Background: an optimization exercise with open tools, aiming at small area and a short achievable clock period. Do not read the settings as production practice.
Where RTL was checked, it was by simulation tests only, not by an equivalence proof against the original.
Some runs may be left out. An edit can pass the tests and still lose a function that they never use.
For runs 1 to 6 and 9 to 13, only the layout was checked, not whether the RTL still works.

===== flow/config.mk =====
export PLATFORM = sky130hd
export DESIGN_NAME = vedicmult_16bit
export DESIGN_NICKNAME = vedicmult_16bit
export VERILOG_FILES = /design/flow/design.v
export SDC_FILE = /design/flow/constraint.sdc
export NUM_CORES = 4
export LEC_CHECK = 0
export CAP_MARGIN = 20
export CORE_MARGIN = 2
export CORE_UTILIZATION = 40
export CTS_BUF_LIST = sky130_fd_sc_hd__clkbuf_2 sky130_fd_sc_hd__clkbuf_4
export SLEW_MARGIN = 20
export SYNTH_HIERARCHICAL = 1
export SYNTH_MINIMUM_KEEP_SIZE = 0

===== flow/standard.sh =====
#!/bin/bash
# synth_recipe.tcl (not shown) runs the flow's synth.tcl, then flattens the netlist and writes it again
# the make line also repeats each setting of config.mk as NAME=value (left out here)
make -C /OpenROAD-flow-scripts/flow DESIGN_CONFIG=/design/flow/config.mk WORK_HOME=/design/flow/orfs CLKGATE_MAP_FILE= SYNTH_SCRIPT=/design/flow/synth_recipe.tcl "${@:-finish}"

===== flow/flow/pre_floorplan.tcl =====
# Synthesis (abc) maps each Booth selector to an a22oi_2; the _1 cell is the
# same function in less area and easily drives the single gate it feeds.
set swaps {sky130_fd_sc_hd__a22oi_2 sky130_fd_sc_hd__a22oi_1}
set n 0
foreach inst [[ord::get_db_block] getInsts] {
  set m [[$inst getMaster] getName]
  if { [dict exists $swaps $m] } {
    replace_cell [get_cells [$inst getName]] [dict get $swaps $m]
    incr n
  }
}
puts "pre_floorplan: resized $n cells"

===== flow/flow/run.sh =====
#!/bin/bash
# Own layout flow: the standard ORFS flow (standard.sh), with the input and
# output port buffers made of plain buf_2 cells (the default picks a delay cell).
set -euo pipefail
export BUFFER_PORTS_ARGS="-buffer_cell sky130_fd_sc_hd__buf_2"
export PRE_FLOORPLAN_TCL="$PWD/flow/pre_floorplan.tcl"
bash standard.sh > standard.log 2>&1

===== flow/design.v =====
module vedicmult_16bit(input [15:0] a, b,
input clk, reset,
output reg [31:0] out);
wire one1;
wire two2;
wire neg3;
wire bp4;
wire bp5;
wire bp6;
wire bp7;
wire bp8;
wire bp9;
wire bp10;
wire bp11;
wire bp12;
wire bp13;
wire bp14;
wire bp15;
wire bp16;
wire bp17;
wire bp18;
wire bp19;
wire bp20;
wire pp21;
wire pp22;
wire pp23;
wire pp24;
wire one25;
wire two26;
wire neg27;
wire bp28;
wire bp29;
wire bp30;
wire bp31;
wire bp32;
wire bp33;
wire bp34;
wire bp35;
wire bp36;
wire bp37;
wire bp38;
wire bp39;
wire bp40;
wire bp41;
wire bp42;
wire bp43;
wire bp44;
wire pp45;
wire pp46;
wire one47;
wire two48;
wire neg49;
wire bp50;
wire bp51;
wire bp52;
wire bp53;
wire bp54;
wire bp55;
wire bp56;
wire bp57;
wire bp58;
wire bp59;
wire bp60;
wire bp61;
wire bp62;
wire bp63;
wire bp64;
wire bp65;
wire bp66;
wire pp67;
wire pp68;
wire one69;
wire two70;
wire neg71;
wire bp72;
wire bp73;
wire bp74;
wire bp75;
wire bp76;
wire bp77;
wire bp78;
wire bp79;
wire bp80;
wire bp81;
wire bp82;
wire bp83;
wire bp84;
wire bp85;
wire bp86;
wire bp87;
wire bp88;
wire pp89;
wire pp90;
wire one91;
wire two92;
wire neg93;
wire bp94;
wire bp95;
wire bp96;
wire bp97;
wire bp98;
wire bp99;
wire bp100;
wire bp101;
wire bp102;
wire bp103;
wire bp104;
wire bp105;
wire bp106;
wire bp107;
wire bp108;
wire bp109;
wire bp110;
wire pp111;
wire pp112;
wire one113;
wire two114;
wire neg115;
wire bp116;
wire bp117;
wire bp118;
wire bp119;
wire bp120;
wire bp121;
wire bp122;
wire bp123;
wire bp124;
wire bp125;
wire bp126;
wire bp127;
wire bp128;
wire bp129;
wire bp130;
wire bp131;
wire bp132;
wire pp133;
wire pp134;
wire one135;
wire two136;
wire neg137;
wire bp138;
wire bp139;
wire bp140;
wire bp141;
wire bp142;
wire bp143;
wire bp144;
wire bp145;
wire bp146;
wire bp147;
wire bp148;
wire bp149;
wire bp150;
wire bp151;
wire bp152;
wire bp153;
wire bp154;
wire pp155;
wire pp156;
wire one157;
wire two158;
wire neg159;
wire bp160;
wire bp161;
wire bp162;
wire bp163;
wire bp164;
wire bp165;
wire bp166;
wire bp167;
wire bp168;
wire bp169;
wire bp170;
wire bp171;
wire bp172;
wire bp173;
wire bp174;
wire bp175;
wire bp176;
wire pp177;
wire pp178;
wire pp179;
wire pp180;
wire pp181;
wire pp182;
wire pp183;
wire pp184;
wire pp185;
wire pp186;
wire pp187;
wire pp188;
wire pp189;
wire pp190;
wire pp191;
wire pp192;
wire pp193;
wire pp194;
wire pp195;
wire pp196;
wire pp197;
wire pp198;
wire pp199;
wire pp200;
wire pp201;
wire pp202;
wire pp203;
wire pp204;
wire pp205;
wire pp206;
wire s207;
wire c208;
wire s209;
wire c210;
wire s211;
wire c212;
wire s213;
wire c214;
wire s215;
wire c216;
wire s217;
wire c218;
wire s219;
wire c220;
wire s221;
wire c222;
wire s223;
wire c224;
wire s225;
wire c226;
wire s227;
wire c228;
wire s229;
wire c230;
wire s231;
wire c232;
wire s233;
wire c234;
wire s235;
wire c236;
wire s237;
wire c238;
wire s239;
wire c240;
wire s241;
wire c242;
wire s243;
wire c244;
wire s245;
wire c246;
wire s247;
wire c248;
wire s249;
wire c250;
wire s251;
wire c252;
wire s253;
wire c254;
wire s255;
wire c256;
wire s257;
wire c258;
wire s259;
wire c260;
wire s261;
wire c262;
wire s263;
wire c264;
wire s265;
wire c266;
wire s267;
wire c268;
wire s269;
wire c270;
wire s271;
wire c272;
wire s273;
wire c274;
wire s275;
wire c276;
wire s277;
wire c278;
wire s279;
wire c280;
wire s281;
wire c282;
wire s283;
wire c284;
wire s285;
wire c286;
wire s287;
wire c288;
wire s289;
wire c290;
wire s291;
wire c292;
wire s293;
wire c294;
wire s295;
wire c296;
wire s297;
wire c298;
wire s299;
wire c300;
wire s301;
wire c302;
wire s303;
wire c304;
wire s305;
wire c306;
wire s307;
wire c308;
wire s309;
wire c310;
wire s311;
wire c312;
wire s313;
wire c314;
wire s315;
wire c316;
wire s317;
wire c318;
wire s319;
wire c320;
wire s321;
wire c322;
wire s323;
wire c324;
wire s325;
wire c326;
wire s327;
wire c328;
wire s329;
wire c330;
wire s331;
wire c332;
wire s333;
wire c334;
wire s335;
wire c336;
wire s337;
wire c338;
wire s339;
wire c340;
wire s341;
wire c342;
wire s343;
wire c344;
wire s345;
wire c346;
wire s347;
wire c348;
wire s349;
wire c350;
wire s351;
wire c352;
wire s353;
wire c354;
wire s355;
wire c356;
wire s357;
wire c358;
wire s359;
wire c360;
wire s361;
wire c362;
wire s363;
wire c364;
wire s365;
wire c366;
wire s367;
wire c368;
wire s369;
wire c370;
wire s371;
wire c372;
wire s373;
wire c374;
wire s375;
wire c376;
wire s377;
wire c378;
wire s379;
wire c380;
wire s381;
wire c382;
wire s383;
wire c384;
wire s385;
wire c386;
wire s387;
wire c388;
wire s389;
wire c390;
wire s391;
wire c392;
wire s393;
wire c394;
wire s395;
wire c396;
wire s397;
wire c398;
wire s399;
wire c400;
wire s401;
wire c402;
wire s403;
wire c404;
wire s405;
wire c406;
wire s407;
wire c408;
wire s409;
wire c410;
wire s411;
wire c412;
wire s413;
wire c414;
wire s415;
wire c416;
wire s417;
wire c418;
wire s419;
wire c420;
wire s421;
wire c422;
wire s423;
wire c424;
wire s425;
wire c426;
wire s427;
wire c428;
wire s429;
wire c430;
wire s431;
wire c432;
wire s433;
wire c434;
wire s435;
wire c436;
wire s437;
wire c438;
wire s439;
wire c440;
wire s441;
wire c442;
wire s443;
wire c444;
wire s445;
wire c446;
wire s447;
wire c448;
wire s449;
wire c450;
wire s451;
wire c452;
wire s453;
wire c454;
wire s455;
wire c456;
wire s457;
wire c458;
wire s459;
wire c460;
wire s461;
wire c462;
wire s463;
wire c464;
wire s465;
wire c466;
wire s467;
wire c468;
wire s469;
wire c470;
wire s471;
wire c472;
wire s473;
wire c474;
wire s475;
wire c476;
wire ci477;
wire p478;
wire g479;
wire p480;
wire p481;
wire g482;
wire p483;
wire p484;
wire g485;
wire p486;
wire p487;
wire g488;
wire p489;
wire g490;
wire p491;
wire g492;
wire p493;
wire g494;
wire p495;
wire g496;
wire p497;
wire g498;
wire p499;
wire g500;
wire p501;
wire g502;
wire p503;
wire g504;
wire p505;
wire g506;
wire p507;
wire g508;
wire p509;
wire g510;
wire p511;
wire g512;
wire p513;
wire g514;
wire p515;
wire g516;
wire p517;
wire g518;
wire p519;
wire g520;
wire g521;
wire p522;
wire g523;
wire p524;
wire g525;
wire p526;
wire g527;
wire p528;
wire g529;
wire p530;
wire g531;
wire p532;
wire g533;
wire p534;
wire g535;
wire p536;
wire g537;
wire p538;
wire g539;
wire p540;
wire g541;
wire p542;
wire g543;
wire p544;
wire g545;
wire p546;
wire g547;
wire p548;
wire g549;
wire p550;
wire g551;
wire p552;
wire g553;
wire p554;
wire g555;
wire p556;
wire g557;
wire p558;
wire g559;
wire p560;
wire g561;
wire p562;
wire g563;
wire p564;
wire g565;
wire p566;
wire g567;
wire p568;
wire g569;
wire p570;
wire g571;
wire p572;
wire g573;
wire p574;
wire g575;
wire p576;
wire g577;
wire p578;
wire g579;
wire p580;
wire g581;
wire p582;
wire g583;
wire p584;
wire g585;
wire p586;
wire g587;
wire p588;
wire g589;
wire p590;
wire g591;
wire p592;
wire g593;
wire p594;
wire g595;
wire p596;
wire g597;
wire p598;
wire g599;
wire p600;
wire g601;
wire p602;
wire g603;
wire p604;
wire g605;
wire p606;
wire g607;
wire p608;
wire g609;
wire p610;
wire g611;
wire p612;
wire g613;
wire p614;
wire g615;
wire p616;
wire o617;
wire o618;
wire o619;
wire o620;
wire o621;
wire o622;
wire o623;
wire o624;
wire o625;
wire o626;
wire o627;
wire o628;
wire o629;
wire o630;
wire o631;
wire o632;
wire o633;
wire o634;
wire o635;
wire o636;
wire o637;
wire o638;
wire o639;
assign one1 = b[0] ^ 1'b0;
assign two2 = (b[1] & ~b[0] & ~1'b0) | (~b[1] & b[0] & 1'b0);
assign neg3 = b[1];
BSELN1 u_bp4 (.s(one1), .neg(neg3), .x(a[0]), .o(bp4));
BSELN u_bp5 (.one(one1), .two(two2), .neg(neg3), .x(a[1]), .y(a[0]), .o(bp5));
BSELN u_bp6 (.one(one1), .two(two2), .neg(neg3), .x(a[2]), .y(a[1]), .o(bp6));
BSELN u_bp7 (.one(one1), .two(two2), .neg(neg3), .x(a[3]), .y(a[2]), .o(bp7));
BSELN u_bp8 (.one(one1), .two(two2), .neg(neg3), .x(a[4]), .y(a[3]), .o(bp8));
BSELN u_bp9 (.one(one1), .two(two2), .neg(neg3), .x(a[5]), .y(a[4]), .o(bp9));
BSELN u_bp10 (.one(one1), .two(two2), .neg(neg3), .x(a[6]), .y(a[5]), .o(bp10));
BSELN u_bp11 (.one(one1), .two(two2), .neg(neg3), .x(a[7]), .y(a[6]), .o(bp11));
BSELN u_bp12 (.one(one1), .two(two2), .neg(neg3), .x(a[8]), .y(a[7]), .o(bp12));
BSELN u_bp13 (.one(one1), .two(two2), .neg(neg3), .x(a[9]), .y(a[8]), .o(bp13));
BSELN u_bp14 (.one(one1), .two(two2), .neg(neg3), .x(a[10]), .y(a[9]), .o(bp14));
BSELN u_bp15 (.one(one1), .two(two2), .neg(neg3), .x(a[11]), .y(a[10]), .o(bp15));
BSELN u_bp16 (.one(one1), .two(two2), .neg(neg3), .x(a[12]), .y(a[11]), .o(bp16));
BSELN u_bp17 (.one(one1), .two(two2), .neg(neg3), .x(a[13]), .y(a[12]), .o(bp17));
BSELN u_bp18 (.one(one1), .two(two2), .neg(neg3), .x(a[14]), .y(a[13]), .o(bp18));
BSELN u_bp19 (.one(one1), .two(two2), .neg(neg3), .x(a[15]), .y(a[14]), .o(bp19));
BSELN1 u_bp20 (.s(two2), .neg(neg3), .x(a[15]), .o(bp20));
assign pp21 = ~(neg3);
assign pp22 = ~(neg3);
assign pp23 = ~(neg3);
assign pp24 = ~(~neg3);
assign one25 = b[2] ^ b[1];
assign two26 = (b[3] & ~b[2] & ~b[1]) | (~b[3] & b[2] & b[1]);
assign neg27 = b[3];
BSELN1 u_bp28 (.s(one25), .neg(neg27), .x(a[0]), .o(bp28));
BSELN u_bp29 (.one(one25), .two(two26), .neg(neg27), .x(a[1]), .y(a[0]), .o(bp29));
BSELN u_bp30 (.one(one25), .two(two26), .neg(neg27), .x(a[2]), .y(a[1]), .o(bp30));
BSELN u_bp31 (.one(one25), .two(two26), .neg(neg27), .x(a[3]), .y(a[2]), .o(bp31));
BSELN u_bp32 (.one(one25), .two(two26), .neg(neg27), .x(a[4]), .y(a[3]), .o(bp32));
BSELN u_bp33 (.one(one25), .two(two26), .neg(neg27), .x(a[5]), .y(a[4]), .o(bp33));
BSELN u_bp34 (.one(one25), .two(two26), .neg(neg27), .x(a[6]), .y(a[5]), .o(bp34));
BSELN u_bp35 (.one(one25), .two(two26), .neg(neg27), .x(a[7]), .y(a[6]), .o(bp35));
BSELN u_bp36 (.one(one25), .two(two26), .neg(neg27), .x(a[8]), .y(a[7]), .o(bp36));
BSELN u_bp37 (.one(one25), .two(two26), .neg(neg27), .x(a[9]), .y(a[8]), .o(bp37));
BSELN u_bp38 (.one(one25), .two(two26), .neg(neg27), .x(a[10]), .y(a[9]), .o(bp38));
BSELN u_bp39 (.one(one25), .two(two26), .neg(neg27), .x(a[11]), .y(a[10]), .o(bp39));
BSELN u_bp40 (.one(one25), .two(two26), .neg(neg27), .x(a[12]), .y(a[11]), .o(bp40));
BSELN u_bp41 (.one(one25), .two(two26), .neg(neg27), .x(a[13]), .y(a[12]), .o(bp41));
BSELN u_bp42 (.one(one25), .two(two26), .neg(neg27), .x(a[14]), .y(a[13]), .o(bp42));
BSELN u_bp43 (.one(one25), .two(two26), .neg(neg27), .x(a[15]), .y(a[14]), .o(bp43));
BSELN1 u_bp44 (.s(two26), .neg(neg27), .x(a[15]), .o(bp44));
assign pp45 = ~(neg27);
assign pp46 = ~(~neg27);
assign one47 = b[4] ^ b[3];
assign two48 = (b[5] & ~b[4] & ~b[3]) | (~b[5] & b[4] & b[3]);
assign neg49 = b[5];
BSELN1 u_bp50 (.s(one47), .neg(neg49), .x(a[0]), .o(bp50));
BSELN u_bp51 (.one(one47), .two(two48), .neg(neg49), .x(a[1]), .y(a[0]), .o(bp51));
BSELN u_bp52 (.one(one47), .two(two48), .neg(neg49), .x(a[2]), .y(a[1]), .o(bp52));
BSELN u_bp53 (.one(one47), .two(two48), .neg(neg49), .x(a[3]), .y(a[2]), .o(bp53));
BSELN u_bp54 (.one(one47), .two(two48), .neg(neg49), .x(a[4]), .y(a[3]), .o(bp54));
BSELN u_bp55 (.one(one47), .two(two48), .neg(neg49), .x(a[5]), .y(a[4]), .o(bp55));
BSELN u_bp56 (.one(one47), .two(two48), .neg(neg49), .x(a[6]), .y(a[5]), .o(bp56));
BSELN u_bp57 (.one(one47), .two(two48), .neg(neg49), .x(a[7]), .y(a[6]), .o(bp57));
BSELN u_bp58 (.one(one47), .two(two48), .neg(neg49), .x(a[8]), .y(a[7]), .o(bp58));
BSELN u_bp59 (.one(one47), .two(two48), .neg(neg49), .x(a[9]), .y(a[8]), .o(bp59));
BSELN u_bp60 (.one(one47), .two(two48), .neg(neg49), .x(a[10]), .y(a[9]), .o(bp60));
BSELN u_bp61 (.one(one47), .two(two48), .neg(neg49), .x(a[11]), .y(a[10]), .o(bp61));
BSELN u_bp62 (.one(one47), .two(two48), .neg(neg49), .x(a[12]), .y(a[11]), .o(bp62));
BSELN u_bp63 (.one(one47), .two(two48), .neg(neg49), .x(a[13]), .y(a[12]), .o(bp63));
BSELN u_bp64 (.one(one47), .two(two48), .neg(neg49), .x(a[14]), .y(a[13]), .o(bp64));
BSELN u_bp65 (.one(one47), .two(two48), .neg(neg49), .x(a[15]), .y(a[14]), .o(bp65));
BSELN1 u_bp66 (.s(two48), .neg(neg49), .x(a[15]), .o(bp66));
assign pp67 = ~(neg49);
assign pp68 = ~(~neg49);
assign one69 = b[6] ^ b[5];
assign two70 = (b[7] & ~b[6] & ~b[5]) | (~b[7] & b[6] & b[5]);
assign neg71 = b[7];
BSELN1 u_bp72 (.s(one69), .neg(neg71), .x(a[0]), .o(bp72));
BSELN u_bp73 (.one(one69), .two(two70), .neg(neg71), .x(a[1]), .y(a[0]), .o(bp73));
BSELN u_bp74 (.one(one69), .two(two70), .neg(neg71), .x(a[2]), .y(a[1]), .o(bp74));
BSELN u_bp75 (.one(one69), .two(two70), .neg(neg71), .x(a[3]), .y(a[2]), .o(bp75));
BSELN u_bp76 (.one(one69), .two(two70), .neg(neg71), .x(a[4]), .y(a[3]), .o(bp76));
BSELN u_bp77 (.one(one69), .two(two70), .neg(neg71), .x(a[5]), .y(a[4]), .o(bp77));
BSELN u_bp78 (.one(one69), .two(two70), .neg(neg71), .x(a[6]), .y(a[5]), .o(bp78));
BSELN u_bp79 (.one(one69), .two(two70), .neg(neg71), .x(a[7]), .y(a[6]), .o(bp79));
BSELN u_bp80 (.one(one69), .two(two70), .neg(neg71), .x(a[8]), .y(a[7]), .o(bp80));
BSELN u_bp81 (.one(one69), .two(two70), .neg(neg71), .x(a[9]), .y(a[8]), .o(bp81));
BSELN u_bp82 (.one(one69), .two(two70), .neg(neg71), .x(a[10]), .y(a[9]), .o(bp82));
BSELN u_bp83 (.one(one69), .two(two70), .neg(neg71), .x(a[11]), .y(a[10]), .o(bp83));
BSELN u_bp84 (.one(one69), .two(two70), .neg(neg71), .x(a[12]), .y(a[11]), .o(bp84));
BSELN u_bp85 (.one(one69), .two(two70), .neg(neg71), .x(a[13]), .y(a[12]), .o(bp85));
BSELN u_bp86 (.one(one69), .two(two70), .neg(neg71), .x(a[14]), .y(a[13]), .o(bp86));
BSELN u_bp87 (.one(one69), .two(two70), .neg(neg71), .x(a[15]), .y(a[14]), .o(bp87));
BSELN1 u_bp88 (.s(two70), .neg(neg71), .x(a[15]), .o(bp88));
assign pp89 = ~(neg71);
assign pp90 = ~(~neg71);
assign one91 = b[8] ^ b[7];
assign two92 = (b[9] & ~b[8] & ~b[7]) | (~b[9] & b[8] & b[7]);
assign neg93 = b[9];
BSELN1 u_bp94 (.s(one91), .neg(neg93), .x(a[0]), .o(bp94));
BSELN u_bp95 (.one(one91), .two(two92), .neg(neg93), .x(a[1]), .y(a[0]), .o(bp95));
BSELN u_bp96 (.one(one91), .two(two92), .neg(neg93), .x(a[2]), .y(a[1]), .o(bp96));
BSELN u_bp97 (.one(one91), .two(two92), .neg(neg93), .x(a[3]), .y(a[2]), .o(bp97));
BSELN u_bp98 (.one(one91), .two(two92), .neg(neg93), .x(a[4]), .y(a[3]), .o(bp98));
BSELN u_bp99 (.one(one91), .two(two92), .neg(neg93), .x(a[5]), .y(a[4]), .o(bp99));
BSELN u_bp100 (.one(one91), .two(two92), .neg(neg93), .x(a[6]), .y(a[5]), .o(bp100));
BSELN u_bp101 (.one(one91), .two(two92), .neg(neg93), .x(a[7]), .y(a[6]), .o(bp101));
BSELN u_bp102 (.one(one91), .two(two92), .neg(neg93), .x(a[8]), .y(a[7]), .o(bp102));
BSELN u_bp103 (.one(one91), .two(two92), .neg(neg93), .x(a[9]), .y(a[8]), .o(bp103));
BSELN u_bp104 (.one(one91), .two(two92), .neg(neg93), .x(a[10]), .y(a[9]), .o(bp104));
BSELN u_bp105 (.one(one91), .two(two92), .neg(neg93), .x(a[11]), .y(a[10]), .o(bp105));
BSELN u_bp106 (.one(one91), .two(two92), .neg(neg93), .x(a[12]), .y(a[11]), .o(bp106));
BSELN u_bp107 (.one(one91), .two(two92), .neg(neg93), .x(a[13]), .y(a[12]), .o(bp107));
BSELN u_bp108 (.one(one91), .two(two92), .neg(neg93), .x(a[14]), .y(a[13]), .o(bp108));
BSELN u_bp109 (.one(one91), .two(two92), .neg(neg93), .x(a[15]), .y(a[14]), .o(bp109));
BSELN1 u_bp110 (.s(two92), .neg(neg93), .x(a[15]), .o(bp110));
assign pp111 = ~(neg93);
assign pp112 = ~(~neg93);
assign one113 = b[10] ^ b[9];
assign two114 = (b[11] & ~b[10] & ~b[9]) | (~b[11] & b[10] & b[9]);
assign neg115 = b[11];
BSELN1 u_bp116 (.s(one113), .neg(neg115), .x(a[0]), .o(bp116));
BSELN u_bp117 (.one(one113), .two(two114), .neg(neg115), .x(a[1]), .y(a[0]), .o(bp117));
BSELN u_bp118 (.one(one113), .two(two114), .neg(neg115), .x(a[2]), .y(a[1]), .o(bp118));
BSELN u_bp119 (.one(one113), .two(two114), .neg(neg115), .x(a[3]), .y(a[2]), .o(bp119));
BSELN u_bp120 (.one(one113), .two(two114), .neg(neg115), .x(a[4]), .y(a[3]), .o(bp120));
BSELN u_bp121 (.one(one113), .two(two114), .neg(neg115), .x(a[5]), .y(a[4]), .o(bp121));
BSELN u_bp122 (.one(one113), .two(two114), .neg(neg115), .x(a[6]), .y(a[5]), .o(bp122));
BSELN u_bp123 (.one(one113), .two(two114), .neg(neg115), .x(a[7]), .y(a[6]), .o(bp123));
BSELN u_bp124 (.one(one113), .two(two114), .neg(neg115), .x(a[8]), .y(a[7]), .o(bp124));
BSELN u_bp125 (.one(one113), .two(two114), .neg(neg115), .x(a[9]), .y(a[8]), .o(bp125));
BSELN u_bp126 (.one(one113), .two(two114), .neg(neg115), .x(a[10]), .y(a[9]), .o(bp126));
BSELN u_bp127 (.one(one113), .two(two114), .neg(neg115), .x(a[11]), .y(a[10]), .o(bp127));
BSELN u_bp128 (.one(one113), .two(two114), .neg(neg115), .x(a[12]), .y(a[11]), .o(bp128));
BSELN u_bp129 (.one(one113), .two(two114), .neg(neg115), .x(a[13]), .y(a[12]), .o(bp129));
BSELN u_bp130 (.one(one113), .two(two114), .neg(neg115), .x(a[14]), .y(a[13]), .o(bp130));
BSELN u_bp131 (.one(one113), .two(two114), .neg(neg115), .x(a[15]), .y(a[14]), .o(bp131));
BSELN1 u_bp132 (.s(two114), .neg(neg115), .x(a[15]), .o(bp132));
assign pp133 = ~(neg115);
assign pp134 = ~(~neg115);
assign one135 = b[12] ^ b[11];
assign two136 = (b[13] & ~b[12] & ~b[11]) | (~b[13] & b[12] & b[11]);
assign neg137 = b[13];
BSELN1 u_bp138 (.s(one135), .neg(neg137), .x(a[0]), .o(bp138));
BSELN u_bp139 (.one(one135), .two(two136), .neg(neg137), .x(a[1]), .y(a[0]), .o(bp139));
BSELN u_bp140 (.one(one135), .two(two136), .neg(neg137), .x(a[2]), .y(a[1]), .o(bp140));
BSELN u_bp141 (.one(one135), .two(two136), .neg(neg137), .x(a[3]), .y(a[2]), .o(bp141));
BSELN u_bp142 (.one(one135), .two(two136), .neg(neg137), .x(a[4]), .y(a[3]), .o(bp142));
BSELN u_bp143 (.one(one135), .two(two136), .neg(neg137), .x(a[5]), .y(a[4]), .o(bp143));
BSELN u_bp144 (.one(one135), .two(two136), .neg(neg137), .x(a[6]), .y(a[5]), .o(bp144));
BSELN u_bp145 (.one(one135), .two(two136), .neg(neg137), .x(a[7]), .y(a[6]), .o(bp145));
BSELN u_bp146 (.one(one135), .two(two136), .neg(neg137), .x(a[8]), .y(a[7]), .o(bp146));
BSELN u_bp147 (.one(one135), .two(two136), .neg(neg137), .x(a[9]), .y(a[8]), .o(bp147));
BSELN u_bp148 (.one(one135), .two(two136), .neg(neg137), .x(a[10]), .y(a[9]), .o(bp148));
BSELN u_bp149 (.one(one135), .two(two136), .neg(neg137), .x(a[11]), .y(a[10]), .o(bp149));
BSELN u_bp150 (.one(one135), .two(two136), .neg(neg137), .x(a[12]), .y(a[11]), .o(bp150));
BSELN u_bp151 (.one(one135), .two(two136), .neg(neg137), .x(a[13]), .y(a[12]), .o(bp151));
BSELN u_bp152 (.one(one135), .two(two136), .neg(neg137), .x(a[14]), .y(a[13]), .o(bp152));
BSELN u_bp153 (.one(one135), .two(two136), .neg(neg137), .x(a[15]), .y(a[14]), .o(bp153));
BSELN1 u_bp154 (.s(two136), .neg(neg137), .x(a[15]), .o(bp154));
assign pp155 = ~(neg137);
assign pp156 = ~(~neg137);
assign one157 = b[14] ^ b[13];
assign two158 = (b[15] & ~b[14] & ~b[13]) | (~b[15] & b[14] & b[13]);
assign neg159 = b[15];
BSELN1 u_bp160 (.s(one157), .neg(neg159), .x(a[0]), .o(bp160));
BSELN u_bp161 (.one(one157), .two(two158), .neg(neg159), .x(a[1]), .y(a[0]), .o(bp161));
BSELN u_bp162 (.one(one157), .two(two158), .neg(neg159), .x(a[2]), .y(a[1]), .o(bp162));
BSELN u_bp163 (.one(one157), .two(two158), .neg(neg159), .x(a[3]), .y(a[2]), .o(bp163));
BSELN u_bp164 (.one(one157), .two(two158), .neg(neg159), .x(a[4]), .y(a[3]), .o(bp164));
BSELN u_bp165 (.one(one157), .two(two158), .neg(neg159), .x(a[5]), .y(a[4]), .o(bp165));
BSELN u_bp166 (.one(one157), .two(two158), .neg(neg159), .x(a[6]), .y(a[5]), .o(bp166));
BSELN u_bp167 (.one(one157), .two(two158), .neg(neg159), .x(a[7]), .y(a[6]), .o(bp167));
BSELN u_bp168 (.one(one157), .two(two158), .neg(neg159), .x(a[8]), .y(a[7]), .o(bp168));
BSELN u_bp169 (.one(one157), .two(two158), .neg(neg159), .x(a[9]), .y(a[8]), .o(bp169));
BSELN u_bp170 (.one(one157), .two(two158), .neg(neg159), .x(a[10]), .y(a[9]), .o(bp170));
BSELN u_bp171 (.one(one157), .two(two158), .neg(neg159), .x(a[11]), .y(a[10]), .o(bp171));
BSELN u_bp172 (.one(one157), .two(two158), .neg(neg159), .x(a[12]), .y(a[11]), .o(bp172));
BSELN u_bp173 (.one(one157), .two(two158), .neg(neg159), .x(a[13]), .y(a[12]), .o(bp173));
BSELN u_bp174 (.one(one157), .two(two158), .neg(neg159), .x(a[14]), .y(a[13]), .o(bp174));
BSELN u_bp175 (.one(one157), .two(two158), .neg(neg159), .x(a[15]), .y(a[14]), .o(bp175));
BSELN1 u_bp176 (.s(two158), .neg(neg159), .x(a[15]), .o(bp176));
assign pp177 = ~(neg159);
assign pp178 = ~(~neg159);
assign pp179 = ~(a[0] & b[15]);
assign pp180 = ~(a[1] & b[15]);
assign pp181 = ~(a[2] & b[15]);
assign pp182 = ~(a[3] & b[15]);
assign pp183 = ~(a[4] & b[15]);
assign pp184 = ~(a[5] & b[15]);
assign pp185 = ~(a[6] & b[15]);
assign pp186 = ~(a[7] & b[15]);
assign pp187 = ~(a[8] & b[15]);
assign pp188 = ~(a[9] & b[15]);
assign pp189 = ~(a[10] & b[15]);
assign pp190 = ~(a[11] & b[15]);
assign pp191 = ~(a[12] & b[15]);
assign pp192 = ~(a[13] & b[15]);
assign pp193 = ~(a[14] & b[15]);
assign pp194 = ~(a[15] & b[15]);
assign pp195 = ~(~(a[4] & b[15]));
assign pp196 = ~(a[4] & b[15]);
assign pp197 = ~(~(a[6] & b[15]));
assign pp198 = ~(a[6] & b[15]);
assign pp199 = ~(~(a[8] & b[15]));
assign pp200 = ~(a[8] & b[15]);
assign pp201 = ~(~(a[10] & b[15]));
assign pp202 = ~(a[10] & b[15]);
assign pp203 = ~(~(a[12] & b[15]));
assign pp204 = ~(a[12] & b[15]);
assign pp205 = ~(~(a[14] & b[15]));
assign pp206 = ~(a[14] & b[15]);
FA u_s207 (.x(pp45), .y(bp6), .z(bp28), .s(s207), .c(c208));
FA u_s209 (.x(bp7), .y(bp29), .z(c208), .s(s209), .c(c210));
FA u_s211 (.x(pp67), .y(bp8), .z(bp30), .s(s211), .c(c212));
FA u_s213 (.x(bp50), .y(s211), .z(c210), .s(s213), .c(c214));
FA u_s215 (.x(bp9), .y(bp31), .z(bp51), .s(s215), .c(c216));
FA u_s217 (.x(c212), .y(s215), .z(c214), .s(s217), .c(c218));
FA u_s219 (.x(pp89), .y(bp10), .z(bp32), .s(s219), .c(c220));
FA u_s221 (.x(bp52), .y(bp72), .z(c216), .s(s221), .c(c222));
FA u_s223 (.x(s219), .y(s221), .z(c218), .s(s223), .c(c224));
FA u_s225 (.x(bp11), .y(bp33), .z(bp53), .s(s225), .c(c226));
FA u_s227 (.x(bp73), .y(c220), .z(s225), .s(s227), .c(c228));
XN2 u_s229 (.x(c222), .y(s227), .o(s229));
OR2 u_c230 (.x(c222), .y(s227), .o(c230));
FA u_s231 (.x(pp111), .y(bp12), .z(bp34), .s(s231), .c(c232));
FA u_s233 (.x(bp54), .y(bp74), .z(bp94), .s(s233), .c(c234));
FA u_s235 (.x(c226), .y(s231), .z(s233), .s(s235), .c(c236));
FA u_s237 (.x(c228), .y(s235), .z(c230), .s(s237), .c(c238));
FA u_s239 (.x(bp13), .y(bp35), .z(bp55), .s(s239), .c(c240));
FA u_s241 (.x(bp75), .y(bp95), .z(c232), .s(s241), .c(c242));
FA u_s243 (.x(c234), .y(s239), .z(s241), .s(s243), .c(c244));
FA u_s245 (.x(c236), .y(s243), .z(c238), .s(s245), .c(c246));
FA u_s247 (.x(pp133), .y(bp14), .z(bp36), .s(s247), .c(c248));
FA u_s249 (.x(bp56), .y(bp76), .z(bp96), .s(s249), .c(c250));
FA u_s251 (.x(bp116), .y(c240), .z(s247), .s(s251), .c(c252));
FA u_s253 (.x(s249), .y(c242), .z(s251), .s(s253), .c(c254));
XN2 u_s255 (.x(c244), .y(s253), .o(s255));
OR2 u_c256 (.x(c244), .y(s253), .o(c256));
FA u_s257 (.x(bp15), .y(bp37), .z(bp57), .s(s257), .c(c258));
FA u_s259 (.x(bp77), .y(bp97), .z(bp117), .s(s259), .c(c260));
FA u_s261 (.x(c248), .y(c250), .z(s257), .s(s261), .c(c262));
FA u_s263 (.x(s259), .y(c252), .z(s261), .s(s263), .c(c264));
FA u_s265 (.x(c254), .y(s263), .z(c256), .s(s265), .c(c266));
FA u_s267 (.x(pp155), .y(bp16), .z(bp38), .s(s267), .c(c268));
FA u_s269 (.x(bp58), .y(bp78), .z(bp98), .s(s269), .c(c270));
FA u_s271 (.x(bp118), .y(bp138), .z(c258), .s(s271), .c(c272));
FA u_s273 (.x(c260), .y(s267), .z(s269), .s(s273), .c(c274));
FA u_s275 (.x(c262), .y(s271), .z(s273), .s(s275), .c(c276));
XN2 u_s277 (.x(c264), .y(s275), .o(s277));
OR2 u_c278 (.x(c264), .y(s275), .o(c278));
FA u_s279 (.x(bp17), .y(bp39), .z(bp59), .s(s279), .c(c280));
FA u_s281 (.x(bp79), .y(bp99), .z(bp119), .s(s281), .c(c282));
FA u_s283 (.x(bp139), .y(c268), .z(c270), .s(s283), .c(c284));
FA u_s285 (.x(s279), .y(s281), .z(c272), .s(s285), .c(c286));
FA u_s287 (.x(c274), .y(s283), .z(s285), .s(s287), .c(c288));
FA u_s289 (.x(c276), .y(c278), .z(s287), .s(s289), .c(c290));
FA u_s291 (.x(pp177), .y(bp18), .z(bp40), .s(s291), .c(c292));
FA u_s293 (.x(bp60), .y(bp80), .z(bp100), .s(s293), .c(c294));
FA u_s295 (.x(bp120), .y(bp140), .z(bp160), .s(s295), .c(c296));
FA u_s297 (.x(c280), .y(c282), .z(s291), .s(s297), .c(c298));
FA u_s299 (.x(s293), .y(s295), .z(c284), .s(s299), .c(c300));
FA u_s301 (.x(s297), .y(c286), .z(s299), .s(s301), .c(c302));
XN2 u_s303 (.x(c288), .y(s301), .o(s303));
OR2 u_c304 (.x(c288), .y(s301), .o(c304));
FA u_s305 (.x(bp19), .y(bp41), .z(bp61), .s(s305), .c(c306));
FA u_s307 (.x(bp81), .y(bp101), .z(bp121), .s(s307), .c(c308));
FA u_s309 (.x(bp141), .y(bp161), .z(c292), .s(s309), .c(c310));
FA u_s311 (.x(c294), .y(c296), .z(s305), .s(s311), .c(c312));
FA u_s313 (.x(s307), .y(c298), .z(s309), .s(s313), .c(c314));
FA u_s315 (.x(s311), .y(c300), .z(s313), .s(s315), .c(c316));
FA u_s317 (.x(c302), .y(s315), .z(c304), .s(s317), .c(c318));
FA u_s319 (.x(pp179), .y(bp20), .z(bp42), .s(s319), .c(c320));
FA u_s321 (.x(bp62), .y(bp82), .z(bp102), .s(s321), .c(c322));
FA u_s323 (.x(bp122), .y(bp142), .z(bp162), .s(s323), .c(c324));
FA u_s325 (.x(c306), .y(c308), .z(s319), .s(s325), .c(c326));
FA u_s327 (.x(s321), .y(s323), .z(c310), .s(s327), .c(c328));
FA u_s329 (.x(c312), .y(s325), .z(s327), .s(s329), .c(c330));
FA u_s331 (.x(c314), .y(s329), .z(c316), .s(s331), .c(c332));
FA u_s333 (.x(pp22), .y(pp180), .z(bp43), .s(s333), .c(c334));
FA u_s335 (.x(bp63), .y(bp83), .z(bp103), .s(s335), .c(c336));
FA u_s337 (.x(bp123), .y(bp143), .z(bp163), .s(s337), .c(c338));
FA u_s339 (.x(c320), .y(c322), .z(c324), .s(s339), .c(c340));
FA u_s341 (.x(s333), .y(s335), .z(s337), .s(s341), .c(c342));
FA u_s343 (.x(c326), .y(s339), .z(s341), .s(s343), .c(c344));
FA u_s345 (.x(c328), .y(s343), .z(c330), .s(s345), .c(c346));
FA u_s347 (.x(pp23), .y(pp181), .z(bp44), .s(s347), .c(c348));
FA u_s349 (.x(bp64), .y(bp84), .z(bp104), .s(s349), .c(c350));
FA u_s351 (.x(bp124), .y(bp144), .z(bp164), .s(s351), .c(c352));
FA u_s353 (.x(c334), .y(c336), .z(c338), .s(s353), .c(c354));
FA u_s355 (.x(s347), .y(s349), .z(s351), .s(s355), .c(c356));
FA u_s357 (.x(c340), .y(c342), .z(s353), .s(s357), .c(c358));
FA u_s359 (.x(s355), .y(c344), .z(s357), .s(s359), .c(c360));
FA u_s361 (.x(pp24), .y(pp46), .z(pp182), .s(s361), .c(c362));
FA u_s363 (.x(bp65), .y(bp85), .z(bp105), .s(s363), .c(c364));
FA u_s365 (.x(bp125), .y(bp145), .z(bp165), .s(s365), .c(c366));
FA u_s367 (.x(s361), .y(c348), .z(c350), .s(s367), .c(c368));
FA u_s369 (.x(c352), .y(s363), .z(s365), .s(s369), .c(c370));
FA u_s371 (.x(c354), .y(s367), .z(c356), .s(s371), .c(c372));
FA u_s373 (.x(s369), .y(c358), .z(s371), .s(s373), .c(c374));
FA u_s375 (.x(pp195), .y(bp66), .z(bp86), .s(s375), .c(c376));
FA u_s377 (.x(bp106), .y(bp126), .z(bp146), .s(s377), .c(c378));
FA u_s379 (.x(bp166), .y(c362), .z(c364), .s(s379), .c(c380));
FA u_s381 (.x(c366), .y(s375), .z(s377), .s(s381), .c(c382));
FA u_s383 (.x(c368), .y(s379), .z(c370), .s(s383), .c(c384));
FA u_s385 (.x(s381), .y(c372), .z(s383), .s(s385), .c(c386));
FA u_s387 (.x(pp68), .y(pp184), .z(pp196), .s(s387), .c(c388));
FA u_s389 (.x(bp87), .y(bp107), .z(bp127), .s(s389), .c(c390));
FA u_s391 (.x(bp147), .y(bp167), .z(s387), .s(s391), .c(c392));
FA u_s393 (.x(c376), .y(c378), .z(s389), .s(s393), .c(c394));
FA u_s395 (.x(s391), .y(c380), .z(c382), .s(s395), .c(c396));
FA u_s397 (.x(s393), .y(c384), .z(s395), .s(s397), .c(c398));
FA u_s399 (.x(pp197), .y(bp88), .z(bp108), .s(s399), .c(c400));
FA u_s401 (.x(bp128), .y(bp148), .z(bp168), .s(s401), .c(c402));
FA u_s403 (.x(c388), .y(c390), .z(s399), .s(s403), .c(c404));
FA u_s405 (.x(s401), .y(c392), .z(c394), .s(s405), .c(c406));
FA u_s407 (.x(s403), .y(c396), .z(s405), .s(s407), .c(c408));
FA u_s409 (.x(pp90), .y(pp186), .z(pp198), .s(s409), .c(c410));
FA u_s411 (.x(bp109), .y(bp129), .z(bp149), .s(s411), .c(c412));
FA u_s413 (.x(bp169), .y(s409), .z(c400), .s(s413), .c(c414));
FA u_s415 (.x(c402), .y(s411), .z(c404), .s(s415), .c(c416));
FA u_s417 (.x(s413), .y(c406), .z(s415), .s(s417), .c(c418));
FA u_s419 (.x(pp199), .y(bp110), .z(bp130), .s(s419), .c(c420));
FA u_s421 (.x(bp150), .y(bp170), .z(c410), .s(s421), .c(c422));
FA u_s423 (.x(c412), .y(s419), .z(s421), .s(s423), .c(c424));
FA u_s425 (.x(c414), .y(s423), .z(c416), .s(s425), .c(c426));
FA u_s427 (.x(pp112), .y(pp188), .z(pp200), .s(s427), .c(c428));
FA u_s429 (.x(bp131), .y(bp151), .z(bp171), .s(s429), .c(c430));
FA u_s431 (.x(s427), .y(c420), .z(s429), .s(s431), .c(c432));
FA u_s433 (.x(c422), .y(s431), .z(c424), .s(s433), .c(c434));
FA u_s435 (.x(pp201), .y(bp132), .z(bp152), .s(s435), .c(c436));
FA u_s437 (.x(bp172), .y(c428), .z(c430), .s(s437), .c(c438));
FA u_s439 (.x(s435), .y(c432), .z(s437), .s(s439), .c(c440));
FA u_s441 (.x(pp134), .y(pp190), .z(pp202), .s(s441), .c(c442));
FA u_s443 (.x(bp153), .y(bp173), .z(s441), .s(s443), .c(c444));
FA u_s445 (.x(c436), .y(s443), .z(c438), .s(s445), .c(c446));
FA u_s447 (.x(pp203), .y(bp154), .z(bp174), .s(s447), .c(c448));
FA u_s449 (.x(c442), .y(s447), .z(c444), .s(s449), .c(c450));
FA u_s451 (.x(pp156), .y(pp192), .z(pp204), .s(s451), .c(c452));
FA u_s453 (.x(bp175), .y(s451), .z(c448), .s(s453), .c(c454));
FA u_s455 (.x(pp205), .y(bp176), .z(c452), .s(s455), .c(c456));
FA u_s457 (.x(pp178), .y(pp194), .z(pp206), .s(s457), .c(c458));
XN2 u_s459 (.x(bp4), .y(pp21), .o(s459));
OR2 u_c460 (.x(bp4), .y(pp21), .o(c460));
XN2 u_s461 (.x(bp5), .y(c460), .o(s461));
OR2 u_c462 (.x(bp5), .y(c460), .o(c462));
XN2 u_s463 (.x(s207), .y(c462), .o(s463));
OR2 u_c464 (.x(s207), .y(c462), .o(c464));
XN2 u_s465 (.x(s209), .y(c464), .o(s465));
OR2 u_c466 (.x(s209), .y(c464), .o(c466));
XN2 u_s467 (.x(s213), .y(c466), .o(s467));
OR2 u_c468 (.x(s213), .y(c466), .o(c468));
XN2 u_s469 (.x(s217), .y(c468), .o(s469));
OR2 u_c470 (.x(s217), .y(c468), .o(c470));
XN2 u_s471 (.x(s223), .y(c470), .o(s471));
OR2 u_c472 (.x(s223), .y(c470), .o(c472));
FA u_s473 (.x(c224), .y(s229), .z(c472), .s(s473), .c(c474));
XN2 u_s475 (.x(s237), .y(c474), .o(s475));
OR2 u_c476 (.x(s237), .y(c474), .o(c476));
assign ci477 = ~c476;
assign p478 = ~s245;
NR2 u_g479 (.x(c246), .y(s255), .o(g479));
X2 u_p480 (.x(c246), .y(s255), .o(p480));
assign p481 = ~s265;
NR2 u_g482 (.x(c266), .y(s277), .o(g482));
X2 u_p483 (.x(c266), .y(s277), .o(p483));
assign p484 = ~s289;
NR2 u_g485 (.x(c290), .y(s303), .o(g485));
X2 u_p486 (.x(c290), .y(s303), .o(p486));
assign p487 = ~s317;
NR2 u_g488 (.x(c318), .y(s331), .o(g488));
X2 u_p489 (.x(c318), .y(s331), .o(p489));
NR2 u_g490 (.x(c332), .y(s345), .o(g490));
X2 u_p491 (.x(c332), .y(s345), .o(p491));
NR2 u_g492 (.x(c346), .y(s359), .o(g492));
X2 u_p493 (.x(c346), .y(s359), .o(p493));
NR2 u_g494 (.x(c360), .y(s373), .o(g494));
X2 u_p495 (.x(c360), .y(s373), .o(p495));
NR2 u_g496 (.x(c374), .y(s385), .o(g496));
X2 u_p497 (.x(c374), .y(s385), .o(p497));
NR2 u_g498 (.x(c386), .y(s397), .o(g498));
X2 u_p499 (.x(c386), .y(s397), .o(p499));
NR2 u_g500 (.x(c398), .y(s407), .o(g500));
X2 u_p501 (.x(c398), .y(s407), .o(p501));
NR2 u_g502 (.x(c408), .y(s417), .o(g502));
X2 u_p503 (.x(c408), .y(s417), .o(p503));
NR2 u_g504 (.x(c418), .y(s425), .o(g504));
X2 u_p505 (.x(c418), .y(s425), .o(p505));
NR2 u_g506 (.x(c426), .y(s433), .o(g506));
X2 u_p507 (.x(c426), .y(s433), .o(p507));
NR2 u_g508 (.x(c434), .y(s439), .o(g508));
X2 u_p509 (.x(c434), .y(s439), .o(p509));
NR2 u_g510 (.x(c440), .y(s445), .o(g510));
X2 u_p511 (.x(c440), .y(s445), .o(p511));
NR2 u_g512 (.x(c446), .y(s449), .o(g512));
X2 u_p513 (.x(c446), .y(s449), .o(p513));
NR2 u_g514 (.x(c450), .y(s453), .o(g514));
X2 u_p515 (.x(c450), .y(s453), .o(p515));
NR2 u_g516 (.x(c454), .y(s455), .o(g516));
X2 u_p517 (.x(c454), .y(s455), .o(p517));
NR2 u_g518 (.x(c456), .y(s457), .o(g518));
X2 u_p519 (.x(c456), .y(s457), .o(p519));
assign g520 = 1'b0 | (p478 & ci477);
assign g521 = g479 | (p480 & g520);
assign p522 = p480 & p478;
assign g523 = g482 | (p483 & 1'b0);
assign p524 = p483 & p481;
assign g525 = g485 | (p486 & 1'b0);
assign p526 = p486 & p484;
assign g527 = g488 | (p489 & 1'b0);
assign p528 = p489 & p487;
assign g529 = g492 | (p493 & g490);
assign p530 = p493 & p491;
assign g531 = g496 | (p497 & g494);
assign p532 = p497 & p495;
assign g533 = g500 | (p501 & g498);
assign p534 = p501 & p499;
assign g535 = g504 | (p505 & g502);
assign p536 = p505 & p503;
assign g537 = g508 | (p509 & g506);
assign p538 = p509 & p507;
assign g539 = g512 | (p513 & g510);
assign p540 = p513 & p511;
assign g541 = g516 | (p517 & g514);
assign p542 = p517 & p515;
assign g543 = 1'b0 | (p481 & g521);
assign p544 = p481 & p522;
assign g545 = g523 | (p524 & g521);
assign p546 = p524 & p522;
assign g547 = 1'b0 | (p487 & g525);
assign p548 = p487 & p526;
assign g549 = g527 | (p528 & g525);
assign p550 = p528 & p526;
assign g551 = g494 | (p495 & g529);
assign p552 = p495 & p530;
assign g553 = g531 | (p532 & g529);
assign p554 = p532 & p530;
assign g555 = g502 | (p503 & g533);
assign p556 = p503 & p534;
assign g557 = g535 | (p536 & g533);
assign p558 = p536 & p534;
assign g559 = g510 | (p511 & g537);
assign p560 = p511 & p538;
assign g561 = g539 | (p540 & g537);
assign p562 = p540 & p538;
assign g563 = g518 | (p519 & g541);
assign p564 = p519 & p542;
assign g565 = 1'b0 | (p484 & g545);
assign p566 = p484 & p546;
assign g567 = g525 | (p526 & g545);
assign p568 = p526 & p546;
assign g569 = g547 | (p548 & g545);
assign p570 = p548 & p546;
assign g571 = g549 | (p550 & g545);
assign p572 = p550 & p546;
assign g573 = g498 | (p499 & g553);
assign p574 = p499 & p554;
assign g575 = g533 | (p534 & g553);
assign p576 = p534 & p554;
assign g577 = g555 | (p556 & g553);
assign p578 = p556 & p554;
assign g579 = g557 | (p558 & g553);
assign p580 = p558 & p554;
assign g581 = g514 | (p515 & g561);
assign p582 = p515 & p562;
assign g583 = g541 | (p542 & g561);
assign p584 = p542 & p562;
assign g585 = g563 | (p564 & g561);
assign p586 = p564 & p562;
assign g587 = g490 | (p491 & g571);
assign p588 = p491 & p572;
assign g589 = g529 | (p530 & g571);
assign p590 = p530 & p572;
assign g591 = g551 | (p552 & g571);
assign p592 = p552 & p572;
assign g593 = g553 | (p554 & g571);
assign p594 = p554 & p572;
assign g595 = g573 | (p574 & g571);
assign p596 = p574 & p572;
assign g597 = g575 | (p576 & g571);
assign p598 = p576 & p572;
assign g599 = g577 | (p578 & g571);
assign p600 = p578 & p572;
assign g601 = g579 | (p580 & g571);
assign p602 = p580 & p572;
assign g603 = g506 | (p507 & g601);
assign p604 = p507 & p602;
assign g605 = g537 | (p538 & g601);
assign p606 = p538 & p602;
assign g607 = g559 | (p560 & g601);
assign p608 = p560 & p602;
assign g609 = g561 | (p562 & g601);
assign p610 = p562 & p602;
assign g611 = g581 | (p582 & g601);
assign p612 = p582 & p602;
assign g613 = g583 | (p584 & g601);
assign p614 = p584 & p602;
assign g615 = g585 | (p586 & g601);
assign p616 = p586 & p602;
assign o617 = p478 ^ ci477;
assign o618 = p480 ^ g520;
assign o619 = p481 ^ g521;
assign o620 = p483 ^ g543;
assign o621 = p484 ^ g545;
assign o622 = p486 ^ g565;
assign o623 = p487 ^ g567;
assign o624 = p489 ^ g569;
assign o625 = p491 ^ g571;
assign o626 = p493 ^ g587;
assign o627 = p495 ^ g589;
assign o628 = p497 ^ g591;
assign o629 = p499 ^ g593;
assign o630 = p501 ^ g595;
assign o631 = p503 ^ g597;
assign o632 = p505 ^ g599;
assign o633 = p507 ^ g601;
assign o634 = p509 ^ g603;
assign o635 = p511 ^ g605;
assign o636 = p513 ^ g607;
assign o637 = p515 ^ g609;
assign o638 = p517 ^ g611;
assign o639 = p519 ^ g613;
wire [31:0] prod = {o639, o638, o637, o636, o635, o634, o633, o632, o631, o630, o629, o628, o627, o626, o625, o624, o623, o622, o621, o620, o619, o618, o617, ~s475, ~s473, ~s471, ~s469, ~s467, ~s465, ~s463, ~s461, ~s459};
always @(posedge clk) begin
  if (reset) out <= prod;
  else out <= 32'd0;
end
endmodule
module FA(input x, y, z, output s, c);
assign s = x ^ y ^ z;
assign c = (x & y) | (x & z) | (y & z);
endmodule
module XN2(input x, y, output o);
assign o = ~(x ^ y);
endmodule
module OR2(input x, y, output o);
assign o = x | y;
endmodule
module X2(input x, y, output o);
assign o = x ^ y;
endmodule
module NR2(input x, y, output o);
assign o = ~(x | y);
endmodule
module BSELN(input one, two, neg, x, y, output o);
assign o = ~(((one & x) | (two & y)) ^ neg);
endmodule
module BSELN1(input s, neg, x, output o);
assign o = ~((s & x) ^ neg);
endmodule

===== flow/constraint.sdc =====
create_clock -name core_clock -period 17.0 [get_ports {clk}]
set_input_delay 3.4000 -clock core_clock [delete_from_list [all_inputs] [get_ports {clk}]]
set_output_delay 3.4000 -clock core_clock [all_outputs]
set_load 0.01 [all_outputs]

==> results.sh, run 1 <==
export IMPL_clkbuf_count=7
export IMPL_busiest_layer="met2"
export IMPL_ioPinCount=66
export IMPL_first_iter_violations=427
export IMPL_layout_nonclk_buf_frac=0.0543
export IMPL_relSlewSlack=0.346
export IMPL_drt_wirelength_per_cell_um=19.2
export IMPL_grtUsageMet3=0.0193
export IMPL_synthesis_nets=840
export IMPL_crit_family="adder cells"
export IMPL_finalWirelength_um=18700
export IMPL_arrival_ns=10.37
export IMPL_seqCellArea_um2=641
export IMPL_dr_wl_met2_um=8760
export IMPL_cts_sinks=32
export IMPL_timing_setup_tns_ns=0
export IMPL_status="finished clean"
export IMPL_end_kind="register"
export IMPL_hpwlAfterDp_um=14000
export IMPL_multi_input_area_share=0.806
export IMPL_grt_met2_usage=0.344
export IMPL_min_path_cells=2
export IMPL_finalHoldViolCount=0
export IMPL_setup_viol=0
export IMPL_slew_violations=0
export IMPL_route_detailed_drc=0
export IMPL_met1_usage=0.310
export IMPL_cp_startpoint="b[1]"
export IMPL_layout_common_cells="xor2_1, fa_1, a22oi_1"
export IMPL_inverters=20
export IMPL_vias=5527
export IMPL_finalCritPeriodShare=0.596
export IMPL_final_area_um2=7510
export IMPL_critPathSlowestCell="nor2_1"
export IMPL_ant_nets=0
export IMPL_crit_fanout=22
export IMPL_worst_slack_ns=6.88
export IMPL_drive_gt1_frac=0.121
export IMPL_tap_cells=220
export IMPL_final_cells=976
export IMPL_crit_top_cell="fa_1"
export IMPL_top_register="out"
export IMPL_cp_cell_sequence="buf_2, inv_1, nor2_1, a22oi_1, xor2_1, fa_1, fa_1, fa_1, fa_1, fa_1, or2_1, fa_1, or2_1, inv_1, ha_1, ha_1, or2_4, a311oi_4, nor4_1, o211ai_1, and3_1, o21a_1"
export IMPL_grt_start_max_net_pins=37
export IMPL_grt_pass1_wl_um=30200
export IMPL_n_all_buffers=76
export IMPL_cp_depth=22
export IMPL_cts_buffer_depth=2
export IMPL_seq_cells=32
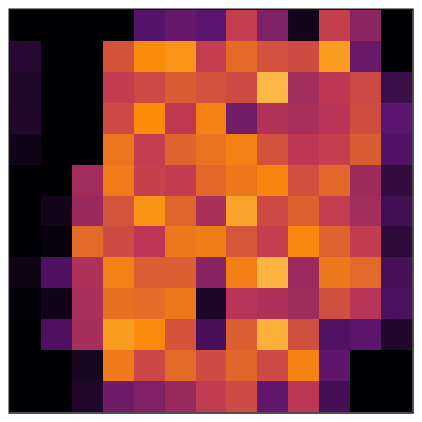
**Above:** run 1 (local utilization).
(3 px per µm) The die is cut into 13 by 13 equal tiles; black is low, pale yellow is high, 0 to 100% covered.
The densest ninth of the die: middle. The emptiest ninth of the die: top left. The mean over all tiles is 40%.
Starting Density: 0.408
Final Core Density: 0.453

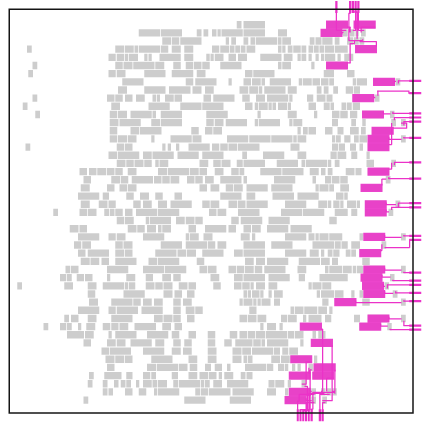
**Above:** run 1 (port wiring).
(3 px per µm)
Magenta stands for out, bits 32, direction output, edge 19 right, 8 bottom, 5 top, end cells 32, buffers 32, wire 438 µm.

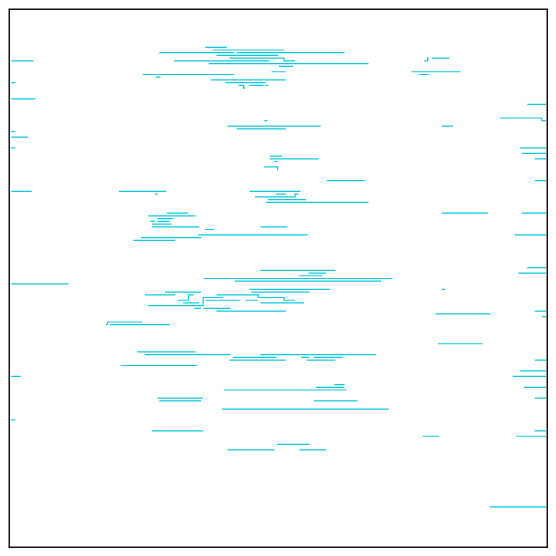
**Above:** run 1 (metal 3).
(4 px per µm)
The longest straight run is 46.9 µm. The layer carries 1230 µm of wire. The layer holds 6.6% of the routed length. 92 nets have wire on it.

## Run 2: files that changed since run 1, shown whole
==> flow/design.v <==
module vedicmult_16bit(input [15:0] a, b,
input clk, reset,
output reg [31:0] out);
wire one1;
wire two2;
wire neg3;
wire bp4;
wire bp5;
wire bp6;
wire bp7;
wire bp8;
wire bp9;
wire bp10;
wire bp11;
wire bp12;
wire bp13;
wire bp14;
wire bp15;
wire bp16;
wire bp17;
wire bp18;
wire bp19;
wire bp20;
wire pp21;
wire pp22;
wire pp23;
wire pp24;
wire one25;
wire two26;
wire neg27;
wire bp28;
wire bp29;
wire bp30;
wire bp31;
wire bp32;
wire bp33;
wire bp34;
wire bp35;
wire bp36;
wire bp37;
wire bp38;
wire bp39;
wire bp40;
wire bp41;
wire bp42;
wire bp43;
wire bp44;
wire pp45;
wire pp46;
wire one47;
wire two48;
wire neg49;
wire bp50;
wire bp51;
wire bp52;
wire bp53;
wire bp54;
wire bp55;
wire bp56;
wire bp57;
wire bp58;
wire bp59;
wire bp60;
wire bp61;
wire bp62;
wire bp63;
wire bp64;
wire bp65;
wire bp66;
wire pp67;
wire pp68;
wire one69;
wire two70;
wire neg71;
wire bp72;
wire bp73;
wire bp74;
wire bp75;
wire bp76;
wire bp77;
wire bp78;
wire bp79;
wire bp80;
wire bp81;
wire bp82;
wire bp83;
wire bp84;
wire bp85;
wire bp86;
wire bp87;
wire bp88;
wire pp89;
wire pp90;
wire one91;
wire two92;
wire neg93;
wire bp94;
wire bp95;
wire bp96;
wire bp97;
wire bp98;
wire bp99;
wire bp100;
wire bp101;
wire bp102;
wire bp103;
wire bp104;
wire bp105;
wire bp106;
wire bp107;
wire bp108;
wire bp109;
wire bp110;
wire pp111;
wire pp112;
wire one113;
wire two114;
wire neg115;
wire bp116;
wire bp117;
wire bp118;
wire bp119;
wire bp120;
wire bp121;
wire bp122;
wire bp123;
wire bp124;
wire bp125;
wire bp126;
wire bp127;
wire bp128;
wire bp129;
wire bp130;
wire bp131;
wire bp132;
wire pp133;
wire pp134;
wire one135;
wire two136;
wire neg137;
wire bp138;
wire bp139;
wire bp140;
wire bp141;
wire bp142;
wire bp143;
wire bp144;
wire bp145;
wire bp146;
wire bp147;
wire bp148;
wire bp149;
wire bp150;
wire bp151;
wire bp152;
wire bp153;
wire bp154;
wire pp155;
wire pp156;
wire one157;
wire two158;
wire neg159;
wire bp160;
wire bp161;
wire bp162;
wire bp163;
wire bp164;
wire bp165;
wire bp166;
wire bp167;
wire bp168;
wire bp169;
wire bp170;
wire bp171;
wire bp172;
wire bp173;
wire bp174;
wire bp175;
wire bp176;
wire pp177;
wire pp178;
wire pp179;
wire pp180;
wire pp181;
wire pp182;
wire pp183;
wire pp184;
wire pp185;
wire pp186;
wire pp187;
wire pp188;
wire pp189;
wire pp190;
wire pp191;
wire pp192;
wire pp193;
wire pp194;
wire pp195;
wire pp196;
wire pp197;
wire pp198;
wire pp199;
wire pp200;
wire pp201;
wire pp202;
wire pp203;
wire pp204;
wire pp205;
wire pp206;
wire s207;
wire c208;
wire s209;
wire c210;
wire s211;
wire c212;
wire s213;
wire c214;
wire s215;
wire c216;
wire s217;
wire c218;
wire s219;
wire c220;
wire s221;
wire c222;
wire s223;
wire c224;
wire s225;
wire c226;
wire s227;
wire c228;
wire s229;
wire c230;
wire s231;
wire c232;
wire s233;
wire c234;
wire s235;
wire c236;
wire s237;
wire c238;
wire s239;
wire c240;
wire s241;
wire c242;
wire s243;
wire c244;
wire s245;
wire c246;
wire s247;
wire c248;
wire s249;
wire c250;
wire s251;
wire c252;
wire s253;
wire c254;
wire s255;
wire c256;
wire s257;
wire c258;
wire s259;
wire c260;
wire s261;
wire c262;
wire s263;
wire c264;
wire s265;
wire c266;
wire s267;
wire c268;
wire s269;
wire c270;
wire s271;
wire c272;
wire s273;
wire c274;
wire s275;
wire c276;
wire s277;
wire c278;
wire s279;
wire c280;
wire s281;
wire c282;
wire s283;
wire c284;
wire s285;
wire c286;
wire s287;
wire c288;
wire s289;
wire c290;
wire s291;
wire c292;
wire s293;
wire c294;
wire s295;
wire c296;
wire s297;
wire c298;
wire s299;
wire c300;
wire s301;
wire c302;
wire s303;
wire c304;
wire s305;
wire c306;
wire s307;
wire c308;
wire s309;
wire c310;
wire s311;
wire c312;
wire s313;
wire c314;
wire s315;
wire c316;
wire s317;
wire c318;
wire s319;
wire c320;
wire s321;
wire c322;
wire s323;
wire c324;
wire s325;
wire c326;
wire s327;
wire c328;
wire s329;
wire c330;
wire s331;
wire c332;
wire s333;
wire c334;
wire s335;
wire c336;
wire s337;
wire c338;
wire s339;
wire c340;
wire s341;
wire c342;
wire s343;
wire c344;
wire s345;
wire c346;
wire s347;
wire c348;
wire s349;
wire c350;
wire s351;
wire c352;
wire s353;
wire c354;
wire s355;
wire c356;
wire s357;
wire c358;
wire s359;
wire c360;
wire s361;
wire c362;
wire s363;
wire c364;
wire s365;
wire c366;
wire s367;
wire c368;
wire s369;
wire c370;
wire s371;
wire c372;
wire s373;
wire c374;
wire s375;
wire c376;
wire s377;
wire c378;
wire s379;
wire c380;
wire s381;
wire c382;
wire s383;
wire c384;
wire s385;
wire c386;
wire s387;
wire c388;
wire s389;
wire c390;
wire s391;
wire c392;
wire s393;
wire c394;
wire s395;
wire c396;
wire s397;
wire c398;
wire s399;
wire c400;
wire s401;
wire c402;
wire s403;
wire c404;
wire s405;
wire c406;
wire s407;
wire c408;
wire s409;
wire c410;
wire s411;
wire c412;
wire s413;
wire c414;
wire s415;
wire c416;
wire s417;
wire c418;
wire s419;
wire c420;
wire s421;
wire c422;
wire s423;
wire c424;
wire s425;
wire c426;
wire s427;
wire c428;
wire s429;
wire c430;
wire s431;
wire c432;
wire s433;
wire c434;
wire s435;
wire c436;
wire s437;
wire c438;
wire s439;
wire c440;
wire s441;
wire c442;
wire s443;
wire c444;
wire s445;
wire c446;
wire s447;
wire c448;
wire s449;
wire c450;
wire s451;
wire c452;
wire s453;
wire c454;
wire s455;
wire c456;
wire s457;
wire c458;
wire s459;
wire c460;
wire s461;
wire c462;
wire s463;
wire c464;
wire s465;
wire c466;
wire ci467;
wire g468;
wire p469;
wire g470;
wire p471;
wire g472;
wire p473;
wire g474;
wire p475;
wire g476;
wire p477;
wire g478;
wire p479;
wire g480;
wire p481;
wire g482;
wire p483;
wire g484;
wire p485;
wire g486;
wire p487;
wire g488;
wire p489;
wire g490;
wire p491;
wire g492;
wire p493;
wire g494;
wire p495;
wire g496;
wire p497;
wire g498;
wire p499;
wire g500;
wire p501;
wire g502;
wire p503;
wire g504;
wire p505;
wire g506;
wire p507;
wire g508;
wire p509;
wire g510;
wire p511;
wire g512;
wire p513;
wire g514;
wire p515;
wire g516;
wire p517;
wire g518;
wire p519;
wire g520;
wire p521;
wire g522;
wire p523;
wire g524;
wire g525;
wire p526;
wire g527;
wire p528;
wire g529;
wire p530;
wire g531;
wire p532;
wire g533;
wire p534;
wire g535;
wire p536;
wire g537;
wire p538;
wire g539;
wire p540;
wire g541;
wire p542;
wire g543;
wire p544;
wire g545;
wire p546;
wire g547;
wire p548;
wire g549;
wire p550;
wire g551;
wire p552;
wire g553;
wire p554;
wire g555;
wire p556;
wire g557;
wire p558;
wire g559;
wire p560;
wire g561;
wire p562;
wire g563;
wire p564;
wire g565;
wire p566;
wire g567;
wire p568;
wire g569;
wire p570;
wire g571;
wire p572;
wire g573;
wire p574;
wire g575;
wire p576;
wire g577;
wire p578;
wire g579;
wire p580;
wire g581;
wire p582;
wire g583;
wire p584;
wire g585;
wire p586;
wire g587;
wire p588;
wire g589;
wire p590;
wire g591;
wire p592;
wire g593;
wire p594;
wire g595;
wire p596;
wire g597;
wire p598;
wire g599;
wire p600;
wire g601;
wire p602;
wire g603;
wire p604;
wire g605;
wire p606;
wire g607;
wire p608;
wire g609;
wire p610;
wire g611;
wire p612;
wire g613;
wire p614;
wire g615;
wire p616;
wire g617;
wire p618;
wire g619;
wire p620;
wire g621;
wire p622;
wire g623;
wire p624;
wire g625;
wire p626;
wire g627;
wire p628;
wire g629;
wire p630;
wire g631;
wire p632;
wire g633;
wire p634;
wire g635;
wire p636;
wire g637;
wire p638;
wire g639;
wire p640;
wire g641;
wire p642;
wire g643;
wire p644;
wire g645;
wire p646;
wire g647;
wire p648;
wire g649;
wire p650;
wire g651;
wire p652;
wire o653;
wire o654;
wire o655;
wire o656;
wire o657;
wire o658;
wire o659;
wire o660;
wire o661;
wire o662;
wire o663;
wire o664;
wire o665;
wire o666;
wire o667;
wire o668;
wire o669;
wire o670;
wire o671;
wire o672;
wire o673;
wire o674;
wire o675;
wire o676;
wire o677;
wire o678;
wire o679;
wire o680;
assign one1 = b[0] ^ 1'b0;
assign two2 = (b[1] & ~b[0] & ~1'b0) | (~b[1] & b[0] & 1'b0);
assign neg3 = b[1];
BSELN1 u_bp4 (.s(one1), .neg(neg3), .x(a[0]), .o(bp4));
BSELN u_bp5 (.one(one1), .two(two2), .neg(neg3), .x(a[1]), .y(a[0]), .o(bp5));
BSELN u_bp6 (.one(one1), .two(two2), .neg(neg3), .x(a[2]), .y(a[1]), .o(bp6));
BSELN u_bp7 (.one(one1), .two(two2), .neg(neg3), .x(a[3]), .y(a[2]), .o(bp7));
BSELN u_bp8 (.one(one1), .two(two2), .neg(neg3), .x(a[4]), .y(a[3]), .o(bp8));
BSELN u_bp9 (.one(one1), .two(two2), .neg(neg3), .x(a[5]), .y(a[4]), .o(bp9));
BSELN u_bp10 (.one(one1), .two(two2), .neg(neg3), .x(a[6]), .y(a[5]), .o(bp10));
BSELN u_bp11 (.one(one1), .two(two2), .neg(neg3), .x(a[7]), .y(a[6]), .o(bp11));
BSELN u_bp12 (.one(one1), .two(two2), .neg(neg3), .x(a[8]), .y(a[7]), .o(bp12));
BSELN u_bp13 (.one(one1), .two(two2), .neg(neg3), .x(a[9]), .y(a[8]), .o(bp13));
BSELN u_bp14 (.one(one1), .two(two2), .neg(neg3), .x(a[10]), .y(a[9]), .o(bp14));
BSELN u_bp15 (.one(one1), .two(two2), .neg(neg3), .x(a[11]), .y(a[10]), .o(bp15));
BSELN u_bp16 (.one(one1), .two(two2), .neg(neg3), .x(a[12]), .y(a[11]), .o(bp16));
BSELN u_bp17 (.one(one1), .two(two2), .neg(neg3), .x(a[13]), .y(a[12]), .o(bp17));
BSELN u_bp18 (.one(one1), .two(two2), .neg(neg3), .x(a[14]), .y(a[13]), .o(bp18));
BSELN u_bp19 (.one(one1), .two(two2), .neg(neg3), .x(a[15]), .y(a[14]), .o(bp19));
BSELN1 u_bp20 (.s(two2), .neg(neg3), .x(a[15]), .o(bp20));
assign pp21 = ~(neg3);
assign pp22 = ~(neg3);
assign pp23 = ~(neg3);
assign pp24 = ~(~neg3);
assign one25 = b[2] ^ b[1];
assign two26 = (b[3] & ~b[2] & ~b[1]) | (~b[3] & b[2] & b[1]);
assign neg27 = b[3];
BSELN1 u_bp28 (.s(one25), .neg(neg27), .x(a[0]), .o(bp28));
BSELN u_bp29 (.one(one25), .two(two26), .neg(neg27), .x(a[1]), .y(a[0]), .o(bp29));
BSELN u_bp30 (.one(one25), .two(two26), .neg(neg27), .x(a[2]), .y(a[1]), .o(bp30));
BSELN u_bp31 (.one(one25), .two(two26), .neg(neg27), .x(a[3]), .y(a[2]), .o(bp31));
BSELN u_bp32 (.one(one25), .two(two26), .neg(neg27), .x(a[4]), .y(a[3]), .o(bp32));
BSELN u_bp33 (.one(one25), .two(two26), .neg(neg27), .x(a[5]), .y(a[4]), .o(bp33));
BSELN u_bp34 (.one(one25), .two(two26), .neg(neg27), .x(a[6]), .y(a[5]), .o(bp34));
BSELN u_bp35 (.one(one25), .two(two26), .neg(neg27), .x(a[7]), .y(a[6]), .o(bp35));
BSELN u_bp36 (.one(one25), .two(two26), .neg(neg27), .x(a[8]), .y(a[7]), .o(bp36));
BSELN u_bp37 (.one(one25), .two(two26), .neg(neg27), .x(a[9]), .y(a[8]), .o(bp37));
BSELN u_bp38 (.one(one25), .two(two26), .neg(neg27), .x(a[10]), .y(a[9]), .o(bp38));
BSELN u_bp39 (.one(one25), .two(two26), .neg(neg27), .x(a[11]), .y(a[10]), .o(bp39));
BSELN u_bp40 (.one(one25), .two(two26), .neg(neg27), .x(a[12]), .y(a[11]), .o(bp40));
BSELN u_bp41 (.one(one25), .two(two26), .neg(neg27), .x(a[13]), .y(a[12]), .o(bp41));
BSELN u_bp42 (.one(one25), .two(two26), .neg(neg27), .x(a[14]), .y(a[13]), .o(bp42));
BSELN u_bp43 (.one(one25), .two(two26), .neg(neg27), .x(a[15]), .y(a[14]), .o(bp43));
BSELN1 u_bp44 (.s(two26), .neg(neg27), .x(a[15]), .o(bp44));
assign pp45 = ~(neg27);
assign pp46 = ~(~neg27);
assign one47 = b[4] ^ b[3];
assign two48 = (b[5] & ~b[4] & ~b[3]) | (~b[5] & b[4] & b[3]);
assign neg49 = b[5];
BSELN1 u_bp50 (.s(one47), .neg(neg49), .x(a[0]), .o(bp50));
BSELN u_bp51 (.one(one47), .two(two48), .neg(neg49), .x(a[1]), .y(a[0]), .o(bp51));
BSELN u_bp52 (.one(one47), .two(two48), .neg(neg49), .x(a[2]), .y(a[1]), .o(bp52));
BSELN u_bp53 (.one(one47), .two(two48), .neg(neg49), .x(a[3]), .y(a[2]), .o(bp53));
BSELN u_bp54 (.one(one47), .two(two48), .neg(neg49), .x(a[4]), .y(a[3]), .o(bp54));
BSELN u_bp55 (.one(one47), .two(two48), .neg(neg49), .x(a[5]), .y(a[4]), .o(bp55));
BSELN u_bp56 (.one(one47), .two(two48), .neg(neg49), .x(a[6]), .y(a[5]), .o(bp56));
BSELN u_bp57 (.one(one47), .two(two48), .neg(neg49), .x(a[7]), .y(a[6]), .o(bp57));
BSELN u_bp58 (.one(one47), .two(two48), .neg(neg49), .x(a[8]), .y(a[7]), .o(bp58));
BSELN u_bp59 (.one(one47), .two(two48), .neg(neg49), .x(a[9]), .y(a[8]), .o(bp59));
BSELN u_bp60 (.one(one47), .two(two48), .neg(neg49), .x(a[10]), .y(a[9]), .o(bp60));
BSELN u_bp61 (.one(one47), .two(two48), .neg(neg49), .x(a[11]), .y(a[10]), .o(bp61));
BSELN u_bp62 (.one(one47), .two(two48), .neg(neg49), .x(a[12]), .y(a[11]), .o(bp62));
BSELN u_bp63 (.one(one47), .two(two48), .neg(neg49), .x(a[13]), .y(a[12]), .o(bp63));
BSELN u_bp64 (.one(one47), .two(two48), .neg(neg49), .x(a[14]), .y(a[13]), .o(bp64));
BSELN u_bp65 (.one(one47), .two(two48), .neg(neg49), .x(a[15]), .y(a[14]), .o(bp65));
BSELN1 u_bp66 (.s(two48), .neg(neg49), .x(a[15]), .o(bp66));
assign pp67 = ~(neg49);
assign pp68 = ~(~neg49);
assign one69 = b[6] ^ b[5];
assign two70 = (b[7] & ~b[6] & ~b[5]) | (~b[7] & b[6] & b[5]);
assign neg71 = b[7];
BSELN1 u_bp72 (.s(one69), .neg(neg71), .x(a[0]), .o(bp72));
BSELN u_bp73 (.one(one69), .two(two70), .neg(neg71), .x(a[1]), .y(a[0]), .o(bp73));
BSELN u_bp74 (.one(one69), .two(two70), .neg(neg71), .x(a[2]), .y(a[1]), .o(bp74));
BSELN u_bp75 (.one(one69), .two(two70), .neg(neg71), .x(a[3]), .y(a[2]), .o(bp75));
BSELN u_bp76 (.one(one69), .two(two70), .neg(neg71), .x(a[4]), .y(a[3]), .o(bp76));
BSELN u_bp77 (.one(one69), .two(two70), .neg(neg71), .x(a[5]), .y(a[4]), .o(bp77));
BSELN u_bp78 (.one(one69), .two(two70), .neg(neg71), .x(a[6]), .y(a[5]), .o(bp78));
BSELN u_bp79 (.one(one69), .two(two70), .neg(neg71), .x(a[7]), .y(a[6]), .o(bp79));
BSELN u_bp80 (.one(one69), .two(two70), .neg(neg71), .x(a[8]), .y(a[7]), .o(bp80));
BSELN u_bp81 (.one(one69), .two(two70), .neg(neg71), .x(a[9]), .y(a[8]), .o(bp81));
BSELN u_bp82 (.one(one69), .two(two70), .neg(neg71), .x(a[10]), .y(a[9]), .o(bp82));
BSELN u_bp83 (.one(one69), .two(two70), .neg(neg71), .x(a[11]), .y(a[10]), .o(bp83));
BSELN u_bp84 (.one(one69), .two(two70), .neg(neg71), .x(a[12]), .y(a[11]), .o(bp84));
BSELN u_bp85 (.one(one69), .two(two70), .neg(neg71), .x(a[13]), .y(a[12]), .o(bp85));
BSELN u_bp86 (.one(one69), .two(two70), .neg(neg71), .x(a[14]), .y(a[13]), .o(bp86));
BSELN u_bp87 (.one(one69), .two(two70), .neg(neg71), .x(a[15]), .y(a[14]), .o(bp87));
BSELN1 u_bp88 (.s(two70), .neg(neg71), .x(a[15]), .o(bp88));
assign pp89 = ~(neg71);
assign pp90 = ~(~neg71);
assign one91 = b[8] ^ b[7];
assign two92 = (b[9] & ~b[8] & ~b[7]) | (~b[9] & b[8] & b[7]);
assign neg93 = b[9];
BSELN1 u_bp94 (.s(one91), .neg(neg93), .x(a[0]), .o(bp94));
BSELN u_bp95 (.one(one91), .two(two92), .neg(neg93), .x(a[1]), .y(a[0]), .o(bp95));
BSELN u_bp96 (.one(one91), .two(two92), .neg(neg93), .x(a[2]), .y(a[1]), .o(bp96));
BSELN u_bp97 (.one(one91), .two(two92), .neg(neg93), .x(a[3]), .y(a[2]), .o(bp97));
BSELN u_bp98 (.one(one91), .two(two92), .neg(neg93), .x(a[4]), .y(a[3]), .o(bp98));
BSELN u_bp99 (.one(one91), .two(two92), .neg(neg93), .x(a[5]), .y(a[4]), .o(bp99));
BSELN u_bp100 (.one(one91), .two(two92), .neg(neg93), .x(a[6]), .y(a[5]), .o(bp100));
BSELN u_bp101 (.one(one91), .two(two92), .neg(neg93), .x(a[7]), .y(a[6]), .o(bp101));
BSELN u_bp102 (.one(one91), .two(two92), .neg(neg93), .x(a[8]), .y(a[7]), .o(bp102));
BSELN u_bp103 (.one(one91), .two(two92), .neg(neg93), .x(a[9]), .y(a[8]), .o(bp103));
BSELN u_bp104 (.one(one91), .two(two92), .neg(neg93), .x(a[10]), .y(a[9]), .o(bp104));
BSELN u_bp105 (.one(one91), .two(two92), .neg(neg93), .x(a[11]), .y(a[10]), .o(bp105));
BSELN u_bp106 (.one(one91), .two(two92), .neg(neg93), .x(a[12]), .y(a[11]), .o(bp106));
BSELN u_bp107 (.one(one91), .two(two92), .neg(neg93), .x(a[13]), .y(a[12]), .o(bp107));
BSELN u_bp108 (.one(one91), .two(two92), .neg(neg93), .x(a[14]), .y(a[13]), .o(bp108));
BSELN u_bp109 (.one(one91), .two(two92), .neg(neg93), .x(a[15]), .y(a[14]), .o(bp109));
BSELN1 u_bp110 (.s(two92), .neg(neg93), .x(a[15]), .o(bp110));
assign pp111 = ~(neg93);
assign pp112 = ~(~neg93);
assign one113 = b[10] ^ b[9];
assign two114 = (b[11] & ~b[10] & ~b[9]) | (~b[11] & b[10] & b[9]);
assign neg115 = b[11];
BSELN1 u_bp116 (.s(one113), .neg(neg115), .x(a[0]), .o(bp116));
BSELN u_bp117 (.one(one113), .two(two114), .neg(neg115), .x(a[1]), .y(a[0]), .o(bp117));
BSELN u_bp118 (.one(one113), .two(two114), .neg(neg115), .x(a[2]), .y(a[1]), .o(bp118));
BSELN u_bp119 (.one(one113), .two(two114), .neg(neg115), .x(a[3]), .y(a[2]), .o(bp119));
BSELN u_bp120 (.one(one113), .two(two114), .neg(neg115), .x(a[4]), .y(a[3]), .o(bp120));
BSELN u_bp121 (.one(one113), .two(two114), .neg(neg115), .x(a[5]), .y(a[4]), .o(bp121));
BSELN u_bp122 (.one(one113), .two(two114), .neg(neg115), .x(a[6]), .y(a[5]), .o(bp122));
BSELN u_bp123 (.one(one113), .two(two114), .neg(neg115), .x(a[7]), .y(a[6]), .o(bp123));
BSELN u_bp124 (.one(one113), .two(two114), .neg(neg115), .x(a[8]), .y(a[7]), .o(bp124));
BSELN u_bp125 (.one(one113), .two(two114), .neg(neg115), .x(a[9]), .y(a[8]), .o(bp125));
BSELN u_bp126 (.one(one113), .two(two114), .neg(neg115), .x(a[10]), .y(a[9]), .o(bp126));
BSELN u_bp127 (.one(one113), .two(two114), .neg(neg115), .x(a[11]), .y(a[10]), .o(bp127));
BSELN u_bp128 (.one(one113), .two(two114), .neg(neg115), .x(a[12]), .y(a[11]), .o(bp128));
BSELN u_bp129 (.one(one113), .two(two114), .neg(neg115), .x(a[13]), .y(a[12]), .o(bp129));
BSELN u_bp130 (.one(one113), .two(two114), .neg(neg115), .x(a[14]), .y(a[13]), .o(bp130));
BSELN u_bp131 (.one(one113), .two(two114), .neg(neg115), .x(a[15]), .y(a[14]), .o(bp131));
BSELN1 u_bp132 (.s(two114), .neg(neg115), .x(a[15]), .o(bp132));
assign pp133 = ~(neg115);
assign pp134 = ~(~neg115);
assign one135 = b[12] ^ b[11];
assign two136 = (b[13] & ~b[12] & ~b[11]) | (~b[13] & b[12] & b[11]);
assign neg137 = b[13];
BSELN1 u_bp138 (.s(one135), .neg(neg137), .x(a[0]), .o(bp138));
BSELN u_bp139 (.one(one135), .two(two136), .neg(neg137), .x(a[1]), .y(a[0]), .o(bp139));
BSELN u_bp140 (.one(one135), .two(two136), .neg(neg137), .x(a[2]), .y(a[1]), .o(bp140));
BSELN u_bp141 (.one(one135), .two(two136), .neg(neg137), .x(a[3]), .y(a[2]), .o(bp141));
BSELN u_bp142 (.one(one135), .two(two136), .neg(neg137), .x(a[4]), .y(a[3]), .o(bp142));
BSELN u_bp143 (.one(one135), .two(two136), .neg(neg137), .x(a[5]), .y(a[4]), .o(bp143));
BSELN u_bp144 (.one(one135), .two(two136), .neg(neg137), .x(a[6]), .y(a[5]), .o(bp144));
BSELN u_bp145 (.one(one135), .two(two136), .neg(neg137), .x(a[7]), .y(a[6]), .o(bp145));
BSELN u_bp146 (.one(one135), .two(two136), .neg(neg137), .x(a[8]), .y(a[7]), .o(bp146));
BSELN u_bp147 (.one(one135), .two(two136), .neg(neg137), .x(a[9]), .y(a[8]), .o(bp147));
BSELN u_bp148 (.one(one135), .two(two136), .neg(neg137), .x(a[10]), .y(a[9]), .o(bp148));
BSELN u_bp149 (.one(one135), .two(two136), .neg(neg137), .x(a[11]), .y(a[10]), .o(bp149));
BSELN u_bp150 (.one(one135), .two(two136), .neg(neg137), .x(a[12]), .y(a[11]), .o(bp150));
BSELN u_bp151 (.one(one135), .two(two136), .neg(neg137), .x(a[13]), .y(a[12]), .o(bp151));
BSELN u_bp152 (.one(one135), .two(two136), .neg(neg137), .x(a[14]), .y(a[13]), .o(bp152));
BSELN u_bp153 (.one(one135), .two(two136), .neg(neg137), .x(a[15]), .y(a[14]), .o(bp153));
BSELN1 u_bp154 (.s(two136), .neg(neg137), .x(a[15]), .o(bp154));
assign pp155 = ~(neg137);
assign pp156 = ~(~neg137);
assign one157 = b[14] ^ b[13];
assign two158 = (b[15] & ~b[14] & ~b[13]) | (~b[15] & b[14] & b[13]);
assign neg159 = b[15];
BSELN1 u_bp160 (.s(one157), .neg(neg159), .x(a[0]), .o(bp160));
BSELN u_bp161 (.one(one157), .two(two158), .neg(neg159), .x(a[1]), .y(a[0]), .o(bp161));
BSELN u_bp162 (.one(one157), .two(two158), .neg(neg159), .x(a[2]), .y(a[1]), .o(bp162));
BSELN u_bp163 (.one(one157), .two(two158), .neg(neg159), .x(a[3]), .y(a[2]), .o(bp163));
BSELN u_bp164 (.one(one157), .two(two158), .neg(neg159), .x(a[4]), .y(a[3]), .o(bp164));
BSELN u_bp165 (.one(one157), .two(two158), .neg(neg159), .x(a[5]), .y(a[4]), .o(bp165));
BSELN u_bp166 (.one(one157), .two(two158), .neg(neg159), .x(a[6]), .y(a[5]), .o(bp166));
BSELN u_bp167 (.one(one157), .two(two158), .neg(neg159), .x(a[7]), .y(a[6]), .o(bp167));
BSELN u_bp168 (.one(one157), .two(two158), .neg(neg159), .x(a[8]), .y(a[7]), .o(bp168));
BSELN u_bp169 (.one(one157), .two(two158), .neg(neg159), .x(a[9]), .y(a[8]), .o(bp169));
BSELN u_bp170 (.one(one157), .two(two158), .neg(neg159), .x(a[10]), .y(a[9]), .o(bp170));
BSELN u_bp171 (.one(one157), .two(two158), .neg(neg159), .x(a[11]), .y(a[10]), .o(bp171));
BSELN u_bp172 (.one(one157), .two(two158), .neg(neg159), .x(a[12]), .y(a[11]), .o(bp172));
BSELN u_bp173 (.one(one157), .two(two158), .neg(neg159), .x(a[13]), .y(a[12]), .o(bp173));
BSELN u_bp174 (.one(one157), .two(two158), .neg(neg159), .x(a[14]), .y(a[13]), .o(bp174));
BSELN u_bp175 (.one(one157), .two(two158), .neg(neg159), .x(a[15]), .y(a[14]), .o(bp175));
BSELN1 u_bp176 (.s(two158), .neg(neg159), .x(a[15]), .o(bp176));
assign pp177 = ~(neg159);
assign pp178 = ~(~neg159);
assign pp179 = ~(a[0] & b[15]);
assign pp180 = ~(a[1] & b[15]);
assign pp181 = ~(a[2] & b[15]);
assign pp182 = ~(a[3] & b[15]);
assign pp183 = ~(a[4] & b[15]);
assign pp184 = ~(a[5] & b[15]);
assign pp185 = ~(a[6] & b[15]);
assign pp186 = ~(a[7] & b[15]);
assign pp187 = ~(a[8] & b[15]);
assign pp188 = ~(a[9] & b[15]);
assign pp189 = ~(a[10] & b[15]);
assign pp190 = ~(a[11] & b[15]);
assign pp191 = ~(a[12] & b[15]);
assign pp192 = ~(a[13] & b[15]);
assign pp193 = ~(a[14] & b[15]);
assign pp194 = ~(a[15] & b[15]);
assign pp195 = ~(~(a[4] & b[15]));
assign pp196 = ~(a[4] & b[15]);
assign pp197 = ~(~(a[6] & b[15]));
assign pp198 = ~(a[6] & b[15]);
assign pp199 = ~(~(a[8] & b[15]));
assign pp200 = ~(a[8] & b[15]);
assign pp201 = ~(~(a[10] & b[15]));
assign pp202 = ~(a[10] & b[15]);
assign pp203 = ~(~(a[12] & b[15]));
assign pp204 = ~(a[12] & b[15]);
assign pp205 = ~(~(a[14] & b[15]));
assign pp206 = ~(a[14] & b[15]);
XN2 u_s207 (.x(pp133), .y(bp14), .o(s207));
OR2 u_c208 (.x(pp133), .y(bp14), .o(c208));
XN2 u_s209 (.x(bp15), .y(bp37), .o(s209));
OR2 u_c210 (.x(bp15), .y(bp37), .o(c210));
FA u_s211 (.x(pp155), .y(bp16), .z(bp38), .s(s211), .c(c212));
XN2 u_s213 (.x(bp58), .y(bp78), .o(s213));
OR2 u_c214 (.x(bp58), .y(bp78), .o(c214));
FA u_s215 (.x(bp17), .y(bp39), .z(bp59), .s(s215), .c(c216));
XN2 u_s217 (.x(bp79), .y(bp99), .o(s217));
OR2 u_c218 (.x(bp79), .y(bp99), .o(c218));
FA u_s219 (.x(pp177), .y(bp18), .z(bp40), .s(s219), .c(c220));
FA u_s221 (.x(bp60), .y(bp80), .z(bp100), .s(s221), .c(c222));
XN2 u_s223 (.x(bp120), .y(bp140), .o(s223));
OR2 u_c224 (.x(bp120), .y(bp140), .o(c224));
FA u_s225 (.x(bp19), .y(bp41), .z(bp61), .s(s225), .c(c226));
FA u_s227 (.x(bp81), .y(bp101), .z(bp121), .s(s227), .c(c228));
XN2 u_s229 (.x(bp141), .y(bp161), .o(s229));
OR2 u_c230 (.x(bp141), .y(bp161), .o(c230));
FA u_s231 (.x(pp179), .y(bp20), .z(bp42), .s(s231), .c(c232));
FA u_s233 (.x(bp62), .y(bp82), .z(bp102), .s(s233), .c(c234));
FA u_s235 (.x(bp122), .y(bp142), .z(bp162), .s(s235), .c(c236));
FA u_s237 (.x(pp22), .y(pp180), .z(bp43), .s(s237), .c(c238));
FA u_s239 (.x(bp63), .y(bp83), .z(bp103), .s(s239), .c(c240));
FA u_s241 (.x(bp123), .y(bp143), .z(bp163), .s(s241), .c(c242));
FA u_s243 (.x(pp23), .y(pp181), .z(bp44), .s(s243), .c(c244));
FA u_s245 (.x(bp64), .y(bp84), .z(bp104), .s(s245), .c(c246));
FA u_s247 (.x(bp124), .y(bp144), .z(bp164), .s(s247), .c(c248));
FA u_s249 (.x(pp24), .y(pp46), .z(pp182), .s(s249), .c(c250));
FA u_s251 (.x(bp65), .y(bp85), .z(bp105), .s(s251), .c(c252));
FA u_s253 (.x(bp125), .y(bp145), .z(bp165), .s(s253), .c(c254));
FA u_s255 (.x(pp195), .y(bp66), .z(bp86), .s(s255), .c(c256));
FA u_s257 (.x(bp106), .y(bp126), .z(bp146), .s(s257), .c(c258));
FA u_s259 (.x(pp68), .y(pp184), .z(pp196), .s(s259), .c(c260));
FA u_s261 (.x(bp87), .y(bp107), .z(bp127), .s(s261), .c(c262));
FA u_s263 (.x(pp197), .y(bp88), .z(bp108), .s(s263), .c(c264));
FA u_s265 (.x(pp90), .y(pp186), .z(pp198), .s(s265), .c(c266));
XN2 u_s267 (.x(pp89), .y(bp10), .o(s267));
OR2 u_c268 (.x(pp89), .y(bp10), .o(c268));
XN2 u_s269 (.x(bp11), .y(bp33), .o(s269));
OR2 u_c270 (.x(bp11), .y(bp33), .o(c270));
FA u_s271 (.x(pp111), .y(bp12), .z(bp34), .s(s271), .c(c272));
XN2 u_s273 (.x(bp54), .y(bp74), .o(s273));
OR2 u_c274 (.x(bp54), .y(bp74), .o(c274));
FA u_s275 (.x(bp13), .y(bp35), .z(bp55), .s(s275), .c(c276));
XN2 u_s277 (.x(bp75), .y(bp95), .o(s277));
OR2 u_c278 (.x(bp75), .y(bp95), .o(c278));
FA u_s279 (.x(bp36), .y(bp56), .z(bp76), .s(s279), .c(c280));
FA u_s281 (.x(bp96), .y(bp116), .z(s207), .s(s281), .c(c282));
FA u_s283 (.x(bp57), .y(bp77), .z(bp97), .s(s283), .c(c284));
FA u_s285 (.x(bp117), .y(c208), .z(s209), .s(s285), .c(c286));
FA u_s287 (.x(bp98), .y(bp118), .z(bp138), .s(s287), .c(c288));
FA u_s289 (.x(c210), .y(s213), .z(s211), .s(s289), .c(c290));
FA u_s291 (.x(bp119), .y(bp139), .z(c214), .s(s291), .c(c292));
FA u_s293 (.x(s217), .y(c212), .z(s215), .s(s293), .c(c294));
FA u_s295 (.x(bp160), .y(c218), .z(s223), .s(s295), .c(c296));
FA u_s297 (.x(c216), .y(s219), .z(s221), .s(s297), .c(c298));
FA u_s299 (.x(c224), .y(s229), .z(c220), .s(s299), .c(c300));
FA u_s301 (.x(c222), .y(s225), .z(s227), .s(s301), .c(c302));
FA u_s303 (.x(c230), .y(c226), .z(c228), .s(s303), .c(c304));
FA u_s305 (.x(s231), .y(s233), .z(s235), .s(s305), .c(c306));
FA u_s307 (.x(c232), .y(c234), .z(c236), .s(s307), .c(c308));
FA u_s309 (.x(s237), .y(s239), .z(s241), .s(s309), .c(c310));
FA u_s311 (.x(c238), .y(c240), .z(c242), .s(s311), .c(c312));
FA u_s313 (.x(s243), .y(s245), .z(s247), .s(s313), .c(c314));
FA u_s315 (.x(s249), .y(c244), .z(c246), .s(s315), .c(c316));
FA u_s317 (.x(c248), .y(s251), .z(s253), .s(s317), .c(c318));
FA u_s319 (.x(bp166), .y(c250), .z(c252), .s(s319), .c(c320));
FA u_s321 (.x(c254), .y(s255), .z(s257), .s(s321), .c(c322));
FA u_s323 (.x(bp147), .y(bp167), .z(s259), .s(s323), .c(c324));
FA u_s325 (.x(c256), .y(c258), .z(s261), .s(s325), .c(c326));
FA u_s327 (.x(bp128), .y(bp148), .z(bp168), .s(s327), .c(c328));
FA u_s329 (.x(c260), .y(c262), .z(s263), .s(s329), .c(c330));
FA u_s331 (.x(bp109), .y(bp129), .z(bp149), .s(s331), .c(c332));
FA u_s333 (.x(bp169), .y(s265), .z(c264), .s(s333), .c(c334));
FA u_s335 (.x(pp199), .y(bp110), .z(bp130), .s(s335), .c(c336));
FA u_s337 (.x(bp150), .y(bp170), .z(c266), .s(s337), .c(c338));
FA u_s339 (.x(pp112), .y(pp188), .z(pp200), .s(s339), .c(c340));
FA u_s341 (.x(bp131), .y(bp151), .z(bp171), .s(s341), .c(c342));
FA u_s343 (.x(pp201), .y(bp132), .z(bp152), .s(s343), .c(c344));
FA u_s345 (.x(pp134), .y(pp190), .z(pp202), .s(s345), .c(c346));
XN2 u_s347 (.x(pp67), .y(bp8), .o(s347));
OR2 u_c348 (.x(pp67), .y(bp8), .o(c348));
XN2 u_s349 (.x(bp9), .y(bp31), .o(s349));
OR2 u_c350 (.x(bp9), .y(bp31), .o(c350));
FA u_s351 (.x(bp32), .y(bp52), .z(bp72), .s(s351), .c(c352));
FA u_s353 (.x(bp53), .y(bp73), .z(c268), .s(s353), .c(c354));
FA u_s355 (.x(bp94), .y(c270), .z(s273), .s(s355), .c(c356));
FA u_s357 (.x(c274), .y(s277), .z(c272), .s(s357), .c(c358));
FA u_s359 (.x(c278), .y(c276), .z(s279), .s(s359), .c(c360));
FA u_s361 (.x(c280), .y(s283), .z(c282), .s(s361), .c(c362));
FA u_s363 (.x(c284), .y(s287), .z(c286), .s(s363), .c(c364));
FA u_s365 (.x(c288), .y(s291), .z(c290), .s(s365), .c(c366));
FA u_s367 (.x(c292), .y(s295), .z(c294), .s(s367), .c(c368));
FA u_s369 (.x(c296), .y(s299), .z(c298), .s(s369), .c(c370));
FA u_s371 (.x(c300), .y(s303), .z(c302), .s(s371), .c(c372));
FA u_s373 (.x(c304), .y(s307), .z(c306), .s(s373), .c(c374));
FA u_s375 (.x(c308), .y(s311), .z(c310), .s(s375), .c(c376));
FA u_s377 (.x(c312), .y(s315), .z(c314), .s(s377), .c(c378));
FA u_s379 (.x(c316), .y(s319), .z(c318), .s(s379), .c(c380));
FA u_s381 (.x(s323), .y(c320), .z(c322), .s(s381), .c(c382));
FA u_s383 (.x(s327), .y(c324), .z(c326), .s(s383), .c(c384));
FA u_s385 (.x(c328), .y(s331), .z(s333), .s(s385), .c(c386));
FA u_s387 (.x(c332), .y(s335), .z(s337), .s(s387), .c(c388));
FA u_s389 (.x(s339), .y(c336), .z(s341), .s(s389), .c(c390));
FA u_s391 (.x(bp172), .y(c340), .z(c342), .s(s391), .c(c392));
FA u_s393 (.x(bp153), .y(bp173), .z(s345), .s(s393), .c(c394));
FA u_s395 (.x(pp203), .y(bp154), .z(bp174), .s(s395), .c(c396));
FA u_s397 (.x(pp156), .y(pp192), .z(pp204), .s(s397), .c(c398));
XN2 u_s399 (.x(pp45), .y(bp6), .o(s399));
OR2 u_c400 (.x(pp45), .y(bp6), .o(c400));
XN2 u_s401 (.x(bp7), .y(bp29), .o(s401));
OR2 u_c402 (.x(bp7), .y(bp29), .o(c402));
FA u_s403 (.x(bp30), .y(bp50), .z(s347), .s(s403), .c(c404));
FA u_s405 (.x(bp51), .y(c348), .z(s349), .s(s405), .c(c406));
FA u_s407 (.x(c350), .y(s267), .z(s351), .s(s407), .c(c408));
FA u_s409 (.x(s269), .y(c352), .z(s353), .s(s409), .c(c410));
FA u_s411 (.x(s271), .y(c354), .z(s355), .s(s411), .c(c412));
FA u_s413 (.x(s275), .y(c356), .z(s357), .s(s413), .c(c414));
FA u_s415 (.x(s281), .y(c358), .z(s359), .s(s415), .c(c416));
FA u_s417 (.x(s285), .y(c360), .z(s361), .s(s417), .c(c418));
FA u_s419 (.x(s289), .y(c362), .z(s363), .s(s419), .c(c420));
FA u_s421 (.x(s293), .y(c364), .z(s365), .s(s421), .c(c422));
FA u_s423 (.x(s297), .y(c366), .z(s367), .s(s423), .c(c424));
FA u_s425 (.x(s301), .y(c368), .z(s369), .s(s425), .c(c426));
FA u_s427 (.x(s305), .y(c370), .z(s371), .s(s427), .c(c428));
FA u_s429 (.x(s309), .y(c372), .z(s373), .s(s429), .c(c430));
FA u_s431 (.x(s313), .y(c374), .z(s375), .s(s431), .c(c432));
FA u_s433 (.x(s317), .y(c376), .z(s377), .s(s433), .c(c434));
FA u_s435 (.x(s321), .y(c378), .z(s379), .s(s435), .c(c436));
FA u_s437 (.x(s325), .y(c380), .z(s381), .s(s437), .c(c438));
FA u_s439 (.x(s329), .y(c382), .z(s383), .s(s439), .c(c440));
FA u_s441 (.x(c330), .y(c384), .z(s385), .s(s441), .c(c442));
FA u_s443 (.x(c334), .y(s387), .z(c386), .s(s443), .c(c444));
FA u_s445 (.x(c338), .y(s389), .z(c388), .s(s445), .c(c446));
FA u_s447 (.x(s343), .y(s391), .z(c390), .s(s447), .c(c448));
FA u_s449 (.x(c344), .y(s393), .z(c392), .s(s449), .c(c450));
FA u_s451 (.x(c346), .y(s395), .z(c394), .s(s451), .c(c452));
FA u_s453 (.x(bp175), .y(s397), .z(c396), .s(s453), .c(c454));
FA u_s455 (.x(pp205), .y(bp176), .z(c398), .s(s455), .c(c456));
FA u_s457 (.x(pp178), .y(pp194), .z(pp206), .s(s457), .c(c458));
XN2 u_s459 (.x(pp21), .y(bp4), .o(s459));
OR2 u_c460 (.x(pp21), .y(bp4), .o(c460));
XN2 u_s461 (.x(bp5), .y(c460), .o(s461));
OR2 u_c462 (.x(bp5), .y(c460), .o(c462));
FA u_s463 (.x(bp28), .y(s399), .z(c462), .s(s463), .c(c464));
FA u_s465 (.x(s401), .y(c400), .z(c464), .s(s465), .c(c466));
assign ci467 = ~c466;
NR2 u_g468 (.x(s403), .y(c402), .o(g468));
X2 u_p469 (.x(s403), .y(c402), .o(p469));
NR2 u_g470 (.x(s405), .y(c404), .o(g470));
X2 u_p471 (.x(s405), .y(c404), .o(p471));
NR2 u_g472 (.x(s407), .y(c406), .o(g472));
X2 u_p473 (.x(s407), .y(c406), .o(p473));
NR2 u_g474 (.x(s409), .y(c408), .o(g474));
X2 u_p475 (.x(s409), .y(c408), .o(p475));
NR2 u_g476 (.x(s411), .y(c410), .o(g476));
X2 u_p477 (.x(s411), .y(c410), .o(p477));
NR2 u_g478 (.x(s413), .y(c412), .o(g478));
X2 u_p479 (.x(s413), .y(c412), .o(p479));
NR2 u_g480 (.x(s415), .y(c414), .o(g480));
X2 u_p481 (.x(s415), .y(c414), .o(p481));
NR2 u_g482 (.x(s417), .y(c416), .o(g482));
X2 u_p483 (.x(s417), .y(c416), .o(p483));
NR2 u_g484 (.x(s419), .y(c418), .o(g484));
X2 u_p485 (.x(s419), .y(c418), .o(p485));
NR2 u_g486 (.x(s421), .y(c420), .o(g486));
X2 u_p487 (.x(s421), .y(c420), .o(p487));
NR2 u_g488 (.x(s423), .y(c422), .o(g488));
X2 u_p489 (.x(s423), .y(c422), .o(p489));
NR2 u_g490 (.x(s425), .y(c424), .o(g490));
X2 u_p491 (.x(s425), .y(c424), .o(p491));
NR2 u_g492 (.x(s427), .y(c426), .o(g492));
X2 u_p493 (.x(s427), .y(c426), .o(p493));
NR2 u_g494 (.x(s429), .y(c428), .o(g494));
X2 u_p495 (.x(s429), .y(c428), .o(p495));
NR2 u_g496 (.x(s431), .y(c430), .o(g496));
X2 u_p497 (.x(s431), .y(c430), .o(p497));
NR2 u_g498 (.x(s433), .y(c432), .o(g498));
X2 u_p499 (.x(s433), .y(c432), .o(p499));
NR2 u_g500 (.x(s435), .y(c434), .o(g500));
X2 u_p501 (.x(s435), .y(c434), .o(p501));
NR2 u_g502 (.x(s437), .y(c436), .o(g502));
X2 u_p503 (.x(s437), .y(c436), .o(p503));
NR2 u_g504 (.x(s439), .y(c438), .o(g504));
X2 u_p505 (.x(s439), .y(c438), .o(p505));
NR2 u_g506 (.x(s441), .y(c440), .o(g506));
X2 u_p507 (.x(s441), .y(c440), .o(p507));
NR2 u_g508 (.x(s443), .y(c442), .o(g508));
X2 u_p509 (.x(s443), .y(c442), .o(p509));
NR2 u_g510 (.x(s445), .y(c444), .o(g510));
X2 u_p511 (.x(s445), .y(c444), .o(p511));
NR2 u_g512 (.x(s447), .y(c446), .o(g512));
X2 u_p513 (.x(s447), .y(c446), .o(p513));
NR2 u_g514 (.x(s449), .y(c448), .o(g514));
X2 u_p515 (.x(s449), .y(c448), .o(p515));
NR2 u_g516 (.x(s451), .y(c450), .o(g516));
X2 u_p517 (.x(s451), .y(c450), .o(p517));
NR2 u_g518 (.x(s453), .y(c452), .o(g518));
X2 u_p519 (.x(s453), .y(c452), .o(p519));
NR2 u_g520 (.x(s455), .y(c454), .o(g520));
X2 u_p521 (.x(s455), .y(c454), .o(p521));
NR2 u_g522 (.x(s457), .y(c456), .o(g522));
X2 u_p523 (.x(s457), .y(c456), .o(p523));
assign g524 = g468 | (p469 & ci467);
assign g525 = g470 | (p471 & g524);
assign p526 = p471 & p469;
assign g527 = g474 | (p475 & g472);
assign p528 = p475 & p473;
assign g529 = g478 | (p479 & g476);
assign p530 = p479 & p477;
assign g531 = g482 | (p483 & g480);
assign p532 = p483 & p481;
assign g533 = g486 | (p487 & g484);
assign p534 = p487 & p485;
assign g535 = g490 | (p491 & g488);
assign p536 = p491 & p489;
assign g537 = g494 | (p495 & g492);
assign p538 = p495 & p493;
assign g539 = g498 | (p499 & g496);
assign p540 = p499 & p497;
assign g541 = g502 | (p503 & g500);
assign p542 = p503 & p501;
assign g543 = g506 | (p507 & g504);
assign p544 = p507 & p505;
assign g545 = g510 | (p511 & g508);
assign p546 = p511 & p509;
assign g547 = g514 | (p515 & g512);
assign p548 = p515 & p513;
assign g549 = g518 | (p519 & g516);
assign p550 = p519 & p517;
assign g551 = g522 | (p523 & g520);
assign p552 = p523 & p521;
assign g553 = g472 | (p473 & g525);
assign p554 = p473 & p526;
assign g555 = g527 | (p528 & g525);
assign p556 = p528 & p526;
assign g557 = g480 | (p481 & g529);
assign p558 = p481 & p530;
assign g559 = g531 | (p532 & g529);
assign p560 = p532 & p530;
assign g561 = g488 | (p489 & g533);
assign p562 = p489 & p534;
assign g563 = g535 | (p536 & g533);
assign p564 = p536 & p534;
assign g565 = g496 | (p497 & g537);
assign p566 = p497 & p538;
assign g567 = g539 | (p540 & g537);
assign p568 = p540 & p538;
assign g569 = g504 | (p505 & g541);
assign p570 = p505 & p542;
assign g571 = g543 | (p544 & g541);
assign p572 = p544 & p542;
assign g573 = g512 | (p513 & g545);
assign p574 = p513 & p546;
assign g575 = g547 | (p548 & g545);
assign p576 = p548 & p546;
assign g577 = g520 | (p521 & g549);
assign p578 = p521 & p550;
assign g579 = g551 | (p552 & g549);
assign p580 = p552 & p550;
assign g581 = g476 | (p477 & g555);
assign p582 = p477 & p556;
assign g583 = g529 | (p530 & g555);
assign p584 = p530 & p556;
assign g585 = g557 | (p558 & g555);
assign p586 = p558 & p556;
assign g587 = g559 | (p560 & g555);
assign p588 = p560 & p556;
assign g589 = g492 | (p493 & g563);
assign p590 = p493 & p564;
assign g591 = g537 | (p538 & g563);
assign p592 = p538 & p564;
assign g593 = g565 | (p566 & g563);
assign p594 = p566 & p564;
assign g595 = g567 | (p568 & g563);
assign p596 = p568 & p564;
assign g597 = g508 | (p509 & g571);
assign p598 = p509 & p572;
assign g599 = g545 | (p546 & g571);
assign p600 = p546 & p572;
assign g601 = g573 | (p574 & g571);
assign p602 = p574 & p572;
assign g603 = g575 | (p576 & g571);
assign p604 = p576 & p572;
assign g605 = g484 | (p485 & g587);
assign p606 = p485 & p588;
assign g607 = g533 | (p534 & g587);
assign p608 = p534 & p588;
assign g609 = g561 | (p562 & g587);
assign p610 = p562 & p588;
assign g611 = g563 | (p564 & g587);
assign p612 = p564 & p588;
assign g613 = g589 | (p590 & g587);
assign p614 = p590 & p588;
assign g615 = g591 | (p592 & g587);
assign p616 = p592 & p588;
assign g617 = g593 | (p594 & g587);
assign p618 = p594 & p588;
assign g619 = g595 | (p596 & g587);
assign p620 = p596 & p588;
assign g621 = g516 | (p517 & g603);
assign p622 = p517 & p604;
assign g623 = g549 | (p550 & g603);
assign p624 = p550 & p604;
assign g625 = g577 | (p578 & g603);
assign p626 = p578 & p604;
assign g627 = g579 | (p580 & g603);
assign p628 = p580 & p604;
assign g629 = g500 | (p501 & g619);
assign p630 = p501 & p620;
assign g631 = g541 | (p542 & g619);
assign p632 = p542 & p620;
assign g633 = g569 | (p570 & g619);
assign p634 = p570 & p620;
assign g635 = g571 | (p572 & g619);
assign p636 = p572 & p620;
assign g637 = g597 | (p598 & g619);
assign p638 = p598 & p620;
assign g639 = g599 | (p600 & g619);
assign p640 = p600 & p620;
assign g641 = g601 | (p602 & g619);
assign p642 = p602 & p620;
assign g643 = g603 | (p604 & g619);
assign p644 = p604 & p620;
assign g645 = g621 | (p622 & g619);
assign p646 = p622 & p620;
assign g647 = g623 | (p624 & g619);
assign p648 = p624 & p620;
assign g649 = g625 | (p626 & g619);
assign p650 = p626 & p620;
assign g651 = g627 | (p628 & g619);
assign p652 = p628 & p620;
X2 u_o653 (.x(p469), .y(ci467), .o(o653));
X2 u_o654 (.x(p471), .y(g524), .o(o654));
X2 u_o655 (.x(p473), .y(g525), .o(o655));
X2 u_o656 (.x(p475), .y(g553), .o(o656));
X2 u_o657 (.x(p477), .y(g555), .o(o657));
X2 u_o658 (.x(p479), .y(g581), .o(o658));
X2 u_o659 (.x(p481), .y(g583), .o(o659));
X2 u_o660 (.x(p483), .y(g585), .o(o660));
X2 u_o661 (.x(p485), .y(g587), .o(o661));
X2 u_o662 (.x(p487), .y(g605), .o(o662));
X2 u_o663 (.x(p489), .y(g607), .o(o663));
X2 u_o664 (.x(p491), .y(g609), .o(o664));
X2 u_o665 (.x(p493), .y(g611), .o(o665));
X2 u_o666 (.x(p495), .y(g613), .o(o666));
X2 u_o667 (.x(p497), .y(g615), .o(o667));
X2 u_o668 (.x(p499), .y(g617), .o(o668));
X2 u_o669 (.x(p501), .y(g619), .o(o669));
X2 u_o670 (.x(p503), .y(g629), .o(o670));
X2 u_o671 (.x(p505), .y(g631), .o(o671));
X2 u_o672 (.x(p507), .y(g633), .o(o672));
X2 u_o673 (.x(p509), .y(g635), .o(o673));
X2 u_o674 (.x(p511), .y(g637), .o(o674));
X2 u_o675 (.x(p513), .y(g639), .o(o675));
X2 u_o676 (.x(p515), .y(g641), .o(o676));
X2 u_o677 (.x(p517), .y(g643), .o(o677));
X2 u_o678 (.x(p519), .y(g645), .o(o678));
X2 u_o679 (.x(p521), .y(g647), .o(o679));
X2 u_o680 (.x(p523), .y(g649), .o(o680));
wire [31:0] prod = {o680, o679, o678, o677, o676, o675, o674, o673, o672, o671, o670, o669, o668, o667, o666, o665, o664, o663, o662, o661, o660, o659, o658, o657, o656, o655, o654, o653, ~s465, ~s463, ~s461, ~s459};
always @(posedge clk) begin
  if (reset) out <= prod;
  else out <= 32'd0;
end
endmodule
module FA(input x, y, z, output s, c);
assign s = x ^ y ^ z;
assign c = (x & y) | (x & z) | (y & z);
endmodule
module XN2(input x, y, output o);
assign o = ~(x ^ y);
endmodule
module OR2(input x, y, output o);
assign o = x | y;
endmodule
module X2(input x, y, output o);
assign o = x ^ y;
endmodule
module NR2(input x, y, output o);
assign o = ~(x | y);
endmodule
module BSELN(input one, two, neg, x, y, output o);
assign o = ~(((one & x) | (two & y)) ^ neg);
endmodule
module BSELN1(input s, neg, x, output o);
assign o = ~((s & x) ^ neg);
endmodule
==> flow/config.mk <==
export PLATFORM = sky130hd
export DESIGN_NAME = vedicmult_16bit
export DESIGN_NICKNAME = vedicmult_16bit
export VERILOG_FILES = /design/flow/design.v
export SDC_FILE = /design/flow/constraint.sdc
export NUM_CORES = 4
export LEC_CHECK = 0
export CAP_MARGIN = 20
export CORE_MARGIN = 2
export CORE_UTILIZATION = 40
export CTS_BUF_LIST = sky130_fd_sc_hd__clkbuf_4 sky130_fd_sc_hd__clkbuf_8
export SLEW_MARGIN = 20
export SYNTH_HIERARCHICAL = 1
export SYNTH_MINIMUM_KEEP_SIZE = 0
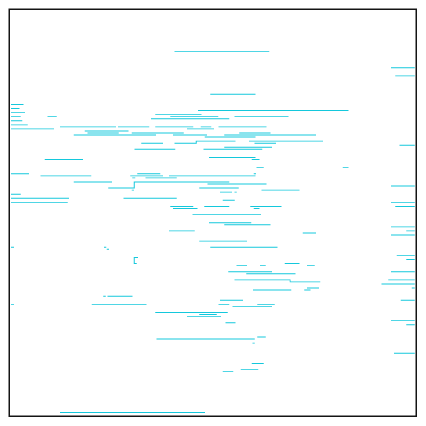
**Above:** run 2 (metal 3).
(3 px per µm)
82 nets have wire on it. The longest straight run is 49.9 µm. The layer carries 1340 µm of wire. The wires run mostly horizontal.

==> results.sh, run 2 <==
export IMPL_min_path_cells=2
export IMPL_worst_slack_ns=7.77
export IMPL_relSlewSlack=0.335
export IMPL_timing_setup_tns_ns=0
export IMPL_busiest_layer="met2"
export IMPL_drt_wirelength_per_cell_um=18.4
export IMPL_cp_startpoint="b[1]"
export IMPL_route_detailed_drc=0
export IMPL_hpwlAfterDp_um=13400
export IMPL_crit_fanout=22
export IMPL_cts_buffer_depth=2
export IMPL_layout_common_cells="xor2_1, a22oi_1, fa_1"
export IMPL_post_route_util=0.460
export IMPL_critPathSlowestCell="nor2_1"
export IMPL_setup_viol=0
export IMPL_finalWirelength_um=18300
export IMPL_met1_usage=0.289
export IMPL_first_iter_violations=392
export IMPL_multi_input_area_share=0.805
export IMPL_crit_top_cell="fa_1"
export IMPL_finalHoldViolCount=0
export IMPL_cts_sinks=32
export IMPL_cp_depth=18
export IMPL_tap_cells=220
export IMPL_dr_wl_met2_um=8780
export IMPL_arrival_ns=9.44
export IMPL_seq_cells=32
export IMPL_grt_pass1_wl_um=30500
export IMPL_final_area_um2=7670
export IMPL_grt_start_max_net_pins=37
export IMPL_vias=5556
export IMPL_end_kind="register"
export IMPL_slew_violations=0
export IMPL_final_cells=996
export IMPL_status="finished clean"
export IMPL_drive_gt1_frac=0.128
export IMPL_ant_nets=0
export IMPL_grtUsageMet3=0.0400
export IMPL_inverters=17
export IMPL_cp_cell_sequence="buf_2, inv_1, nor2_1, a22oi_1, xor2_1, fa_1, fa_1, fa_1, fa_1, xor2_1, and4_2, a221o_1, a21oi_4, o31ai_4, a311oi_2, o31ai_1, xor2_1, and2_1"
export IMPL_crit_family="adder cells"
export IMPL_start_util=0.412
export IMPL_clkbuf_count=8
export IMPL_layout_nonclk_buf_frac=0.0551
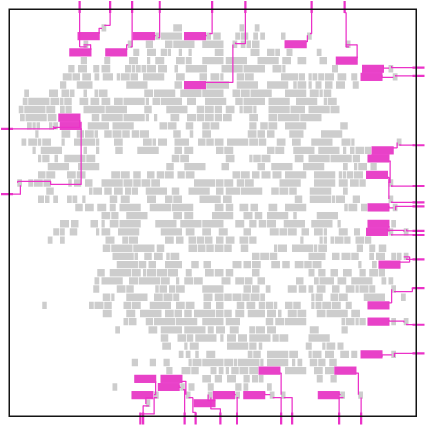
**Above:** run 2 (port wiring).
(3 px per µm)
Magenta stands for out, bits 32, direction output, edge 12 right, 10 bottom, 8 top, 2 left, end cells 32, buffers 32, wire 454 µm.
# IOs: 66
port bufs: 65

==> run 3: changes to the inputs <==
--- a/flow/design.v
+++ b/flow/design.v
@@ -981,14 +981,14 @@
 FA u_s365 (.x(c288), .y(s291), .z(c290), .s(s365), .c(c366));
 FA u_s367 (.x(c292), .y(s295), .z(c294), .s(s367), .c(c368));
 FA u_s369 (.x(c296), .y(s299), .z(c298), .s(s369), .c(c370));
-FA u_s371 (.x(c300), .y(s303), .z(c302), .s(s371), .c(c372));
-FA u_s373 (.x(c304), .y(s307), .z(c306), .s(s373), .c(c374));
-FA u_s375 (.x(c308), .y(s311), .z(c310), .s(s375), .c(c376));
+FA u_s371 (.x(c300), .y(c302), .z(s303), .s(s371), .c(c372));
+FA u_s373 (.x(c304), .y(c306), .z(s307), .s(s373), .c(c374));
+FA u_s375 (.x(c308), .y(c310), .z(s311), .s(s375), .c(c376));
 FA u_s377 (.x(c312), .y(s315), .z(c314), .s(s377), .c(c378));
 FA u_s379 (.x(c316), .y(s319), .z(c318), .s(s379), .c(c380));
 FA u_s381 (.x(s323), .y(c320), .z(c322), .s(s381), .c(c382));
 FA u_s383 (.x(s327), .y(c324), .z(c326), .s(s383), .c(c384));
-FA u_s385 (.x(c328), .y(s331), .z(s333), .s(s385), .c(c386));
+FA u_s385 (.x(c328), .y(s331), .z(c330), .s(s385), .c(c386));
 FA u_s387 (.x(c332), .y(s335), .z(s337), .s(s387), .c(c388));
 FA u_s389 (.x(s339), .y(c336), .z(s341), .s(s389), .c(c390));
 FA u_s391 (.x(bp172), .y(c340), .z(c342), .s(s391), .c(c392));
@@ -1018,10 +1018,10 @@
 FA u_s435 (.x(s321), .y(c378), .z(s379), .s(s435), .c(c436));
 FA u_s437 (.x(s325), .y(c380), .z(s381), .s(s437), .c(c438));
 FA u_s439 (.x(s329), .y(c382), .z(s383), .s(s439), .c(c440));
-FA u_s441 (.x(c330), .y(c384), .z(s385), .s(s441), .c(c442));
+FA u_s441 (.x(s333), .y(c384), .z(s385), .s(s441), .c(c442));
 FA u_s443 (.x(c334), .y(s387), .z(c386), .s(s443), .c(c444));
 FA u_s445 (.x(c338), .y(s389), .z(c388), .s(s445), .c(c446));
-FA u_s447 (.x(s343), .y(s391), .z(c390), .s(s447), .c(c448));
+FA u_s447 (.x(s343), .y(c390), .z(s391), .s(s447), .c(c448));
 FA u_s449 (.x(c344), .y(s393), .z(c392), .s(s449), .c(c450));
 FA u_s451 (.x(c346), .y(s395), .z(c394), .s(s451), .c(c452));
 FA u_s453 (.x(bp175), .y(s397), .z(c396), .s(s453), .c(c454));
@@ -1219,35 +1219,35 @@
 assign p650 = p626 & p620;
 assign g651 = g627 | (p628 & g619);
 assign p652 = p628 & p620;
-X2 u_o653 (.x(p469), .y(ci467), .o(o653));
-X2 u_o654 (.x(p471), .y(g524), .o(o654));
-X2 u_o655 (.x(p473), .y(g525), .o(o655));
-X2 u_o656 (.x(p475), .y(g553), .o(o656));
-X2 u_o657 (.x(p477), .y(g555), .o(o657));
-X2 u_o658 (.x(p479), .y(g581), .o(o658));
-X2 u_o659 (.x(p481), .y(g583), .o(o659));
-X2 u_o660 (.x(p483), .y(g585), .o(o660));
-X2 u_o661 (.x(p485), .y(g587), .o(o661));
-X2 u_o662 (.x(p487), .y(g605), .o(o662));
-X2 u_o663 (.x(p489), .y(g607), .o(o663));
-X2 u_o664 (.x(p491), .y(g609), .o(o664));
-X2 u_o665 (.x(p493), .y(g611), .o(o665));
-X2 u_o666 (.x(p495), .y(g613), .o(o666));
-X2 u_o667 (.x(p497), .y(g615), .o(o667));
-X2 u_o668 (.x(p499), .y(g617), .o(o668));
-X2 u_o669 (.x(p501), .y(g619), .o(o669));
-X2 u_o670 (.x(p503), .y(g629), .o(o670));
-X2 u_o671 (.x(p505), .y(g631), .o(o671));
-X2 u_o672 (.x(p507), .y(g633), .o(o672));
-X2 u_o673 (.x(p509), .y(g635), .o(o673));
-X2 u_o674 (.x(p511), .y(g637), .o(o674));
-X2 u_o675 (.x(p513), .y(g639), .o(o675));
-X2 u_o676 (.x(p515), .y(g641), .o(o676));
-X2 u_o677 (.x(p517), .y(g643), .o(o677));
-X2 u_o678 (.x(p519), .y(g645), .o(o678));
-X2 u_o679 (.x(p521), .y(g647), .o(o679));
-X2 u_o680 (.x(p523), .y(g649), .o(o680));
-wire [31:0] prod = {o680, o679, o678, o677, o676, o675, o674, o673, o672, o671, o670, o669, o668, o667, o666, o665, o664, o663, o662, o661, o660, o659, o658, o657, o656, o655, o654, o653, ~s465, ~s463, ~s461, ~s459};
+XN2 u_o653 (.x(p469), .y(ci467), .o(o653));
+XN2 u_o654 (.x(p471), .y(g524), .o(o654));
+XN2 u_o655 (.x(p473), .y(g525), .o(o655));
+XN2 u_o656 (.x(p475), .y(g553), .o(o656));
+XN2 u_o657 (.x(p477), .y(g555), .o(o657));
+XN2 u_o658 (.x(p479), .y(g581), .o(o658));
+XN2 u_o659 (.x(p481), .y(g583), .o(o659));
+XN2 u_o660 (.x(p483), .y(g585), .o(o660));
+XN2 u_o661 (.x(p485), .y(g587), .o(o661));
+XN2 u_o662 (.x(p487), .y(g605), .o(o662));
+XN2 u_o663 (.x(p489), .y(g607), .o(o663));
+XN2 u_o664 (.x(p491), .y(g609), .o(o664));
+XN2 u_o665 (.x(p493), .y(g611), .o(o665));
+XN2 u_o666 (.x(p495), .y(g613), .o(o666));
+XN2 u_o667 (.x(p497), .y(g615), .o(o667));
+XN2 u_o668 (.x(p499), .y(g617), .o(o668));
+XN2 u_o669 (.x(p501), .y(g619), .o(o669));
+XN2 u_o670 (.x(p503), .y(g629), .o(o670));
+XN2 u_o671 (.x(p505), .y(g631), .o(o671));
+XN2 u_o672 (.x(p507), .y(g633), .o(o672));
+XN2 u_o673 (.x(p509), .y(g635), .o(o673));
+XN2 u_o674 (.x(p511), .y(g637), .o(o674));
+XN2 u_o675 (.x(p513), .y(g639), .o(o675));
+XN2 u_o676 (.x(p515), .y(g641), .o(o676));
+XN2 u_o677 (.x(p517), .y(g643), .o(o677));
+XN2 u_o678 (.x(p519), .y(g645), .o(o678));
+XN2 u_o679 (.x(p521), .y(g647), .o(o679));
+XN2 u_o680 (.x(p523), .y(g649), .o(o680));
+wire [31:0] prod = {~o680, ~o679, ~o678, ~o677, ~o676, ~o675, ~o674, ~o673, ~o672, ~o671, ~o670, ~o669, ~o668, ~o667, ~o666, ~o665, ~o664, ~o663, ~o662, ~o661, ~o660, ~o659, ~o658, ~o657, ~o656, ~o655, ~o654, ~o653, ~s465, ~s463, ~s461, ~s459};
 always @(posedge clk) begin
   if (reset) out <= prod;
   else out <= 32'd0;
--- a/flow/config.mk
+++ b/flow/config.mk
@@ -9,6 +9,6 @@
 export CORE_MARGIN = 2
 export CORE_UTILIZATION = 40
 export CTS_BUF_LIST = sky130_fd_sc_hd__clkbuf_4 sky130_fd_sc_hd__clkbuf_8
-export SLEW_MARGIN = 20
+export SLEW_MARGIN = 70
 export SYNTH_HIERARCHICAL = 1
 export SYNTH_MINIMUM_KEEP_SIZE = 0
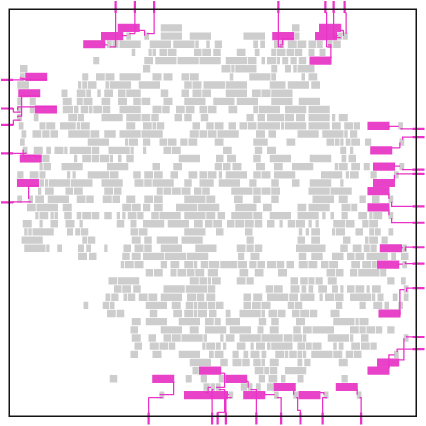
**Above:** run 3 (port wiring).
(3 px per µm)
Magenta stands for out, bits 32, direction output, edge 11 right, 9 bottom, 7 top, 5 left, end cells 32, buffers 32, wire 395 µm.

==> results.sh, run 3 <==
export IMPL_status="finished clean"
export IMPL_row_count=47
export IMPL_seq_cells=32
export IMPL_numCtsBuffers=5
export IMPL_synth_warnings=7
export IMPL_seqCellArea_um2=641
export IMPL_final_area_um2=7770
export IMPL_setup_viol=0
export IMPL_first_iter_violations=418
export IMPL_cts_htree_levels=2
export IMPL_tap_cells=220
export IMPL_met3WireLength_um=1390
export IMPL_top_register="out"
export IMPL_port_buffer_count=65
export IMPL_grt_start_max_net_pins=37
export IMPL_num_antenna_cells=0
export IMPL_inverters=17
export IMPL_min_path_cells=2
export IMPL_multi_input_area_share=0.797
export IMPL_layout_common_cells="xor2_1, a22oi_1, fa_1"
export IMPL_post_route_util=0.465
export IMPL_ioPinCount=66
export IMPL_worst_slack_ns=8.42
export IMPL_core_area_um2=16700
export IMPL_hold_ws_ns=3.49
export IMPL_vias_per_cell=5.60
export IMPL_globalplace_congestion=0.862
export IMPL_grt_setup_unrepaired="no"
export IMPL_slew_violations=0
export IMPL_start_util=0.412
export IMPL_grt_antenna_before_repair=0
export IMPL_finalCritPeriodShare=0.505
export IMPL_hpwlAfterDp_um=13700
export IMPL_crit_top_cell="fa_1"
export IMPL_met1_length_um=8240
export IMPL_max_stage_delay_ns=0.57
export IMPL_crit_family="adder cells"
export IMPL_dieArea_um2=18300
export IMPL_cp_startpoint="b[5]"
export IMPL_crit_fanout=23
export IMPL_final_cells=1001
export IMPL_cts_buffer_depth=2
export IMPL_busiest_layer="met2"
export IMPL_ant_nets=0
export IMPL_drive_gt1_frac=0.134
export IMPL_finalHoldViolCount=0
export IMPL_cts_repair_resized=0
export IMPL_syn_inst=695
export IMPL_largest_reg_flops=32
export IMPL_met1_usage=0.306
export IMPL_clkbuf_count=6
export IMPL_route_detailed_drc=0
export IMPL_track_usage=0.220
export IMPL_end_kind="register"
export IMPL_layout_nonclk_buf_frac=0.0650
export IMPL_critPathSlowestCell="fa_1"
export IMPL_grt_pass1_wl_um=31600
export IMPL_cts_tree="built"
export IMPL_timing_setup_tns_ns=0
export IMPL_crit_buf_inv=4
export IMPL_drt_wirelength_per_cell_um=19.1
export IMPL_relSlewSlack=0.715
export IMPL_cp_depth=21
export IMPL_dr_wl_met2_um=9210
export IMPL_n_all_buffers=83
export IMPL_cts_sinks=32
export IMPL_die_y_um=135
export IMPL_arrival_ns=8.79
export IMPL_fin_nets=928
export IMPL_synthesis_nets=843
export IMPL_grt_met2_usage=0.363
export IMPL_cp_cell_sequence="buf_4, inv_1, nand3_1, o21ai_0, buf_4, a22oi_1, xor2_1, fa_1, fa_1, fa_1, fa_1, xor2_1, and4_2, a221o_1, a21oi_4, o31ai_4, buf_2, a311oi_2, o31ai_1, xnor2_1, nor2b_1"
export IMPL_highest_layer="met4"
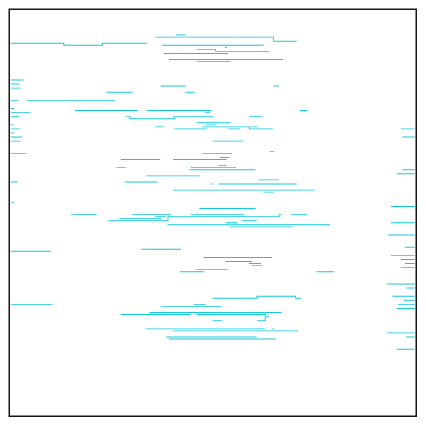
**Above:** run 3 (metal 3).
(3 px per µm)
The longest straight run is 53.8 µm. The layer carries 1390 µm of wire. 91 nets have wire on it. The layer holds 7.3% of the routed length. The wires run mostly horizontal.
GR Util met3: 0.0344
Total Wirelength: 19200 µm
via count: 5604

==> run 4: changes to the inputs <==
==> flow/flow/run.sh (replaced) <==
#!/bin/bash
# Own layout flow: the standard ORFS flow (standard.sh), with the input and
# output port buffers made of plain buf_2 cells (the default picks a delay cell);
# the output buffers are then cut down to buf_1 before detailed placement.
set -euo pipefail
export BUFFER_PORTS_ARGS="-buffer_cell sky130_fd_sc_hd__buf_2"
export PRE_FLOORPLAN_TCL="$PWD/flow/pre_floorplan.tcl"
export PRE_DETAIL_PLACE_TCL="$PWD/flow/pre_detail_place.tcl"
export SETUP_SLACK_MARGIN=8.8
bash standard.sh > standard.log 2>&1
==> flow/flow/pre_detail_place.tcl (new file) <==
# Output ports drive only the 10 fF pin load and have ample slack: their port
# buffers can be the smallest buffer.
set n 0
foreach inst [[ord::get_db_block] getInsts] {
  set m [[$inst getMaster] getName]
  set name [$inst getName]
  if { $m eq "sky130_fd_sc_hd__buf_2" && [string match "output*" $name] } {
    replace_cell [get_cells $name] sky130_fd_sc_hd__buf_1
    incr n
  }
}
puts "pre_detail_place: resized $n output buffers"
--- a/flow/config.mk
+++ b/flow/config.mk
@@ -8,7 +8,8 @@
 export CAP_MARGIN = 20
 export CORE_MARGIN = 2
 export CORE_UTILIZATION = 40
-export CTS_BUF_LIST = sky130_fd_sc_hd__clkbuf_4 sky130_fd_sc_hd__clkbuf_8
+export CTS_BUF_LIST = sky130_fd_sc_hd__clkbuf_4
+export CTS_CLUSTER_SIZE = 8
 export SLEW_MARGIN = 70
 export SYNTH_HIERARCHICAL = 1
 export SYNTH_MINIMUM_KEEP_SIZE = 0
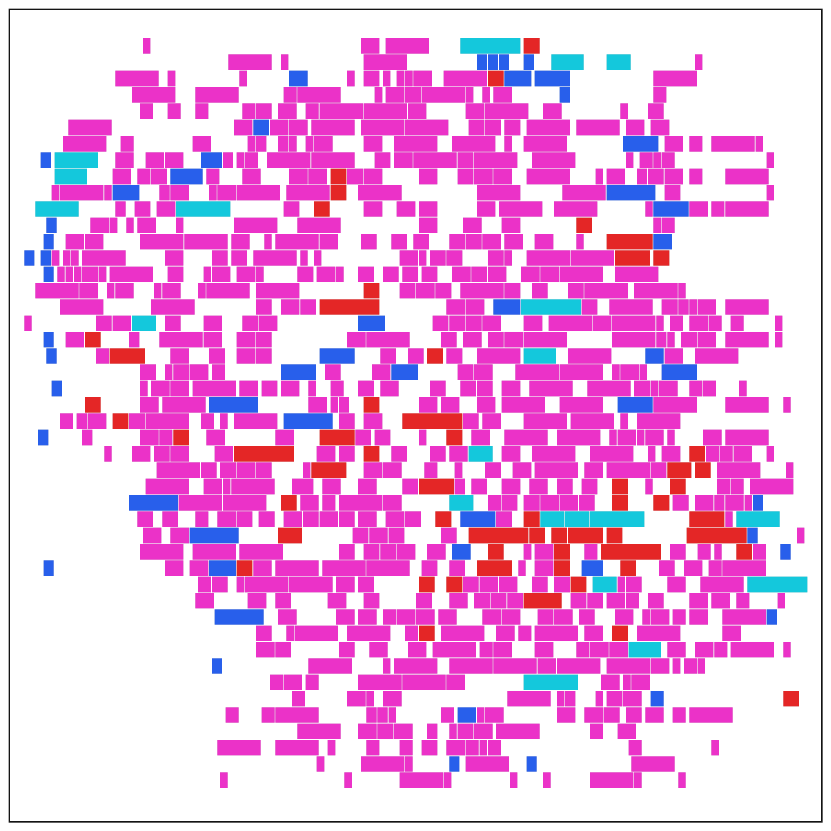
**Above:** run 4 (cells by drive strength).
(6 px per µm)
Cyan stands for _6 and larger, cells 20, most used buf_6. Red stands for _3 and _4 cells, cells 58, most used buf_4. Blue stands for _2 cells, cells 53, most used buf_2. Magenta stands for _0 and _1 cells, cells 676, most used xor2_1.
fin area: 8370 µm²
setup slack after layout: 8.94 ns
Buffers excl. clock: 107

==> results.sh, run 4 <==
export IMPL_syn_inst=695
export IMPL_globalplace_congestion=0.879
export IMPL_die_y_um=135
export IMPL_finalHoldViolCount=0
export IMPL_synthesis_nets=843
export IMPL_cp_cell_sequence="buf_6, buf_16, buf_8, xor2_4, a22oi_1, xor2_1, or2_1, fa_1, fa_1, fa_1, xor2_1, a21o_1, a21o_1, a221o_1, a21oi_4, o31ai_4, a311oi_2, o21bai_1, xnor2_1, nor2b_1"
export IMPL_timing_setup_tns_ns=0
export IMPL_row_count=47
export IMPL_met3WireLength_um=1300
export IMPL_cp_depth=20
export IMPL_top_register="out"
export IMPL_num_antenna_cells=1
export IMPL_hpwlAfterDp_um=14100
export IMPL_finalCritPeriodShare=0.474
export IMPL_layout_nonclk_buf_frac=0.0994
export IMPL_port_buffer_count=65
export IMPL_cts_tree="built"
export IMPL_layout_common_cells="xor2_1, a22oi_1, fa_1"
export IMPL_grt_met2_usage=0.352
export IMPL_setup_viol=0
export IMPL_route_detailed_drc=0
export IMPL_first_iter_violations=478
export IMPL_final_cells=1028
export IMPL_grt_setup_unrepaired="no"
export IMPL_slew_violations=0
export IMPL_met1_usage=0.290
export IMPL_highest_layer="met4"
export IMPL_status="finished clean"
export IMPL_cts_htree_levels=2
export IMPL_crit_fanout=8
export IMPL_grt_pass1_wl_um=30700
export IMPL_grt_antenna_before_repair=1
export IMPL_synth_warnings=7
export IMPL_min_path_cells=2
export IMPL_tap_cells=220
export IMPL_period_needed_ns=8.06
export IMPL_multi_input_cells=643
export IMPL_cp_startpoint="b[5]"
export IMPL_worstPathRequired_ns=17.31
export IMPL_ant_nets=0
export IMPL_numCtsBuffers=5
export IMPL_finalWirelength_um=19500
export IMPL_seq_cells=32
export IMPL_cts_buffer_depth=2
export IMPL_drive_gt1_frac=0.162
export IMPL_multi_input_area_share=0.776
export IMPL_dieArea_um2=18300
export IMPL_critPathSlowestCell="fa_1"
export IMPL_crit_top_cell="fa_1"
export IMPL_seqCellArea_um2=641
export IMPL_max_stage_delay_ns=0.59
export IMPL_met1_length_um=8350
export IMPL_cts_sinks=32
export IMPL_drt_wirelength_per_cell_um=19.0
export IMPL_dr_wl_met2_um=9490
export IMPL_crit_family="compound AO/OA/AOI/OAI gates"
export IMPL_ioPinCount=66
export IMPL_place_area_um2=7730
export IMPL_worst_setup_path_start_kind="input pin"
export IMPL_vias=5771
export IMPL_clkbuf_count=7
export IMPL_busiest_layer="met2"
export IMPL_vias_per_cell=5.61
export IMPL_grt_start_max_net_pins=37
export IMPL_cts_repair_resized=14
export IMPL_hold_ws_ns=3.42
export IMPL_arrival_ns=8.37
export IMPL_inverters=17
export IMPL_fin_nets=954
export IMPL_grtUsageMet3=0.0374
export IMPL_largest_reg_flops=32
export IMPL_track_usage=0.214
export IMPL_crit_buf_inv=3
export IMPL_end_kind="register"
export IMPL_relSlewSlack=0.717
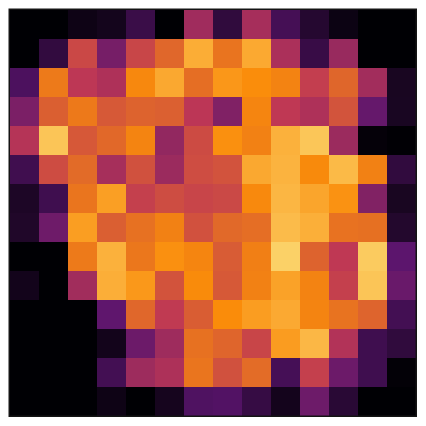
**Above:** run 4 (local utilization).
(3 px per µm) The die is cut into 14 by 14 equal tiles; black is low, pale yellow is high, 0 to 100% covered.
The fullest tile reaches 90%. 15% of the tiles are nearly empty. The emptiest ninth of the die: bottom left.
Starting Density: 0.412
Core Region: 16700 µm²
Final Core Density: 0.501

==> run 5: changes to the inputs <==
--- a/flow/flow/run.sh
+++ b/flow/flow/run.sh
@@ -6,5 +6,4 @@
 export BUFFER_PORTS_ARGS="-buffer_cell sky130_fd_sc_hd__buf_2"
 export PRE_FLOORPLAN_TCL="$PWD/flow/pre_floorplan.tcl"
 export PRE_DETAIL_PLACE_TCL="$PWD/flow/pre_detail_place.tcl"
-export SETUP_SLACK_MARGIN=8.8
 bash standard.sh > standard.log 2>&1
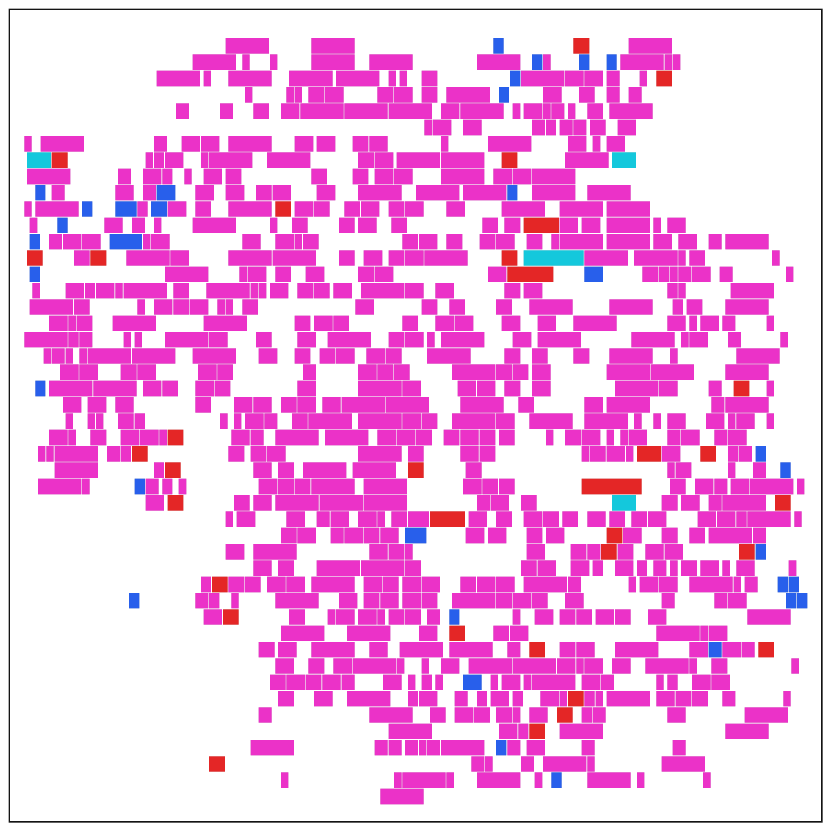
**Above:** run 5 (cells by drive strength).
(6 px per µm)
Cyan stands for _6 and larger, cells 4, most used buf_6. Blue stands for _2 cells, cells 33, most used buf_2. Red stands for _3 and _4 cells, cells 33, most used buf_4. Magenta stands for _0 and _1 cells, cells 710, most used xor2_1.

==> results.sh, run 5 <==
export IMPL_cts_buffer_depth=2
export IMPL_finalWirelength_um=19100
export IMPL_synth_warnings=7
export IMPL_dr_wl_met2_um=9240
export IMPL_track_usage=0.220
export IMPL_worstPathRequired_ns=17.30
export IMPL_cts_sinks=32
export IMPL_route_detailed_drc=0
export IMPL_tap_cells=220
export IMPL_max_stage_delay_ns=0.56
export IMPL_drt_wirelength_per_cell_um=19.1
export IMPL_seqCellArea_um2=641
export IMPL_timing_setup_tns_ns=0
export IMPL_multi_input_area_share=0.805
export IMPL_die_y_um=135
export IMPL_end_kind="register"
export IMPL_crit_fanout=23
export IMPL_globalplace_congestion=0.862
export IMPL_largest_reg_flops=32
export IMPL_synthesis_nets=843
export IMPL_hpwlAfterDp_um=13700
export IMPL_core_area_um2=16700
export IMPL_cp_cell_sequence="buf_4, inv_1, nand3_1, o21ai_0, buf_4, a22oi_1, xor2_1, fa_1, fa_1, fa_1, fa_1, xor2_1, a21o_1, a21o_1, a221o_1, a21oi_4, o31ai_4, clkbuf_4, a311oi_2, o21bai_1, xnor2_1, nor2b_1"
export IMPL_start_util=0.412
export IMPL_layout_common_cells="xor2_1, a22oi_1, fa_1"
export IMPL_critPathSlowestCell="fa_1"
export IMPL_highest_layer="met4"
export IMPL_syn_inst=695
export IMPL_grt_setup_unrepaired="no"
export IMPL_met1_length_um=8320
export IMPL_top_register="out"
export IMPL_clkbuf_count=5
export IMPL_vias_per_cell=5.64
export IMPL_cts_htree_levels=2
export IMPL_grt_start_max_net_pins=37
export IMPL_ioPinCount=66
export IMPL_crit_family="adder cells"
export IMPL_port_buffer_count=65
export IMPL_crit_buf_inv=4
export IMPL_hold_ws_ns=3.40
export IMPL_grt_antenna_before_repair=1
export IMPL_seq_cells=32
export IMPL_worst_setup_path_start_kind="input pin"
export IMPL_cp_depth=22
export IMPL_finalHoldViolCount=0
export IMPL_fin_nets=927
export IMPL_numCtsBuffers=5
export IMPL_ant_nets=0
export IMPL_drive_gt1_frac=0.0897
export IMPL_row_count=47
export IMPL_inverters=17
export IMPL_place_area_um2=7590
export IMPL_grt_met2_usage=0.364
export IMPL_arrival_ns=8.75
export IMPL_num_antenna_cells=1
export IMPL_grt_pass1_wl_um=31500
export IMPL_slew_violations=0
export IMPL_multi_input_cells=641
export IMPL_vias=5644
export IMPL_n_all_buffers=82
export IMPL_met3WireLength_um=1250
export IMPL_status="finished clean"
export IMPL_relSlewSlack=0.708
export IMPL_cts_tree="built"
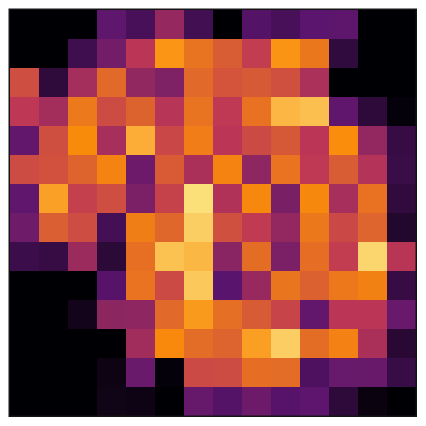
**Above:** run 5 (local utilization).
(3 px per µm) The die is cut into 14 by 14 equal tiles; black is low, pale yellow is high, 0 to 100% covered.
8.2% of the tiles are over 75% full. The emptiest ninth of the die: bottom left. 16% of the tiles are nearly empty. The fullest tile reaches 93%. The mean over all tiles is 41%.
Final Core Density: 0.460

--- run 6 (changed files replaced; the others as in run 5) ---
removed: flow/flow/run.sh
removed: flow/flow/pre_detail_place.tcl
removed: flow/flow/pre_floorplan.tcl
removed: flow/standard.sh
==> flow/design.v <==
module vedicmult_16bit(input [15:0] a, b,
input clk, reset,
output reg [31:0] out);
wire pp0_0;
wire pp0_1;
wire pp0_2;
wire pp0_3;
wire pp0_4;
wire pp0_5;
wire pp0_6;
wire pp0_7;
wire pp0_8;
wire pp0_9;
wire pp0_10;
wire pp0_11;
wire pp0_12;
wire pp0_13;
wire pp0_14;
wire pp0_15;
wire pp1_0;
wire pp1_1;
wire pp1_2;
wire pp1_3;
wire pp1_4;
wire pp1_5;
wire pp1_6;
wire pp1_7;
wire pp1_8;
wire pp1_9;
wire pp1_10;
wire pp1_11;
wire pp1_12;
wire pp1_13;
wire pp1_14;
wire pp1_15;
wire pp2_0;
wire pp2_1;
wire pp2_2;
wire pp2_3;
wire pp2_4;
wire pp2_5;
wire pp2_6;
wire pp2_7;
wire pp2_8;
wire pp2_9;
wire pp2_10;
wire pp2_11;
wire pp2_12;
wire pp2_13;
wire pp2_14;
wire pp2_15;
wire pp3_0;
wire pp3_1;
wire pp3_2;
wire pp3_3;
wire pp3_4;
wire pp3_5;
wire pp3_6;
wire pp3_7;
wire pp3_8;
wire pp3_9;
wire pp3_10;
wire pp3_11;
wire pp3_12;
wire pp3_13;
wire pp3_14;
wire pp3_15;
wire pp4_0;
wire pp4_1;
wire pp4_2;
wire pp4_3;
wire pp4_4;
wire pp4_5;
wire pp4_6;
wire pp4_7;
wire pp4_8;
wire pp4_9;
wire pp4_10;
wire pp4_11;
wire pp4_12;
wire pp4_13;
wire pp4_14;
wire pp4_15;
wire pp5_0;
wire pp5_1;
wire pp5_2;
wire pp5_3;
wire pp5_4;
wire pp5_5;
wire pp5_6;
wire pp5_7;
wire pp5_8;
wire pp5_9;
wire pp5_10;
wire pp5_11;
wire pp5_12;
wire pp5_13;
wire pp5_14;
wire pp5_15;
wire pp6_0;
wire pp6_1;
wire pp6_2;
wire pp6_3;
wire pp6_4;
wire pp6_5;
wire pp6_6;
wire pp6_7;
wire pp6_8;
wire pp6_9;
wire pp6_10;
wire pp6_11;
wire pp6_12;
wire pp6_13;
wire pp6_14;
wire pp6_15;
wire pp7_0;
wire pp7_1;
wire pp7_2;
wire pp7_3;
wire pp7_4;
wire pp7_5;
wire pp7_6;
wire pp7_7;
wire pp7_8;
wire pp7_9;
wire pp7_10;
wire pp7_11;
wire pp7_12;
wire pp7_13;
wire pp7_14;
wire pp7_15;
wire pp8_0;
wire pp8_1;
wire pp8_2;
wire pp8_3;
wire pp8_4;
wire pp8_5;
wire pp8_6;
wire pp8_7;
wire pp8_8;
wire pp8_9;
wire pp8_10;
wire pp8_11;
wire pp8_12;
wire pp8_13;
wire pp8_14;
wire pp8_15;
wire pp9_0;
wire pp9_1;
wire pp9_2;
wire pp9_3;
wire pp9_4;
wire pp9_5;
wire pp9_6;
wire pp9_7;
wire pp9_8;
wire pp9_9;
wire pp9_10;
wire pp9_11;
wire pp9_12;
wire pp9_13;
wire pp9_14;
wire pp9_15;
wire pp10_0;
wire pp10_1;
wire pp10_2;
wire pp10_3;
wire pp10_4;
wire pp10_5;
wire pp10_6;
wire pp10_7;
wire pp10_8;
wire pp10_9;
wire pp10_10;
wire pp10_11;
wire pp10_12;
wire pp10_13;
wire pp10_14;
wire pp10_15;
wire pp11_0;
wire pp11_1;
wire pp11_2;
wire pp11_3;
wire pp11_4;
wire pp11_5;
wire pp11_6;
wire pp11_7;
wire pp11_8;
wire pp11_9;
wire pp11_10;
wire pp11_11;
wire pp11_12;
wire pp11_13;
wire pp11_14;
wire pp11_15;
wire pp12_0;
wire pp12_1;
wire pp12_2;
wire pp12_3;
wire pp12_4;
wire pp12_5;
wire pp12_6;
wire pp12_7;
wire pp12_8;
wire pp12_9;
wire pp12_10;
wire pp12_11;
wire pp12_12;
wire pp12_13;
wire pp12_14;
wire pp12_15;
wire pp13_0;
wire pp13_1;
wire pp13_2;
wire pp13_3;
wire pp13_4;
wire pp13_5;
wire pp13_6;
wire pp13_7;
wire pp13_8;
wire pp13_9;
wire pp13_10;
wire pp13_11;
wire pp13_12;
wire pp13_13;
wire pp13_14;
wire pp13_15;
wire pp14_0;
wire pp14_1;
wire pp14_2;
wire pp14_3;
wire pp14_4;
wire pp14_5;
wire pp14_6;
wire pp14_7;
wire pp14_8;
wire pp14_9;
wire pp14_10;
wire pp14_11;
wire pp14_12;
wire pp14_13;
wire pp14_14;
wire pp14_15;
wire pp15_0;
wire pp15_1;
wire pp15_2;
wire pp15_3;
wire pp15_4;
wire pp15_5;
wire pp15_6;
wire pp15_7;
wire pp15_8;
wire pp15_9;
wire pp15_10;
wire pp15_11;
wire pp15_12;
wire pp15_13;
wire pp15_14;
wire pp15_15;
wire s1;
wire c2;
wire s3;
wire c4;
wire s5;
wire c6;
wire s7;
wire c8;
wire s9;
wire c10;
wire s11;
wire c12;
wire s13;
wire c14;
wire s15;
wire c16;
wire s17;
wire c18;
wire s19;
wire c20;
wire s21;
wire c22;
wire s23;
wire c24;
wire s25;
wire c26;
wire s27;
wire c28;
wire s29;
wire c30;
wire s31;
wire c32;
wire s33;
wire c34;
wire s35;
wire c36;
wire s37;
wire c38;
wire s39;
wire c40;
wire s41;
wire c42;
wire s43;
wire c44;
wire s45;
wire c46;
wire s47;
wire c48;
wire s49;
wire c50;
wire s51;
wire c52;
wire s53;
wire c54;
wire s55;
wire c56;
wire s57;
wire c58;
wire s59;
wire c60;
wire s61;
wire c62;
wire s63;
wire c64;
wire s65;
wire c66;
wire s67;
wire c68;
wire s69;
wire c70;
wire s71;
wire c72;
wire s73;
wire c74;
wire s75;
wire c76;
wire s77;
wire c78;
wire s79;
wire c80;
wire s81;
wire c82;
wire s83;
wire c84;
wire s85;
wire c86;
wire s87;
wire c88;
wire s89;
wire c90;
wire s91;
wire c92;
wire s93;
wire c94;
wire s95;
wire c96;
wire s97;
wire c98;
wire s99;
wire c100;
wire s101;
wire c102;
wire s103;
wire c104;
wire s105;
wire c106;
wire s107;
wire c108;
wire s109;
wire c110;
wire s111;
wire c112;
wire s113;
wire c114;
wire s115;
wire c116;
wire s117;
wire c118;
wire s119;
wire c120;
wire s121;
wire c122;
wire s123;
wire c124;
wire s125;
wire c126;
wire s127;
wire c128;
wire s129;
wire c130;
wire s131;
wire c132;
wire s133;
wire c134;
wire s135;
wire c136;
wire s137;
wire c138;
wire s139;
wire c140;
wire s141;
wire c142;
wire s143;
wire c144;
wire s145;
wire c146;
wire s147;
wire c148;
wire s149;
wire c150;
wire s151;
wire c152;
wire s153;
wire c154;
wire s155;
wire c156;
wire s157;
wire c158;
wire s159;
wire c160;
wire s161;
wire c162;
wire s163;
wire c164;
wire s165;
wire c166;
wire s167;
wire c168;
wire s169;
wire c170;
wire s171;
wire c172;
wire s173;
wire c174;
wire s175;
wire c176;
wire s177;
wire c178;
wire s179;
wire c180;
wire s181;
wire c182;
wire s183;
wire c184;
wire s185;
wire c186;
wire s187;
wire c188;
wire s189;
wire c190;
wire s191;
wire c192;
wire s193;
wire c194;
wire s195;
wire c196;
wire s197;
wire c198;
wire s199;
wire c200;
wire s201;
wire c202;
wire s203;
wire c204;
wire s205;
wire c206;
wire s207;
wire c208;
wire s209;
wire c210;
wire s211;
wire c212;
wire s213;
wire c214;
wire s215;
wire c216;
wire s217;
wire c218;
wire s219;
wire c220;
wire s221;
wire c222;
wire s223;
wire c224;
wire s225;
wire c226;
wire s227;
wire c228;
wire s229;
wire c230;
wire s231;
wire c232;
wire s233;
wire c234;
wire s235;
wire c236;
wire s237;
wire c238;
wire s239;
wire c240;
wire s241;
wire c242;
wire s243;
wire c244;
wire s245;
wire c246;
wire s247;
wire c248;
wire s249;
wire c250;
wire s251;
wire c252;
wire s253;
wire c254;
wire s255;
wire c256;
wire s257;
wire c258;
wire s259;
wire c260;
wire s261;
wire c262;
wire s263;
wire c264;
wire s265;
wire c266;
wire s267;
wire c268;
wire s269;
wire c270;
wire s271;
wire c272;
wire s273;
wire c274;
wire s275;
wire c276;
wire s277;
wire c278;
wire s279;
wire c280;
wire s281;
wire c282;
wire s283;
wire c284;
wire s285;
wire c286;
wire s287;
wire c288;
wire s289;
wire c290;
wire s291;
wire c292;
wire s293;
wire c294;
wire s295;
wire c296;
wire s297;
wire c298;
wire s299;
wire c300;
wire s301;
wire c302;
wire s303;
wire c304;
wire s305;
wire c306;
wire s307;
wire c308;
wire s309;
wire c310;
wire s311;
wire c312;
wire s313;
wire c314;
wire s315;
wire c316;
wire s317;
wire c318;
wire s319;
wire c320;
wire s321;
wire c322;
wire s323;
wire c324;
wire s325;
wire c326;
wire s327;
wire c328;
wire s329;
wire c330;
wire s331;
wire c332;
wire s333;
wire c334;
wire s335;
wire c336;
wire s337;
wire c338;
wire s339;
wire c340;
wire s341;
wire c342;
wire s343;
wire c344;
wire s345;
wire c346;
wire s347;
wire c348;
wire s349;
wire c350;
wire s351;
wire c352;
wire s353;
wire c354;
wire s355;
wire c356;
wire s357;
wire c358;
wire s359;
wire c360;
wire s361;
wire c362;
wire s363;
wire c364;
wire s365;
wire c366;
wire s367;
wire c368;
wire s369;
wire c370;
wire s371;
wire c372;
wire s373;
wire c374;
wire s375;
wire c376;
wire s377;
wire c378;
wire s379;
wire c380;
wire s381;
wire c382;
wire s383;
wire c384;
wire s385;
wire c386;
wire s387;
wire c388;
wire s389;
wire c390;
wire s391;
wire c392;
wire s393;
wire c394;
wire s395;
wire c396;
wire s397;
wire c398;
wire s399;
wire c400;
wire s401;
wire c402;
wire s403;
wire c404;
wire s405;
wire c406;
wire s407;
wire c408;
wire s409;
wire c410;
wire s411;
wire c412;
wire s413;
wire c414;
wire s415;
wire c416;
wire s417;
wire c418;
wire s419;
wire c420;
wire s421;
wire c422;
wire s423;
wire c424;
wire s425;
wire c426;
wire s427;
wire c428;
wire s429;
wire c430;
wire s431;
wire c432;
wire s433;
wire c434;
wire s435;
wire c436;
wire ci437;
wire p438;
wire g439;
wire p440;
wire p441;
wire g442;
wire p443;
wire p444;
wire g445;
wire p446;
wire p447;
wire p448;
wire g449;
wire p450;
wire g451;
wire p452;
wire g453;
wire p454;
wire g455;
wire p456;
wire g457;
wire p458;
wire g459;
wire p460;
wire g461;
wire p462;
wire g463;
wire p464;
wire g465;
wire p466;
wire g467;
wire p468;
wire g469;
wire p470;
wire g471;
wire p472;
wire g473;
wire p474;
wire g475;
wire p476;
wire p477;
wire g478;
wire g479;
wire p480;
wire g481;
wire p482;
wire g483;
wire p484;
wire g485;
wire p486;
wire g487;
wire p488;
wire g489;
wire p490;
wire g491;
wire p492;
wire g493;
wire p494;
wire g495;
wire p496;
wire g497;
wire p498;
wire g499;
wire p500;
wire g501;
wire p502;
wire g503;
wire p504;
wire g505;
wire p506;
wire g507;
wire p508;
wire g509;
wire p510;
wire g511;
wire p512;
wire g513;
wire p514;
wire g515;
wire p516;
wire g517;
wire p518;
wire g519;
wire p520;
wire g521;
wire p522;
wire g523;
wire p524;
wire g525;
wire p526;
wire g527;
wire p528;
wire g529;
wire p530;
wire g531;
wire p532;
wire g533;
wire p534;
wire g535;
wire p536;
wire g537;
wire p538;
wire g539;
wire p540;
wire g541;
wire p542;
wire g543;
wire p544;
wire g545;
wire p546;
wire g547;
wire p548;
wire g549;
wire p550;
wire g551;
wire p552;
wire g553;
wire p554;
wire g555;
wire p556;
wire g557;
wire p558;
wire g559;
wire p560;
wire g561;
wire p562;
wire g563;
wire p564;
wire g565;
wire p566;
wire g567;
wire p568;
wire g569;
wire p570;
wire g571;
wire p572;
wire g573;
wire p574;
wire o575;
wire o576;
wire o577;
wire o578;
wire o579;
wire o580;
wire o581;
wire o582;
wire o583;
wire o584;
wire o585;
wire o586;
wire o587;
wire o588;
wire o589;
wire o590;
wire o591;
wire o592;
wire o593;
wire o594;
wire o595;
wire o596;
wire o597;
assign pp0_0 = ~(a[0] & b[0]);
assign pp0_1 = ~(a[1] & b[0]);
assign pp0_2 = ~(a[2] & b[0]);
assign pp0_3 = ~(a[3] & b[0]);
assign pp0_4 = ~(a[4] & b[0]);
assign pp0_5 = ~(a[5] & b[0]);
assign pp0_6 = ~(a[6] & b[0]);
assign pp0_7 = ~(a[7] & b[0]);
assign pp0_8 = ~(a[8] & b[0]);
assign pp0_9 = ~(a[9] & b[0]);
assign pp0_10 = ~(a[10] & b[0]);
assign pp0_11 = ~(a[11] & b[0]);
assign pp0_12 = ~(a[12] & b[0]);
assign pp0_13 = ~(a[13] & b[0]);
assign pp0_14 = ~(a[14] & b[0]);
assign pp0_15 = ~(a[15] & b[0]);
assign pp1_0 = ~(a[0] & b[1]);
assign pp1_1 = ~(a[1] & b[1]);
assign pp1_2 = ~(a[2] & b[1]);
assign pp1_3 = ~(a[3] & b[1]);
assign pp1_4 = ~(a[4] & b[1]);
assign pp1_5 = ~(a[5] & b[1]);
assign pp1_6 = ~(a[6] & b[1]);
assign pp1_7 = ~(a[7] & b[1]);
assign pp1_8 = ~(a[8] & b[1]);
assign pp1_9 = ~(a[9] & b[1]);
assign pp1_10 = ~(a[10] & b[1]);
assign pp1_11 = ~(a[11] & b[1]);
assign pp1_12 = ~(a[12] & b[1]);
assign pp1_13 = ~(a[13] & b[1]);
assign pp1_14 = ~(a[14] & b[1]);
assign pp1_15 = ~(a[15] & b[1]);
assign pp2_0 = ~(a[0] & b[2]);
assign pp2_1 = ~(a[1] & b[2]);
assign pp2_2 = ~(a[2] & b[2]);
assign pp2_3 = ~(a[3] & b[2]);
assign pp2_4 = ~(a[4] & b[2]);
assign pp2_5 = ~(a[5] & b[2]);
assign pp2_6 = ~(a[6] & b[2]);
assign pp2_7 = ~(a[7] & b[2]);
assign pp2_8 = ~(a[8] & b[2]);
assign pp2_9 = ~(a[9] & b[2]);
assign pp2_10 = ~(a[10] & b[2]);
assign pp2_11 = ~(a[11] & b[2]);
assign pp2_12 = ~(a[12] & b[2]);
assign pp2_13 = ~(a[13] & b[2]);
assign pp2_14 = ~(a[14] & b[2]);
assign pp2_15 = ~(a[15] & b[2]);
assign pp3_0 = ~(a[0] & b[3]);
assign pp3_1 = ~(a[1] & b[3]);
assign pp3_2 = ~(a[2] & b[3]);
assign pp3_3 = ~(a[3] & b[3]);
assign pp3_4 = ~(a[4] & b[3]);
assign pp3_5 = ~(a[5] & b[3]);
assign pp3_6 = ~(a[6] & b[3]);
assign pp3_7 = ~(a[7] & b[3]);
assign pp3_8 = ~(a[8] & b[3]);
assign pp3_9 = ~(a[9] & b[3]);
assign pp3_10 = ~(a[10] & b[3]);
assign pp3_11 = ~(a[11] & b[3]);
assign pp3_12 = ~(a[12] & b[3]);
assign pp3_13 = ~(a[13] & b[3]);
assign pp3_14 = ~(a[14] & b[3]);
assign pp3_15 = ~(a[15] & b[3]);
assign pp4_0 = ~(a[0] & b[4]);
assign pp4_1 = ~(a[1] & b[4]);
assign pp4_2 = ~(a[2] & b[4]);
assign pp4_3 = ~(a[3] & b[4]);
assign pp4_4 = ~(a[4] & b[4]);
assign pp4_5 = ~(a[5] & b[4]);
assign pp4_6 = ~(a[6] & b[4]);
assign pp4_7 = ~(a[7] & b[4]);
assign pp4_8 = ~(a[8] & b[4]);
assign pp4_9 = ~(a[9] & b[4]);
assign pp4_10 = ~(a[10] & b[4]);
assign pp4_11 = ~(a[11] & b[4]);
assign pp4_12 = ~(a[12] & b[4]);
assign pp4_13 = ~(a[13] & b[4]);
assign pp4_14 = ~(a[14] & b[4]);
assign pp4_15 = ~(a[15] & b[4]);
assign pp5_0 = ~(a[0] & b[5]);
assign pp5_1 = ~(a[1] & b[5]);
assign pp5_2 = ~(a[2] & b[5]);
assign pp5_3 = ~(a[3] & b[5]);
assign pp5_4 = ~(a[4] & b[5]);
assign pp5_5 = ~(a[5] & b[5]);
assign pp5_6 = ~(a[6] & b[5]);
assign pp5_7 = ~(a[7] & b[5]);
assign pp5_8 = ~(a[8] & b[5]);
assign pp5_9 = ~(a[9] & b[5]);
assign pp5_10 = ~(a[10] & b[5]);
assign pp5_11 = ~(a[11] & b[5]);
assign pp5_12 = ~(a[12] & b[5]);
assign pp5_13 = ~(a[13] & b[5]);
assign pp5_14 = ~(a[14] & b[5]);
assign pp5_15 = ~(a[15] & b[5]);
assign pp6_0 = ~(a[0] & b[6]);
assign pp6_1 = ~(a[1] & b[6]);
assign pp6_2 = ~(a[2] & b[6]);
assign pp6_3 = ~(a[3] & b[6]);
assign pp6_4 = ~(a[4] & b[6]);
assign pp6_5 = ~(a[5] & b[6]);
assign pp6_6 = ~(a[6] & b[6]);
assign pp6_7 = ~(a[7] & b[6]);
assign pp6_8 = ~(a[8] & b[6]);
assign pp6_9 = ~(a[9] & b[6]);
assign pp6_10 = ~(a[10] & b[6]);
assign pp6_11 = ~(a[11] & b[6]);
assign pp6_12 = ~(a[12] & b[6]);
assign pp6_13 = ~(a[13] & b[6]);
assign pp6_14 = ~(a[14] & b[6]);
assign pp6_15 = ~(a[15] & b[6]);
assign pp7_0 = ~(a[0] & b[7]);
assign pp7_1 = ~(a[1] & b[7]);
assign pp7_2 = ~(a[2] & b[7]);
assign pp7_3 = ~(a[3] & b[7]);
assign pp7_4 = ~(a[4] & b[7]);
assign pp7_5 = ~(a[5] & b[7]);
assign pp7_6 = ~(a[6] & b[7]);
assign pp7_7 = ~(a[7] & b[7]);
assign pp7_8 = ~(a[8] & b[7]);
assign pp7_9 = ~(a[9] & b[7]);
assign pp7_10 = ~(a[10] & b[7]);
assign pp7_11 = ~(a[11] & b[7]);
assign pp7_12 = ~(a[12] & b[7]);
assign pp7_13 = ~(a[13] & b[7]);
assign pp7_14 = ~(a[14] & b[7]);
assign pp7_15 = ~(a[15] & b[7]);
assign pp8_0 = ~(a[0] & b[8]);
assign pp8_1 = ~(a[1] & b[8]);
assign pp8_2 = ~(a[2] & b[8]);
assign pp8_3 = ~(a[3] & b[8]);
assign pp8_4 = ~(a[4] & b[8]);
assign pp8_5 = ~(a[5] & b[8]);
assign pp8_6 = ~(a[6] & b[8]);
assign pp8_7 = ~(a[7] & b[8]);
assign pp8_8 = ~(a[8] & b[8]);
assign pp8_9 = ~(a[9] & b[8]);
assign pp8_10 = ~(a[10] & b[8]);
assign pp8_11 = ~(a[11] & b[8]);
assign pp8_12 = ~(a[12] & b[8]);
assign pp8_13 = ~(a[13] & b[8]);
assign pp8_14 = ~(a[14] & b[8]);
assign pp8_15 = ~(a[15] & b[8]);
assign pp9_0 = ~(a[0] & b[9]);
assign pp9_1 = ~(a[1] & b[9]);
assign pp9_2 = ~(a[2] & b[9]);
assign pp9_3 = ~(a[3] & b[9]);
assign pp9_4 = ~(a[4] & b[9]);
assign pp9_5 = ~(a[5] & b[9]);
assign pp9_6 = ~(a[6] & b[9]);
assign pp9_7 = ~(a[7] & b[9]);
assign pp9_8 = ~(a[8] & b[9]);
assign pp9_9 = ~(a[9] & b[9]);
assign pp9_10 = ~(a[10] & b[9]);
assign pp9_11 = ~(a[11] & b[9]);
assign pp9_12 = ~(a[12] & b[9]);
assign pp9_13 = ~(a[13] & b[9]);
assign pp9_14 = ~(a[14] & b[9]);
assign pp9_15 = ~(a[15] & b[9]);
assign pp10_0 = ~(a[0] & b[10]);
assign pp10_1 = ~(a[1] & b[10]);
assign pp10_2 = ~(a[2] & b[10]);
assign pp10_3 = ~(a[3] & b[10]);
assign pp10_4 = ~(a[4] & b[10]);
assign pp10_5 = ~(a[5] & b[10]);
assign pp10_6 = ~(a[6] & b[10]);
assign pp10_7 = ~(a[7] & b[10]);
assign pp10_8 = ~(a[8] & b[10]);
assign pp10_9 = ~(a[9] & b[10]);
assign pp10_10 = ~(a[10] & b[10]);
assign pp10_11 = ~(a[11] & b[10]);
assign pp10_12 = ~(a[12] & b[10]);
assign pp10_13 = ~(a[13] & b[10]);
assign pp10_14 = ~(a[14] & b[10]);
assign pp10_15 = ~(a[15] & b[10]);
assign pp11_0 = ~(a[0] & b[11]);
assign pp11_1 = ~(a[1] & b[11]);
assign pp11_2 = ~(a[2] & b[11]);
assign pp11_3 = ~(a[3] & b[11]);
assign pp11_4 = ~(a[4] & b[11]);
assign pp11_5 = ~(a[5] & b[11]);
assign pp11_6 = ~(a[6] & b[11]);
assign pp11_7 = ~(a[7] & b[11]);
assign pp11_8 = ~(a[8] & b[11]);
assign pp11_9 = ~(a[9] & b[11]);
assign pp11_10 = ~(a[10] & b[11]);
assign pp11_11 = ~(a[11] & b[11]);
assign pp11_12 = ~(a[12] & b[11]);
assign pp11_13 = ~(a[13] & b[11]);
assign pp11_14 = ~(a[14] & b[11]);
assign pp11_15 = ~(a[15] & b[11]);
assign pp12_0 = ~(a[0] & b[12]);
assign pp12_1 = ~(a[1] & b[12]);
assign pp12_2 = ~(a[2] & b[12]);
assign pp12_3 = ~(a[3] & b[12]);
assign pp12_4 = ~(a[4] & b[12]);
assign pp12_5 = ~(a[5] & b[12]);
assign pp12_6 = ~(a[6] & b[12]);
assign pp12_7 = ~(a[7] & b[12]);
assign pp12_8 = ~(a[8] & b[12]);
assign pp12_9 = ~(a[9] & b[12]);
assign pp12_10 = ~(a[10] & b[12]);
assign pp12_11 = ~(a[11] & b[12]);
assign pp12_12 = ~(a[12] & b[12]);
assign pp12_13 = ~(a[13] & b[12]);
assign pp12_14 = ~(a[14] & b[12]);
assign pp12_15 = ~(a[15] & b[12]);
assign pp13_0 = ~(a[0] & b[13]);
assign pp13_1 = ~(a[1] & b[13]);
assign pp13_2 = ~(a[2] & b[13]);
assign pp13_3 = ~(a[3] & b[13]);
assign pp13_4 = ~(a[4] & b[13]);
assign pp13_5 = ~(a[5] & b[13]);
assign pp13_6 = ~(a[6] & b[13]);
assign pp13_7 = ~(a[7] & b[13]);
assign pp13_8 = ~(a[8] & b[13]);
assign pp13_9 = ~(a[9] & b[13]);
assign pp13_10 = ~(a[10] & b[13]);
assign pp13_11 = ~(a[11] & b[13]);
assign pp13_12 = ~(a[12] & b[13]);
assign pp13_13 = ~(a[13] & b[13]);
assign pp13_14 = ~(a[14] & b[13]);
assign pp13_15 = ~(a[15] & b[13]);
assign pp14_0 = ~(a[0] & b[14]);
assign pp14_1 = ~(a[1] & b[14]);
assign pp14_2 = ~(a[2] & b[14]);
assign pp14_3 = ~(a[3] & b[14]);
assign pp14_4 = ~(a[4] & b[14]);
assign pp14_5 = ~(a[5] & b[14]);
assign pp14_6 = ~(a[6] & b[14]);
assign pp14_7 = ~(a[7] & b[14]);
assign pp14_8 = ~(a[8] & b[14]);
assign pp14_9 = ~(a[9] & b[14]);
assign pp14_10 = ~(a[10] & b[14]);
assign pp14_11 = ~(a[11] & b[14]);
assign pp14_12 = ~(a[12] & b[14]);
assign pp14_13 = ~(a[13] & b[14]);
assign pp14_14 = ~(a[14] & b[14]);
assign pp14_15 = ~(a[15] & b[14]);
assign pp15_0 = ~(a[0] & b[15]);
assign pp15_1 = ~(a[1] & b[15]);
assign pp15_2 = ~(a[2] & b[15]);
assign pp15_3 = ~(a[3] & b[15]);
assign pp15_4 = ~(a[4] & b[15]);
assign pp15_5 = ~(a[5] & b[15]);
assign pp15_6 = ~(a[6] & b[15]);
assign pp15_7 = ~(a[7] & b[15]);
assign pp15_8 = ~(a[8] & b[15]);
assign pp15_9 = ~(a[9] & b[15]);
assign pp15_10 = ~(a[10] & b[15]);
assign pp15_11 = ~(a[11] & b[15]);
assign pp15_12 = ~(a[12] & b[15]);
assign pp15_13 = ~(a[13] & b[15]);
assign pp15_14 = ~(a[14] & b[15]);
assign pp15_15 = ~(a[15] & b[15]);
FA u_s1 (.x(pp0_2), .y(pp1_1), .z(pp2_0), .s(s1), .c(c2));
FA u_s3 (.x(pp0_3), .y(pp1_2), .z(pp2_1), .s(s3), .c(c4));
FA u_s5 (.x(pp3_0), .y(c2), .z(s3), .s(s5), .c(c6));
FA u_s7 (.x(pp0_4), .y(pp1_3), .z(pp2_2), .s(s7), .c(c8));
FA u_s9 (.x(pp3_1), .y(pp4_0), .z(c4), .s(s9), .c(c10));
FA u_s11 (.x(s7), .y(c6), .z(s9), .s(s11), .c(c12));
FA u_s13 (.x(pp0_5), .y(pp1_4), .z(pp2_3), .s(s13), .c(c14));
FA u_s15 (.x(pp3_2), .y(pp4_1), .z(pp5_0), .s(s15), .c(c16));
FA u_s17 (.x(c8), .y(s13), .z(s15), .s(s17), .c(c18));
FA u_s19 (.x(c10), .y(s17), .z(c12), .s(s19), .c(c20));
FA u_s21 (.x(pp0_6), .y(pp1_5), .z(pp2_4), .s(s21), .c(c22));
FA u_s23 (.x(pp3_3), .y(pp4_2), .z(pp5_1), .s(s23), .c(c24));
FA u_s25 (.x(pp6_0), .y(c14), .z(c16), .s(s25), .c(c26));
FA u_s27 (.x(s21), .y(s23), .z(c18), .s(s27), .c(c28));
FA u_s29 (.x(s25), .y(s27), .z(c20), .s(s29), .c(c30));
FA u_s31 (.x(pp0_7), .y(pp1_6), .z(pp2_5), .s(s31), .c(c32));
FA u_s33 (.x(pp3_4), .y(pp4_3), .z(pp5_2), .s(s33), .c(c34));
FA u_s35 (.x(pp6_1), .y(pp7_0), .z(c22), .s(s35), .c(c36));
FA u_s37 (.x(c24), .y(s31), .z(s33), .s(s37), .c(c38));
FA u_s39 (.x(c26), .y(s35), .z(s37), .s(s39), .c(c40));
FA u_s41 (.x(c28), .y(s39), .z(c30), .s(s41), .c(c42));
FA u_s43 (.x(pp0_8), .y(pp1_7), .z(pp2_6), .s(s43), .c(c44));
FA u_s45 (.x(pp3_5), .y(pp4_4), .z(pp5_3), .s(s45), .c(c46));
FA u_s47 (.x(pp6_2), .y(pp7_1), .z(pp8_0), .s(s47), .c(c48));
FA u_s49 (.x(c32), .y(c34), .z(s43), .s(s49), .c(c50));
FA u_s51 (.x(s45), .y(s47), .z(c36), .s(s51), .c(c52));
FA u_s53 (.x(c38), .y(s49), .z(s51), .s(s53), .c(c54));
HAN u_s55 (.x(c40), .y(s53), .s(s55), .c(c56));
FA u_s57 (.x(pp0_9), .y(pp1_8), .z(pp2_7), .s(s57), .c(c58));
FA u_s59 (.x(pp3_6), .y(pp4_5), .z(pp5_4), .s(s59), .c(c60));
FA u_s61 (.x(pp6_3), .y(pp7_2), .z(pp8_1), .s(s61), .c(c62));
FA u_s63 (.x(pp9_0), .y(c44), .z(c46), .s(s63), .c(c64));
FA u_s65 (.x(c48), .y(s57), .z(s59), .s(s65), .c(c66));
FA u_s67 (.x(s61), .y(c50), .z(s63), .s(s67), .c(c68));
FA u_s69 (.x(s65), .y(c52), .z(s67), .s(s69), .c(c70));
FA u_s71 (.x(c54), .y(s69), .z(c56), .s(s71), .c(c72));
FA u_s73 (.x(pp0_10), .y(pp1_9), .z(pp2_8), .s(s73), .c(c74));
FA u_s75 (.x(pp3_7), .y(pp4_6), .z(pp5_5), .s(s75), .c(c76));
FA u_s77 (.x(pp6_4), .y(pp7_3), .z(pp8_2), .s(s77), .c(c78));
FA u_s79 (.x(pp9_1), .y(pp10_0), .z(c58), .s(s79), .c(c80));
FA u_s81 (.x(c60), .y(c62), .z(s73), .s(s81), .c(c82));
FA u_s83 (.x(s75), .y(s77), .z(c64), .s(s83), .c(c84));
FA u_s85 (.x(s79), .y(c66), .z(s81), .s(s85), .c(c86));
FA u_s87 (.x(c68), .y(s83), .z(s85), .s(s87), .c(c88));
HAN u_s89 (.x(c70), .y(s87), .s(s89), .c(c90));
FA u_s91 (.x(pp0_11), .y(pp1_10), .z(pp2_9), .s(s91), .c(c92));
FA u_s93 (.x(pp3_8), .y(pp4_7), .z(pp5_6), .s(s93), .c(c94));
FA u_s95 (.x(pp6_5), .y(pp7_4), .z(pp8_3), .s(s95), .c(c96));
FA u_s97 (.x(pp9_2), .y(pp10_1), .z(pp11_0), .s(s97), .c(c98));
FA u_s99 (.x(c74), .y(c76), .z(c78), .s(s99), .c(c100));
FA u_s101 (.x(s91), .y(s93), .z(s95), .s(s101), .c(c102));
FA u_s103 (.x(s97), .y(c80), .z(c82), .s(s103), .c(c104));
FA u_s105 (.x(s99), .y(s101), .z(c84), .s(s105), .c(c106));
FA u_s107 (.x(s103), .y(c86), .z(s105), .s(s107), .c(c108));
FA u_s109 (.x(c88), .y(c90), .z(s107), .s(s109), .c(c110));
FA u_s111 (.x(pp0_12), .y(pp1_11), .z(pp2_10), .s(s111), .c(c112));
FA u_s113 (.x(pp3_9), .y(pp4_8), .z(pp5_7), .s(s113), .c(c114));
FA u_s115 (.x(pp6_6), .y(pp7_5), .z(pp8_4), .s(s115), .c(c116));
FA u_s117 (.x(pp9_3), .y(pp10_2), .z(pp11_1), .s(s117), .c(c118));
FA u_s119 (.x(pp12_0), .y(c92), .z(c94), .s(s119), .c(c120));
FA u_s121 (.x(c96), .y(c98), .z(s111), .s(s121), .c(c122));
FA u_s123 (.x(s113), .y(s115), .z(s117), .s(s123), .c(c124));
FA u_s125 (.x(c100), .y(c102), .z(s119), .s(s125), .c(c126));
FA u_s127 (.x(s121), .y(s123), .z(c104), .s(s127), .c(c128));
FA u_s129 (.x(s125), .y(c106), .z(s127), .s(s129), .c(c130));
HAN u_s131 (.x(c108), .y(s129), .s(s131), .c(c132));
FA u_s133 (.x(pp0_13), .y(pp1_12), .z(pp2_11), .s(s133), .c(c134));
FA u_s135 (.x(pp3_10), .y(pp4_9), .z(pp5_8), .s(s135), .c(c136));
FA u_s137 (.x(pp6_7), .y(pp7_6), .z(pp8_5), .s(s137), .c(c138));
FA u_s139 (.x(pp9_4), .y(pp10_3), .z(pp11_2), .s(s139), .c(c140));
FA u_s141 (.x(pp12_1), .y(pp13_0), .z(c112), .s(s141), .c(c142));
FA u_s143 (.x(c114), .y(c116), .z(c118), .s(s143), .c(c144));
FA u_s145 (.x(s133), .y(s135), .z(s137), .s(s145), .c(c146));
FA u_s147 (.x(s139), .y(c120), .z(c122), .s(s147), .c(c148));
FA u_s149 (.x(s141), .y(c124), .z(s143), .s(s149), .c(c150));
FA u_s151 (.x(s145), .y(c126), .z(s147), .s(s151), .c(c152));
FA u_s153 (.x(s149), .y(c128), .z(s151), .s(s153), .c(c154));
FA u_s155 (.x(c130), .y(s153), .z(c132), .s(s155), .c(c156));
FA u_s157 (.x(pp0_14), .y(pp1_13), .z(pp2_12), .s(s157), .c(c158));
FA u_s159 (.x(pp3_11), .y(pp4_10), .z(pp5_9), .s(s159), .c(c160));
FA u_s161 (.x(pp6_8), .y(pp7_7), .z(pp8_6), .s(s161), .c(c162));
FA u_s163 (.x(pp9_5), .y(pp10_4), .z(pp11_3), .s(s163), .c(c164));
FA u_s165 (.x(pp12_2), .y(pp13_1), .z(pp14_0), .s(s165), .c(c166));
FA u_s167 (.x(c134), .y(c136), .z(c138), .s(s167), .c(c168));
FA u_s169 (.x(c140), .y(s157), .z(s159), .s(s169), .c(c170));
FA u_s171 (.x(s161), .y(s163), .z(s165), .s(s171), .c(c172));
FA u_s173 (.x(c142), .y(c144), .z(c146), .s(s173), .c(c174));
FA u_s175 (.x(s167), .y(s169), .z(s171), .s(s175), .c(c176));
FA u_s177 (.x(c148), .y(c150), .z(s173), .s(s177), .c(c178));
FA u_s179 (.x(s175), .y(c152), .z(s177), .s(s179), .c(c180));
HAN u_s181 (.x(c154), .y(s179), .s(s181), .c(c182));
FA u_s183 (.x(pp0_15), .y(pp1_14), .z(pp2_13), .s(s183), .c(c184));
FA u_s185 (.x(pp3_12), .y(pp4_11), .z(pp5_10), .s(s185), .c(c186));
FA u_s187 (.x(pp6_9), .y(pp7_8), .z(pp8_7), .s(s187), .c(c188));
FA u_s189 (.x(pp9_6), .y(pp10_5), .z(pp11_4), .s(s189), .c(c190));
FA u_s191 (.x(pp12_3), .y(pp13_2), .z(pp14_1), .s(s191), .c(c192));
FA u_s193 (.x(pp15_0), .y(c158), .z(c160), .s(s193), .c(c194));
FA u_s195 (.x(c162), .y(c164), .z(c166), .s(s195), .c(c196));
FA u_s197 (.x(s183), .y(s185), .z(s187), .s(s197), .c(c198));
FA u_s199 (.x(s189), .y(s191), .z(c168), .s(s199), .c(c200));
FA u_s201 (.x(c170), .y(c172), .z(s193), .s(s201), .c(c202));
FA u_s203 (.x(s195), .y(s197), .z(c174), .s(s203), .c(c204));
FA u_s205 (.x(s199), .y(s201), .z(c176), .s(s205), .c(c206));
FA u_s207 (.x(s203), .y(c178), .z(s205), .s(s207), .c(c208));
FA u_s209 (.x(c180), .y(s207), .z(c182), .s(s209), .c(c210));
FA u_s211 (.x(pp1_15), .y(pp2_14), .z(pp3_13), .s(s211), .c(c212));
FA u_s213 (.x(pp4_12), .y(pp5_11), .z(pp6_10), .s(s213), .c(c214));
FA u_s215 (.x(pp7_9), .y(pp8_8), .z(pp9_7), .s(s215), .c(c216));
FA u_s217 (.x(pp10_6), .y(pp11_5), .z(pp12_4), .s(s217), .c(c218));
FA u_s219 (.x(pp13_3), .y(pp14_2), .z(pp15_1), .s(s219), .c(c220));
FA u_s221 (.x(c184), .y(c186), .z(c188), .s(s221), .c(c222));
FA u_s223 (.x(c190), .y(c192), .z(s211), .s(s223), .c(c224));
FA u_s225 (.x(s213), .y(s215), .z(s217), .s(s225), .c(c226));
FA u_s227 (.x(s219), .y(c194), .z(c196), .s(s227), .c(c228));
FA u_s229 (.x(c198), .y(s221), .z(s223), .s(s229), .c(c230));
FA u_s231 (.x(s225), .y(c200), .z(c202), .s(s231), .c(c232));
FA u_s233 (.x(s227), .y(s229), .z(c204), .s(s233), .c(c234));
FA u_s235 (.x(s231), .y(c206), .z(s233), .s(s235), .c(c236));
FA u_s237 (.x(c208), .y(s235), .z(c210), .s(s237), .c(c238));
FA u_s239 (.x(pp2_15), .y(pp3_14), .z(pp4_13), .s(s239), .c(c240));
FA u_s241 (.x(pp5_12), .y(pp6_11), .z(pp7_10), .s(s241), .c(c242));
FA u_s243 (.x(pp8_9), .y(pp9_8), .z(pp10_7), .s(s243), .c(c244));
FA u_s245 (.x(pp11_6), .y(pp12_5), .z(pp13_4), .s(s245), .c(c246));
FA u_s247 (.x(pp14_3), .y(pp15_2), .z(c212), .s(s247), .c(c248));
FA u_s249 (.x(c214), .y(c216), .z(c218), .s(s249), .c(c250));
FA u_s251 (.x(c220), .y(s239), .z(s241), .s(s251), .c(c252));
FA u_s253 (.x(s243), .y(s245), .z(c222), .s(s253), .c(c254));
FA u_s255 (.x(c224), .y(s247), .z(c226), .s(s255), .c(c256));
FA u_s257 (.x(s249), .y(s251), .z(c228), .s(s257), .c(c258));
FA u_s259 (.x(s253), .y(c230), .z(s255), .s(s259), .c(c260));
FA u_s261 (.x(c232), .y(s257), .z(s259), .s(s261), .c(c262));
FA u_s263 (.x(c234), .y(s261), .z(c236), .s(s263), .c(c264));
FA u_s265 (.x(pp3_15), .y(pp4_14), .z(pp5_13), .s(s265), .c(c266));
FA u_s267 (.x(pp6_12), .y(pp7_11), .z(pp8_10), .s(s267), .c(c268));
FA u_s269 (.x(pp9_9), .y(pp10_8), .z(pp11_7), .s(s269), .c(c270));
FA u_s271 (.x(pp12_6), .y(pp13_5), .z(pp14_4), .s(s271), .c(c272));
FA u_s273 (.x(pp15_3), .y(c240), .z(c242), .s(s273), .c(c274));
FA u_s275 (.x(c244), .y(c246), .z(s265), .s(s275), .c(c276));
FA u_s277 (.x(s267), .y(s269), .z(s271), .s(s277), .c(c278));
FA u_s279 (.x(c248), .y(c250), .z(c252), .s(s279), .c(c280));
FA u_s281 (.x(s273), .y(s275), .z(s277), .s(s281), .c(c282));
FA u_s283 (.x(c254), .y(c256), .z(s279), .s(s283), .c(c284));
FA u_s285 (.x(s281), .y(c258), .z(c260), .s(s285), .c(c286));
FA u_s287 (.x(s283), .y(c262), .z(s285), .s(s287), .c(c288));
FA u_s289 (.x(pp4_15), .y(pp5_14), .z(pp6_13), .s(s289), .c(c290));
FA u_s291 (.x(pp7_12), .y(pp8_11), .z(pp9_10), .s(s291), .c(c292));
FA u_s293 (.x(pp10_9), .y(pp11_8), .z(pp12_7), .s(s293), .c(c294));
FA u_s295 (.x(pp13_6), .y(pp14_5), .z(pp15_4), .s(s295), .c(c296));
FA u_s297 (.x(c266), .y(c268), .z(c270), .s(s297), .c(c298));
FA u_s299 (.x(c272), .y(s289), .z(s291), .s(s299), .c(c300));
FA u_s301 (.x(s293), .y(s295), .z(c274), .s(s301), .c(c302));
FA u_s303 (.x(c276), .y(c278), .z(s297), .s(s303), .c(c304));
FA u_s305 (.x(s299), .y(c280), .z(s301), .s(s305), .c(c306));
FA u_s307 (.x(c282), .y(s303), .z(c284), .s(s307), .c(c308));
FA u_s309 (.x(s305), .y(c286), .z(s307), .s(s309), .c(c310));
FA u_s311 (.x(pp5_15), .y(pp6_14), .z(pp7_13), .s(s311), .c(c312));
FA u_s313 (.x(pp8_12), .y(pp9_11), .z(pp10_10), .s(s313), .c(c314));
FA u_s315 (.x(pp11_9), .y(pp12_8), .z(pp13_7), .s(s315), .c(c316));
FA u_s317 (.x(pp14_6), .y(pp15_5), .z(c290), .s(s317), .c(c318));
FA u_s319 (.x(c292), .y(c294), .z(c296), .s(s319), .c(c320));
FA u_s321 (.x(s311), .y(s313), .z(s315), .s(s321), .c(c322));
FA u_s323 (.x(c298), .y(s317), .z(c300), .s(s323), .c(c324));
FA u_s325 (.x(s319), .y(s321), .z(c302), .s(s325), .c(c326));
FA u_s327 (.x(c304), .y(s323), .z(s325), .s(s327), .c(c328));
FA u_s329 (.x(c306), .y(c308), .z(s327), .s(s329), .c(c330));
FA u_s331 (.x(pp6_15), .y(pp7_14), .z(pp8_13), .s(s331), .c(c332));
FA u_s333 (.x(pp9_12), .y(pp10_11), .z(pp11_10), .s(s333), .c(c334));
FA u_s335 (.x(pp12_9), .y(pp13_8), .z(pp14_7), .s(s335), .c(c336));
FA u_s337 (.x(pp15_6), .y(c312), .z(c314), .s(s337), .c(c338));
FA u_s339 (.x(c316), .y(s331), .z(s333), .s(s339), .c(c340));
FA u_s341 (.x(s335), .y(c318), .z(c320), .s(s341), .c(c342));
FA u_s343 (.x(c322), .y(s337), .z(s339), .s(s343), .c(c344));
FA u_s345 (.x(c324), .y(s341), .z(s343), .s(s345), .c(c346));
FA u_s347 (.x(c326), .y(s345), .z(c328), .s(s347), .c(c348));
FA u_s349 (.x(pp7_15), .y(pp8_14), .z(pp9_13), .s(s349), .c(c350));
FA u_s351 (.x(pp10_12), .y(pp11_11), .z(pp12_10), .s(s351), .c(c352));
FA u_s353 (.x(pp13_9), .y(pp14_8), .z(pp15_7), .s(s353), .c(c354));
FA u_s355 (.x(c332), .y(c334), .z(c336), .s(s355), .c(c356));
FA u_s357 (.x(s349), .y(s351), .z(s353), .s(s357), .c(c358));
FA u_s359 (.x(c338), .y(c340), .z(s355), .s(s359), .c(c360));
FA u_s361 (.x(s357), .y(c342), .z(c344), .s(s361), .c(c362));
FA u_s363 (.x(s359), .y(c346), .z(s361), .s(s363), .c(c364));
FA u_s365 (.x(pp8_15), .y(pp9_14), .z(pp10_13), .s(s365), .c(c366));
FA u_s367 (.x(pp11_12), .y(pp12_11), .z(pp13_10), .s(s367), .c(c368));
FA u_s369 (.x(pp14_9), .y(pp15_8), .z(c350), .s(s369), .c(c370));
FA u_s371 (.x(c352), .y(c354), .z(s365), .s(s371), .c(c372));
FA u_s373 (.x(s367), .y(c356), .z(s369), .s(s373), .c(c374));
FA u_s375 (.x(c358), .y(s371), .z(c360), .s(s375), .c(c376));
FA u_s377 (.x(s373), .y(c362), .z(s375), .s(s377), .c(c378));
FA u_s379 (.x(pp9_15), .y(pp10_14), .z(pp11_13), .s(s379), .c(c380));
FA u_s381 (.x(pp12_12), .y(pp13_11), .z(pp14_10), .s(s381), .c(c382));
FA u_s383 (.x(pp15_9), .y(c366), .z(c368), .s(s383), .c(c384));
FA u_s385 (.x(s379), .y(s381), .z(c370), .s(s385), .c(c386));
FA u_s387 (.x(c372), .y(s383), .z(s385), .s(s387), .c(c388));
FA u_s389 (.x(c374), .y(s387), .z(c376), .s(s389), .c(c390));
FA u_s391 (.x(pp10_15), .y(pp11_14), .z(pp12_13), .s(s391), .c(c392));
FA u_s393 (.x(pp13_12), .y(pp14_11), .z(pp15_10), .s(s393), .c(c394));
FA u_s395 (.x(c380), .y(c382), .z(s391), .s(s395), .c(c396));
FA u_s397 (.x(s393), .y(c384), .z(s395), .s(s397), .c(c398));
FA u_s399 (.x(c386), .y(s397), .z(c388), .s(s399), .c(c400));
FA u_s401 (.x(pp11_15), .y(pp12_14), .z(pp13_13), .s(s401), .c(c402));
FA u_s403 (.x(pp14_12), .y(pp15_11), .z(c392), .s(s403), .c(c404));
FA u_s405 (.x(c394), .y(s401), .z(c396), .s(s405), .c(c406));
FA u_s407 (.x(s403), .y(c398), .z(s405), .s(s407), .c(c408));
FA u_s409 (.x(pp12_15), .y(pp13_14), .z(pp14_13), .s(s409), .c(c410));
FA u_s411 (.x(pp15_12), .y(c402), .z(s409), .s(s411), .c(c412));
FA u_s413 (.x(c404), .y(s411), .z(c406), .s(s413), .c(c414));
FA u_s415 (.x(pp13_15), .y(pp14_14), .z(pp15_13), .s(s415), .c(c416));
FA u_s417 (.x(c410), .y(s415), .z(c412), .s(s417), .c(c418));
FA u_s419 (.x(pp14_15), .y(pp15_14), .z(c416), .s(s419), .c(c420));
HAN u_s421 (.x(pp0_1), .y(pp1_0), .s(s421), .c(c422));
HAN u_s423 (.x(s1), .y(c422), .s(s423), .c(c424));
HAN u_s425 (.x(s5), .y(c424), .s(s425), .c(c426));
HAN u_s427 (.x(s11), .y(c426), .s(s427), .c(c428));
HAN u_s429 (.x(s19), .y(c428), .s(s429), .c(c430));
HAN u_s431 (.x(s29), .y(c430), .s(s431), .c(c432));
HAN u_s433 (.x(s41), .y(c432), .s(s433), .c(c434));
FA u_s435 (.x(c42), .y(s55), .z(c434), .s(s435), .c(c436));
assign ci437 = ~c436;
assign p438 = ~s71;
assign g439 = ~c72 & ~s89;
assign p440 = ~c72 ^ ~s89;
assign p441 = ~s109;
assign g442 = ~c110 & ~s131;
assign p443 = ~c110 ^ ~s131;
assign p444 = ~s155;
assign g445 = ~c156 & ~s181;
assign p446 = ~c156 ^ ~s181;
assign p447 = ~s209;
assign p448 = ~s237;
assign g449 = ~c238 & ~s263;
assign p450 = ~c238 ^ ~s263;
assign g451 = ~c264 & ~s287;
assign p452 = ~c264 ^ ~s287;
assign g453 = ~c288 & ~s309;
assign p454 = ~c288 ^ ~s309;
assign g455 = ~c310 & ~s329;
assign p456 = ~c310 ^ ~s329;
assign g457 = ~c330 & ~s347;
assign p458 = ~c330 ^ ~s347;
assign g459 = ~c348 & ~s363;
assign p460 = ~c348 ^ ~s363;
assign g461 = ~c364 & ~s377;
assign p462 = ~c364 ^ ~s377;
assign g463 = ~c378 & ~s389;
assign p464 = ~c378 ^ ~s389;
assign g465 = ~c390 & ~s399;
assign p466 = ~c390 ^ ~s399;
assign g467 = ~c400 & ~s407;
assign p468 = ~c400 ^ ~s407;
assign g469 = ~c408 & ~s413;
assign p470 = ~c408 ^ ~s413;
assign g471 = ~c414 & ~s417;
assign p472 = ~c414 ^ ~s417;
assign g473 = ~c418 & ~s419;
assign p474 = ~c418 ^ ~s419;
assign g475 = ~pp15_15 & ~c420;
assign p476 = ~pp15_15 ^ ~c420;
assign p477 = 1'b0;
assign g478 = 1'b0 | (p438 & ci437);
assign g479 = g439 | (p440 & g478);
assign p480 = p440 & p438;
assign g481 = g442 | (p443 & 1'b0);
assign p482 = p443 & p441;
assign g483 = g445 | (p446 & 1'b0);
assign p484 = p446 & p444;
assign g485 = 1'b0 | (p448 & 1'b0);
assign p486 = p448 & p447;
assign g487 = g451 | (p452 & g449);
assign p488 = p452 & p450;
assign g489 = g455 | (p456 & g453);
assign p490 = p456 & p454;
assign g491 = g459 | (p460 & g457);
assign p492 = p460 & p458;
assign g493 = g463 | (p464 & g461);
assign p494 = p464 & p462;
assign g495 = g467 | (p468 & g465);
assign p496 = p468 & p466;
assign g497 = g471 | (p472 & g469);
assign p498 = p472 & p470;
assign g499 = g475 | (p476 & g473);
assign p500 = p476 & p474;
assign g501 = 1'b0 | (p441 & g479);
assign p502 = p441 & p480;
assign g503 = g481 | (p482 & g479);
assign p504 = p482 & p480;
assign g505 = 1'b0 | (p447 & g483);
assign p506 = p447 & p484;
assign g507 = g485 | (p486 & g483);
assign p508 = p486 & p484;
assign g509 = g453 | (p454 & g487);
assign p510 = p454 & p488;
assign g511 = g489 | (p490 & g487);
assign p512 = p490 & p488;
assign g513 = g461 | (p462 & g491);
assign p514 = p462 & p492;
assign g515 = g493 | (p494 & g491);
assign p516 = p494 & p492;
assign g517 = g469 | (p470 & g495);
assign p518 = p470 & p496;
assign g519 = g497 | (p498 & g495);
assign p520 = p498 & p496;
assign g521 = 1'b0 | (p477 & g499);
assign p522 = p477 & p500;
assign g523 = 1'b0 | (p444 & g503);
assign p524 = p444 & p504;
assign g525 = g483 | (p484 & g503);
assign p526 = p484 & p504;
assign g527 = g505 | (p506 & g503);
assign p528 = p506 & p504;
assign g529 = g507 | (p508 & g503);
assign p530 = p508 & p504;
assign g531 = g457 | (p458 & g511);
assign p532 = p458 & p512;
assign g533 = g491 | (p492 & g511);
assign p534 = p492 & p512;
assign g535 = g513 | (p514 & g511);
assign p536 = p514 & p512;
assign g537 = g515 | (p516 & g511);
assign p538 = p516 & p512;
assign g539 = g473 | (p474 & g519);
assign p540 = p474 & p520;
assign g541 = g499 | (p500 & g519);
assign p542 = p500 & p520;
assign g543 = g521 | (p522 & g519);
assign p544 = p522 & p520;
assign g545 = g449 | (p450 & g529);
assign p546 = p450 & p530;
assign g547 = g487 | (p488 & g529);
assign p548 = p488 & p530;
assign g549 = g509 | (p510 & g529);
assign p550 = p510 & p530;
assign g551 = g511 | (p512 & g529);
assign p552 = p512 & p530;
assign g553 = g531 | (p532 & g529);
assign p554 = p532 & p530;
assign g555 = g533 | (p534 & g529);
assign p556 = p534 & p530;
assign g557 = g535 | (p536 & g529);
assign p558 = p536 & p530;
assign g559 = g537 | (p538 & g529);
assign p560 = p538 & p530;
assign g561 = g465 | (p466 & g559);
assign p562 = p466 & p560;
assign g563 = g495 | (p496 & g559);
assign p564 = p496 & p560;
assign g565 = g517 | (p518 & g559);
assign p566 = p518 & p560;
assign g567 = g519 | (p520 & g559);
assign p568 = p520 & p560;
assign g569 = g539 | (p540 & g559);
assign p570 = p540 & p560;
assign g571 = g541 | (p542 & g559);
assign p572 = p542 & p560;
assign g573 = g543 | (p544 & g559);
assign p574 = p544 & p560;
assign o575 = p438 ^ ci437;
assign o576 = p440 ^ g478;
assign o577 = p441 ^ g479;
assign o578 = p443 ^ g501;
assign o579 = p444 ^ g503;
assign o580 = p446 ^ g523;
assign o581 = p447 ^ g525;
assign o582 = p448 ^ g527;
assign o583 = p450 ^ g529;
assign o584 = p452 ^ g545;
assign o585 = p454 ^ g547;
assign o586 = p456 ^ g549;
assign o587 = p458 ^ g551;
assign o588 = p460 ^ g553;
assign o589 = p462 ^ g555;
assign o590 = p464 ^ g557;
assign o591 = p466 ^ g559;
assign o592 = p468 ^ g561;
assign o593 = p470 ^ g563;
assign o594 = p472 ^ g565;
assign o595 = p474 ^ g567;
assign o596 = p476 ^ g569;
assign o597 = p477 ^ g571;
wire [31:0] prod = {o597, o596, o595, o594, o593, o592, o591, o590, o589, o588, o587, o586, o585, o584, o583, o582, o581, o580, o579, o578, o577, o576, o575, ~s435, ~s433, ~s431, ~s429, ~s427, ~s425, ~s423, ~s421, ~pp0_0};
always @(posedge clk) begin
  if (reset) out <= prod;
  else out <= 32'd0;
end
endmodule
module FA(input x, y, z, output s, c);
assign s = x ^ y ^ z;
assign c = (x & y) | (x & z) | (y & z);
endmodule
module HAN(input x, y, output s, c);
assign s = ~(x ^ y);
assign c = x | y;
endmodule
==> flow/run.sh <==
#!/bin/bash
# synth_recipe.tcl (not shown) runs the flow's synth.tcl, then flattens the netlist and writes it again
# the make line also repeats each setting of config.mk as NAME=value (left out here)
make -C /OpenROAD-flow-scripts/flow DESIGN_CONFIG=/design/flow/config.mk WORK_HOME=/design/flow/orfs CLKGATE_MAP_FILE= SYNTH_SCRIPT=/design/flow/synth_recipe.tcl finish
==> flow/config.mk <==
export PLATFORM = sky130hd
export DESIGN_NAME = vedicmult_16bit
export DESIGN_NICKNAME = vedicmult_16bit
export VERILOG_FILES = /design/flow/design.v
export SDC_FILE = /design/flow/constraint.sdc
export NUM_CORES = 4
export LEC_CHECK = 0
export CAP_MARGIN = 20
export CORE_MARGIN = 2
export CORE_UTILIZATION = 40
export SLEW_MARGIN = 20
export SYNTH_HIERARCHICAL = 1
export SYNTH_MINIMUM_KEEP_SIZE = 0
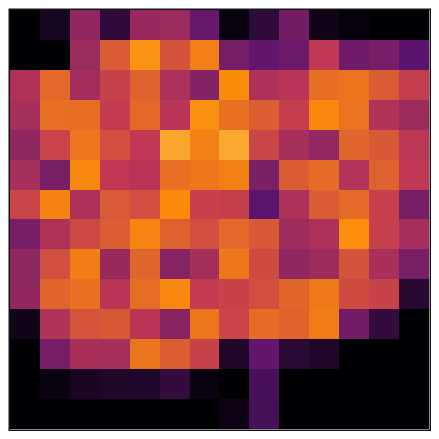
**Above:** run 6 (local utilization).
(3 px per µm) The die is cut into 14 by 14 equal tiles; black is low, pale yellow is high, 0 to 100% covered.
The mean over all tiles is 41%. The emptiest ninth of the die: bottom right. 2.6% of the tiles are over 75% full.
Starting Density: 0.409
Core Region: 18000 µm²
Final Core Density: 0.459

==> results.sh, run 6 <==
export IMPL_crit_family="adder cells"
export IMPL_numCtsBuffers=5
export IMPL_cts_repair_resized=0
export IMPL_min_path_cells=4
export IMPL_track_usage=0.212
export IMPL_row_count=49
export IMPL_cts_buffer_depth=2
export IMPL_slew_violations=0
export IMPL_critPathCapture="out[26]"
export IMPL_tap_cells=229
export IMPL_inverters=86
export IMPL_dr_wl_met2_um=9830
export IMPL_synth_edff_count=0
export IMPL_grt_met2_usage=0.371
export IMPL_relSlewSlack=0.396
export IMPL_route_detailed_drc=0
export IMPL_final_area_um2=8280
export IMPL_worstPathRequired_ns=17.17
export IMPL_finalHoldViolCount=0
export IMPL_met3WireLength_um=1160
export IMPL_synth_warnings=7
export IMPL_critPathKind="in -> reg"
export IMPL_syn_inst=775
export IMPL_period_needed_ns=9.77
export IMPL_arrival_ns=9.94
export IMPL_vias_per_cell=5.23
export IMPL_fmax_mhz=102
export IMPL_grt_pass1_wl_um=32000
export IMPL_die_y_um=140
export IMPL_multi_input_area_share=0.746
export IMPL_largest_reg_flops=32
export IMPL_dieArea_um2=19600
export IMPL_n_all_buffers=70
export IMPL_worst_slack_ns=7.23
export IMPL_max_stage_delay_ns=0.88
export IMPL_grt_setup_unrepaired="no"
export IMPL_grtUsageMet3=0.0368
export IMPL_port_buffer_count=65
export IMPL_finalWirelength_um=19300
export IMPL_worst_setup_path_start_kind="input pin"
export IMPL_multi_input_cells=593
export IMPL_crit_buf_inv=4
export IMPL_end_kind="register"
export IMPL_timing_setup_tns_ns=0
export IMPL_synth_top_cell_by_area="fa_1"
export IMPL_globalplace_congestion=0.859
export IMPL_hold_ws_ns=3.93
export IMPL_vias=5326
export IMPL_drive_gt1_frac=0.0203
export IMPL_met1_length_um=7610
export IMPL_cp_depth=22
export IMPL_ant_nets=0
export IMPL_top_register="out"
export IMPL_finalCritPeriodShare=0.575
export IMPL_synthesis_nets=1049
export IMPL_busiest_layer="met2"
export IMPL_seqCellArea_um2=641
export IMPL_cts_tree="built"
export IMPL_hold_end="out[28]"
export IMPL_placed_cells=1010
export IMPL_hp_class="in -> reg"
export IMPL_synth_main_ff_cell="dfxtp_1"
export IMPL_synth_compound_area_frac=0.0264
export IMPL_grt_start_max_net_pins=37
export IMPL_status="finished clean"
export IMPL_syn_area_per_cell_um2=9.52
export IMPL_clkbuf_count=6
export IMPL_critPathSlowestCell="clkdlybuf4s50_1"
export IMPL_seq_cells=32
export IMPL_layout_commonest_cell="nand2_1"
export IMPL_layout_common_cells="nand2_1, fa_1, inv_1"
export IMPL_final_cells=1018
export IMPL_cts_htree_levels=2
export IMPL_crit_fanout=16
export IMPL_cts_sinks=32
export IMPL_setup_viol=0
export IMPL_crit_top_cell="fa_1"
export IMPL_num_antenna_cells=0
export IMPL_place_area_um2=8110
export IMPL_ioPinCount=66
export IMPL_fin_nets=1062
export IMPL_min_from="reset"
export IMPL_grt_antenna_before_repair=0
export IMPL_highest_layer="met4"
export IMPL_cp_cell_sequence="clkdlybuf4s50_1, nand2_1, fa_1, fa_1, fa_1, fa_1, fa_1, fa_1, inv_1, ha_1, inv_1, fa_1, inv_1, ha_1, fa_1, nand3b_1, a221oi_1, a32o_1, nor2_1, fa_1, xnor2_1, and2_1"
export IMPL_hpwlAfterDp_um=14900
export IMPL_clk_pin_slew_ns=0.05
export IMPL_synth_top_cells_by_area="fa_1, nand2_1, dfxtp_1, ha_1, inv_1"
export IMPL_multiInputGateArea_um2=6180
export IMPL_maxCapViolations=0
export IMPL_synthTopCellsByCount="nand2_1, fa_1, inv_1, clkbuf_1, dfxtp_1"
export IMPL_layout_nonclk_buf_frac=0.0831
export IMPL_met1_usage=0.265
export IMPL_max_slew_worst_pin_slew_ns=0.902
export IMPL_drt_wirelength_per_cell_um=19.0
export IMPL_cp_startpoint="a[2]"
export IMPL_first_iter_violations=319
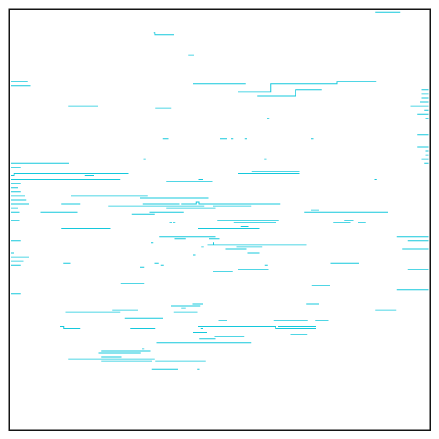
**Above:** run 6 (metal 3).
(3 px per µm)
The layer carries 1160 µm of wire. The longest straight run is 38.0 µm. 93 nets have wire on it. The wires run mostly horizontal. The layer holds 6.0% of the routed length.

==> run 7: changes to the inputs <==
--- a/flow/design.v
+++ b/flow/design.v
@@ -1137,7 +1137,8 @@
 FA u_s49 (.x(c32), .y(c34), .z(s43), .s(s49), .c(c50));
 FA u_s51 (.x(s45), .y(s47), .z(c36), .s(s51), .c(c52));
 FA u_s53 (.x(c38), .y(s49), .z(s51), .s(s53), .c(c54));
-HAN u_s55 (.x(c40), .y(s53), .s(s55), .c(c56));
+XN2 u_s55 (.x(c40), .y(s53), .o(s55));
+OR2 u_c56 (.x(c40), .y(s53), .o(c56));
 FA u_s57 (.x(pp0_9), .y(pp1_8), .z(pp2_7), .s(s57), .c(c58));
 FA u_s59 (.x(pp3_6), .y(pp4_5), .z(pp5_4), .s(s59), .c(c60));
 FA u_s61 (.x(pp6_3), .y(pp7_2), .z(pp8_1), .s(s61), .c(c62));
@@ -1154,7 +1155,8 @@
 FA u_s83 (.x(s75), .y(s77), .z(c64), .s(s83), .c(c84));
 FA u_s85 (.x(s79), .y(c66), .z(s81), .s(s85), .c(c86));
 FA u_s87 (.x(c68), .y(s83), .z(s85), .s(s87), .c(c88));
-HAN u_s89 (.x(c70), .y(s87), .s(s89), .c(c90));
+XN2 u_s89 (.x(c70), .y(s87), .o(s89));
+OR2 u_c90 (.x(c70), .y(s87), .o(c90));
 FA u_s91 (.x(pp0_11), .y(pp1_10), .z(pp2_9), .s(s91), .c(c92));
 FA u_s93 (.x(pp3_8), .y(pp4_7), .z(pp5_6), .s(s93), .c(c94));
 FA u_s95 (.x(pp6_5), .y(pp7_4), .z(pp8_3), .s(s95), .c(c96));
@@ -1175,7 +1177,8 @@
 FA u_s125 (.x(c100), .y(c102), .z(s119), .s(s125), .c(c126));
 FA u_s127 (.x(s121), .y(s123), .z(c104), .s(s127), .c(c128));
 FA u_s129 (.x(s125), .y(c106), .z(s127), .s(s129), .c(c130));
-HAN u_s131 (.x(c108), .y(s129), .s(s131), .c(c132));
+XN2 u_s131 (.x(c108), .y(s129), .o(s131));
+OR2 u_c132 (.x(c108), .y(s129), .o(c132));
 FA u_s133 (.x(pp0_13), .y(pp1_12), .z(pp2_11), .s(s133), .c(c134));
 FA u_s135 (.x(pp3_10), .y(pp4_9), .z(pp5_8), .s(s135), .c(c136));
 FA u_s137 (.x(pp6_7), .y(pp7_6), .z(pp8_5), .s(s137), .c(c138));
@@ -1200,7 +1203,8 @@
 FA u_s175 (.x(s167), .y(s169), .z(s171), .s(s175), .c(c176));
 FA u_s177 (.x(c148), .y(c150), .z(s173), .s(s177), .c(c178));
 FA u_s179 (.x(s175), .y(c152), .z(s177), .s(s179), .c(c180));
-HAN u_s181 (.x(c154), .y(s179), .s(s181), .c(c182));
+XN2 u_s181 (.x(c154), .y(s179), .o(s181));
+OR2 u_c182 (.x(c154), .y(s179), .o(c182));
 FA u_s183 (.x(pp0_15), .y(pp1_14), .z(pp2_13), .s(s183), .c(c184));
 FA u_s185 (.x(pp3_12), .y(pp4_11), .z(pp5_10), .s(s185), .c(c186));
 FA u_s187 (.x(pp6_9), .y(pp7_8), .z(pp8_7), .s(s187), .c(c188));
@@ -1320,54 +1324,61 @@
 FA u_s415 (.x(pp13_15), .y(pp14_14), .z(pp15_13), .s(s415), .c(c416));
 FA u_s417 (.x(c410), .y(s415), .z(c412), .s(s417), .c(c418));
 FA u_s419 (.x(pp14_15), .y(pp15_14), .z(c416), .s(s419), .c(c420));
-HAN u_s421 (.x(pp0_1), .y(pp1_0), .s(s421), .c(c422));
-HAN u_s423 (.x(s1), .y(c422), .s(s423), .c(c424));
-HAN u_s425 (.x(s5), .y(c424), .s(s425), .c(c426));
-HAN u_s427 (.x(s11), .y(c426), .s(s427), .c(c428));
-HAN u_s429 (.x(s19), .y(c428), .s(s429), .c(c430));
-HAN u_s431 (.x(s29), .y(c430), .s(s431), .c(c432));
-HAN u_s433 (.x(s41), .y(c432), .s(s433), .c(c434));
+XN2 u_s421 (.x(pp0_1), .y(pp1_0), .o(s421));
+OR2 u_c422 (.x(pp0_1), .y(pp1_0), .o(c422));
+XN2 u_s423 (.x(s1), .y(c422), .o(s423));
+OR2 u_c424 (.x(s1), .y(c422), .o(c424));
+XN2 u_s425 (.x(s5), .y(c424), .o(s425));
+OR2 u_c426 (.x(s5), .y(c424), .o(c426));
+XN2 u_s427 (.x(s11), .y(c426), .o(s427));
+OR2 u_c428 (.x(s11), .y(c426), .o(c428));
+XN2 u_s429 (.x(s19), .y(c428), .o(s429));
+OR2 u_c430 (.x(s19), .y(c428), .o(c430));
+XN2 u_s431 (.x(s29), .y(c430), .o(s431));
+OR2 u_c432 (.x(s29), .y(c430), .o(c432));
+XN2 u_s433 (.x(s41), .y(c432), .o(s433));
+OR2 u_c434 (.x(s41), .y(c432), .o(c434));
 FA u_s435 (.x(c42), .y(s55), .z(c434), .s(s435), .c(c436));
 assign ci437 = ~c436;
 assign p438 = ~s71;
-assign g439 = ~c72 & ~s89;
-assign p440 = ~c72 ^ ~s89;
+NR2 u_g439 (.x(c72), .y(s89), .o(g439));
+X2 u_p440 (.x(c72), .y(s89), .o(p440));
 assign p441 = ~s109;
-assign g442 = ~c110 & ~s131;
-assign p443 = ~c110 ^ ~s131;
+NR2 u_g442 (.x(c110), .y(s131), .o(g442));
+X2 u_p443 (.x(c110), .y(s131), .o(p443));
 assign p444 = ~s155;
-assign g445 = ~c156 & ~s181;
-assign p446 = ~c156 ^ ~s181;
+NR2 u_g445 (.x(c156), .y(s181), .o(g445));
+X2 u_p446 (.x(c156), .y(s181), .o(p446));
 assign p447 = ~s209;
 assign p448 = ~s237;
-assign g449 = ~c238 & ~s263;
-assign p450 = ~c238 ^ ~s263;
-assign g451 = ~c264 & ~s287;
-assign p452 = ~c264 ^ ~s287;
-assign g453 = ~c288 & ~s309;
-assign p454 = ~c288 ^ ~s309;
-assign g455 = ~c310 & ~s329;
-assign p456 = ~c310 ^ ~s329;
-assign g457 = ~c330 & ~s347;
-assign p458 = ~c330 ^ ~s347;
-assign g459 = ~c348 & ~s363;
-assign p460 = ~c348 ^ ~s363;
-assign g461 = ~c364 & ~s377;
-assign p462 = ~c364 ^ ~s377;
-assign g463 = ~c378 & ~s389;
-assign p464 = ~c378 ^ ~s389;
-assign g465 = ~c390 & ~s399;
-assign p466 = ~c390 ^ ~s399;
-assign g467 = ~c400 & ~s407;
-assign p468 = ~c400 ^ ~s407;
-assign g469 = ~c408 & ~s413;
-assign p470 = ~c408 ^ ~s413;
-assign g471 = ~c414 & ~s417;
-assign p472 = ~c414 ^ ~s417;
-assign g473 = ~c418 & ~s419;
-assign p474 = ~c418 ^ ~s419;
-assign g475 = ~pp15_15 & ~c420;
-assign p476 = ~pp15_15 ^ ~c420;
+NR2 u_g449 (.x(c238), .y(s263), .o(g449));
+X2 u_p450 (.x(c238), .y(s263), .o(p450));
+NR2 u_g451 (.x(c264), .y(s287), .o(g451));
+X2 u_p452 (.x(c264), .y(s287), .o(p452));
+NR2 u_g453 (.x(c288), .y(s309), .o(g453));
+X2 u_p454 (.x(c288), .y(s309), .o(p454));
+NR2 u_g455 (.x(c310), .y(s329), .o(g455));
+X2 u_p456 (.x(c310), .y(s329), .o(p456));
+NR2 u_g457 (.x(c330), .y(s347), .o(g457));
+X2 u_p458 (.x(c330), .y(s347), .o(p458));
+NR2 u_g459 (.x(c348), .y(s363), .o(g459));
+X2 u_p460 (.x(c348), .y(s363), .o(p460));
+NR2 u_g461 (.x(c364), .y(s377), .o(g461));
+X2 u_p462 (.x(c364), .y(s377), .o(p462));
+NR2 u_g463 (.x(c378), .y(s389), .o(g463));
+X2 u_p464 (.x(c378), .y(s389), .o(p464));
+NR2 u_g465 (.x(c390), .y(s399), .o(g465));
+X2 u_p466 (.x(c390), .y(s399), .o(p466));
+NR2 u_g467 (.x(c400), .y(s407), .o(g467));
+X2 u_p468 (.x(c400), .y(s407), .o(p468));
+NR2 u_g469 (.x(c408), .y(s413), .o(g469));
+X2 u_p470 (.x(c408), .y(s413), .o(p470));
+NR2 u_g471 (.x(c414), .y(s417), .o(g471));
+X2 u_p472 (.x(c414), .y(s417), .o(p472));
+NR2 u_g473 (.x(c418), .y(s419), .o(g473));
+X2 u_p474 (.x(c418), .y(s419), .o(p474));
+NR2 u_g475 (.x(pp15_15), .y(c420), .o(g475));
+X2 u_p476 (.x(pp15_15), .y(c420), .o(p476));
 assign p477 = 1'b0;
 assign g478 = 1'b0 | (p438 & ci437);
 assign g479 = g439 | (p440 & g478);
@@ -1499,7 +1510,15 @@
 assign s = x ^ y ^ z;
 assign c = (x & y) | (x & z) | (y & z);
 endmodule
-module HAN(input x, y, output s, c);
-assign s = ~(x ^ y);
-assign c = x | y;
+module XN2(input x, y, output o);
+assign o = ~(x ^ y);
+endmodule
+module OR2(input x, y, output o);
+assign o = x | y;
+endmodule
+module X2(input x, y, output o);
+assign o = x ^ y;
+endmodule
+module NR2(input x, y, output o);
+assign o = ~(x | y);
 endmodule
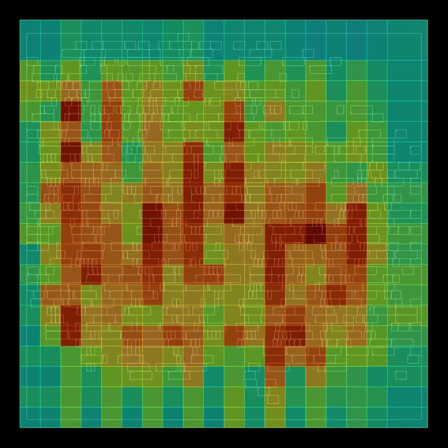
**Above:** run 7 (routing congestion).
GR Util met3: 0.0379
wire length per cell: 19.5 µm
GR Util met1: 0.258
total track usage: 0.216

==> results.sh, run 7 <==
export IMPL_hold_ws_ns=3.62
export IMPL_synth_compound_area_frac=0.0318
export IMPL_first_iter_violations=310
export IMPL_route_detailed_drc=0
export IMPL_cp_depth=21
export IMPL_layout_nonclk_buf_frac=0.0825
export IMPL_largest_reg_flops=32
export IMPL_multiInputGateArea_um2=6260
export IMPL_cts_htree_levels=2
export IMPL_final_area_um2=8010
export IMPL_period_needed_ns=9.94
export IMPL_min_path_cells=3
export IMPL_fin_nets=983
export IMPL_ant_nets=0
export IMPL_worst_setup_path_start_kind="input pin"
export IMPL_seq_cells=32
export IMPL_layout_common_cells="nand2_1, fa_1, clkdlybuf4s50_1"
export IMPL_port_buffer_count=65
export IMPL_synth_edff_count=0
export IMPL_ioPinCount=66
export IMPL_met1_length_um=7060
export IMPL_min_from="reset"
export IMPL_highest_layer="met4"
export IMPL_relSlewSlack=0.387
export IMPL_grt_start_max_net_pins=38
export IMPL_clkbuf_count=8
export IMPL_slew_violations=0
export IMPL_hold_end="out[28]"
export IMPL_worst_slack_ns=7.06
export IMPL_synth_warnings=7
export IMPL_multi_input_cells=625
export IMPL_row_count=48
export IMPL_grt_met2_usage=0.387
export IMPL_placed_cells=954
export IMPL_vias=5297
export IMPL_dieArea_um2=19000
export IMPL_status="finished clean"
export IMPL_final_cells=962
export IMPL_tap_cells=225
export IMPL_place_area_um2=7870
export IMPL_crit_buf_inv=2
export IMPL_maxCapViolations=0
export IMPL_synth_top_cell_by_area="fa_1"
export IMPL_finalHoldViolCount=0
export IMPL_arrival_ns=10.11
export IMPL_critPathCapture="out[26]"
export IMPL_synth_main_ff_cell="dfxtp_1"
export IMPL_synthTopCellsByCount="nand2_1, fa_1, clkbuf_1, dfxtp_1, xor2_1"
export IMPL_numCtsBuffers=5
export IMPL_setup_viol=0
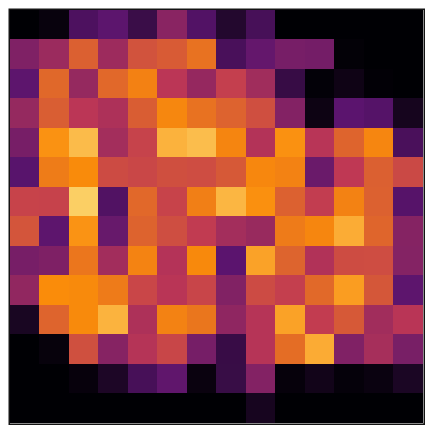
**Above:** run 7 (local utilization).
(3 px per µm) The die is cut into 14 by 14 equal tiles; black is low, pale yellow is high, 0 to 100% covered.
The densest ninth of the die: middle. The fullest tile reaches 90%. 7.7% of the tiles are over 75% full. The mean over all tiles is 41%. 16% of the tiles are nearly empty. The emptiest ninth of the die: top right.
Starting Density: 0.411
Final Core Density: 0.460
Core Region: 17400 µm²

==> run 8: changes to the inputs <==
==> flow/flow/run.sh (new file) <==
#!/bin/bash
# Own layout flow: the standard ORFS flow, with the port buffers made of
# plain buffers (the default picks a delay cell) and a small clock buffer list.
set -euo pipefail
export BUFFER_PORTS_ARGS="-buffer_cell sky130_fd_sc_hd__buf_2"
bash standard.sh > standard.log 2>&1
==> flow/standard.sh (new file) <==
#!/bin/bash
# synth_recipe.tcl (not shown) runs the flow's synth.tcl, then flattens the netlist and writes it again
# the make line also repeats each setting of config.mk as NAME=value (left out here)
make -C /OpenROAD-flow-scripts/flow DESIGN_CONFIG=/design/flow/config.mk WORK_HOME=/design/flow/orfs CLKGATE_MAP_FILE= SYNTH_SCRIPT=/design/flow/synth_recipe.tcl "${@:-finish}"
removed: flow/run.sh
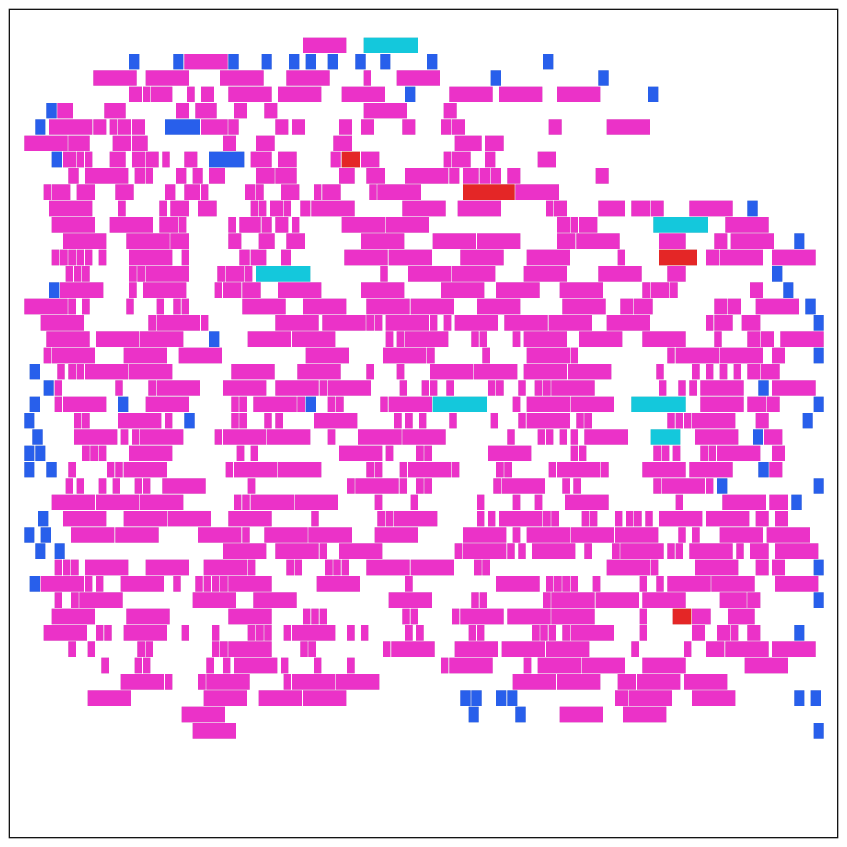
**Above:** run 8 (cells by drive strength).
(6 px per µm)
Cyan stands for _6 and larger, cells 6, most used clkbuf_16. Blue stands for _2 cells, cells 67, most used buf_2. Magenta stands for _0 and _1 cells, cells 658, most used nand2_1. Red stands for _3 and _4 cells, cells 4, most used or2_4.

==> results.sh, run 8 <==
export IMPL_grt_setup_unrepaired="no"
export IMPL_crit_top_cell="fa_1"
export IMPL_synth_main_ff_cell="dfxtp_1"
export IMPL_track_usage=0.218
export IMPL_synth_compound_area_frac=0.0318
export IMPL_seq_cells=32
export IMPL_grt_antenna_before_repair=0
export IMPL_period_needed_ns=9.19
export IMPL_final_cells=960
export IMPL_end_kind="register"
export IMPL_placed_cells=952
export IMPL_globalplace_congestion=0.884
export IMPL_synth_top_cell_by_area="fa_1"
export IMPL_grt_start_max_net_pins=38
export IMPL_critPathKind="in -> reg"
export IMPL_cp_depth=21
export IMPL_min_from="b[0]"
export IMPL_cts_buffer_depth=2
export IMPL_fin_nets=981
export IMPL_relSlewSlack=0.659
export IMPL_met1_usage=0.262
export IMPL_hpwlAfterDp_um=14300
export IMPL_critPathCapture="out[26]"
export IMPL_core_area_um2=17400
export IMPL_ioPinCount=66
export IMPL_met3WireLength_um=1530
export IMPL_row_count=48
export IMPL_highest_layer="met4"
export IMPL_layout_commonest_cell="nand2_1"
export IMPL_layout_nonclk_buf_frac=0.0424
export IMPL_ant_nets=0
export IMPL_busiest_layer="met2"
export IMPL_hp_class="in -> reg"
export IMPL_min_path_cells=2
export IMPL_place_area_um2=7520
export IMPL_worstPathRequired_ns=17.18
export IMPL_synth_edff_count=0
export IMPL_cts_tree="built"
export IMPL_final_area_um2=7670
export IMPL_num_antenna_cells=0
export IMPL_syn_inst=727
export IMPL_cts_sinks=32
export IMPL_crit_family="adder cells"
export IMPL_post_route_util=0.440
export IMPL_slew_violations=0
export IMPL_fmax_mhz=109
export IMPL_synth_top_cells_by_area="fa_1, nand2_1, dfxtp_1, clkbuf_1, xor2_1"
export IMPL_dieArea_um2=19000
export IMPL_multi_input_area_share=0.816
export IMPL_worst_setup_path_start_kind="input pin"
export IMPL_setup_viol=0
export IMPL_clock_tree_area_fraction=0.0191
export IMPL_status="finished clean"
export IMPL_n_all_buffers=65
export IMPL_finalCritPeriodShare=0.541
export IMPL_arrival_ns=9.38
export IMPL_timing_setup_tns_ns=0
export IMPL_top_register="out"
export IMPL_clkbuf_count=8
export IMPL_maxCapViolations=0
export IMPL_finalHoldViolCount=0
export IMPL_grt_met2_usage=0.381
export IMPL_crit_fanout=16
export IMPL_synth_warnings=7
export IMPL_drive_gt1_frac=0.105
export IMPL_multiInputGateArea_um2=6260
export IMPL_port_buffer_count=65
export IMPL_worst_slack_ns=7.81
export IMPL_critPathSlowestCell="fa_1"
export IMPL_multi_input_cells=625
export IMPL_clk_pin_slew_ns=0.05
export IMPL_cts_repair_resized=0
export IMPL_dr_wl_met2_um=9650
export IMPL_layout_common_cells="nand2_1, fa_1, buf_2"
export IMPL_start_util=0.411
export IMPL_syn_area_per_cell_um2=9.85
export IMPL_die_y_um=138
export IMPL_inverters=5
export IMPL_largest_reg_flops=32
export IMPL_drt_wirelength_per_cell_um=19.7
export IMPL_cp_startpoint="b[1]"
export IMPL_met1_length_um=7030
export IMPL_numCtsBuffers=5
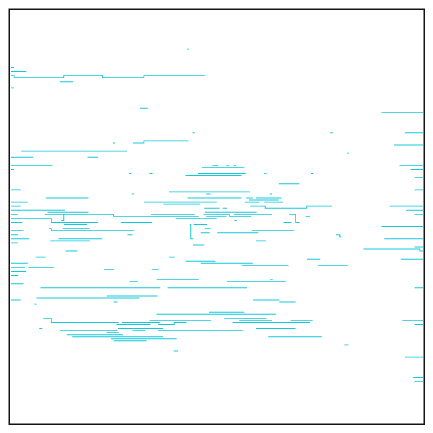
**Above:** run 8 (metal 3).
(3 px per µm)
The layer carries 1530 µm of wire. 103 nets have wire on it. The longest straight run is 39.6 µm. The wires run mostly horizontal. The layer holds 8.1% of the routed length.
Total Wirelength: 18900 µm
via count: 5232
GR Util met3: 0.0497

==> run 9: changes to the inputs <==
--- a/flow/design.v
+++ b/flow/design.v
@@ -1477,29 +1477,29 @@
 assign p572 = p542 & p560;
 assign g573 = g543 | (p544 & g559);
 assign p574 = p544 & p560;
-assign o575 = p438 ^ ci437;
-assign o576 = p440 ^ g478;
-assign o577 = p441 ^ g479;
-assign o578 = p443 ^ g501;
-assign o579 = p444 ^ g503;
-assign o580 = p446 ^ g523;
-assign o581 = p447 ^ g525;
-assign o582 = p448 ^ g527;
-assign o583 = p450 ^ g529;
-assign o584 = p452 ^ g545;
-assign o585 = p454 ^ g547;
-assign o586 = p456 ^ g549;
-assign o587 = p458 ^ g551;
-assign o588 = p460 ^ g553;
-assign o589 = p462 ^ g555;
-assign o590 = p464 ^ g557;
-assign o591 = p466 ^ g559;
-assign o592 = p468 ^ g561;
-assign o593 = p470 ^ g563;
-assign o594 = p472 ^ g565;
-assign o595 = p474 ^ g567;
-assign o596 = p476 ^ g569;
-assign o597 = p477 ^ g571;
+X2 u_o575 (.x(p438), .y(ci437), .o(o575));
+X2 u_o576 (.x(p440), .y(g478), .o(o576));
+X2 u_o577 (.x(p441), .y(g479), .o(o577));
+X2 u_o578 (.x(p443), .y(g501), .o(o578));
+X2 u_o579 (.x(p444), .y(g503), .o(o579));
+X2 u_o580 (.x(p446), .y(g523), .o(o580));
+X2 u_o581 (.x(p447), .y(g525), .o(o581));
+X2 u_o582 (.x(p448), .y(g527), .o(o582));
+X2 u_o583 (.x(p450), .y(g529), .o(o583));
+X2 u_o584 (.x(p452), .y(g545), .o(o584));
+X2 u_o585 (.x(p454), .y(g547), .o(o585));
+X2 u_o586 (.x(p456), .y(g549), .o(o586));
+X2 u_o587 (.x(p458), .y(g551), .o(o587));
+X2 u_o588 (.x(p460), .y(g553), .o(o588));
+X2 u_o589 (.x(p462), .y(g555), .o(o589));
+X2 u_o590 (.x(p464), .y(g557), .o(o590));
+X2 u_o591 (.x(p466), .y(g559), .o(o591));
+X2 u_o592 (.x(p468), .y(g561), .o(o592));
+X2 u_o593 (.x(p470), .y(g563), .o(o593));
+X2 u_o594 (.x(p472), .y(g565), .o(o594));
+X2 u_o595 (.x(p474), .y(g567), .o(o595));
+X2 u_o596 (.x(p476), .y(g569), .o(o596));
+X2 u_o597 (.x(p477), .y(g571), .o(o597));
 wire [31:0] prod = {o597, o596, o595, o594, o593, o592, o591, o590, o589, o588, o587, o586, o585, o584, o583, o582, o581, o580, o579, o578, o577, o576, o575, ~s435, ~s433, ~s431, ~s429, ~s427, ~s425, ~s423, ~s421, ~pp0_0};
 always @(posedge clk) begin
   if (reset) out <= prod;
==> flow/flow/run.sh (replaced) <==
#!/bin/bash
# Own layout flow: the standard ORFS flow (standard.sh), with the input and
# output port buffers made of plain buf_2 cells (the default picks a delay cell).
set -euo pipefail
export BUFFER_PORTS_ARGS="-buffer_cell sky130_fd_sc_hd__buf_2"
export PRE_FLOORPLAN_TCL="$PWD/flow/pre_floorplan.tcl"
bash standard.sh > standard.log 2>&1
==> flow/flow/pre_floorplan.tcl (new file) <==
# Synthesis (abc) maps each Booth selector to an a22oi_2; the _1 cell is the
# same function in less area and easily drives the single gate it feeds.
set swaps {sky130_fd_sc_hd__a22oi_2 sky130_fd_sc_hd__a22oi_1}
set n 0
foreach inst [[ord::get_db_block] getInsts] {
  set m [[$inst getMaster] getName]
  if { [dict exists $swaps $m] } {
    replace_cell [get_cells [$inst getName]] [dict get $swaps $m]
    incr n
  }
}
puts "pre_floorplan: resized $n cells"
--- a/flow/config.mk
+++ b/flow/config.mk
@@ -8,6 +8,7 @@
 export CAP_MARGIN = 20
 export CORE_MARGIN = 2
 export CORE_UTILIZATION = 40
+export CTS_BUF_LIST = sky130_fd_sc_hd__clkbuf_2 sky130_fd_sc_hd__clkbuf_4
 export SLEW_MARGIN = 20
 export SYNTH_HIERARCHICAL = 1
 export SYNTH_MINIMUM_KEEP_SIZE = 0
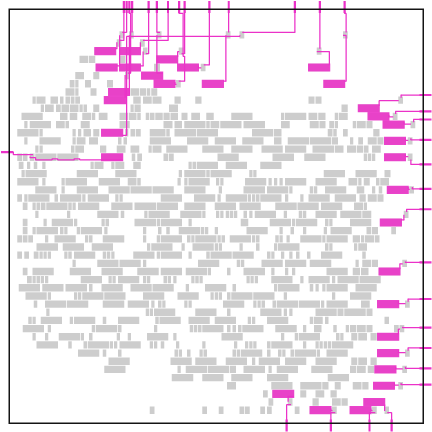
**Above:** run 9 (port wiring).
(3 px per µm)
Magenta stands for out, bits 32, direction output, edge 14 top, 13 right, 4 bottom, 1 left, end cells 32, buffers 32, wire 563 µm.

==> results.sh, run 9 <==
export IMPL_drt_wirelength_per_cell_um=18.5
export IMPL_setup_viol=0
export IMPL_synth_top_cell_by_area="fa_1"
export IMPL_synth_main_ff_cell="dfxtp_1"
export IMPL_status="finished clean"
export IMPL_largest_reg_flops=32
export IMPL_seqCellArea_um2=641
export IMPL_max_stage_delay_ns=0.54
export IMPL_worstPathRequired_ns=17.34
export IMPL_place_area_um2=7490
export IMPL_finalHoldViolCount=0
export IMPL_tap_cells=225
export IMPL_worst_slack_ns=8.03
export IMPL_synthTopCellsByCount="nand2_1, fa_1, clkbuf_1, xor2_1, dfxtp_1"
export IMPL_grt_antenna_before_repair=1
export IMPL_highest_layer="met4"
export IMPL_cts_repair_resized=0
export IMPL_grt_setup_unrepaired="no"
export IMPL_min_path_cells=2
export IMPL_globalplace_congestion=0.831
export IMPL_route_detailed_drc=0
export IMPL_crit_top_cell="fa_1"
export IMPL_arrival_ns=9.31
export IMPL_ant_nets=0
export IMPL_grt_pass1_wl_um=29500
export IMPL_fin_nets=984
export IMPL_n_all_buffers=65
export IMPL_cts_buffer_depth=2
export IMPL_layout_common_cells="nand2_1, fa_1, buf_2"
export IMPL_syn_area_per_cell_um2=9.68
export IMPL_cts_sinks=32
export IMPL_num_antenna_cells=1
export IMPL_track_usage=0.212
export IMPL_period_needed_ns=8.97
export IMPL_dieArea_um2=18900
export IMPL_clk_pin_slew_ns=0.12
export IMPL_critPathCapture="out[29]"
export IMPL_final_area_um2=7550
export IMPL_synthesis_nets=977
export IMPL_layout_nonclk_buf_frac=0.0431
export IMPL_post_route_util=0.435
export IMPL_placed_cells=961
export IMPL_met1_length_um=6910
export IMPL_finalCritPeriodShare=0.528
export IMPL_ioPinCount=66
export IMPL_syn_inst=736
export IMPL_hpwlAfterDp_um=13800
export IMPL_critPathSlowestCell="fa_1"
export IMPL_layout_commonest_cell="nand2_1"
export IMPL_multi_input_cells=628
export IMPL_crit_buf_inv=1
export IMPL_synth_top_cells_by_area="fa_1, nand2_1, dfxtp_1, xor2_1, clkbuf_1"
export IMPL_core_area_um2=17400
export IMPL_hp_class="in -> reg"
export IMPL_drive_gt1_frac=0.101
export IMPL_min_from="a[0]"
export IMPL_clkbuf_count=5
export IMPL_dr_wl_met2_um=9060
export IMPL_synth_edff_count=0
export IMPL_worst_setup_path_start_kind="input pin"
export IMPL_met1_usage=0.266
export IMPL_cts_htree_levels=2
export IMPL_cts_tree="built"
export IMPL_hold_ws_ns=3.48
export IMPL_fmax_mhz=111
export IMPL_inverters=11
export IMPL_slew_violations=0
export IMPL_die_y_um=137
export IMPL_cp_cell_sequence="buf_2, nand2_1, fa_1, fa_1, fa_1, fa_1, fa_1, or2_1, fa_1, fa_1, xor2_1, nor2b_1, nand3_1, a21oi_1, a221o_1, nand2_1, o21ai_0, xor2_1, and2_1"
export IMPL_hold_end="out[0]"
export IMPL_row_count=48
export IMPL_top_register="out"
export IMPL_vias=5112
export IMPL_synth_warnings=7
export IMPL_multiInputGateArea_um2=6200
export IMPL_first_iter_violations=300
export IMPL_start_util=0.411
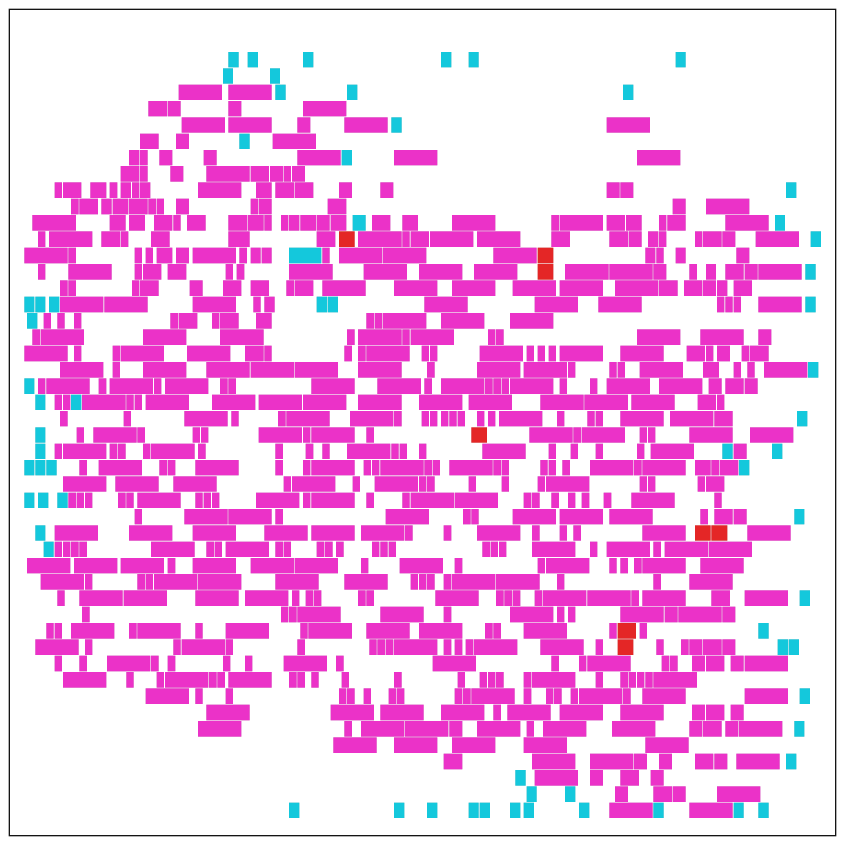
**Above:** run 9 (cells by drive strength).
(6 px per µm)
Red stands for _3 and _4 cells, cells 8, most used clkbuf_4. Magenta stands for _0 and _1 cells, cells 669, most used nand2_1. Cyan stands for _2 cells, cells 67, most used buf_2.

==> run 10: too many edits to list; what changed since run 9 <==
flow/design.v: 1524 -> 1461 lines; modules unchanged: 1
  vedicmult_16bit: edited, 1508 -> 1453 lines
  HAN: new, 4 lines
  removed: XN2, OR2, X2, NR2
==> module HAN as of run 10 <==
module HAN(input x, y, output s, c);
assign s = ~(x ^ y);
assign c = x | y;
endmodule
==> flow/run.sh (new file) <==
#!/bin/bash
# synth_recipe.tcl (not shown) runs the flow's synth.tcl, then flattens the netlist and writes it again
# the make line also repeats each setting of config.mk as NAME=value (left out here)
make -C /OpenROAD-flow-scripts/flow DESIGN_CONFIG=/design/flow/config.mk WORK_HOME=/design/flow/orfs CLKGATE_MAP_FILE= SYNTH_SCRIPT=/design/flow/synth_recipe.tcl finish
--- a/flow/config.mk
+++ b/flow/config.mk
@@ -9,5 +9,4 @@
 export CORE_MARGIN = 2
 export CORE_UTILIZATION = 40
-export CTS_BUF_LIST = sky130_fd_sc_hd__clkbuf_2 sky130_fd_sc_hd__clkbuf_4
 export SLEW_MARGIN = 20
 export SYNTH_HIERARCHICAL = 1
removed: flow/flow/run.sh
removed: flow/flow/pre_floorplan.tcl
removed: flow/standard.sh
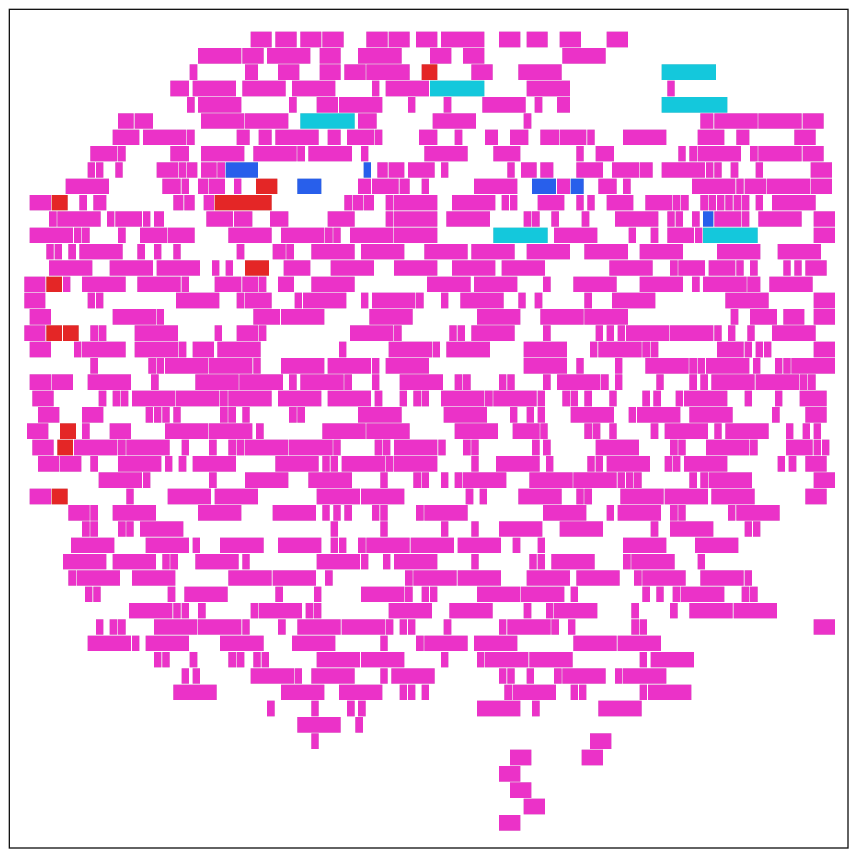
**Above:** run 10 (cells by drive strength).
(6 px per µm)
Cyan stands for _6 and larger, cells 6, most used clkbuf_16. Red stands for _3 and _4 cells, cells 11, most used buf_4. Blue stands for _2 cells, cells 6. Magenta stands for _0 and _1 cells, cells 754, most used nand2_1.

==> results.sh, run 10 <==
export IMPL_status="finished clean"
export IMPL_timing_setup_tns_ns=0
export IMPL_grt_setup_unrepaired="no"
export IMPL_synth_compound_area_frac=0.0254
export IMPL_drt_wirelength_per_cell_um=18.8
export IMPL_synth_main_ff_cell="dfxtp_1"
export IMPL_start_util=0.408
export IMPL_postCtsSetupRepairBufs=0
export IMPL_syn_inst=760
export IMPL_clock_tree_area_fraction=0.0203
export IMPL_cts_tree="built"
export IMPL_cp_cell_sequence="clkdlybuf4s50_1, nand2_1, fa_1, fa_1, fa_1, fa_1, fa_1, fa_1, inv_1, ha_1, inv_1, fa_1, inv_1, ha_1, fa_1, and3b_1, o221a_2, a211oi_1, a211oi_1, fa_1, xnor2_1, nor2_1"
export IMPL_clkbuf_count=5
export IMPL_n_all_buffers=72
export IMPL_synth_top_cells_by_area="fa_1, nand2_1, dfxtp_1, ha_1, inv_1"
export IMPL_final_cells=1006
export IMPL_grtUsageMet3=0.0423
export IMPL_hold_ws_ns=4.01
export IMPL_max_stage_delay_ns=0.98
export IMPL_period_needed_ns=9.78
export IMPL_top_register="out"
export IMPL_synthTopCellsByCount="nand2_1, fa_1, inv_1, clkbuf_1, dfxtp_1"
export IMPL_highest_layer="met4"
export IMPL_synthesis_nets=1040
export IMPL_fin_nets=1056
export IMPL_ioPinCount=66
export IMPL_hpwlAfterDp_um=14700
export IMPL_multi_input_cells=581
export IMPL_first_iter_violations=279
export IMPL_end_kind="register"
export IMPL_grt_antenna_before_repair=0
export IMPL_multiInputGateArea_um2=6160
export IMPL_min_from="reset"
export IMPL_synth_top_cell_by_area="fa_1"
export IMPL_grt_pass1_wl_um=32400
export IMPL_grt_start_max_net_pins=23
export IMPL_layout_nonclk_buf_frac=0.0850
export IMPL_critPathKind="in -> reg"
export IMPL_seqCellArea_um2=641
export IMPL_tap_cells=229
export IMPL_route_detailed_drc=0
export IMPL_die_y_um=140
export IMPL_grt_met2_usage=0.379
export IMPL_crit_family="adder cells"
export IMPL_finalCritPeriodShare=0.575
export IMPL_critPathSlowestCell="clkdlybuf4s50_1"
export IMPL_track_usage=0.215
export IMPL_layout_common_cells="nand2_1, fa_1, inv_1"
export IMPL_worst_setup_path_start_kind="input pin"
export IMPL_clk_pin_slew_ns=0.06
export IMPL_cp_depth=22
export IMPL_numCtsBuffers=5
export IMPL_globalplace_congestion=0.853
export IMPL_worstPathRequired_ns=17.15
export IMPL_seq_cells=32
export IMPL_row_count=49
export IMPL_crit_buf_inv=4
export IMPL_arrival_ns=9.92
export IMPL_hold_end="out[29]"
export IMPL_cts_sinks=32
export IMPL_port_buffer_count=65
export IMPL_place_area_um2=8100
export IMPL_vias=5223
export IMPL_vias_per_cell=5.19
export IMPL_hp_class="in -> reg"
export IMPL_min_path_cells=2
export IMPL_crit_top_cell="fa_1"
export IMPL_critPathCapture="out[28]"
export IMPL_cts_repair_resized=0
export IMPL_synth_edff_count=0
export IMPL_slew_violations=0
export IMPL_worst_slack_ns=7.22
export IMPL_relSlewSlack=0.400
export IMPL_drive_gt1_frac=0.0296
export IMPL_busiest_layer="met2"
export IMPL_met3WireLength_um=1210
export IMPL_finalHoldViolCount=0
export IMPL_maxCapViolations=0
export IMPL_multi_input_area_share=0.744
export IMPL_ant_nets=0
export IMPL_max_slew_worst_pin_slew_ns=0.897
export IMPL_fmax_mhz=102
export IMPL_cts_buffer_depth=2
export IMPL_largest_reg_flops=32
export IMPL_finalWirelength_um=18900
export IMPL_setup_viol=0
export IMPL_met1_length_um=7150
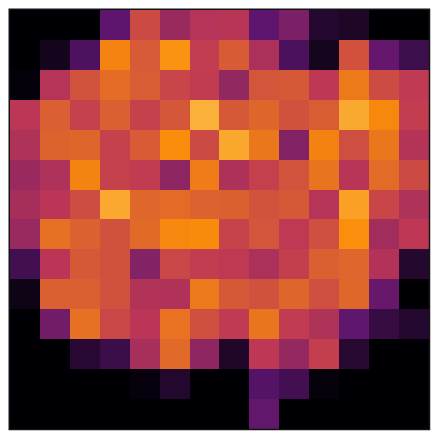
**Above:** run 10 (local utilization).
(3 px per µm) The die is cut into 14 by 14 equal tiles; black is low, pale yellow is high, 0 to 100% covered.
The mean over all tiles is 41%. 19% of the tiles are nearly empty. 4.1% of the tiles are over 75% full. The fullest tile reaches 83%.
Core Region: 18000 µm²
Final Core Density: 0.459

## Run 11: large edit since run 10, in outline
flow/design.v: 1461 -> 1618 lines; modules unchanged: 1
  vedicmult_16bit: edited, 1453 -> 1602 lines
  XN2: new, 3 lines
  OR2: new, 3 lines
  X2: new, 3 lines
  NR2: new, 3 lines
  removed: HAN
==> module XN2 as of run 11 <==
module XN2(input x, y, output o);
assign o = ~(x ^ y);
endmodule
==> module NR2 as of run 11 <==
module NR2(input x, y, output o);
assign o = ~(x | y);
endmodule
==> module X2 as of run 11 <==
module X2(input x, y, output o);
assign o = x ^ y;
endmodule
==> module OR2 as of run 11 <==
module OR2(input x, y, output o);
assign o = x | y;
endmodule
==> flow/flow/run.sh (new file) <==
#!/bin/bash
# Own layout flow: the standard ORFS flow (standard.sh), with the input and
# output port buffers made of plain buf_2 cells (the default picks a delay cell).
set -euo pipefail
export BUFFER_PORTS_ARGS="-buffer_cell sky130_fd_sc_hd__buf_2"
export PRE_FLOORPLAN_TCL="$PWD/flow/pre_floorplan.tcl"
bash standard.sh > standard.log 2>&1
==> flow/flow/pre_floorplan.tcl (new file) <==
# Synthesis (abc) maps each Booth selector to an a22oi_2; the _1 cell is the
# same function in less area and easily drives the single gate it feeds.
set swaps {sky130_fd_sc_hd__a22oi_2 sky130_fd_sc_hd__a22oi_1}
set n 0
foreach inst [[ord::get_db_block] getInsts] {
  set m [[$inst getMaster] getName]
  if { [dict exists $swaps $m] } {
    replace_cell [get_cells [$inst getName]] [dict get $swaps $m]
    incr n
  }
}
puts "pre_floorplan: resized $n cells"
==> flow/standard.sh (new file) <==
#!/bin/bash
# synth_recipe.tcl (not shown) runs the flow's synth.tcl, then flattens the netlist and writes it again
# the make line also repeats each setting of config.mk as NAME=value (left out here)
make -C /OpenROAD-flow-scripts/flow DESIGN_CONFIG=/design/flow/config.mk WORK_HOME=/design/flow/orfs CLKGATE_MAP_FILE= SYNTH_SCRIPT=/design/flow/synth_recipe.tcl "${@:-finish}"
--- a/flow/config.mk
+++ b/flow/config.mk
@@ -9,4 +9,5 @@
 export CORE_MARGIN = 2
 export CORE_UTILIZATION = 40
+export CTS_BUF_LIST = sky130_fd_sc_hd__clkbuf_4 sky130_fd_sc_hd__clkbuf_8
 export SLEW_MARGIN = 20
 export SYNTH_HIERARCHICAL = 1
removed: flow/run.sh
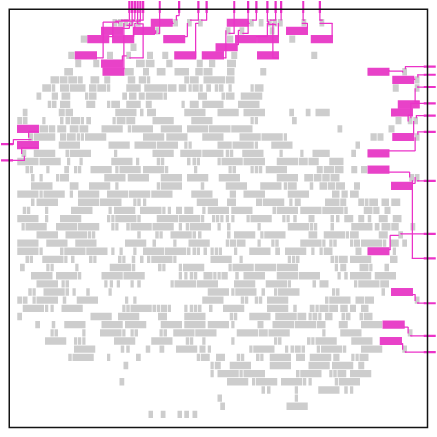
**Above:** run 11 (port wiring).
(3 px per µm)
Magenta stands for out, bits 32, direction output, edge 18 top, 12 right, 2 left, end cells 32, buffers 32, wire 429 µm.

==> results.sh, run 11 <==
export IMPL_status="finished clean"
export IMPL_route_detailed_drc=0
export IMPL_dr_wl_met2_um=10700
export IMPL_clkbuf_count=7
export IMPL_synth_compound_area_frac=0.0449
export IMPL_postCtsSetupRepairBufs=0
export IMPL_cp_startpoint="b[2]"
export IMPL_cts_buffer_depth=2
export IMPL_multi_input_cells=662
export IMPL_core_area_um2=17900
export IMPL_synthesis_nets=993
export IMPL_grt_start_max_net_pins=33
export IMPL_start_util=0.407
export IMPL_final_area_um2=7740
export IMPL_worst_slack_ns=8.53
export IMPL_layout_common_cells="nand2_1, fa_1, buf_2"
export IMPL_synth_edff_count=0
export IMPL_synthTopCellsByCount="nand2_1, fa_1, clkbuf_1, xor2_1, dfxtp_1"
export IMPL_finalWirelength_um=19900
export IMPL_cts_sinks=32
export IMPL_fin_nets=1000
export IMPL_seqCellArea_um2=641
export IMPL_arrival_ns=8.71
export IMPL_timing_setup_tns_ns=0
export IMPL_met3WireLength_um=1070
export IMPL_finalCritPeriodShare=0.498
export IMPL_numCtsBuffers=5
export IMPL_min_from="reset"
export IMPL_cp_cell_sequence="buf_2, nand2_1, fa_1, fa_1, fa_1, fa_1, fa_1, fa_1, xor2_1, a21oi_1, o21a_1, nor2_1, nor3_4, o31ai_4, a311oi_2, o31ai_1, xor2_1, and2_1"
export IMPL_met1_length_um=7580
export IMPL_min_path_cells=2
export IMPL_row_count=49
export IMPL_highest_layer="met4"
export IMPL_crit_top_cell="fa_1"
export IMPL_hold_end="out[3]"
export IMPL_drive_gt1_frac=0.108
export IMPL_layout_nonclk_buf_frac=0.0420
export IMPL_placed_cells=991
export IMPL_setup_viol=0
export IMPL_critPathCapture="out[31]"
export IMPL_die_y_um=139
export IMPL_worstPathRequired_ns=17.24
export IMPL_critPathKind="in -> reg"
export IMPL_cp_depth=18
export IMPL_grt_setup_unrepaired="no"
export IMPL_synth_main_ff_cell="dfxtp_1"
export IMPL_seq_cells=32
export IMPL_largest_reg_flops=32
export IMPL_inverters=3
export IMPL_slew_violations=0
export IMPL_multiInputGateArea_um2=6380
export IMPL_vias_per_cell=5.32
export IMPL_ioPinCount=66
export IMPL_ant_nets=0
export IMPL_crit_buf_inv=1
export IMPL_hpwlAfterDp_um=15000
export IMPL_worst_setup_path_start_kind="input pin"
export IMPL_drt_wirelength_per_cell_um=19.9
export IMPL_post_route_util=0.432
export IMPL_grt_pass1_wl_um=32800
export IMPL_first_iter_violations=276
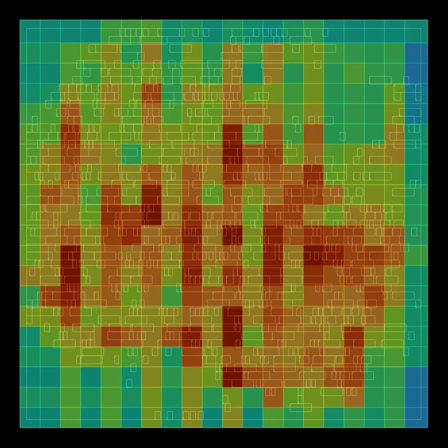
**Above:** run 11 (routing congestion).
GR Util met1: 0.266
GR Util met3: 0.0307
met2 Resource Use GR: 0.407
GR peak layer: met2
total track usage: 0.221

==> run 12: changes to the inputs <==
--- a/flow/flow/run.sh
+++ b/flow/flow/run.sh
@@ -4,4 +4,5 @@
 set -euo pipefail
 export BUFFER_PORTS_ARGS="-buffer_cell sky130_fd_sc_hd__buf_2"
 export PRE_FLOORPLAN_TCL="$PWD/flow/pre_floorplan.tcl"
+export SETUP_SLACK_MARGIN=9
 bash standard.sh > standard.log 2>&1
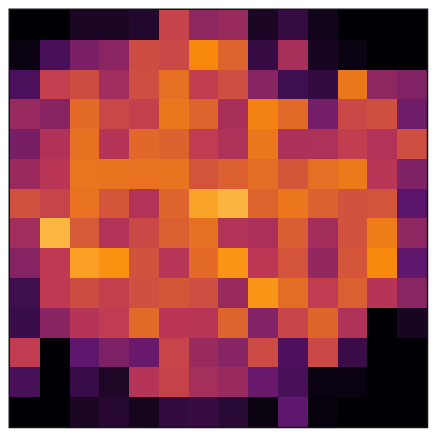
**Above:** run 12 (local utilization).
(3 px per µm) The die is cut into 14 by 14 equal tiles; black is low, pale yellow is high, 0 to 100% covered.
3.6% of the tiles are over 75% full. The densest ninth of the die: middle. The fullest tile reaches 84%.

==> results.sh, run 12 <==
export IMPL_placed_cells=991
export IMPL_layout_nonclk_buf_frac=0.0727
export IMPL_met1_length_um=7180
export IMPL_crit_family="adder cells"
export IMPL_route_detailed_drc=0
export IMPL_cp_depth=17
export IMPL_finalWirelength_um=18100
export IMPL_crit_top_cell="fa_1"
export IMPL_dieArea_um2=19300
export IMPL_cts_htree_levels=2
export IMPL_vias=5245
export IMPL_status="finished clean"
export IMPL_grt_pass1_wl_um=30600
export IMPL_numCtsBuffers=5
export IMPL_dr_wl_met2_um=9840
export IMPL_highest_layer="met4"
export IMPL_layout_common_cells="nand2_1, fa_1, xor2_1"
export IMPL_min_path_cells=2
export IMPL_syn_area_per_cell_um2=9.55
export IMPL_post_route_util=0.458
export IMPL_cp_cell_sequence="buf_8, nand2_1, or2_1, fa_1, fa_1, fa_2, fa_1, fa_1, xor2_2, and4_4, a221o_1, a21oi_4, o21ai_2, a21o_1, a21o_1, xor2_1, and2_1"
export IMPL_row_count=49
export IMPL_ioPinCount=66
export IMPL_hold_ws_ns=3.46
export IMPL_fmax_mhz=127
export IMPL_hp_class="in -> reg"
export IMPL_critPathSlowestCell="fa_1"
export IMPL_final_cells=1004
export IMPL_grt_setup_unrepaired="yes"
export IMPL_cts_repair_resized=31
export IMPL_postCtsSetupRepairBufs=3
export IMPL_track_usage=0.199
export IMPL_drive_gt1_frac=0.179
export IMPL_synthTopCellsByCount="nand2_1, fa_1, clkbuf_1, xor2_1, dfxtp_1"
export IMPL_cts_sinks=32
export IMPL_cts_buffer_depth=2
export IMPL_synth_top_cell_by_area="fa_1"
export IMPL_largest_reg_flops=32
export IMPL_die_y_um=139
export IMPL_syn_cell_area_um2=7280
export IMPL_syn_inst=762
export IMPL_hpwlAfterDp_um=14400
export IMPL_multi_input_cells=662
export IMPL_grt_met2_usage=0.373
export IMPL_timing_setup_tns_ns=0
export IMPL_ant_nets=0
export IMPL_setup_viol=0
export IMPL_grtUsageMet3=0.0211
export IMPL_seqCellArea_um2=641
export IMPL_slew_violations=0
export IMPL_clk_pin_slew_ns=0.07
export IMPL_grt_start_max_net_pins=33
export IMPL_layout_commonest_cell="nand2_1"
export IMPL_start_util=0.407
export IMPL_synth_warnings=7
export IMPL_crit_fanout=16
export IMPL_end_kind="register"
export IMPL_synth_top_cells_by_area="fa_1, nand2_1, dfxtp_1, xor2_1, clkbuf_1"
export IMPL_tap_cells=229
export IMPL_fin_nets=1005
export IMPL_maxCapViolations=0
export IMPL_cp_startpoint="b[0]"
export IMPL_met3WireLength_um=507
export IMPL_seq_cells=32
export IMPL_place_area_um2=7790
export IMPL_clkbuf_count=6
export IMPL_met1_usage=0.241
export IMPL_top_register="out"
export IMPL_globalplace_congestion=0.836
export IMPL_busiest_layer="met2"
export IMPL_drt_wirelength_per_cell_um=18.1
export IMPL_period_needed_ns=7.89
export IMPL_synth_main_ff_cell="dfxtp_1"
export IMPL_arrival_ns=8.05
export IMPL_critPathCapture="out[22]"
export IMPL_vias_per_cell=5.22
export IMPL_core_area_um2=17900
export IMPL_synthesis_nets=993
export IMPL_clock_tree_area_fraction=0.0136
export IMPL_port_buffer_count=65
export IMPL_critPathKind="in -> reg"
export IMPL_synth_compound_area_frac=0.0449
export IMPL_finalHoldViolCount=0
export IMPL_multiInputGateArea_um2=6560
export IMPL_inverters=3
export IMPL_min_from="b[0]"
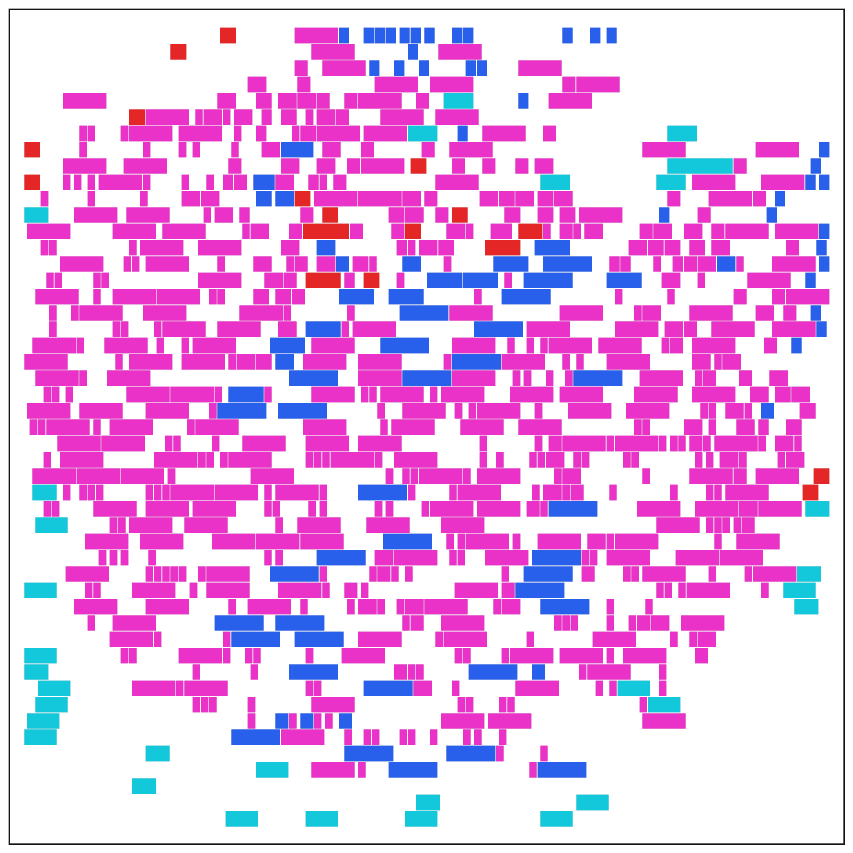
**Above:** run 12 (cells by drive strength).
(6 px per µm)
Blue stands for _2 cells, cells 91. Cyan stands for _6 and larger, cells 31, most used buf_8. Red stands for _3 and _4 cells, cells 17, most used buf_4. Magenta stands for _0 and _1 cells, cells 636, most used nand2_1.
Buffers excl. clock: 70
Synth-to-Final Area Change: 12.8%
fin area: 8210 µm²
setup slack after layout: 9.11 ns

==> run 13: changes to the inputs <==
--- a/flow/flow/run.sh
+++ b/flow/flow/run.sh
@@ -4,5 +4,5 @@
 set -euo pipefail
 export BUFFER_PORTS_ARGS="-buffer_cell sky130_fd_sc_hd__buf_2"
 export PRE_FLOORPLAN_TCL="$PWD/flow/pre_floorplan.tcl"
-export SETUP_SLACK_MARGIN=9
+export SETUP_SLACK_MARGIN=10
 bash standard.sh > standard.log 2>&1
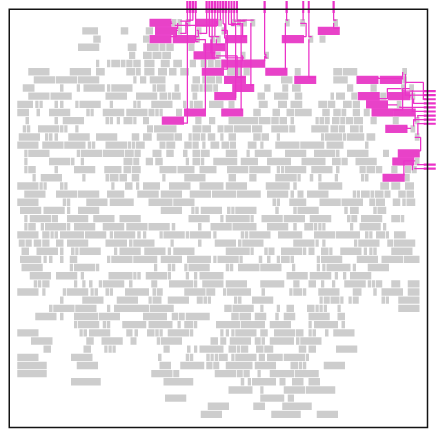
**Above:** run 13 (port wiring).
(3 px per µm)
Magenta stands for out, bits 32, direction output, edge 21 top, 11 right, end cells 32, buffers 32, wire 590 µm.

==> results.sh, run 13 <==
export IMPL_dr_wl_met2_um=10000
export IMPL_crit_fanout=6
export IMPL_crit_top_cell="fa_2"
export IMPL_max_stage_delay_ns=0.57
export IMPL_met1_usage=0.255
export IMPL_layout_nonclk_buf_frac=0.155
export IMPL_synth_warnings=7
export IMPL_cts_sinks=32
export IMPL_hpwlAfterDp_um=14300
export IMPL_inverters=3
export IMPL_grt_setup_unrepaired="yes"
export IMPL_maxCapViolations=0
export IMPL_end_kind="register"
export IMPL_core_area_um2=17900
export IMPL_placed_cells=991
export IMPL_hp_class="in -> reg"
export IMPL_seq_cells=32
export IMPL_clkbuf_count=5
export IMPL_ioPinCount=66
export IMPL_postCtsSetupRepairBufs=49
export IMPL_worst_setup_path_start_kind="input pin"
export IMPL_track_usage=0.207
export IMPL_worst_slack_ns=9.20
export IMPL_top_register="out"
export IMPL_die_y_um=139
export IMPL_syn_inst=762
export IMPL_numCtsBuffers=5
export IMPL_synth_top_cells_by_area="fa_1, nand2_1, dfxtp_1, xor2_1, clkbuf_1"
export IMPL_final_area_um2=9170
export IMPL_fin_nets=1068
export IMPL_synth_main_ff_cell="dfxtp_1"
export IMPL_cp_depth=17
export IMPL_finalCritPeriodShare=0.459
export IMPL_critPathCapture="out[22]"
export IMPL_hold_end="out[0]"
export IMPL_hold_ws_ns=3.47
export IMPL_critPathSlowestCell="fa_2"
export IMPL_worstPathRequired_ns=17.17
export IMPL_layout_commonest_cell="nand2_1"
export IMPL_synthTopCellsByCount="nand2_1, fa_1, clkbuf_1, xor2_1, dfxtp_1"
export IMPL_grt_antenna_before_repair=0
export IMPL_cp_startpoint="a[11]"
export IMPL_status="finished clean"
export IMPL_synth_edff_count=0
export IMPL_layout_common_cells="nand2_1, fa_1, buf_4"
export IMPL_tap_cells=229
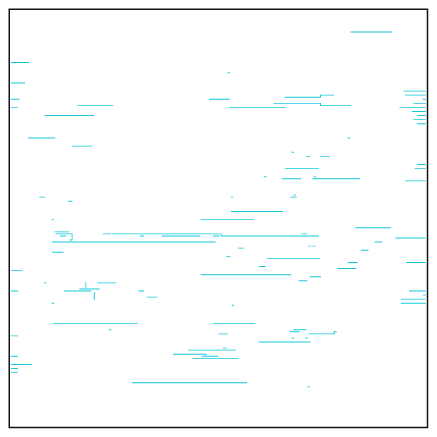
**Above:** run 13 (metal 3).
(3 px per µm)
The layer holds 4.1% of the routed length. The longest straight run is 54.3 µm. The layer carries 773 µm of wire.
GR Util met3: 0.0180
Total Wirelength: 18700 µm
via count: 5454

==> run 14: changes to the inputs <==
--- a/flow/design.v
+++ b/flow/design.v
@@ -1333,14 +1333,14 @@
 FA u_s329 (.x(c244), .y(s247), .z(c246), .s(s329), .c(c330));
 FA u_s331 (.x(c248), .y(s251), .z(c250), .s(s331), .c(c332));
 FA u_s333 (.x(c252), .y(s255), .z(c254), .s(s333), .c(c334));
-FA u_s335 (.x(c256), .y(s259), .z(c258), .s(s335), .c(c336));
+FA u_s335 (.x(c256), .y(c258), .z(s259), .s(s335), .c(c336));
 FA u_s337 (.x(c260), .y(s263), .z(c262), .s(s337), .c(c338));
 FA u_s339 (.x(c264), .y(s267), .z(c266), .s(s339), .c(c340));
 FA u_s341 (.x(c268), .y(s271), .z(c270), .s(s341), .c(c342));
 FA u_s343 (.x(c272), .y(s275), .z(c274), .s(s343), .c(c344));
 FA u_s345 (.x(c276), .y(s279), .z(c278), .s(s345), .c(c346));
 FA u_s347 (.x(c280), .y(s283), .z(s285), .s(s347), .c(c348));
-FA u_s349 (.x(s287), .y(c284), .z(s289), .s(s349), .c(c350));
+FA u_s349 (.x(c284), .y(s287), .z(s289), .s(s349), .c(c350));
 FA u_s351 (.x(s291), .y(c288), .z(c290), .s(s351), .c(c352));
 FA u_s353 (.x(c292), .y(s295), .z(c294), .s(s353), .c(c354));
 FA u_s355 (.x(c296), .y(s299), .z(s301), .s(s355), .c(c356));
@@ -1566,35 +1566,35 @@
 assign p609 = p585 & p579;
 assign g610 = g586 | (p587 & g578);
 assign p611 = p587 & p579;
-X2 u_o612 (.x(p429), .y(ci427), .o(o612));
-X2 u_o613 (.x(p431), .y(g483), .o(o613));
-X2 u_o614 (.x(p433), .y(g484), .o(o614));
-X2 u_o615 (.x(p435), .y(g512), .o(o615));
-X2 u_o616 (.x(p437), .y(g514), .o(o616));
-X2 u_o617 (.x(p439), .y(g540), .o(o617));
-X2 u_o618 (.x(p441), .y(g542), .o(o618));
-X2 u_o619 (.x(p443), .y(g544), .o(o619));
-X2 u_o620 (.x(p445), .y(g546), .o(o620));
-X2 u_o621 (.x(p447), .y(g564), .o(o621));
-X2 u_o622 (.x(p449), .y(g566), .o(o622));
-X2 u_o623 (.x(p451), .y(g568), .o(o623));
-X2 u_o624 (.x(p453), .y(g570), .o(o624));
-X2 u_o625 (.x(p455), .y(g572), .o(o625));
-X2 u_o626 (.x(p457), .y(g574), .o(o626));
-X2 u_o627 (.x(p459), .y(g576), .o(o627));
-X2 u_o628 (.x(p461), .y(g578), .o(o628));
-X2 u_o629 (.x(p463), .y(g588), .o(o629));
-X2 u_o630 (.x(p465), .y(g590), .o(o630));
-X2 u_o631 (.x(p467), .y(g592), .o(o631));
-X2 u_o632 (.x(p469), .y(g594), .o(o632));
-X2 u_o633 (.x(p471), .y(g596), .o(o633));
-X2 u_o634 (.x(p473), .y(g598), .o(o634));
-X2 u_o635 (.x(p475), .y(g600), .o(o635));
-X2 u_o636 (.x(p477), .y(g602), .o(o636));
-X2 u_o637 (.x(p479), .y(g604), .o(o637));
-X2 u_o638 (.x(p481), .y(g606), .o(o638));
-X2 u_o639 (.x(p482), .y(g608), .o(o639));
-wire [31:0] prod = {o639, o638, o637, o636, o635, o634, o633, o632, o631, o630, o629, o628, o627, o626, o625, o624, o623, o622, o621, o620, o619, o618, o617, o616, o615, o614, o613, o612, ~s425, ~s423, ~s421, ~pp0_0};
+XN2 u_o612 (.x(p429), .y(ci427), .o(o612));
+XN2 u_o613 (.x(p431), .y(g483), .o(o613));
+XN2 u_o614 (.x(p433), .y(g484), .o(o614));
+XN2 u_o615 (.x(p435), .y(g512), .o(o615));
+XN2 u_o616 (.x(p437), .y(g514), .o(o616));
+XN2 u_o617 (.x(p439), .y(g540), .o(o617));
+XN2 u_o618 (.x(p441), .y(g542), .o(o618));
+XN2 u_o619 (.x(p443), .y(g544), .o(o619));
+XN2 u_o620 (.x(p445), .y(g546), .o(o620));
+XN2 u_o621 (.x(p447), .y(g564), .o(o621));
+XN2 u_o622 (.x(p449), .y(g566), .o(o622));
+XN2 u_o623 (.x(p451), .y(g568), .o(o623));
+XN2 u_o624 (.x(p453), .y(g570), .o(o624));
+XN2 u_o625 (.x(p455), .y(g572), .o(o625));
+XN2 u_o626 (.x(p457), .y(g574), .o(o626));
+XN2 u_o627 (.x(p459), .y(g576), .o(o627));
+XN2 u_o628 (.x(p461), .y(g578), .o(o628));
+XN2 u_o629 (.x(p463), .y(g588), .o(o629));
+XN2 u_o630 (.x(p465), .y(g590), .o(o630));
+XN2 u_o631 (.x(p467), .y(g592), .o(o631));
+XN2 u_o632 (.x(p469), .y(g594), .o(o632));
+XN2 u_o633 (.x(p471), .y(g596), .o(o633));
+XN2 u_o634 (.x(p473), .y(g598), .o(o634));
+XN2 u_o635 (.x(p475), .y(g600), .o(o635));
+XN2 u_o636 (.x(p477), .y(g602), .o(o636));
+XN2 u_o637 (.x(p479), .y(g604), .o(o637));
+XN2 u_o638 (.x(p481), .y(g606), .o(o638));
+XN2 u_o639 (.x(p482), .y(g608), .o(o639));
+wire [31:0] prod = {~o639, ~o638, ~o637, ~o636, ~o635, ~o634, ~o633, ~o632, ~o631, ~o630, ~o629, ~o628, ~o627, ~o626, ~o625, ~o624, ~o623, ~o622, ~o621, ~o620, ~o619, ~o618, ~o617, ~o616, ~o615, ~o614, ~o613, ~o612, ~s425, ~s423, ~s421, ~pp0_0};
 always @(posedge clk) begin
   if (reset) out <= prod;
   else out <= 32'd0;
--- a/flow/flow/run.sh
+++ b/flow/flow/run.sh
@@ -4,5 +4,4 @@
 set -euo pipefail
 export BUFFER_PORTS_ARGS="-buffer_cell sky130_fd_sc_hd__buf_2"
 export PRE_FLOORPLAN_TCL="$PWD/flow/pre_floorplan.tcl"
-export SETUP_SLACK_MARGIN=10
 bash standard.sh > standard.log 2>&1
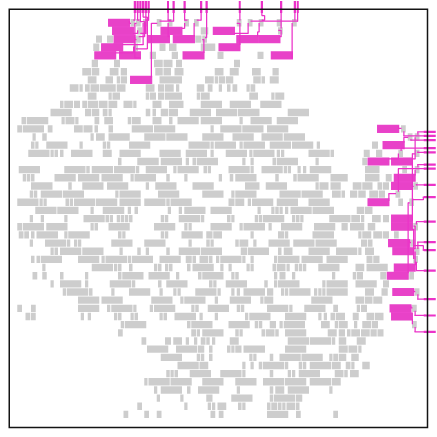
**Above:** run 14 (port wiring).
(3 px per µm)
Magenta stands for out, bits 32, direction output, edge 16 right, 16 top, end cells 32, buffers 32, wire 422 µm.

==> results.sh, run 14 <==
export IMPL_status="finished clean"
export IMPL_grt_met2_usage=0.379
export IMPL_multi_input_cells=662
export IMPL_route_detailed_drc=0
export IMPL_syn_inst=762
export IMPL_drive_gt1_frac=0.109
export IMPL_cp_depth=18
export IMPL_first_iter_violations=361
export IMPL_grt_pass1_wl_um=31600
export IMPL_layout_commonest_cell="nand2_1"
export IMPL_drt_wirelength_per_cell_um=18.7
export IMPL_hp_class="in -> reg"
export IMPL_die_y_um=139
export IMPL_multiInputGateArea_um2=6380
export IMPL_grt_setup_unrepaired="no"
export IMPL_met1_usage=0.268
export IMPL_max_stage_delay_ns=0.61
export IMPL_min_path_cells=2
export IMPL_critPathKind="in -> reg"
export IMPL_layout_nonclk_buf_frac=0.0420
export IMPL_synth_top_cells_by_area="fa_1, nand2_1, dfxtp_1, xnor2_1, clkbuf_1"
export IMPL_worst_setup_path_start_kind="input pin"
export IMPL_synth_top_cell_by_area="fa_1"
export IMPL_multi_input_area_share=0.824
export IMPL_setup_viol=0
export IMPL_arrival_ns=8.63
export IMPL_period_needed_ns=8.40
export IMPL_clock_tree_area_fraction=0.0126
export IMPL_tap_cells=229
export IMPL_placed_cells=991
export IMPL_seqCellArea_um2=641
export IMPL_crit_family="adder cells"
export IMPL_seq_cells=32
export IMPL_n_all_buffers=65
export IMPL_met1_length_um=7350
export IMPL_place_area_um2=7650
export IMPL_vias_per_cell=5.34
export IMPL_grt_start_max_net_pins=33
export IMPL_dr_wl_met2_um=9690
export IMPL_crit_top_cell="fa_1"
export IMPL_syn_area_per_cell_um2=9.55
export IMPL_end_kind="register"
export IMPL_synth_warnings=7
export IMPL_numCtsBuffers=5
export IMPL_synth_main_ff_cell="dfxtp_1"
export IMPL_port_buffer_count=65
export IMPL_ant_nets=0
export IMPL_hold_ws_ns=3.58
export IMPL_crit_buf_inv=1
export IMPL_final_area_um2=7740
export IMPL_row_count=49
export IMPL_postCtsSetupRepairBufs=0
export IMPL_cts_buffer_depth=2
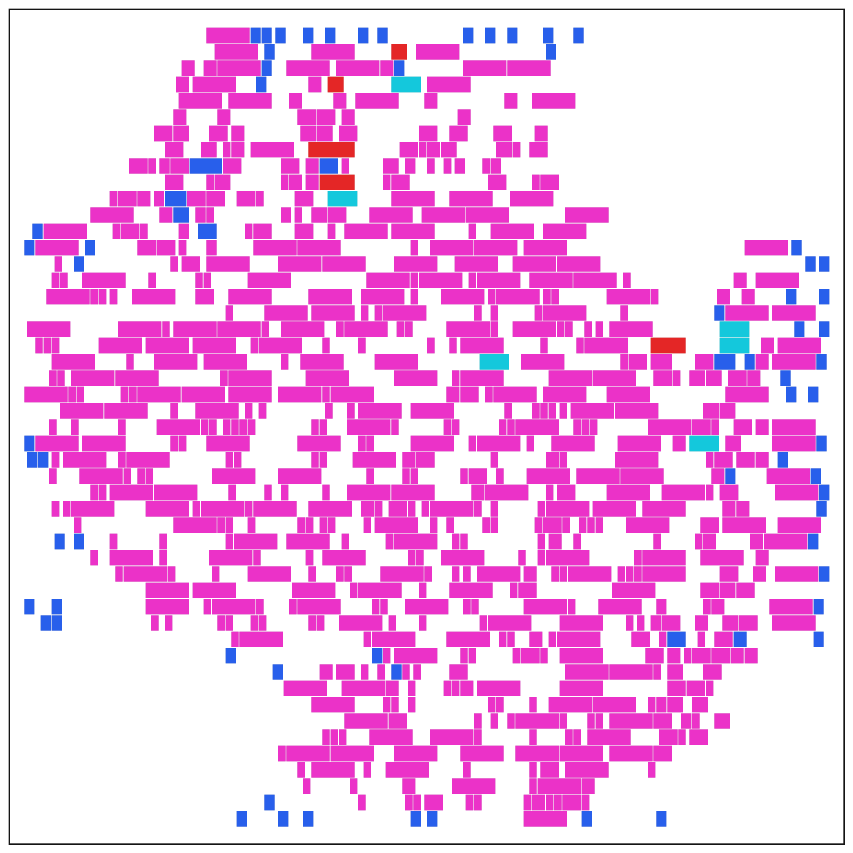
**Above:** run 14 (cells by drive strength).
(6 px per µm)
Blue stands for _2 cells, cells 73, most used buf_2. Cyan stands for _6 and larger, cells 6, most used clkbuf_8. Red stands for _3 and _4 cells, cells 5, most used clkbuf_4. Magenta stands for _0 and _1 cells, cells 686, most used nand2_1.

==> run 15: changes to the inputs <==
--- a/flow/config.mk
+++ b/flow/config.mk
@@ -9,6 +9,6 @@
 export CORE_MARGIN = 2
 export CORE_UTILIZATION = 40
 export CTS_BUF_LIST = sky130_fd_sc_hd__clkbuf_4 sky130_fd_sc_hd__clkbuf_8
-export SLEW_MARGIN = 20
+export SLEW_MARGIN = 70
 export SYNTH_HIERARCHICAL = 1
 export SYNTH_MINIMUM_KEEP_SIZE = 0
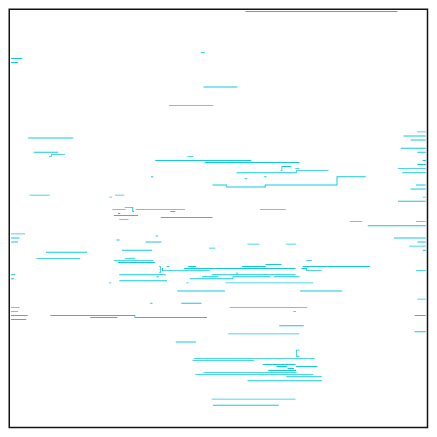
**Above:** run 15 (metal 3).
(3 px per µm)
91 nets have wire on it. The layer holds 6.4% of the routed length. The longest straight run is 50.4 µm.

==> results.sh, run 15 <==
export IMPL_met3WireLength_um=1210
export IMPL_busiest_layer="met2"
export IMPL_clk_pin_slew_ns=0.06
export IMPL_hold_ws_ns=3.50
export IMPL_layout_nonclk_buf_frac=0.0432
export IMPL_crit_buf_inv=1
export IMPL_hpwlAfterDp_um=14500
export IMPL_numCtsBuffers=5
export IMPL_syn_cell_area_um2=7280
export IMPL_tap_cells=229
export IMPL_critPathKind="in -> reg"
export IMPL_fmax_mhz=119
export IMPL_dr_wl_met2_um=9770
export IMPL_die_y_um=139
export IMPL_postCtsSetupRepairBufs=0
export IMPL_maxCapViolations=0
export IMPL_grt_start_max_net_pins=33
export IMPL_met1_length_um=7390
export IMPL_max_stage_delay_ns=0.61
export IMPL_cp_startpoint="a[11]"
export IMPL_period_needed_ns=8.39
export IMPL_route_detailed_drc=0
export IMPL_status="finished clean"
export IMPL_inverters=3
export IMPL_crit_top_cell="fa_1"
export IMPL_hp_class="in -> reg"
export IMPL_finalHoldViolCount=0
export IMPL_ioPinCount=66
export IMPL_globalplace_congestion=0.831
export IMPL_vias_per_cell=5.34
export IMPL_multi_input_area_share=0.823
export IMPL_finalWirelength_um=18700
export IMPL_synth_top_cells_by_area="fa_1, nand2_1, dfxtp_1, xnor2_1, clkbuf_1"
export IMPL_grtUsageMet3=0.0297
export IMPL_multi_input_cells=662
export IMPL_worst_slack_ns=8.61
export IMPL_hold_end="out[31]"
export IMPL_worst_setup_path_start_kind="input pin"
export IMPL_top_register="out"
export IMPL_grt_antenna_before_repair=0
export IMPL_cts_tree="built"
export IMPL_synth_top_cell_by_area="fa_1"
export IMPL_place_area_um2=7650
export IMPL_track_usage=0.210
export IMPL_critPathSlowestCell="fa_1"
export IMPL_final_area_um2=7750
export IMPL_area_growth_pct=6.53
export IMPL_syn_inst=762
export IMPL_row_count=49
export IMPL_cts_htree_levels=2
export IMPL_post_route_util=0.433
export IMPL_end_kind="register"
export IMPL_synth_edff_count=0
export IMPL_finalCritPeriodShare=0.493
export IMPL_layout_common_cells="nand2_1, fa_1, buf_2"
export IMPL_setup_viol=0
export IMPL_crit_family="adder cells"
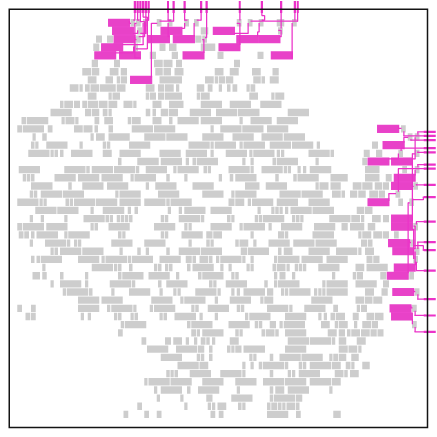
**Above:** run 15 (port wiring).
(3 px per µm)
Magenta stands for out, bits 32, direction output, edge 16 right, 16 top, end cells 32, buffers 32, wire 422 µm.

[static timing again, ports no longer ideal]
The flow's constraints put no driver on any port. The routed layouts listed below were extracted and timed again, unchanged, in two steps. Step 1, drivers: a clkbuf_16 drives clk and a buf_2 each remaining input, both assumed. Step 2 times the ports against the registers' clock, not the clock port: input delays grow and output delays shrink by t, the midpoint of the rising clock arrivals with the driver on. Slacks: no drivers / after step 1 / after step 2; pairs: no drivers / after step 1.
run | t (ns) | setup slack, ns | worst setup path at the end | worst register clock-pin slew, ns | worst data-port slew with drivers (ns)
run 1 | 0.360 | 6.876 / 6.875 / 6.515 | input to register | 0.09 / 0.09 | 0.03
run 2 | 0.347 | 7.774 / 7.787 / 7.440 | input to register | 0.08 / 0.08 | 0.04
run 3 | 0.349 | 8.423 / 8.433 / 8.083 | input to register | 0.08 / 0.08 | 0.04
run 4 | 0.407 | 8.941 / 8.865 / 8.458 | input to register | 0.11 / 0.11 | 0.15
run 5 | 0.435 | 8.551 / 8.560 / 8.125 | input to register | 0.12 / 0.12 | 0.04
run 6 | 0.307 | 7.230 / 7.217 / 6.910 | input to register | 0.05 / 0.05 | 0.05
run 7 | 0.327 | 7.063 / 7.066 / 6.739 | input to register | 0.05 / 0.05 | 0.05
run 8 | 0.329 | 7.806 / 7.773 / 7.445 | input to register | 0.05 / 0.05 | 0.07
run 9 | 0.415 | 8.029 / 8.042 / 7.626 | input to register | 0.12 / 0.12 | 0.05
run 10 | 0.316 | 7.221 / 7.213 / 6.898 | input to register | 0.06 / 0.06 | 0.05
run 11 | 0.332 | 8.528 / 8.547 / 8.215 | input to register | 0.07 / 0.07 | 0.07
run 12 | 0.297 | 9.110 / 9.088 / 8.791 | input to register | 0.07 / 0.07 | 0.06
run 13 | 0.304 | 9.202 / 9.106 / 8.802 | input to register | 0.07 / 0.07 | 0.12
run 14 | 0.324 | 8.605 / 8.597 / 8.273 | input to register | 0.06 / 0.06 | 0.04
run 15 | 0.324 | 8.611 / 8.602 / 8.279 | input to register | 0.06 / 0.06 | 0.04
After both steps every run listed still meets setup and hold. The setup slack of run 4, which loses most, moves by -0.076 ns with the drivers and by -0.483 ns with both steps.
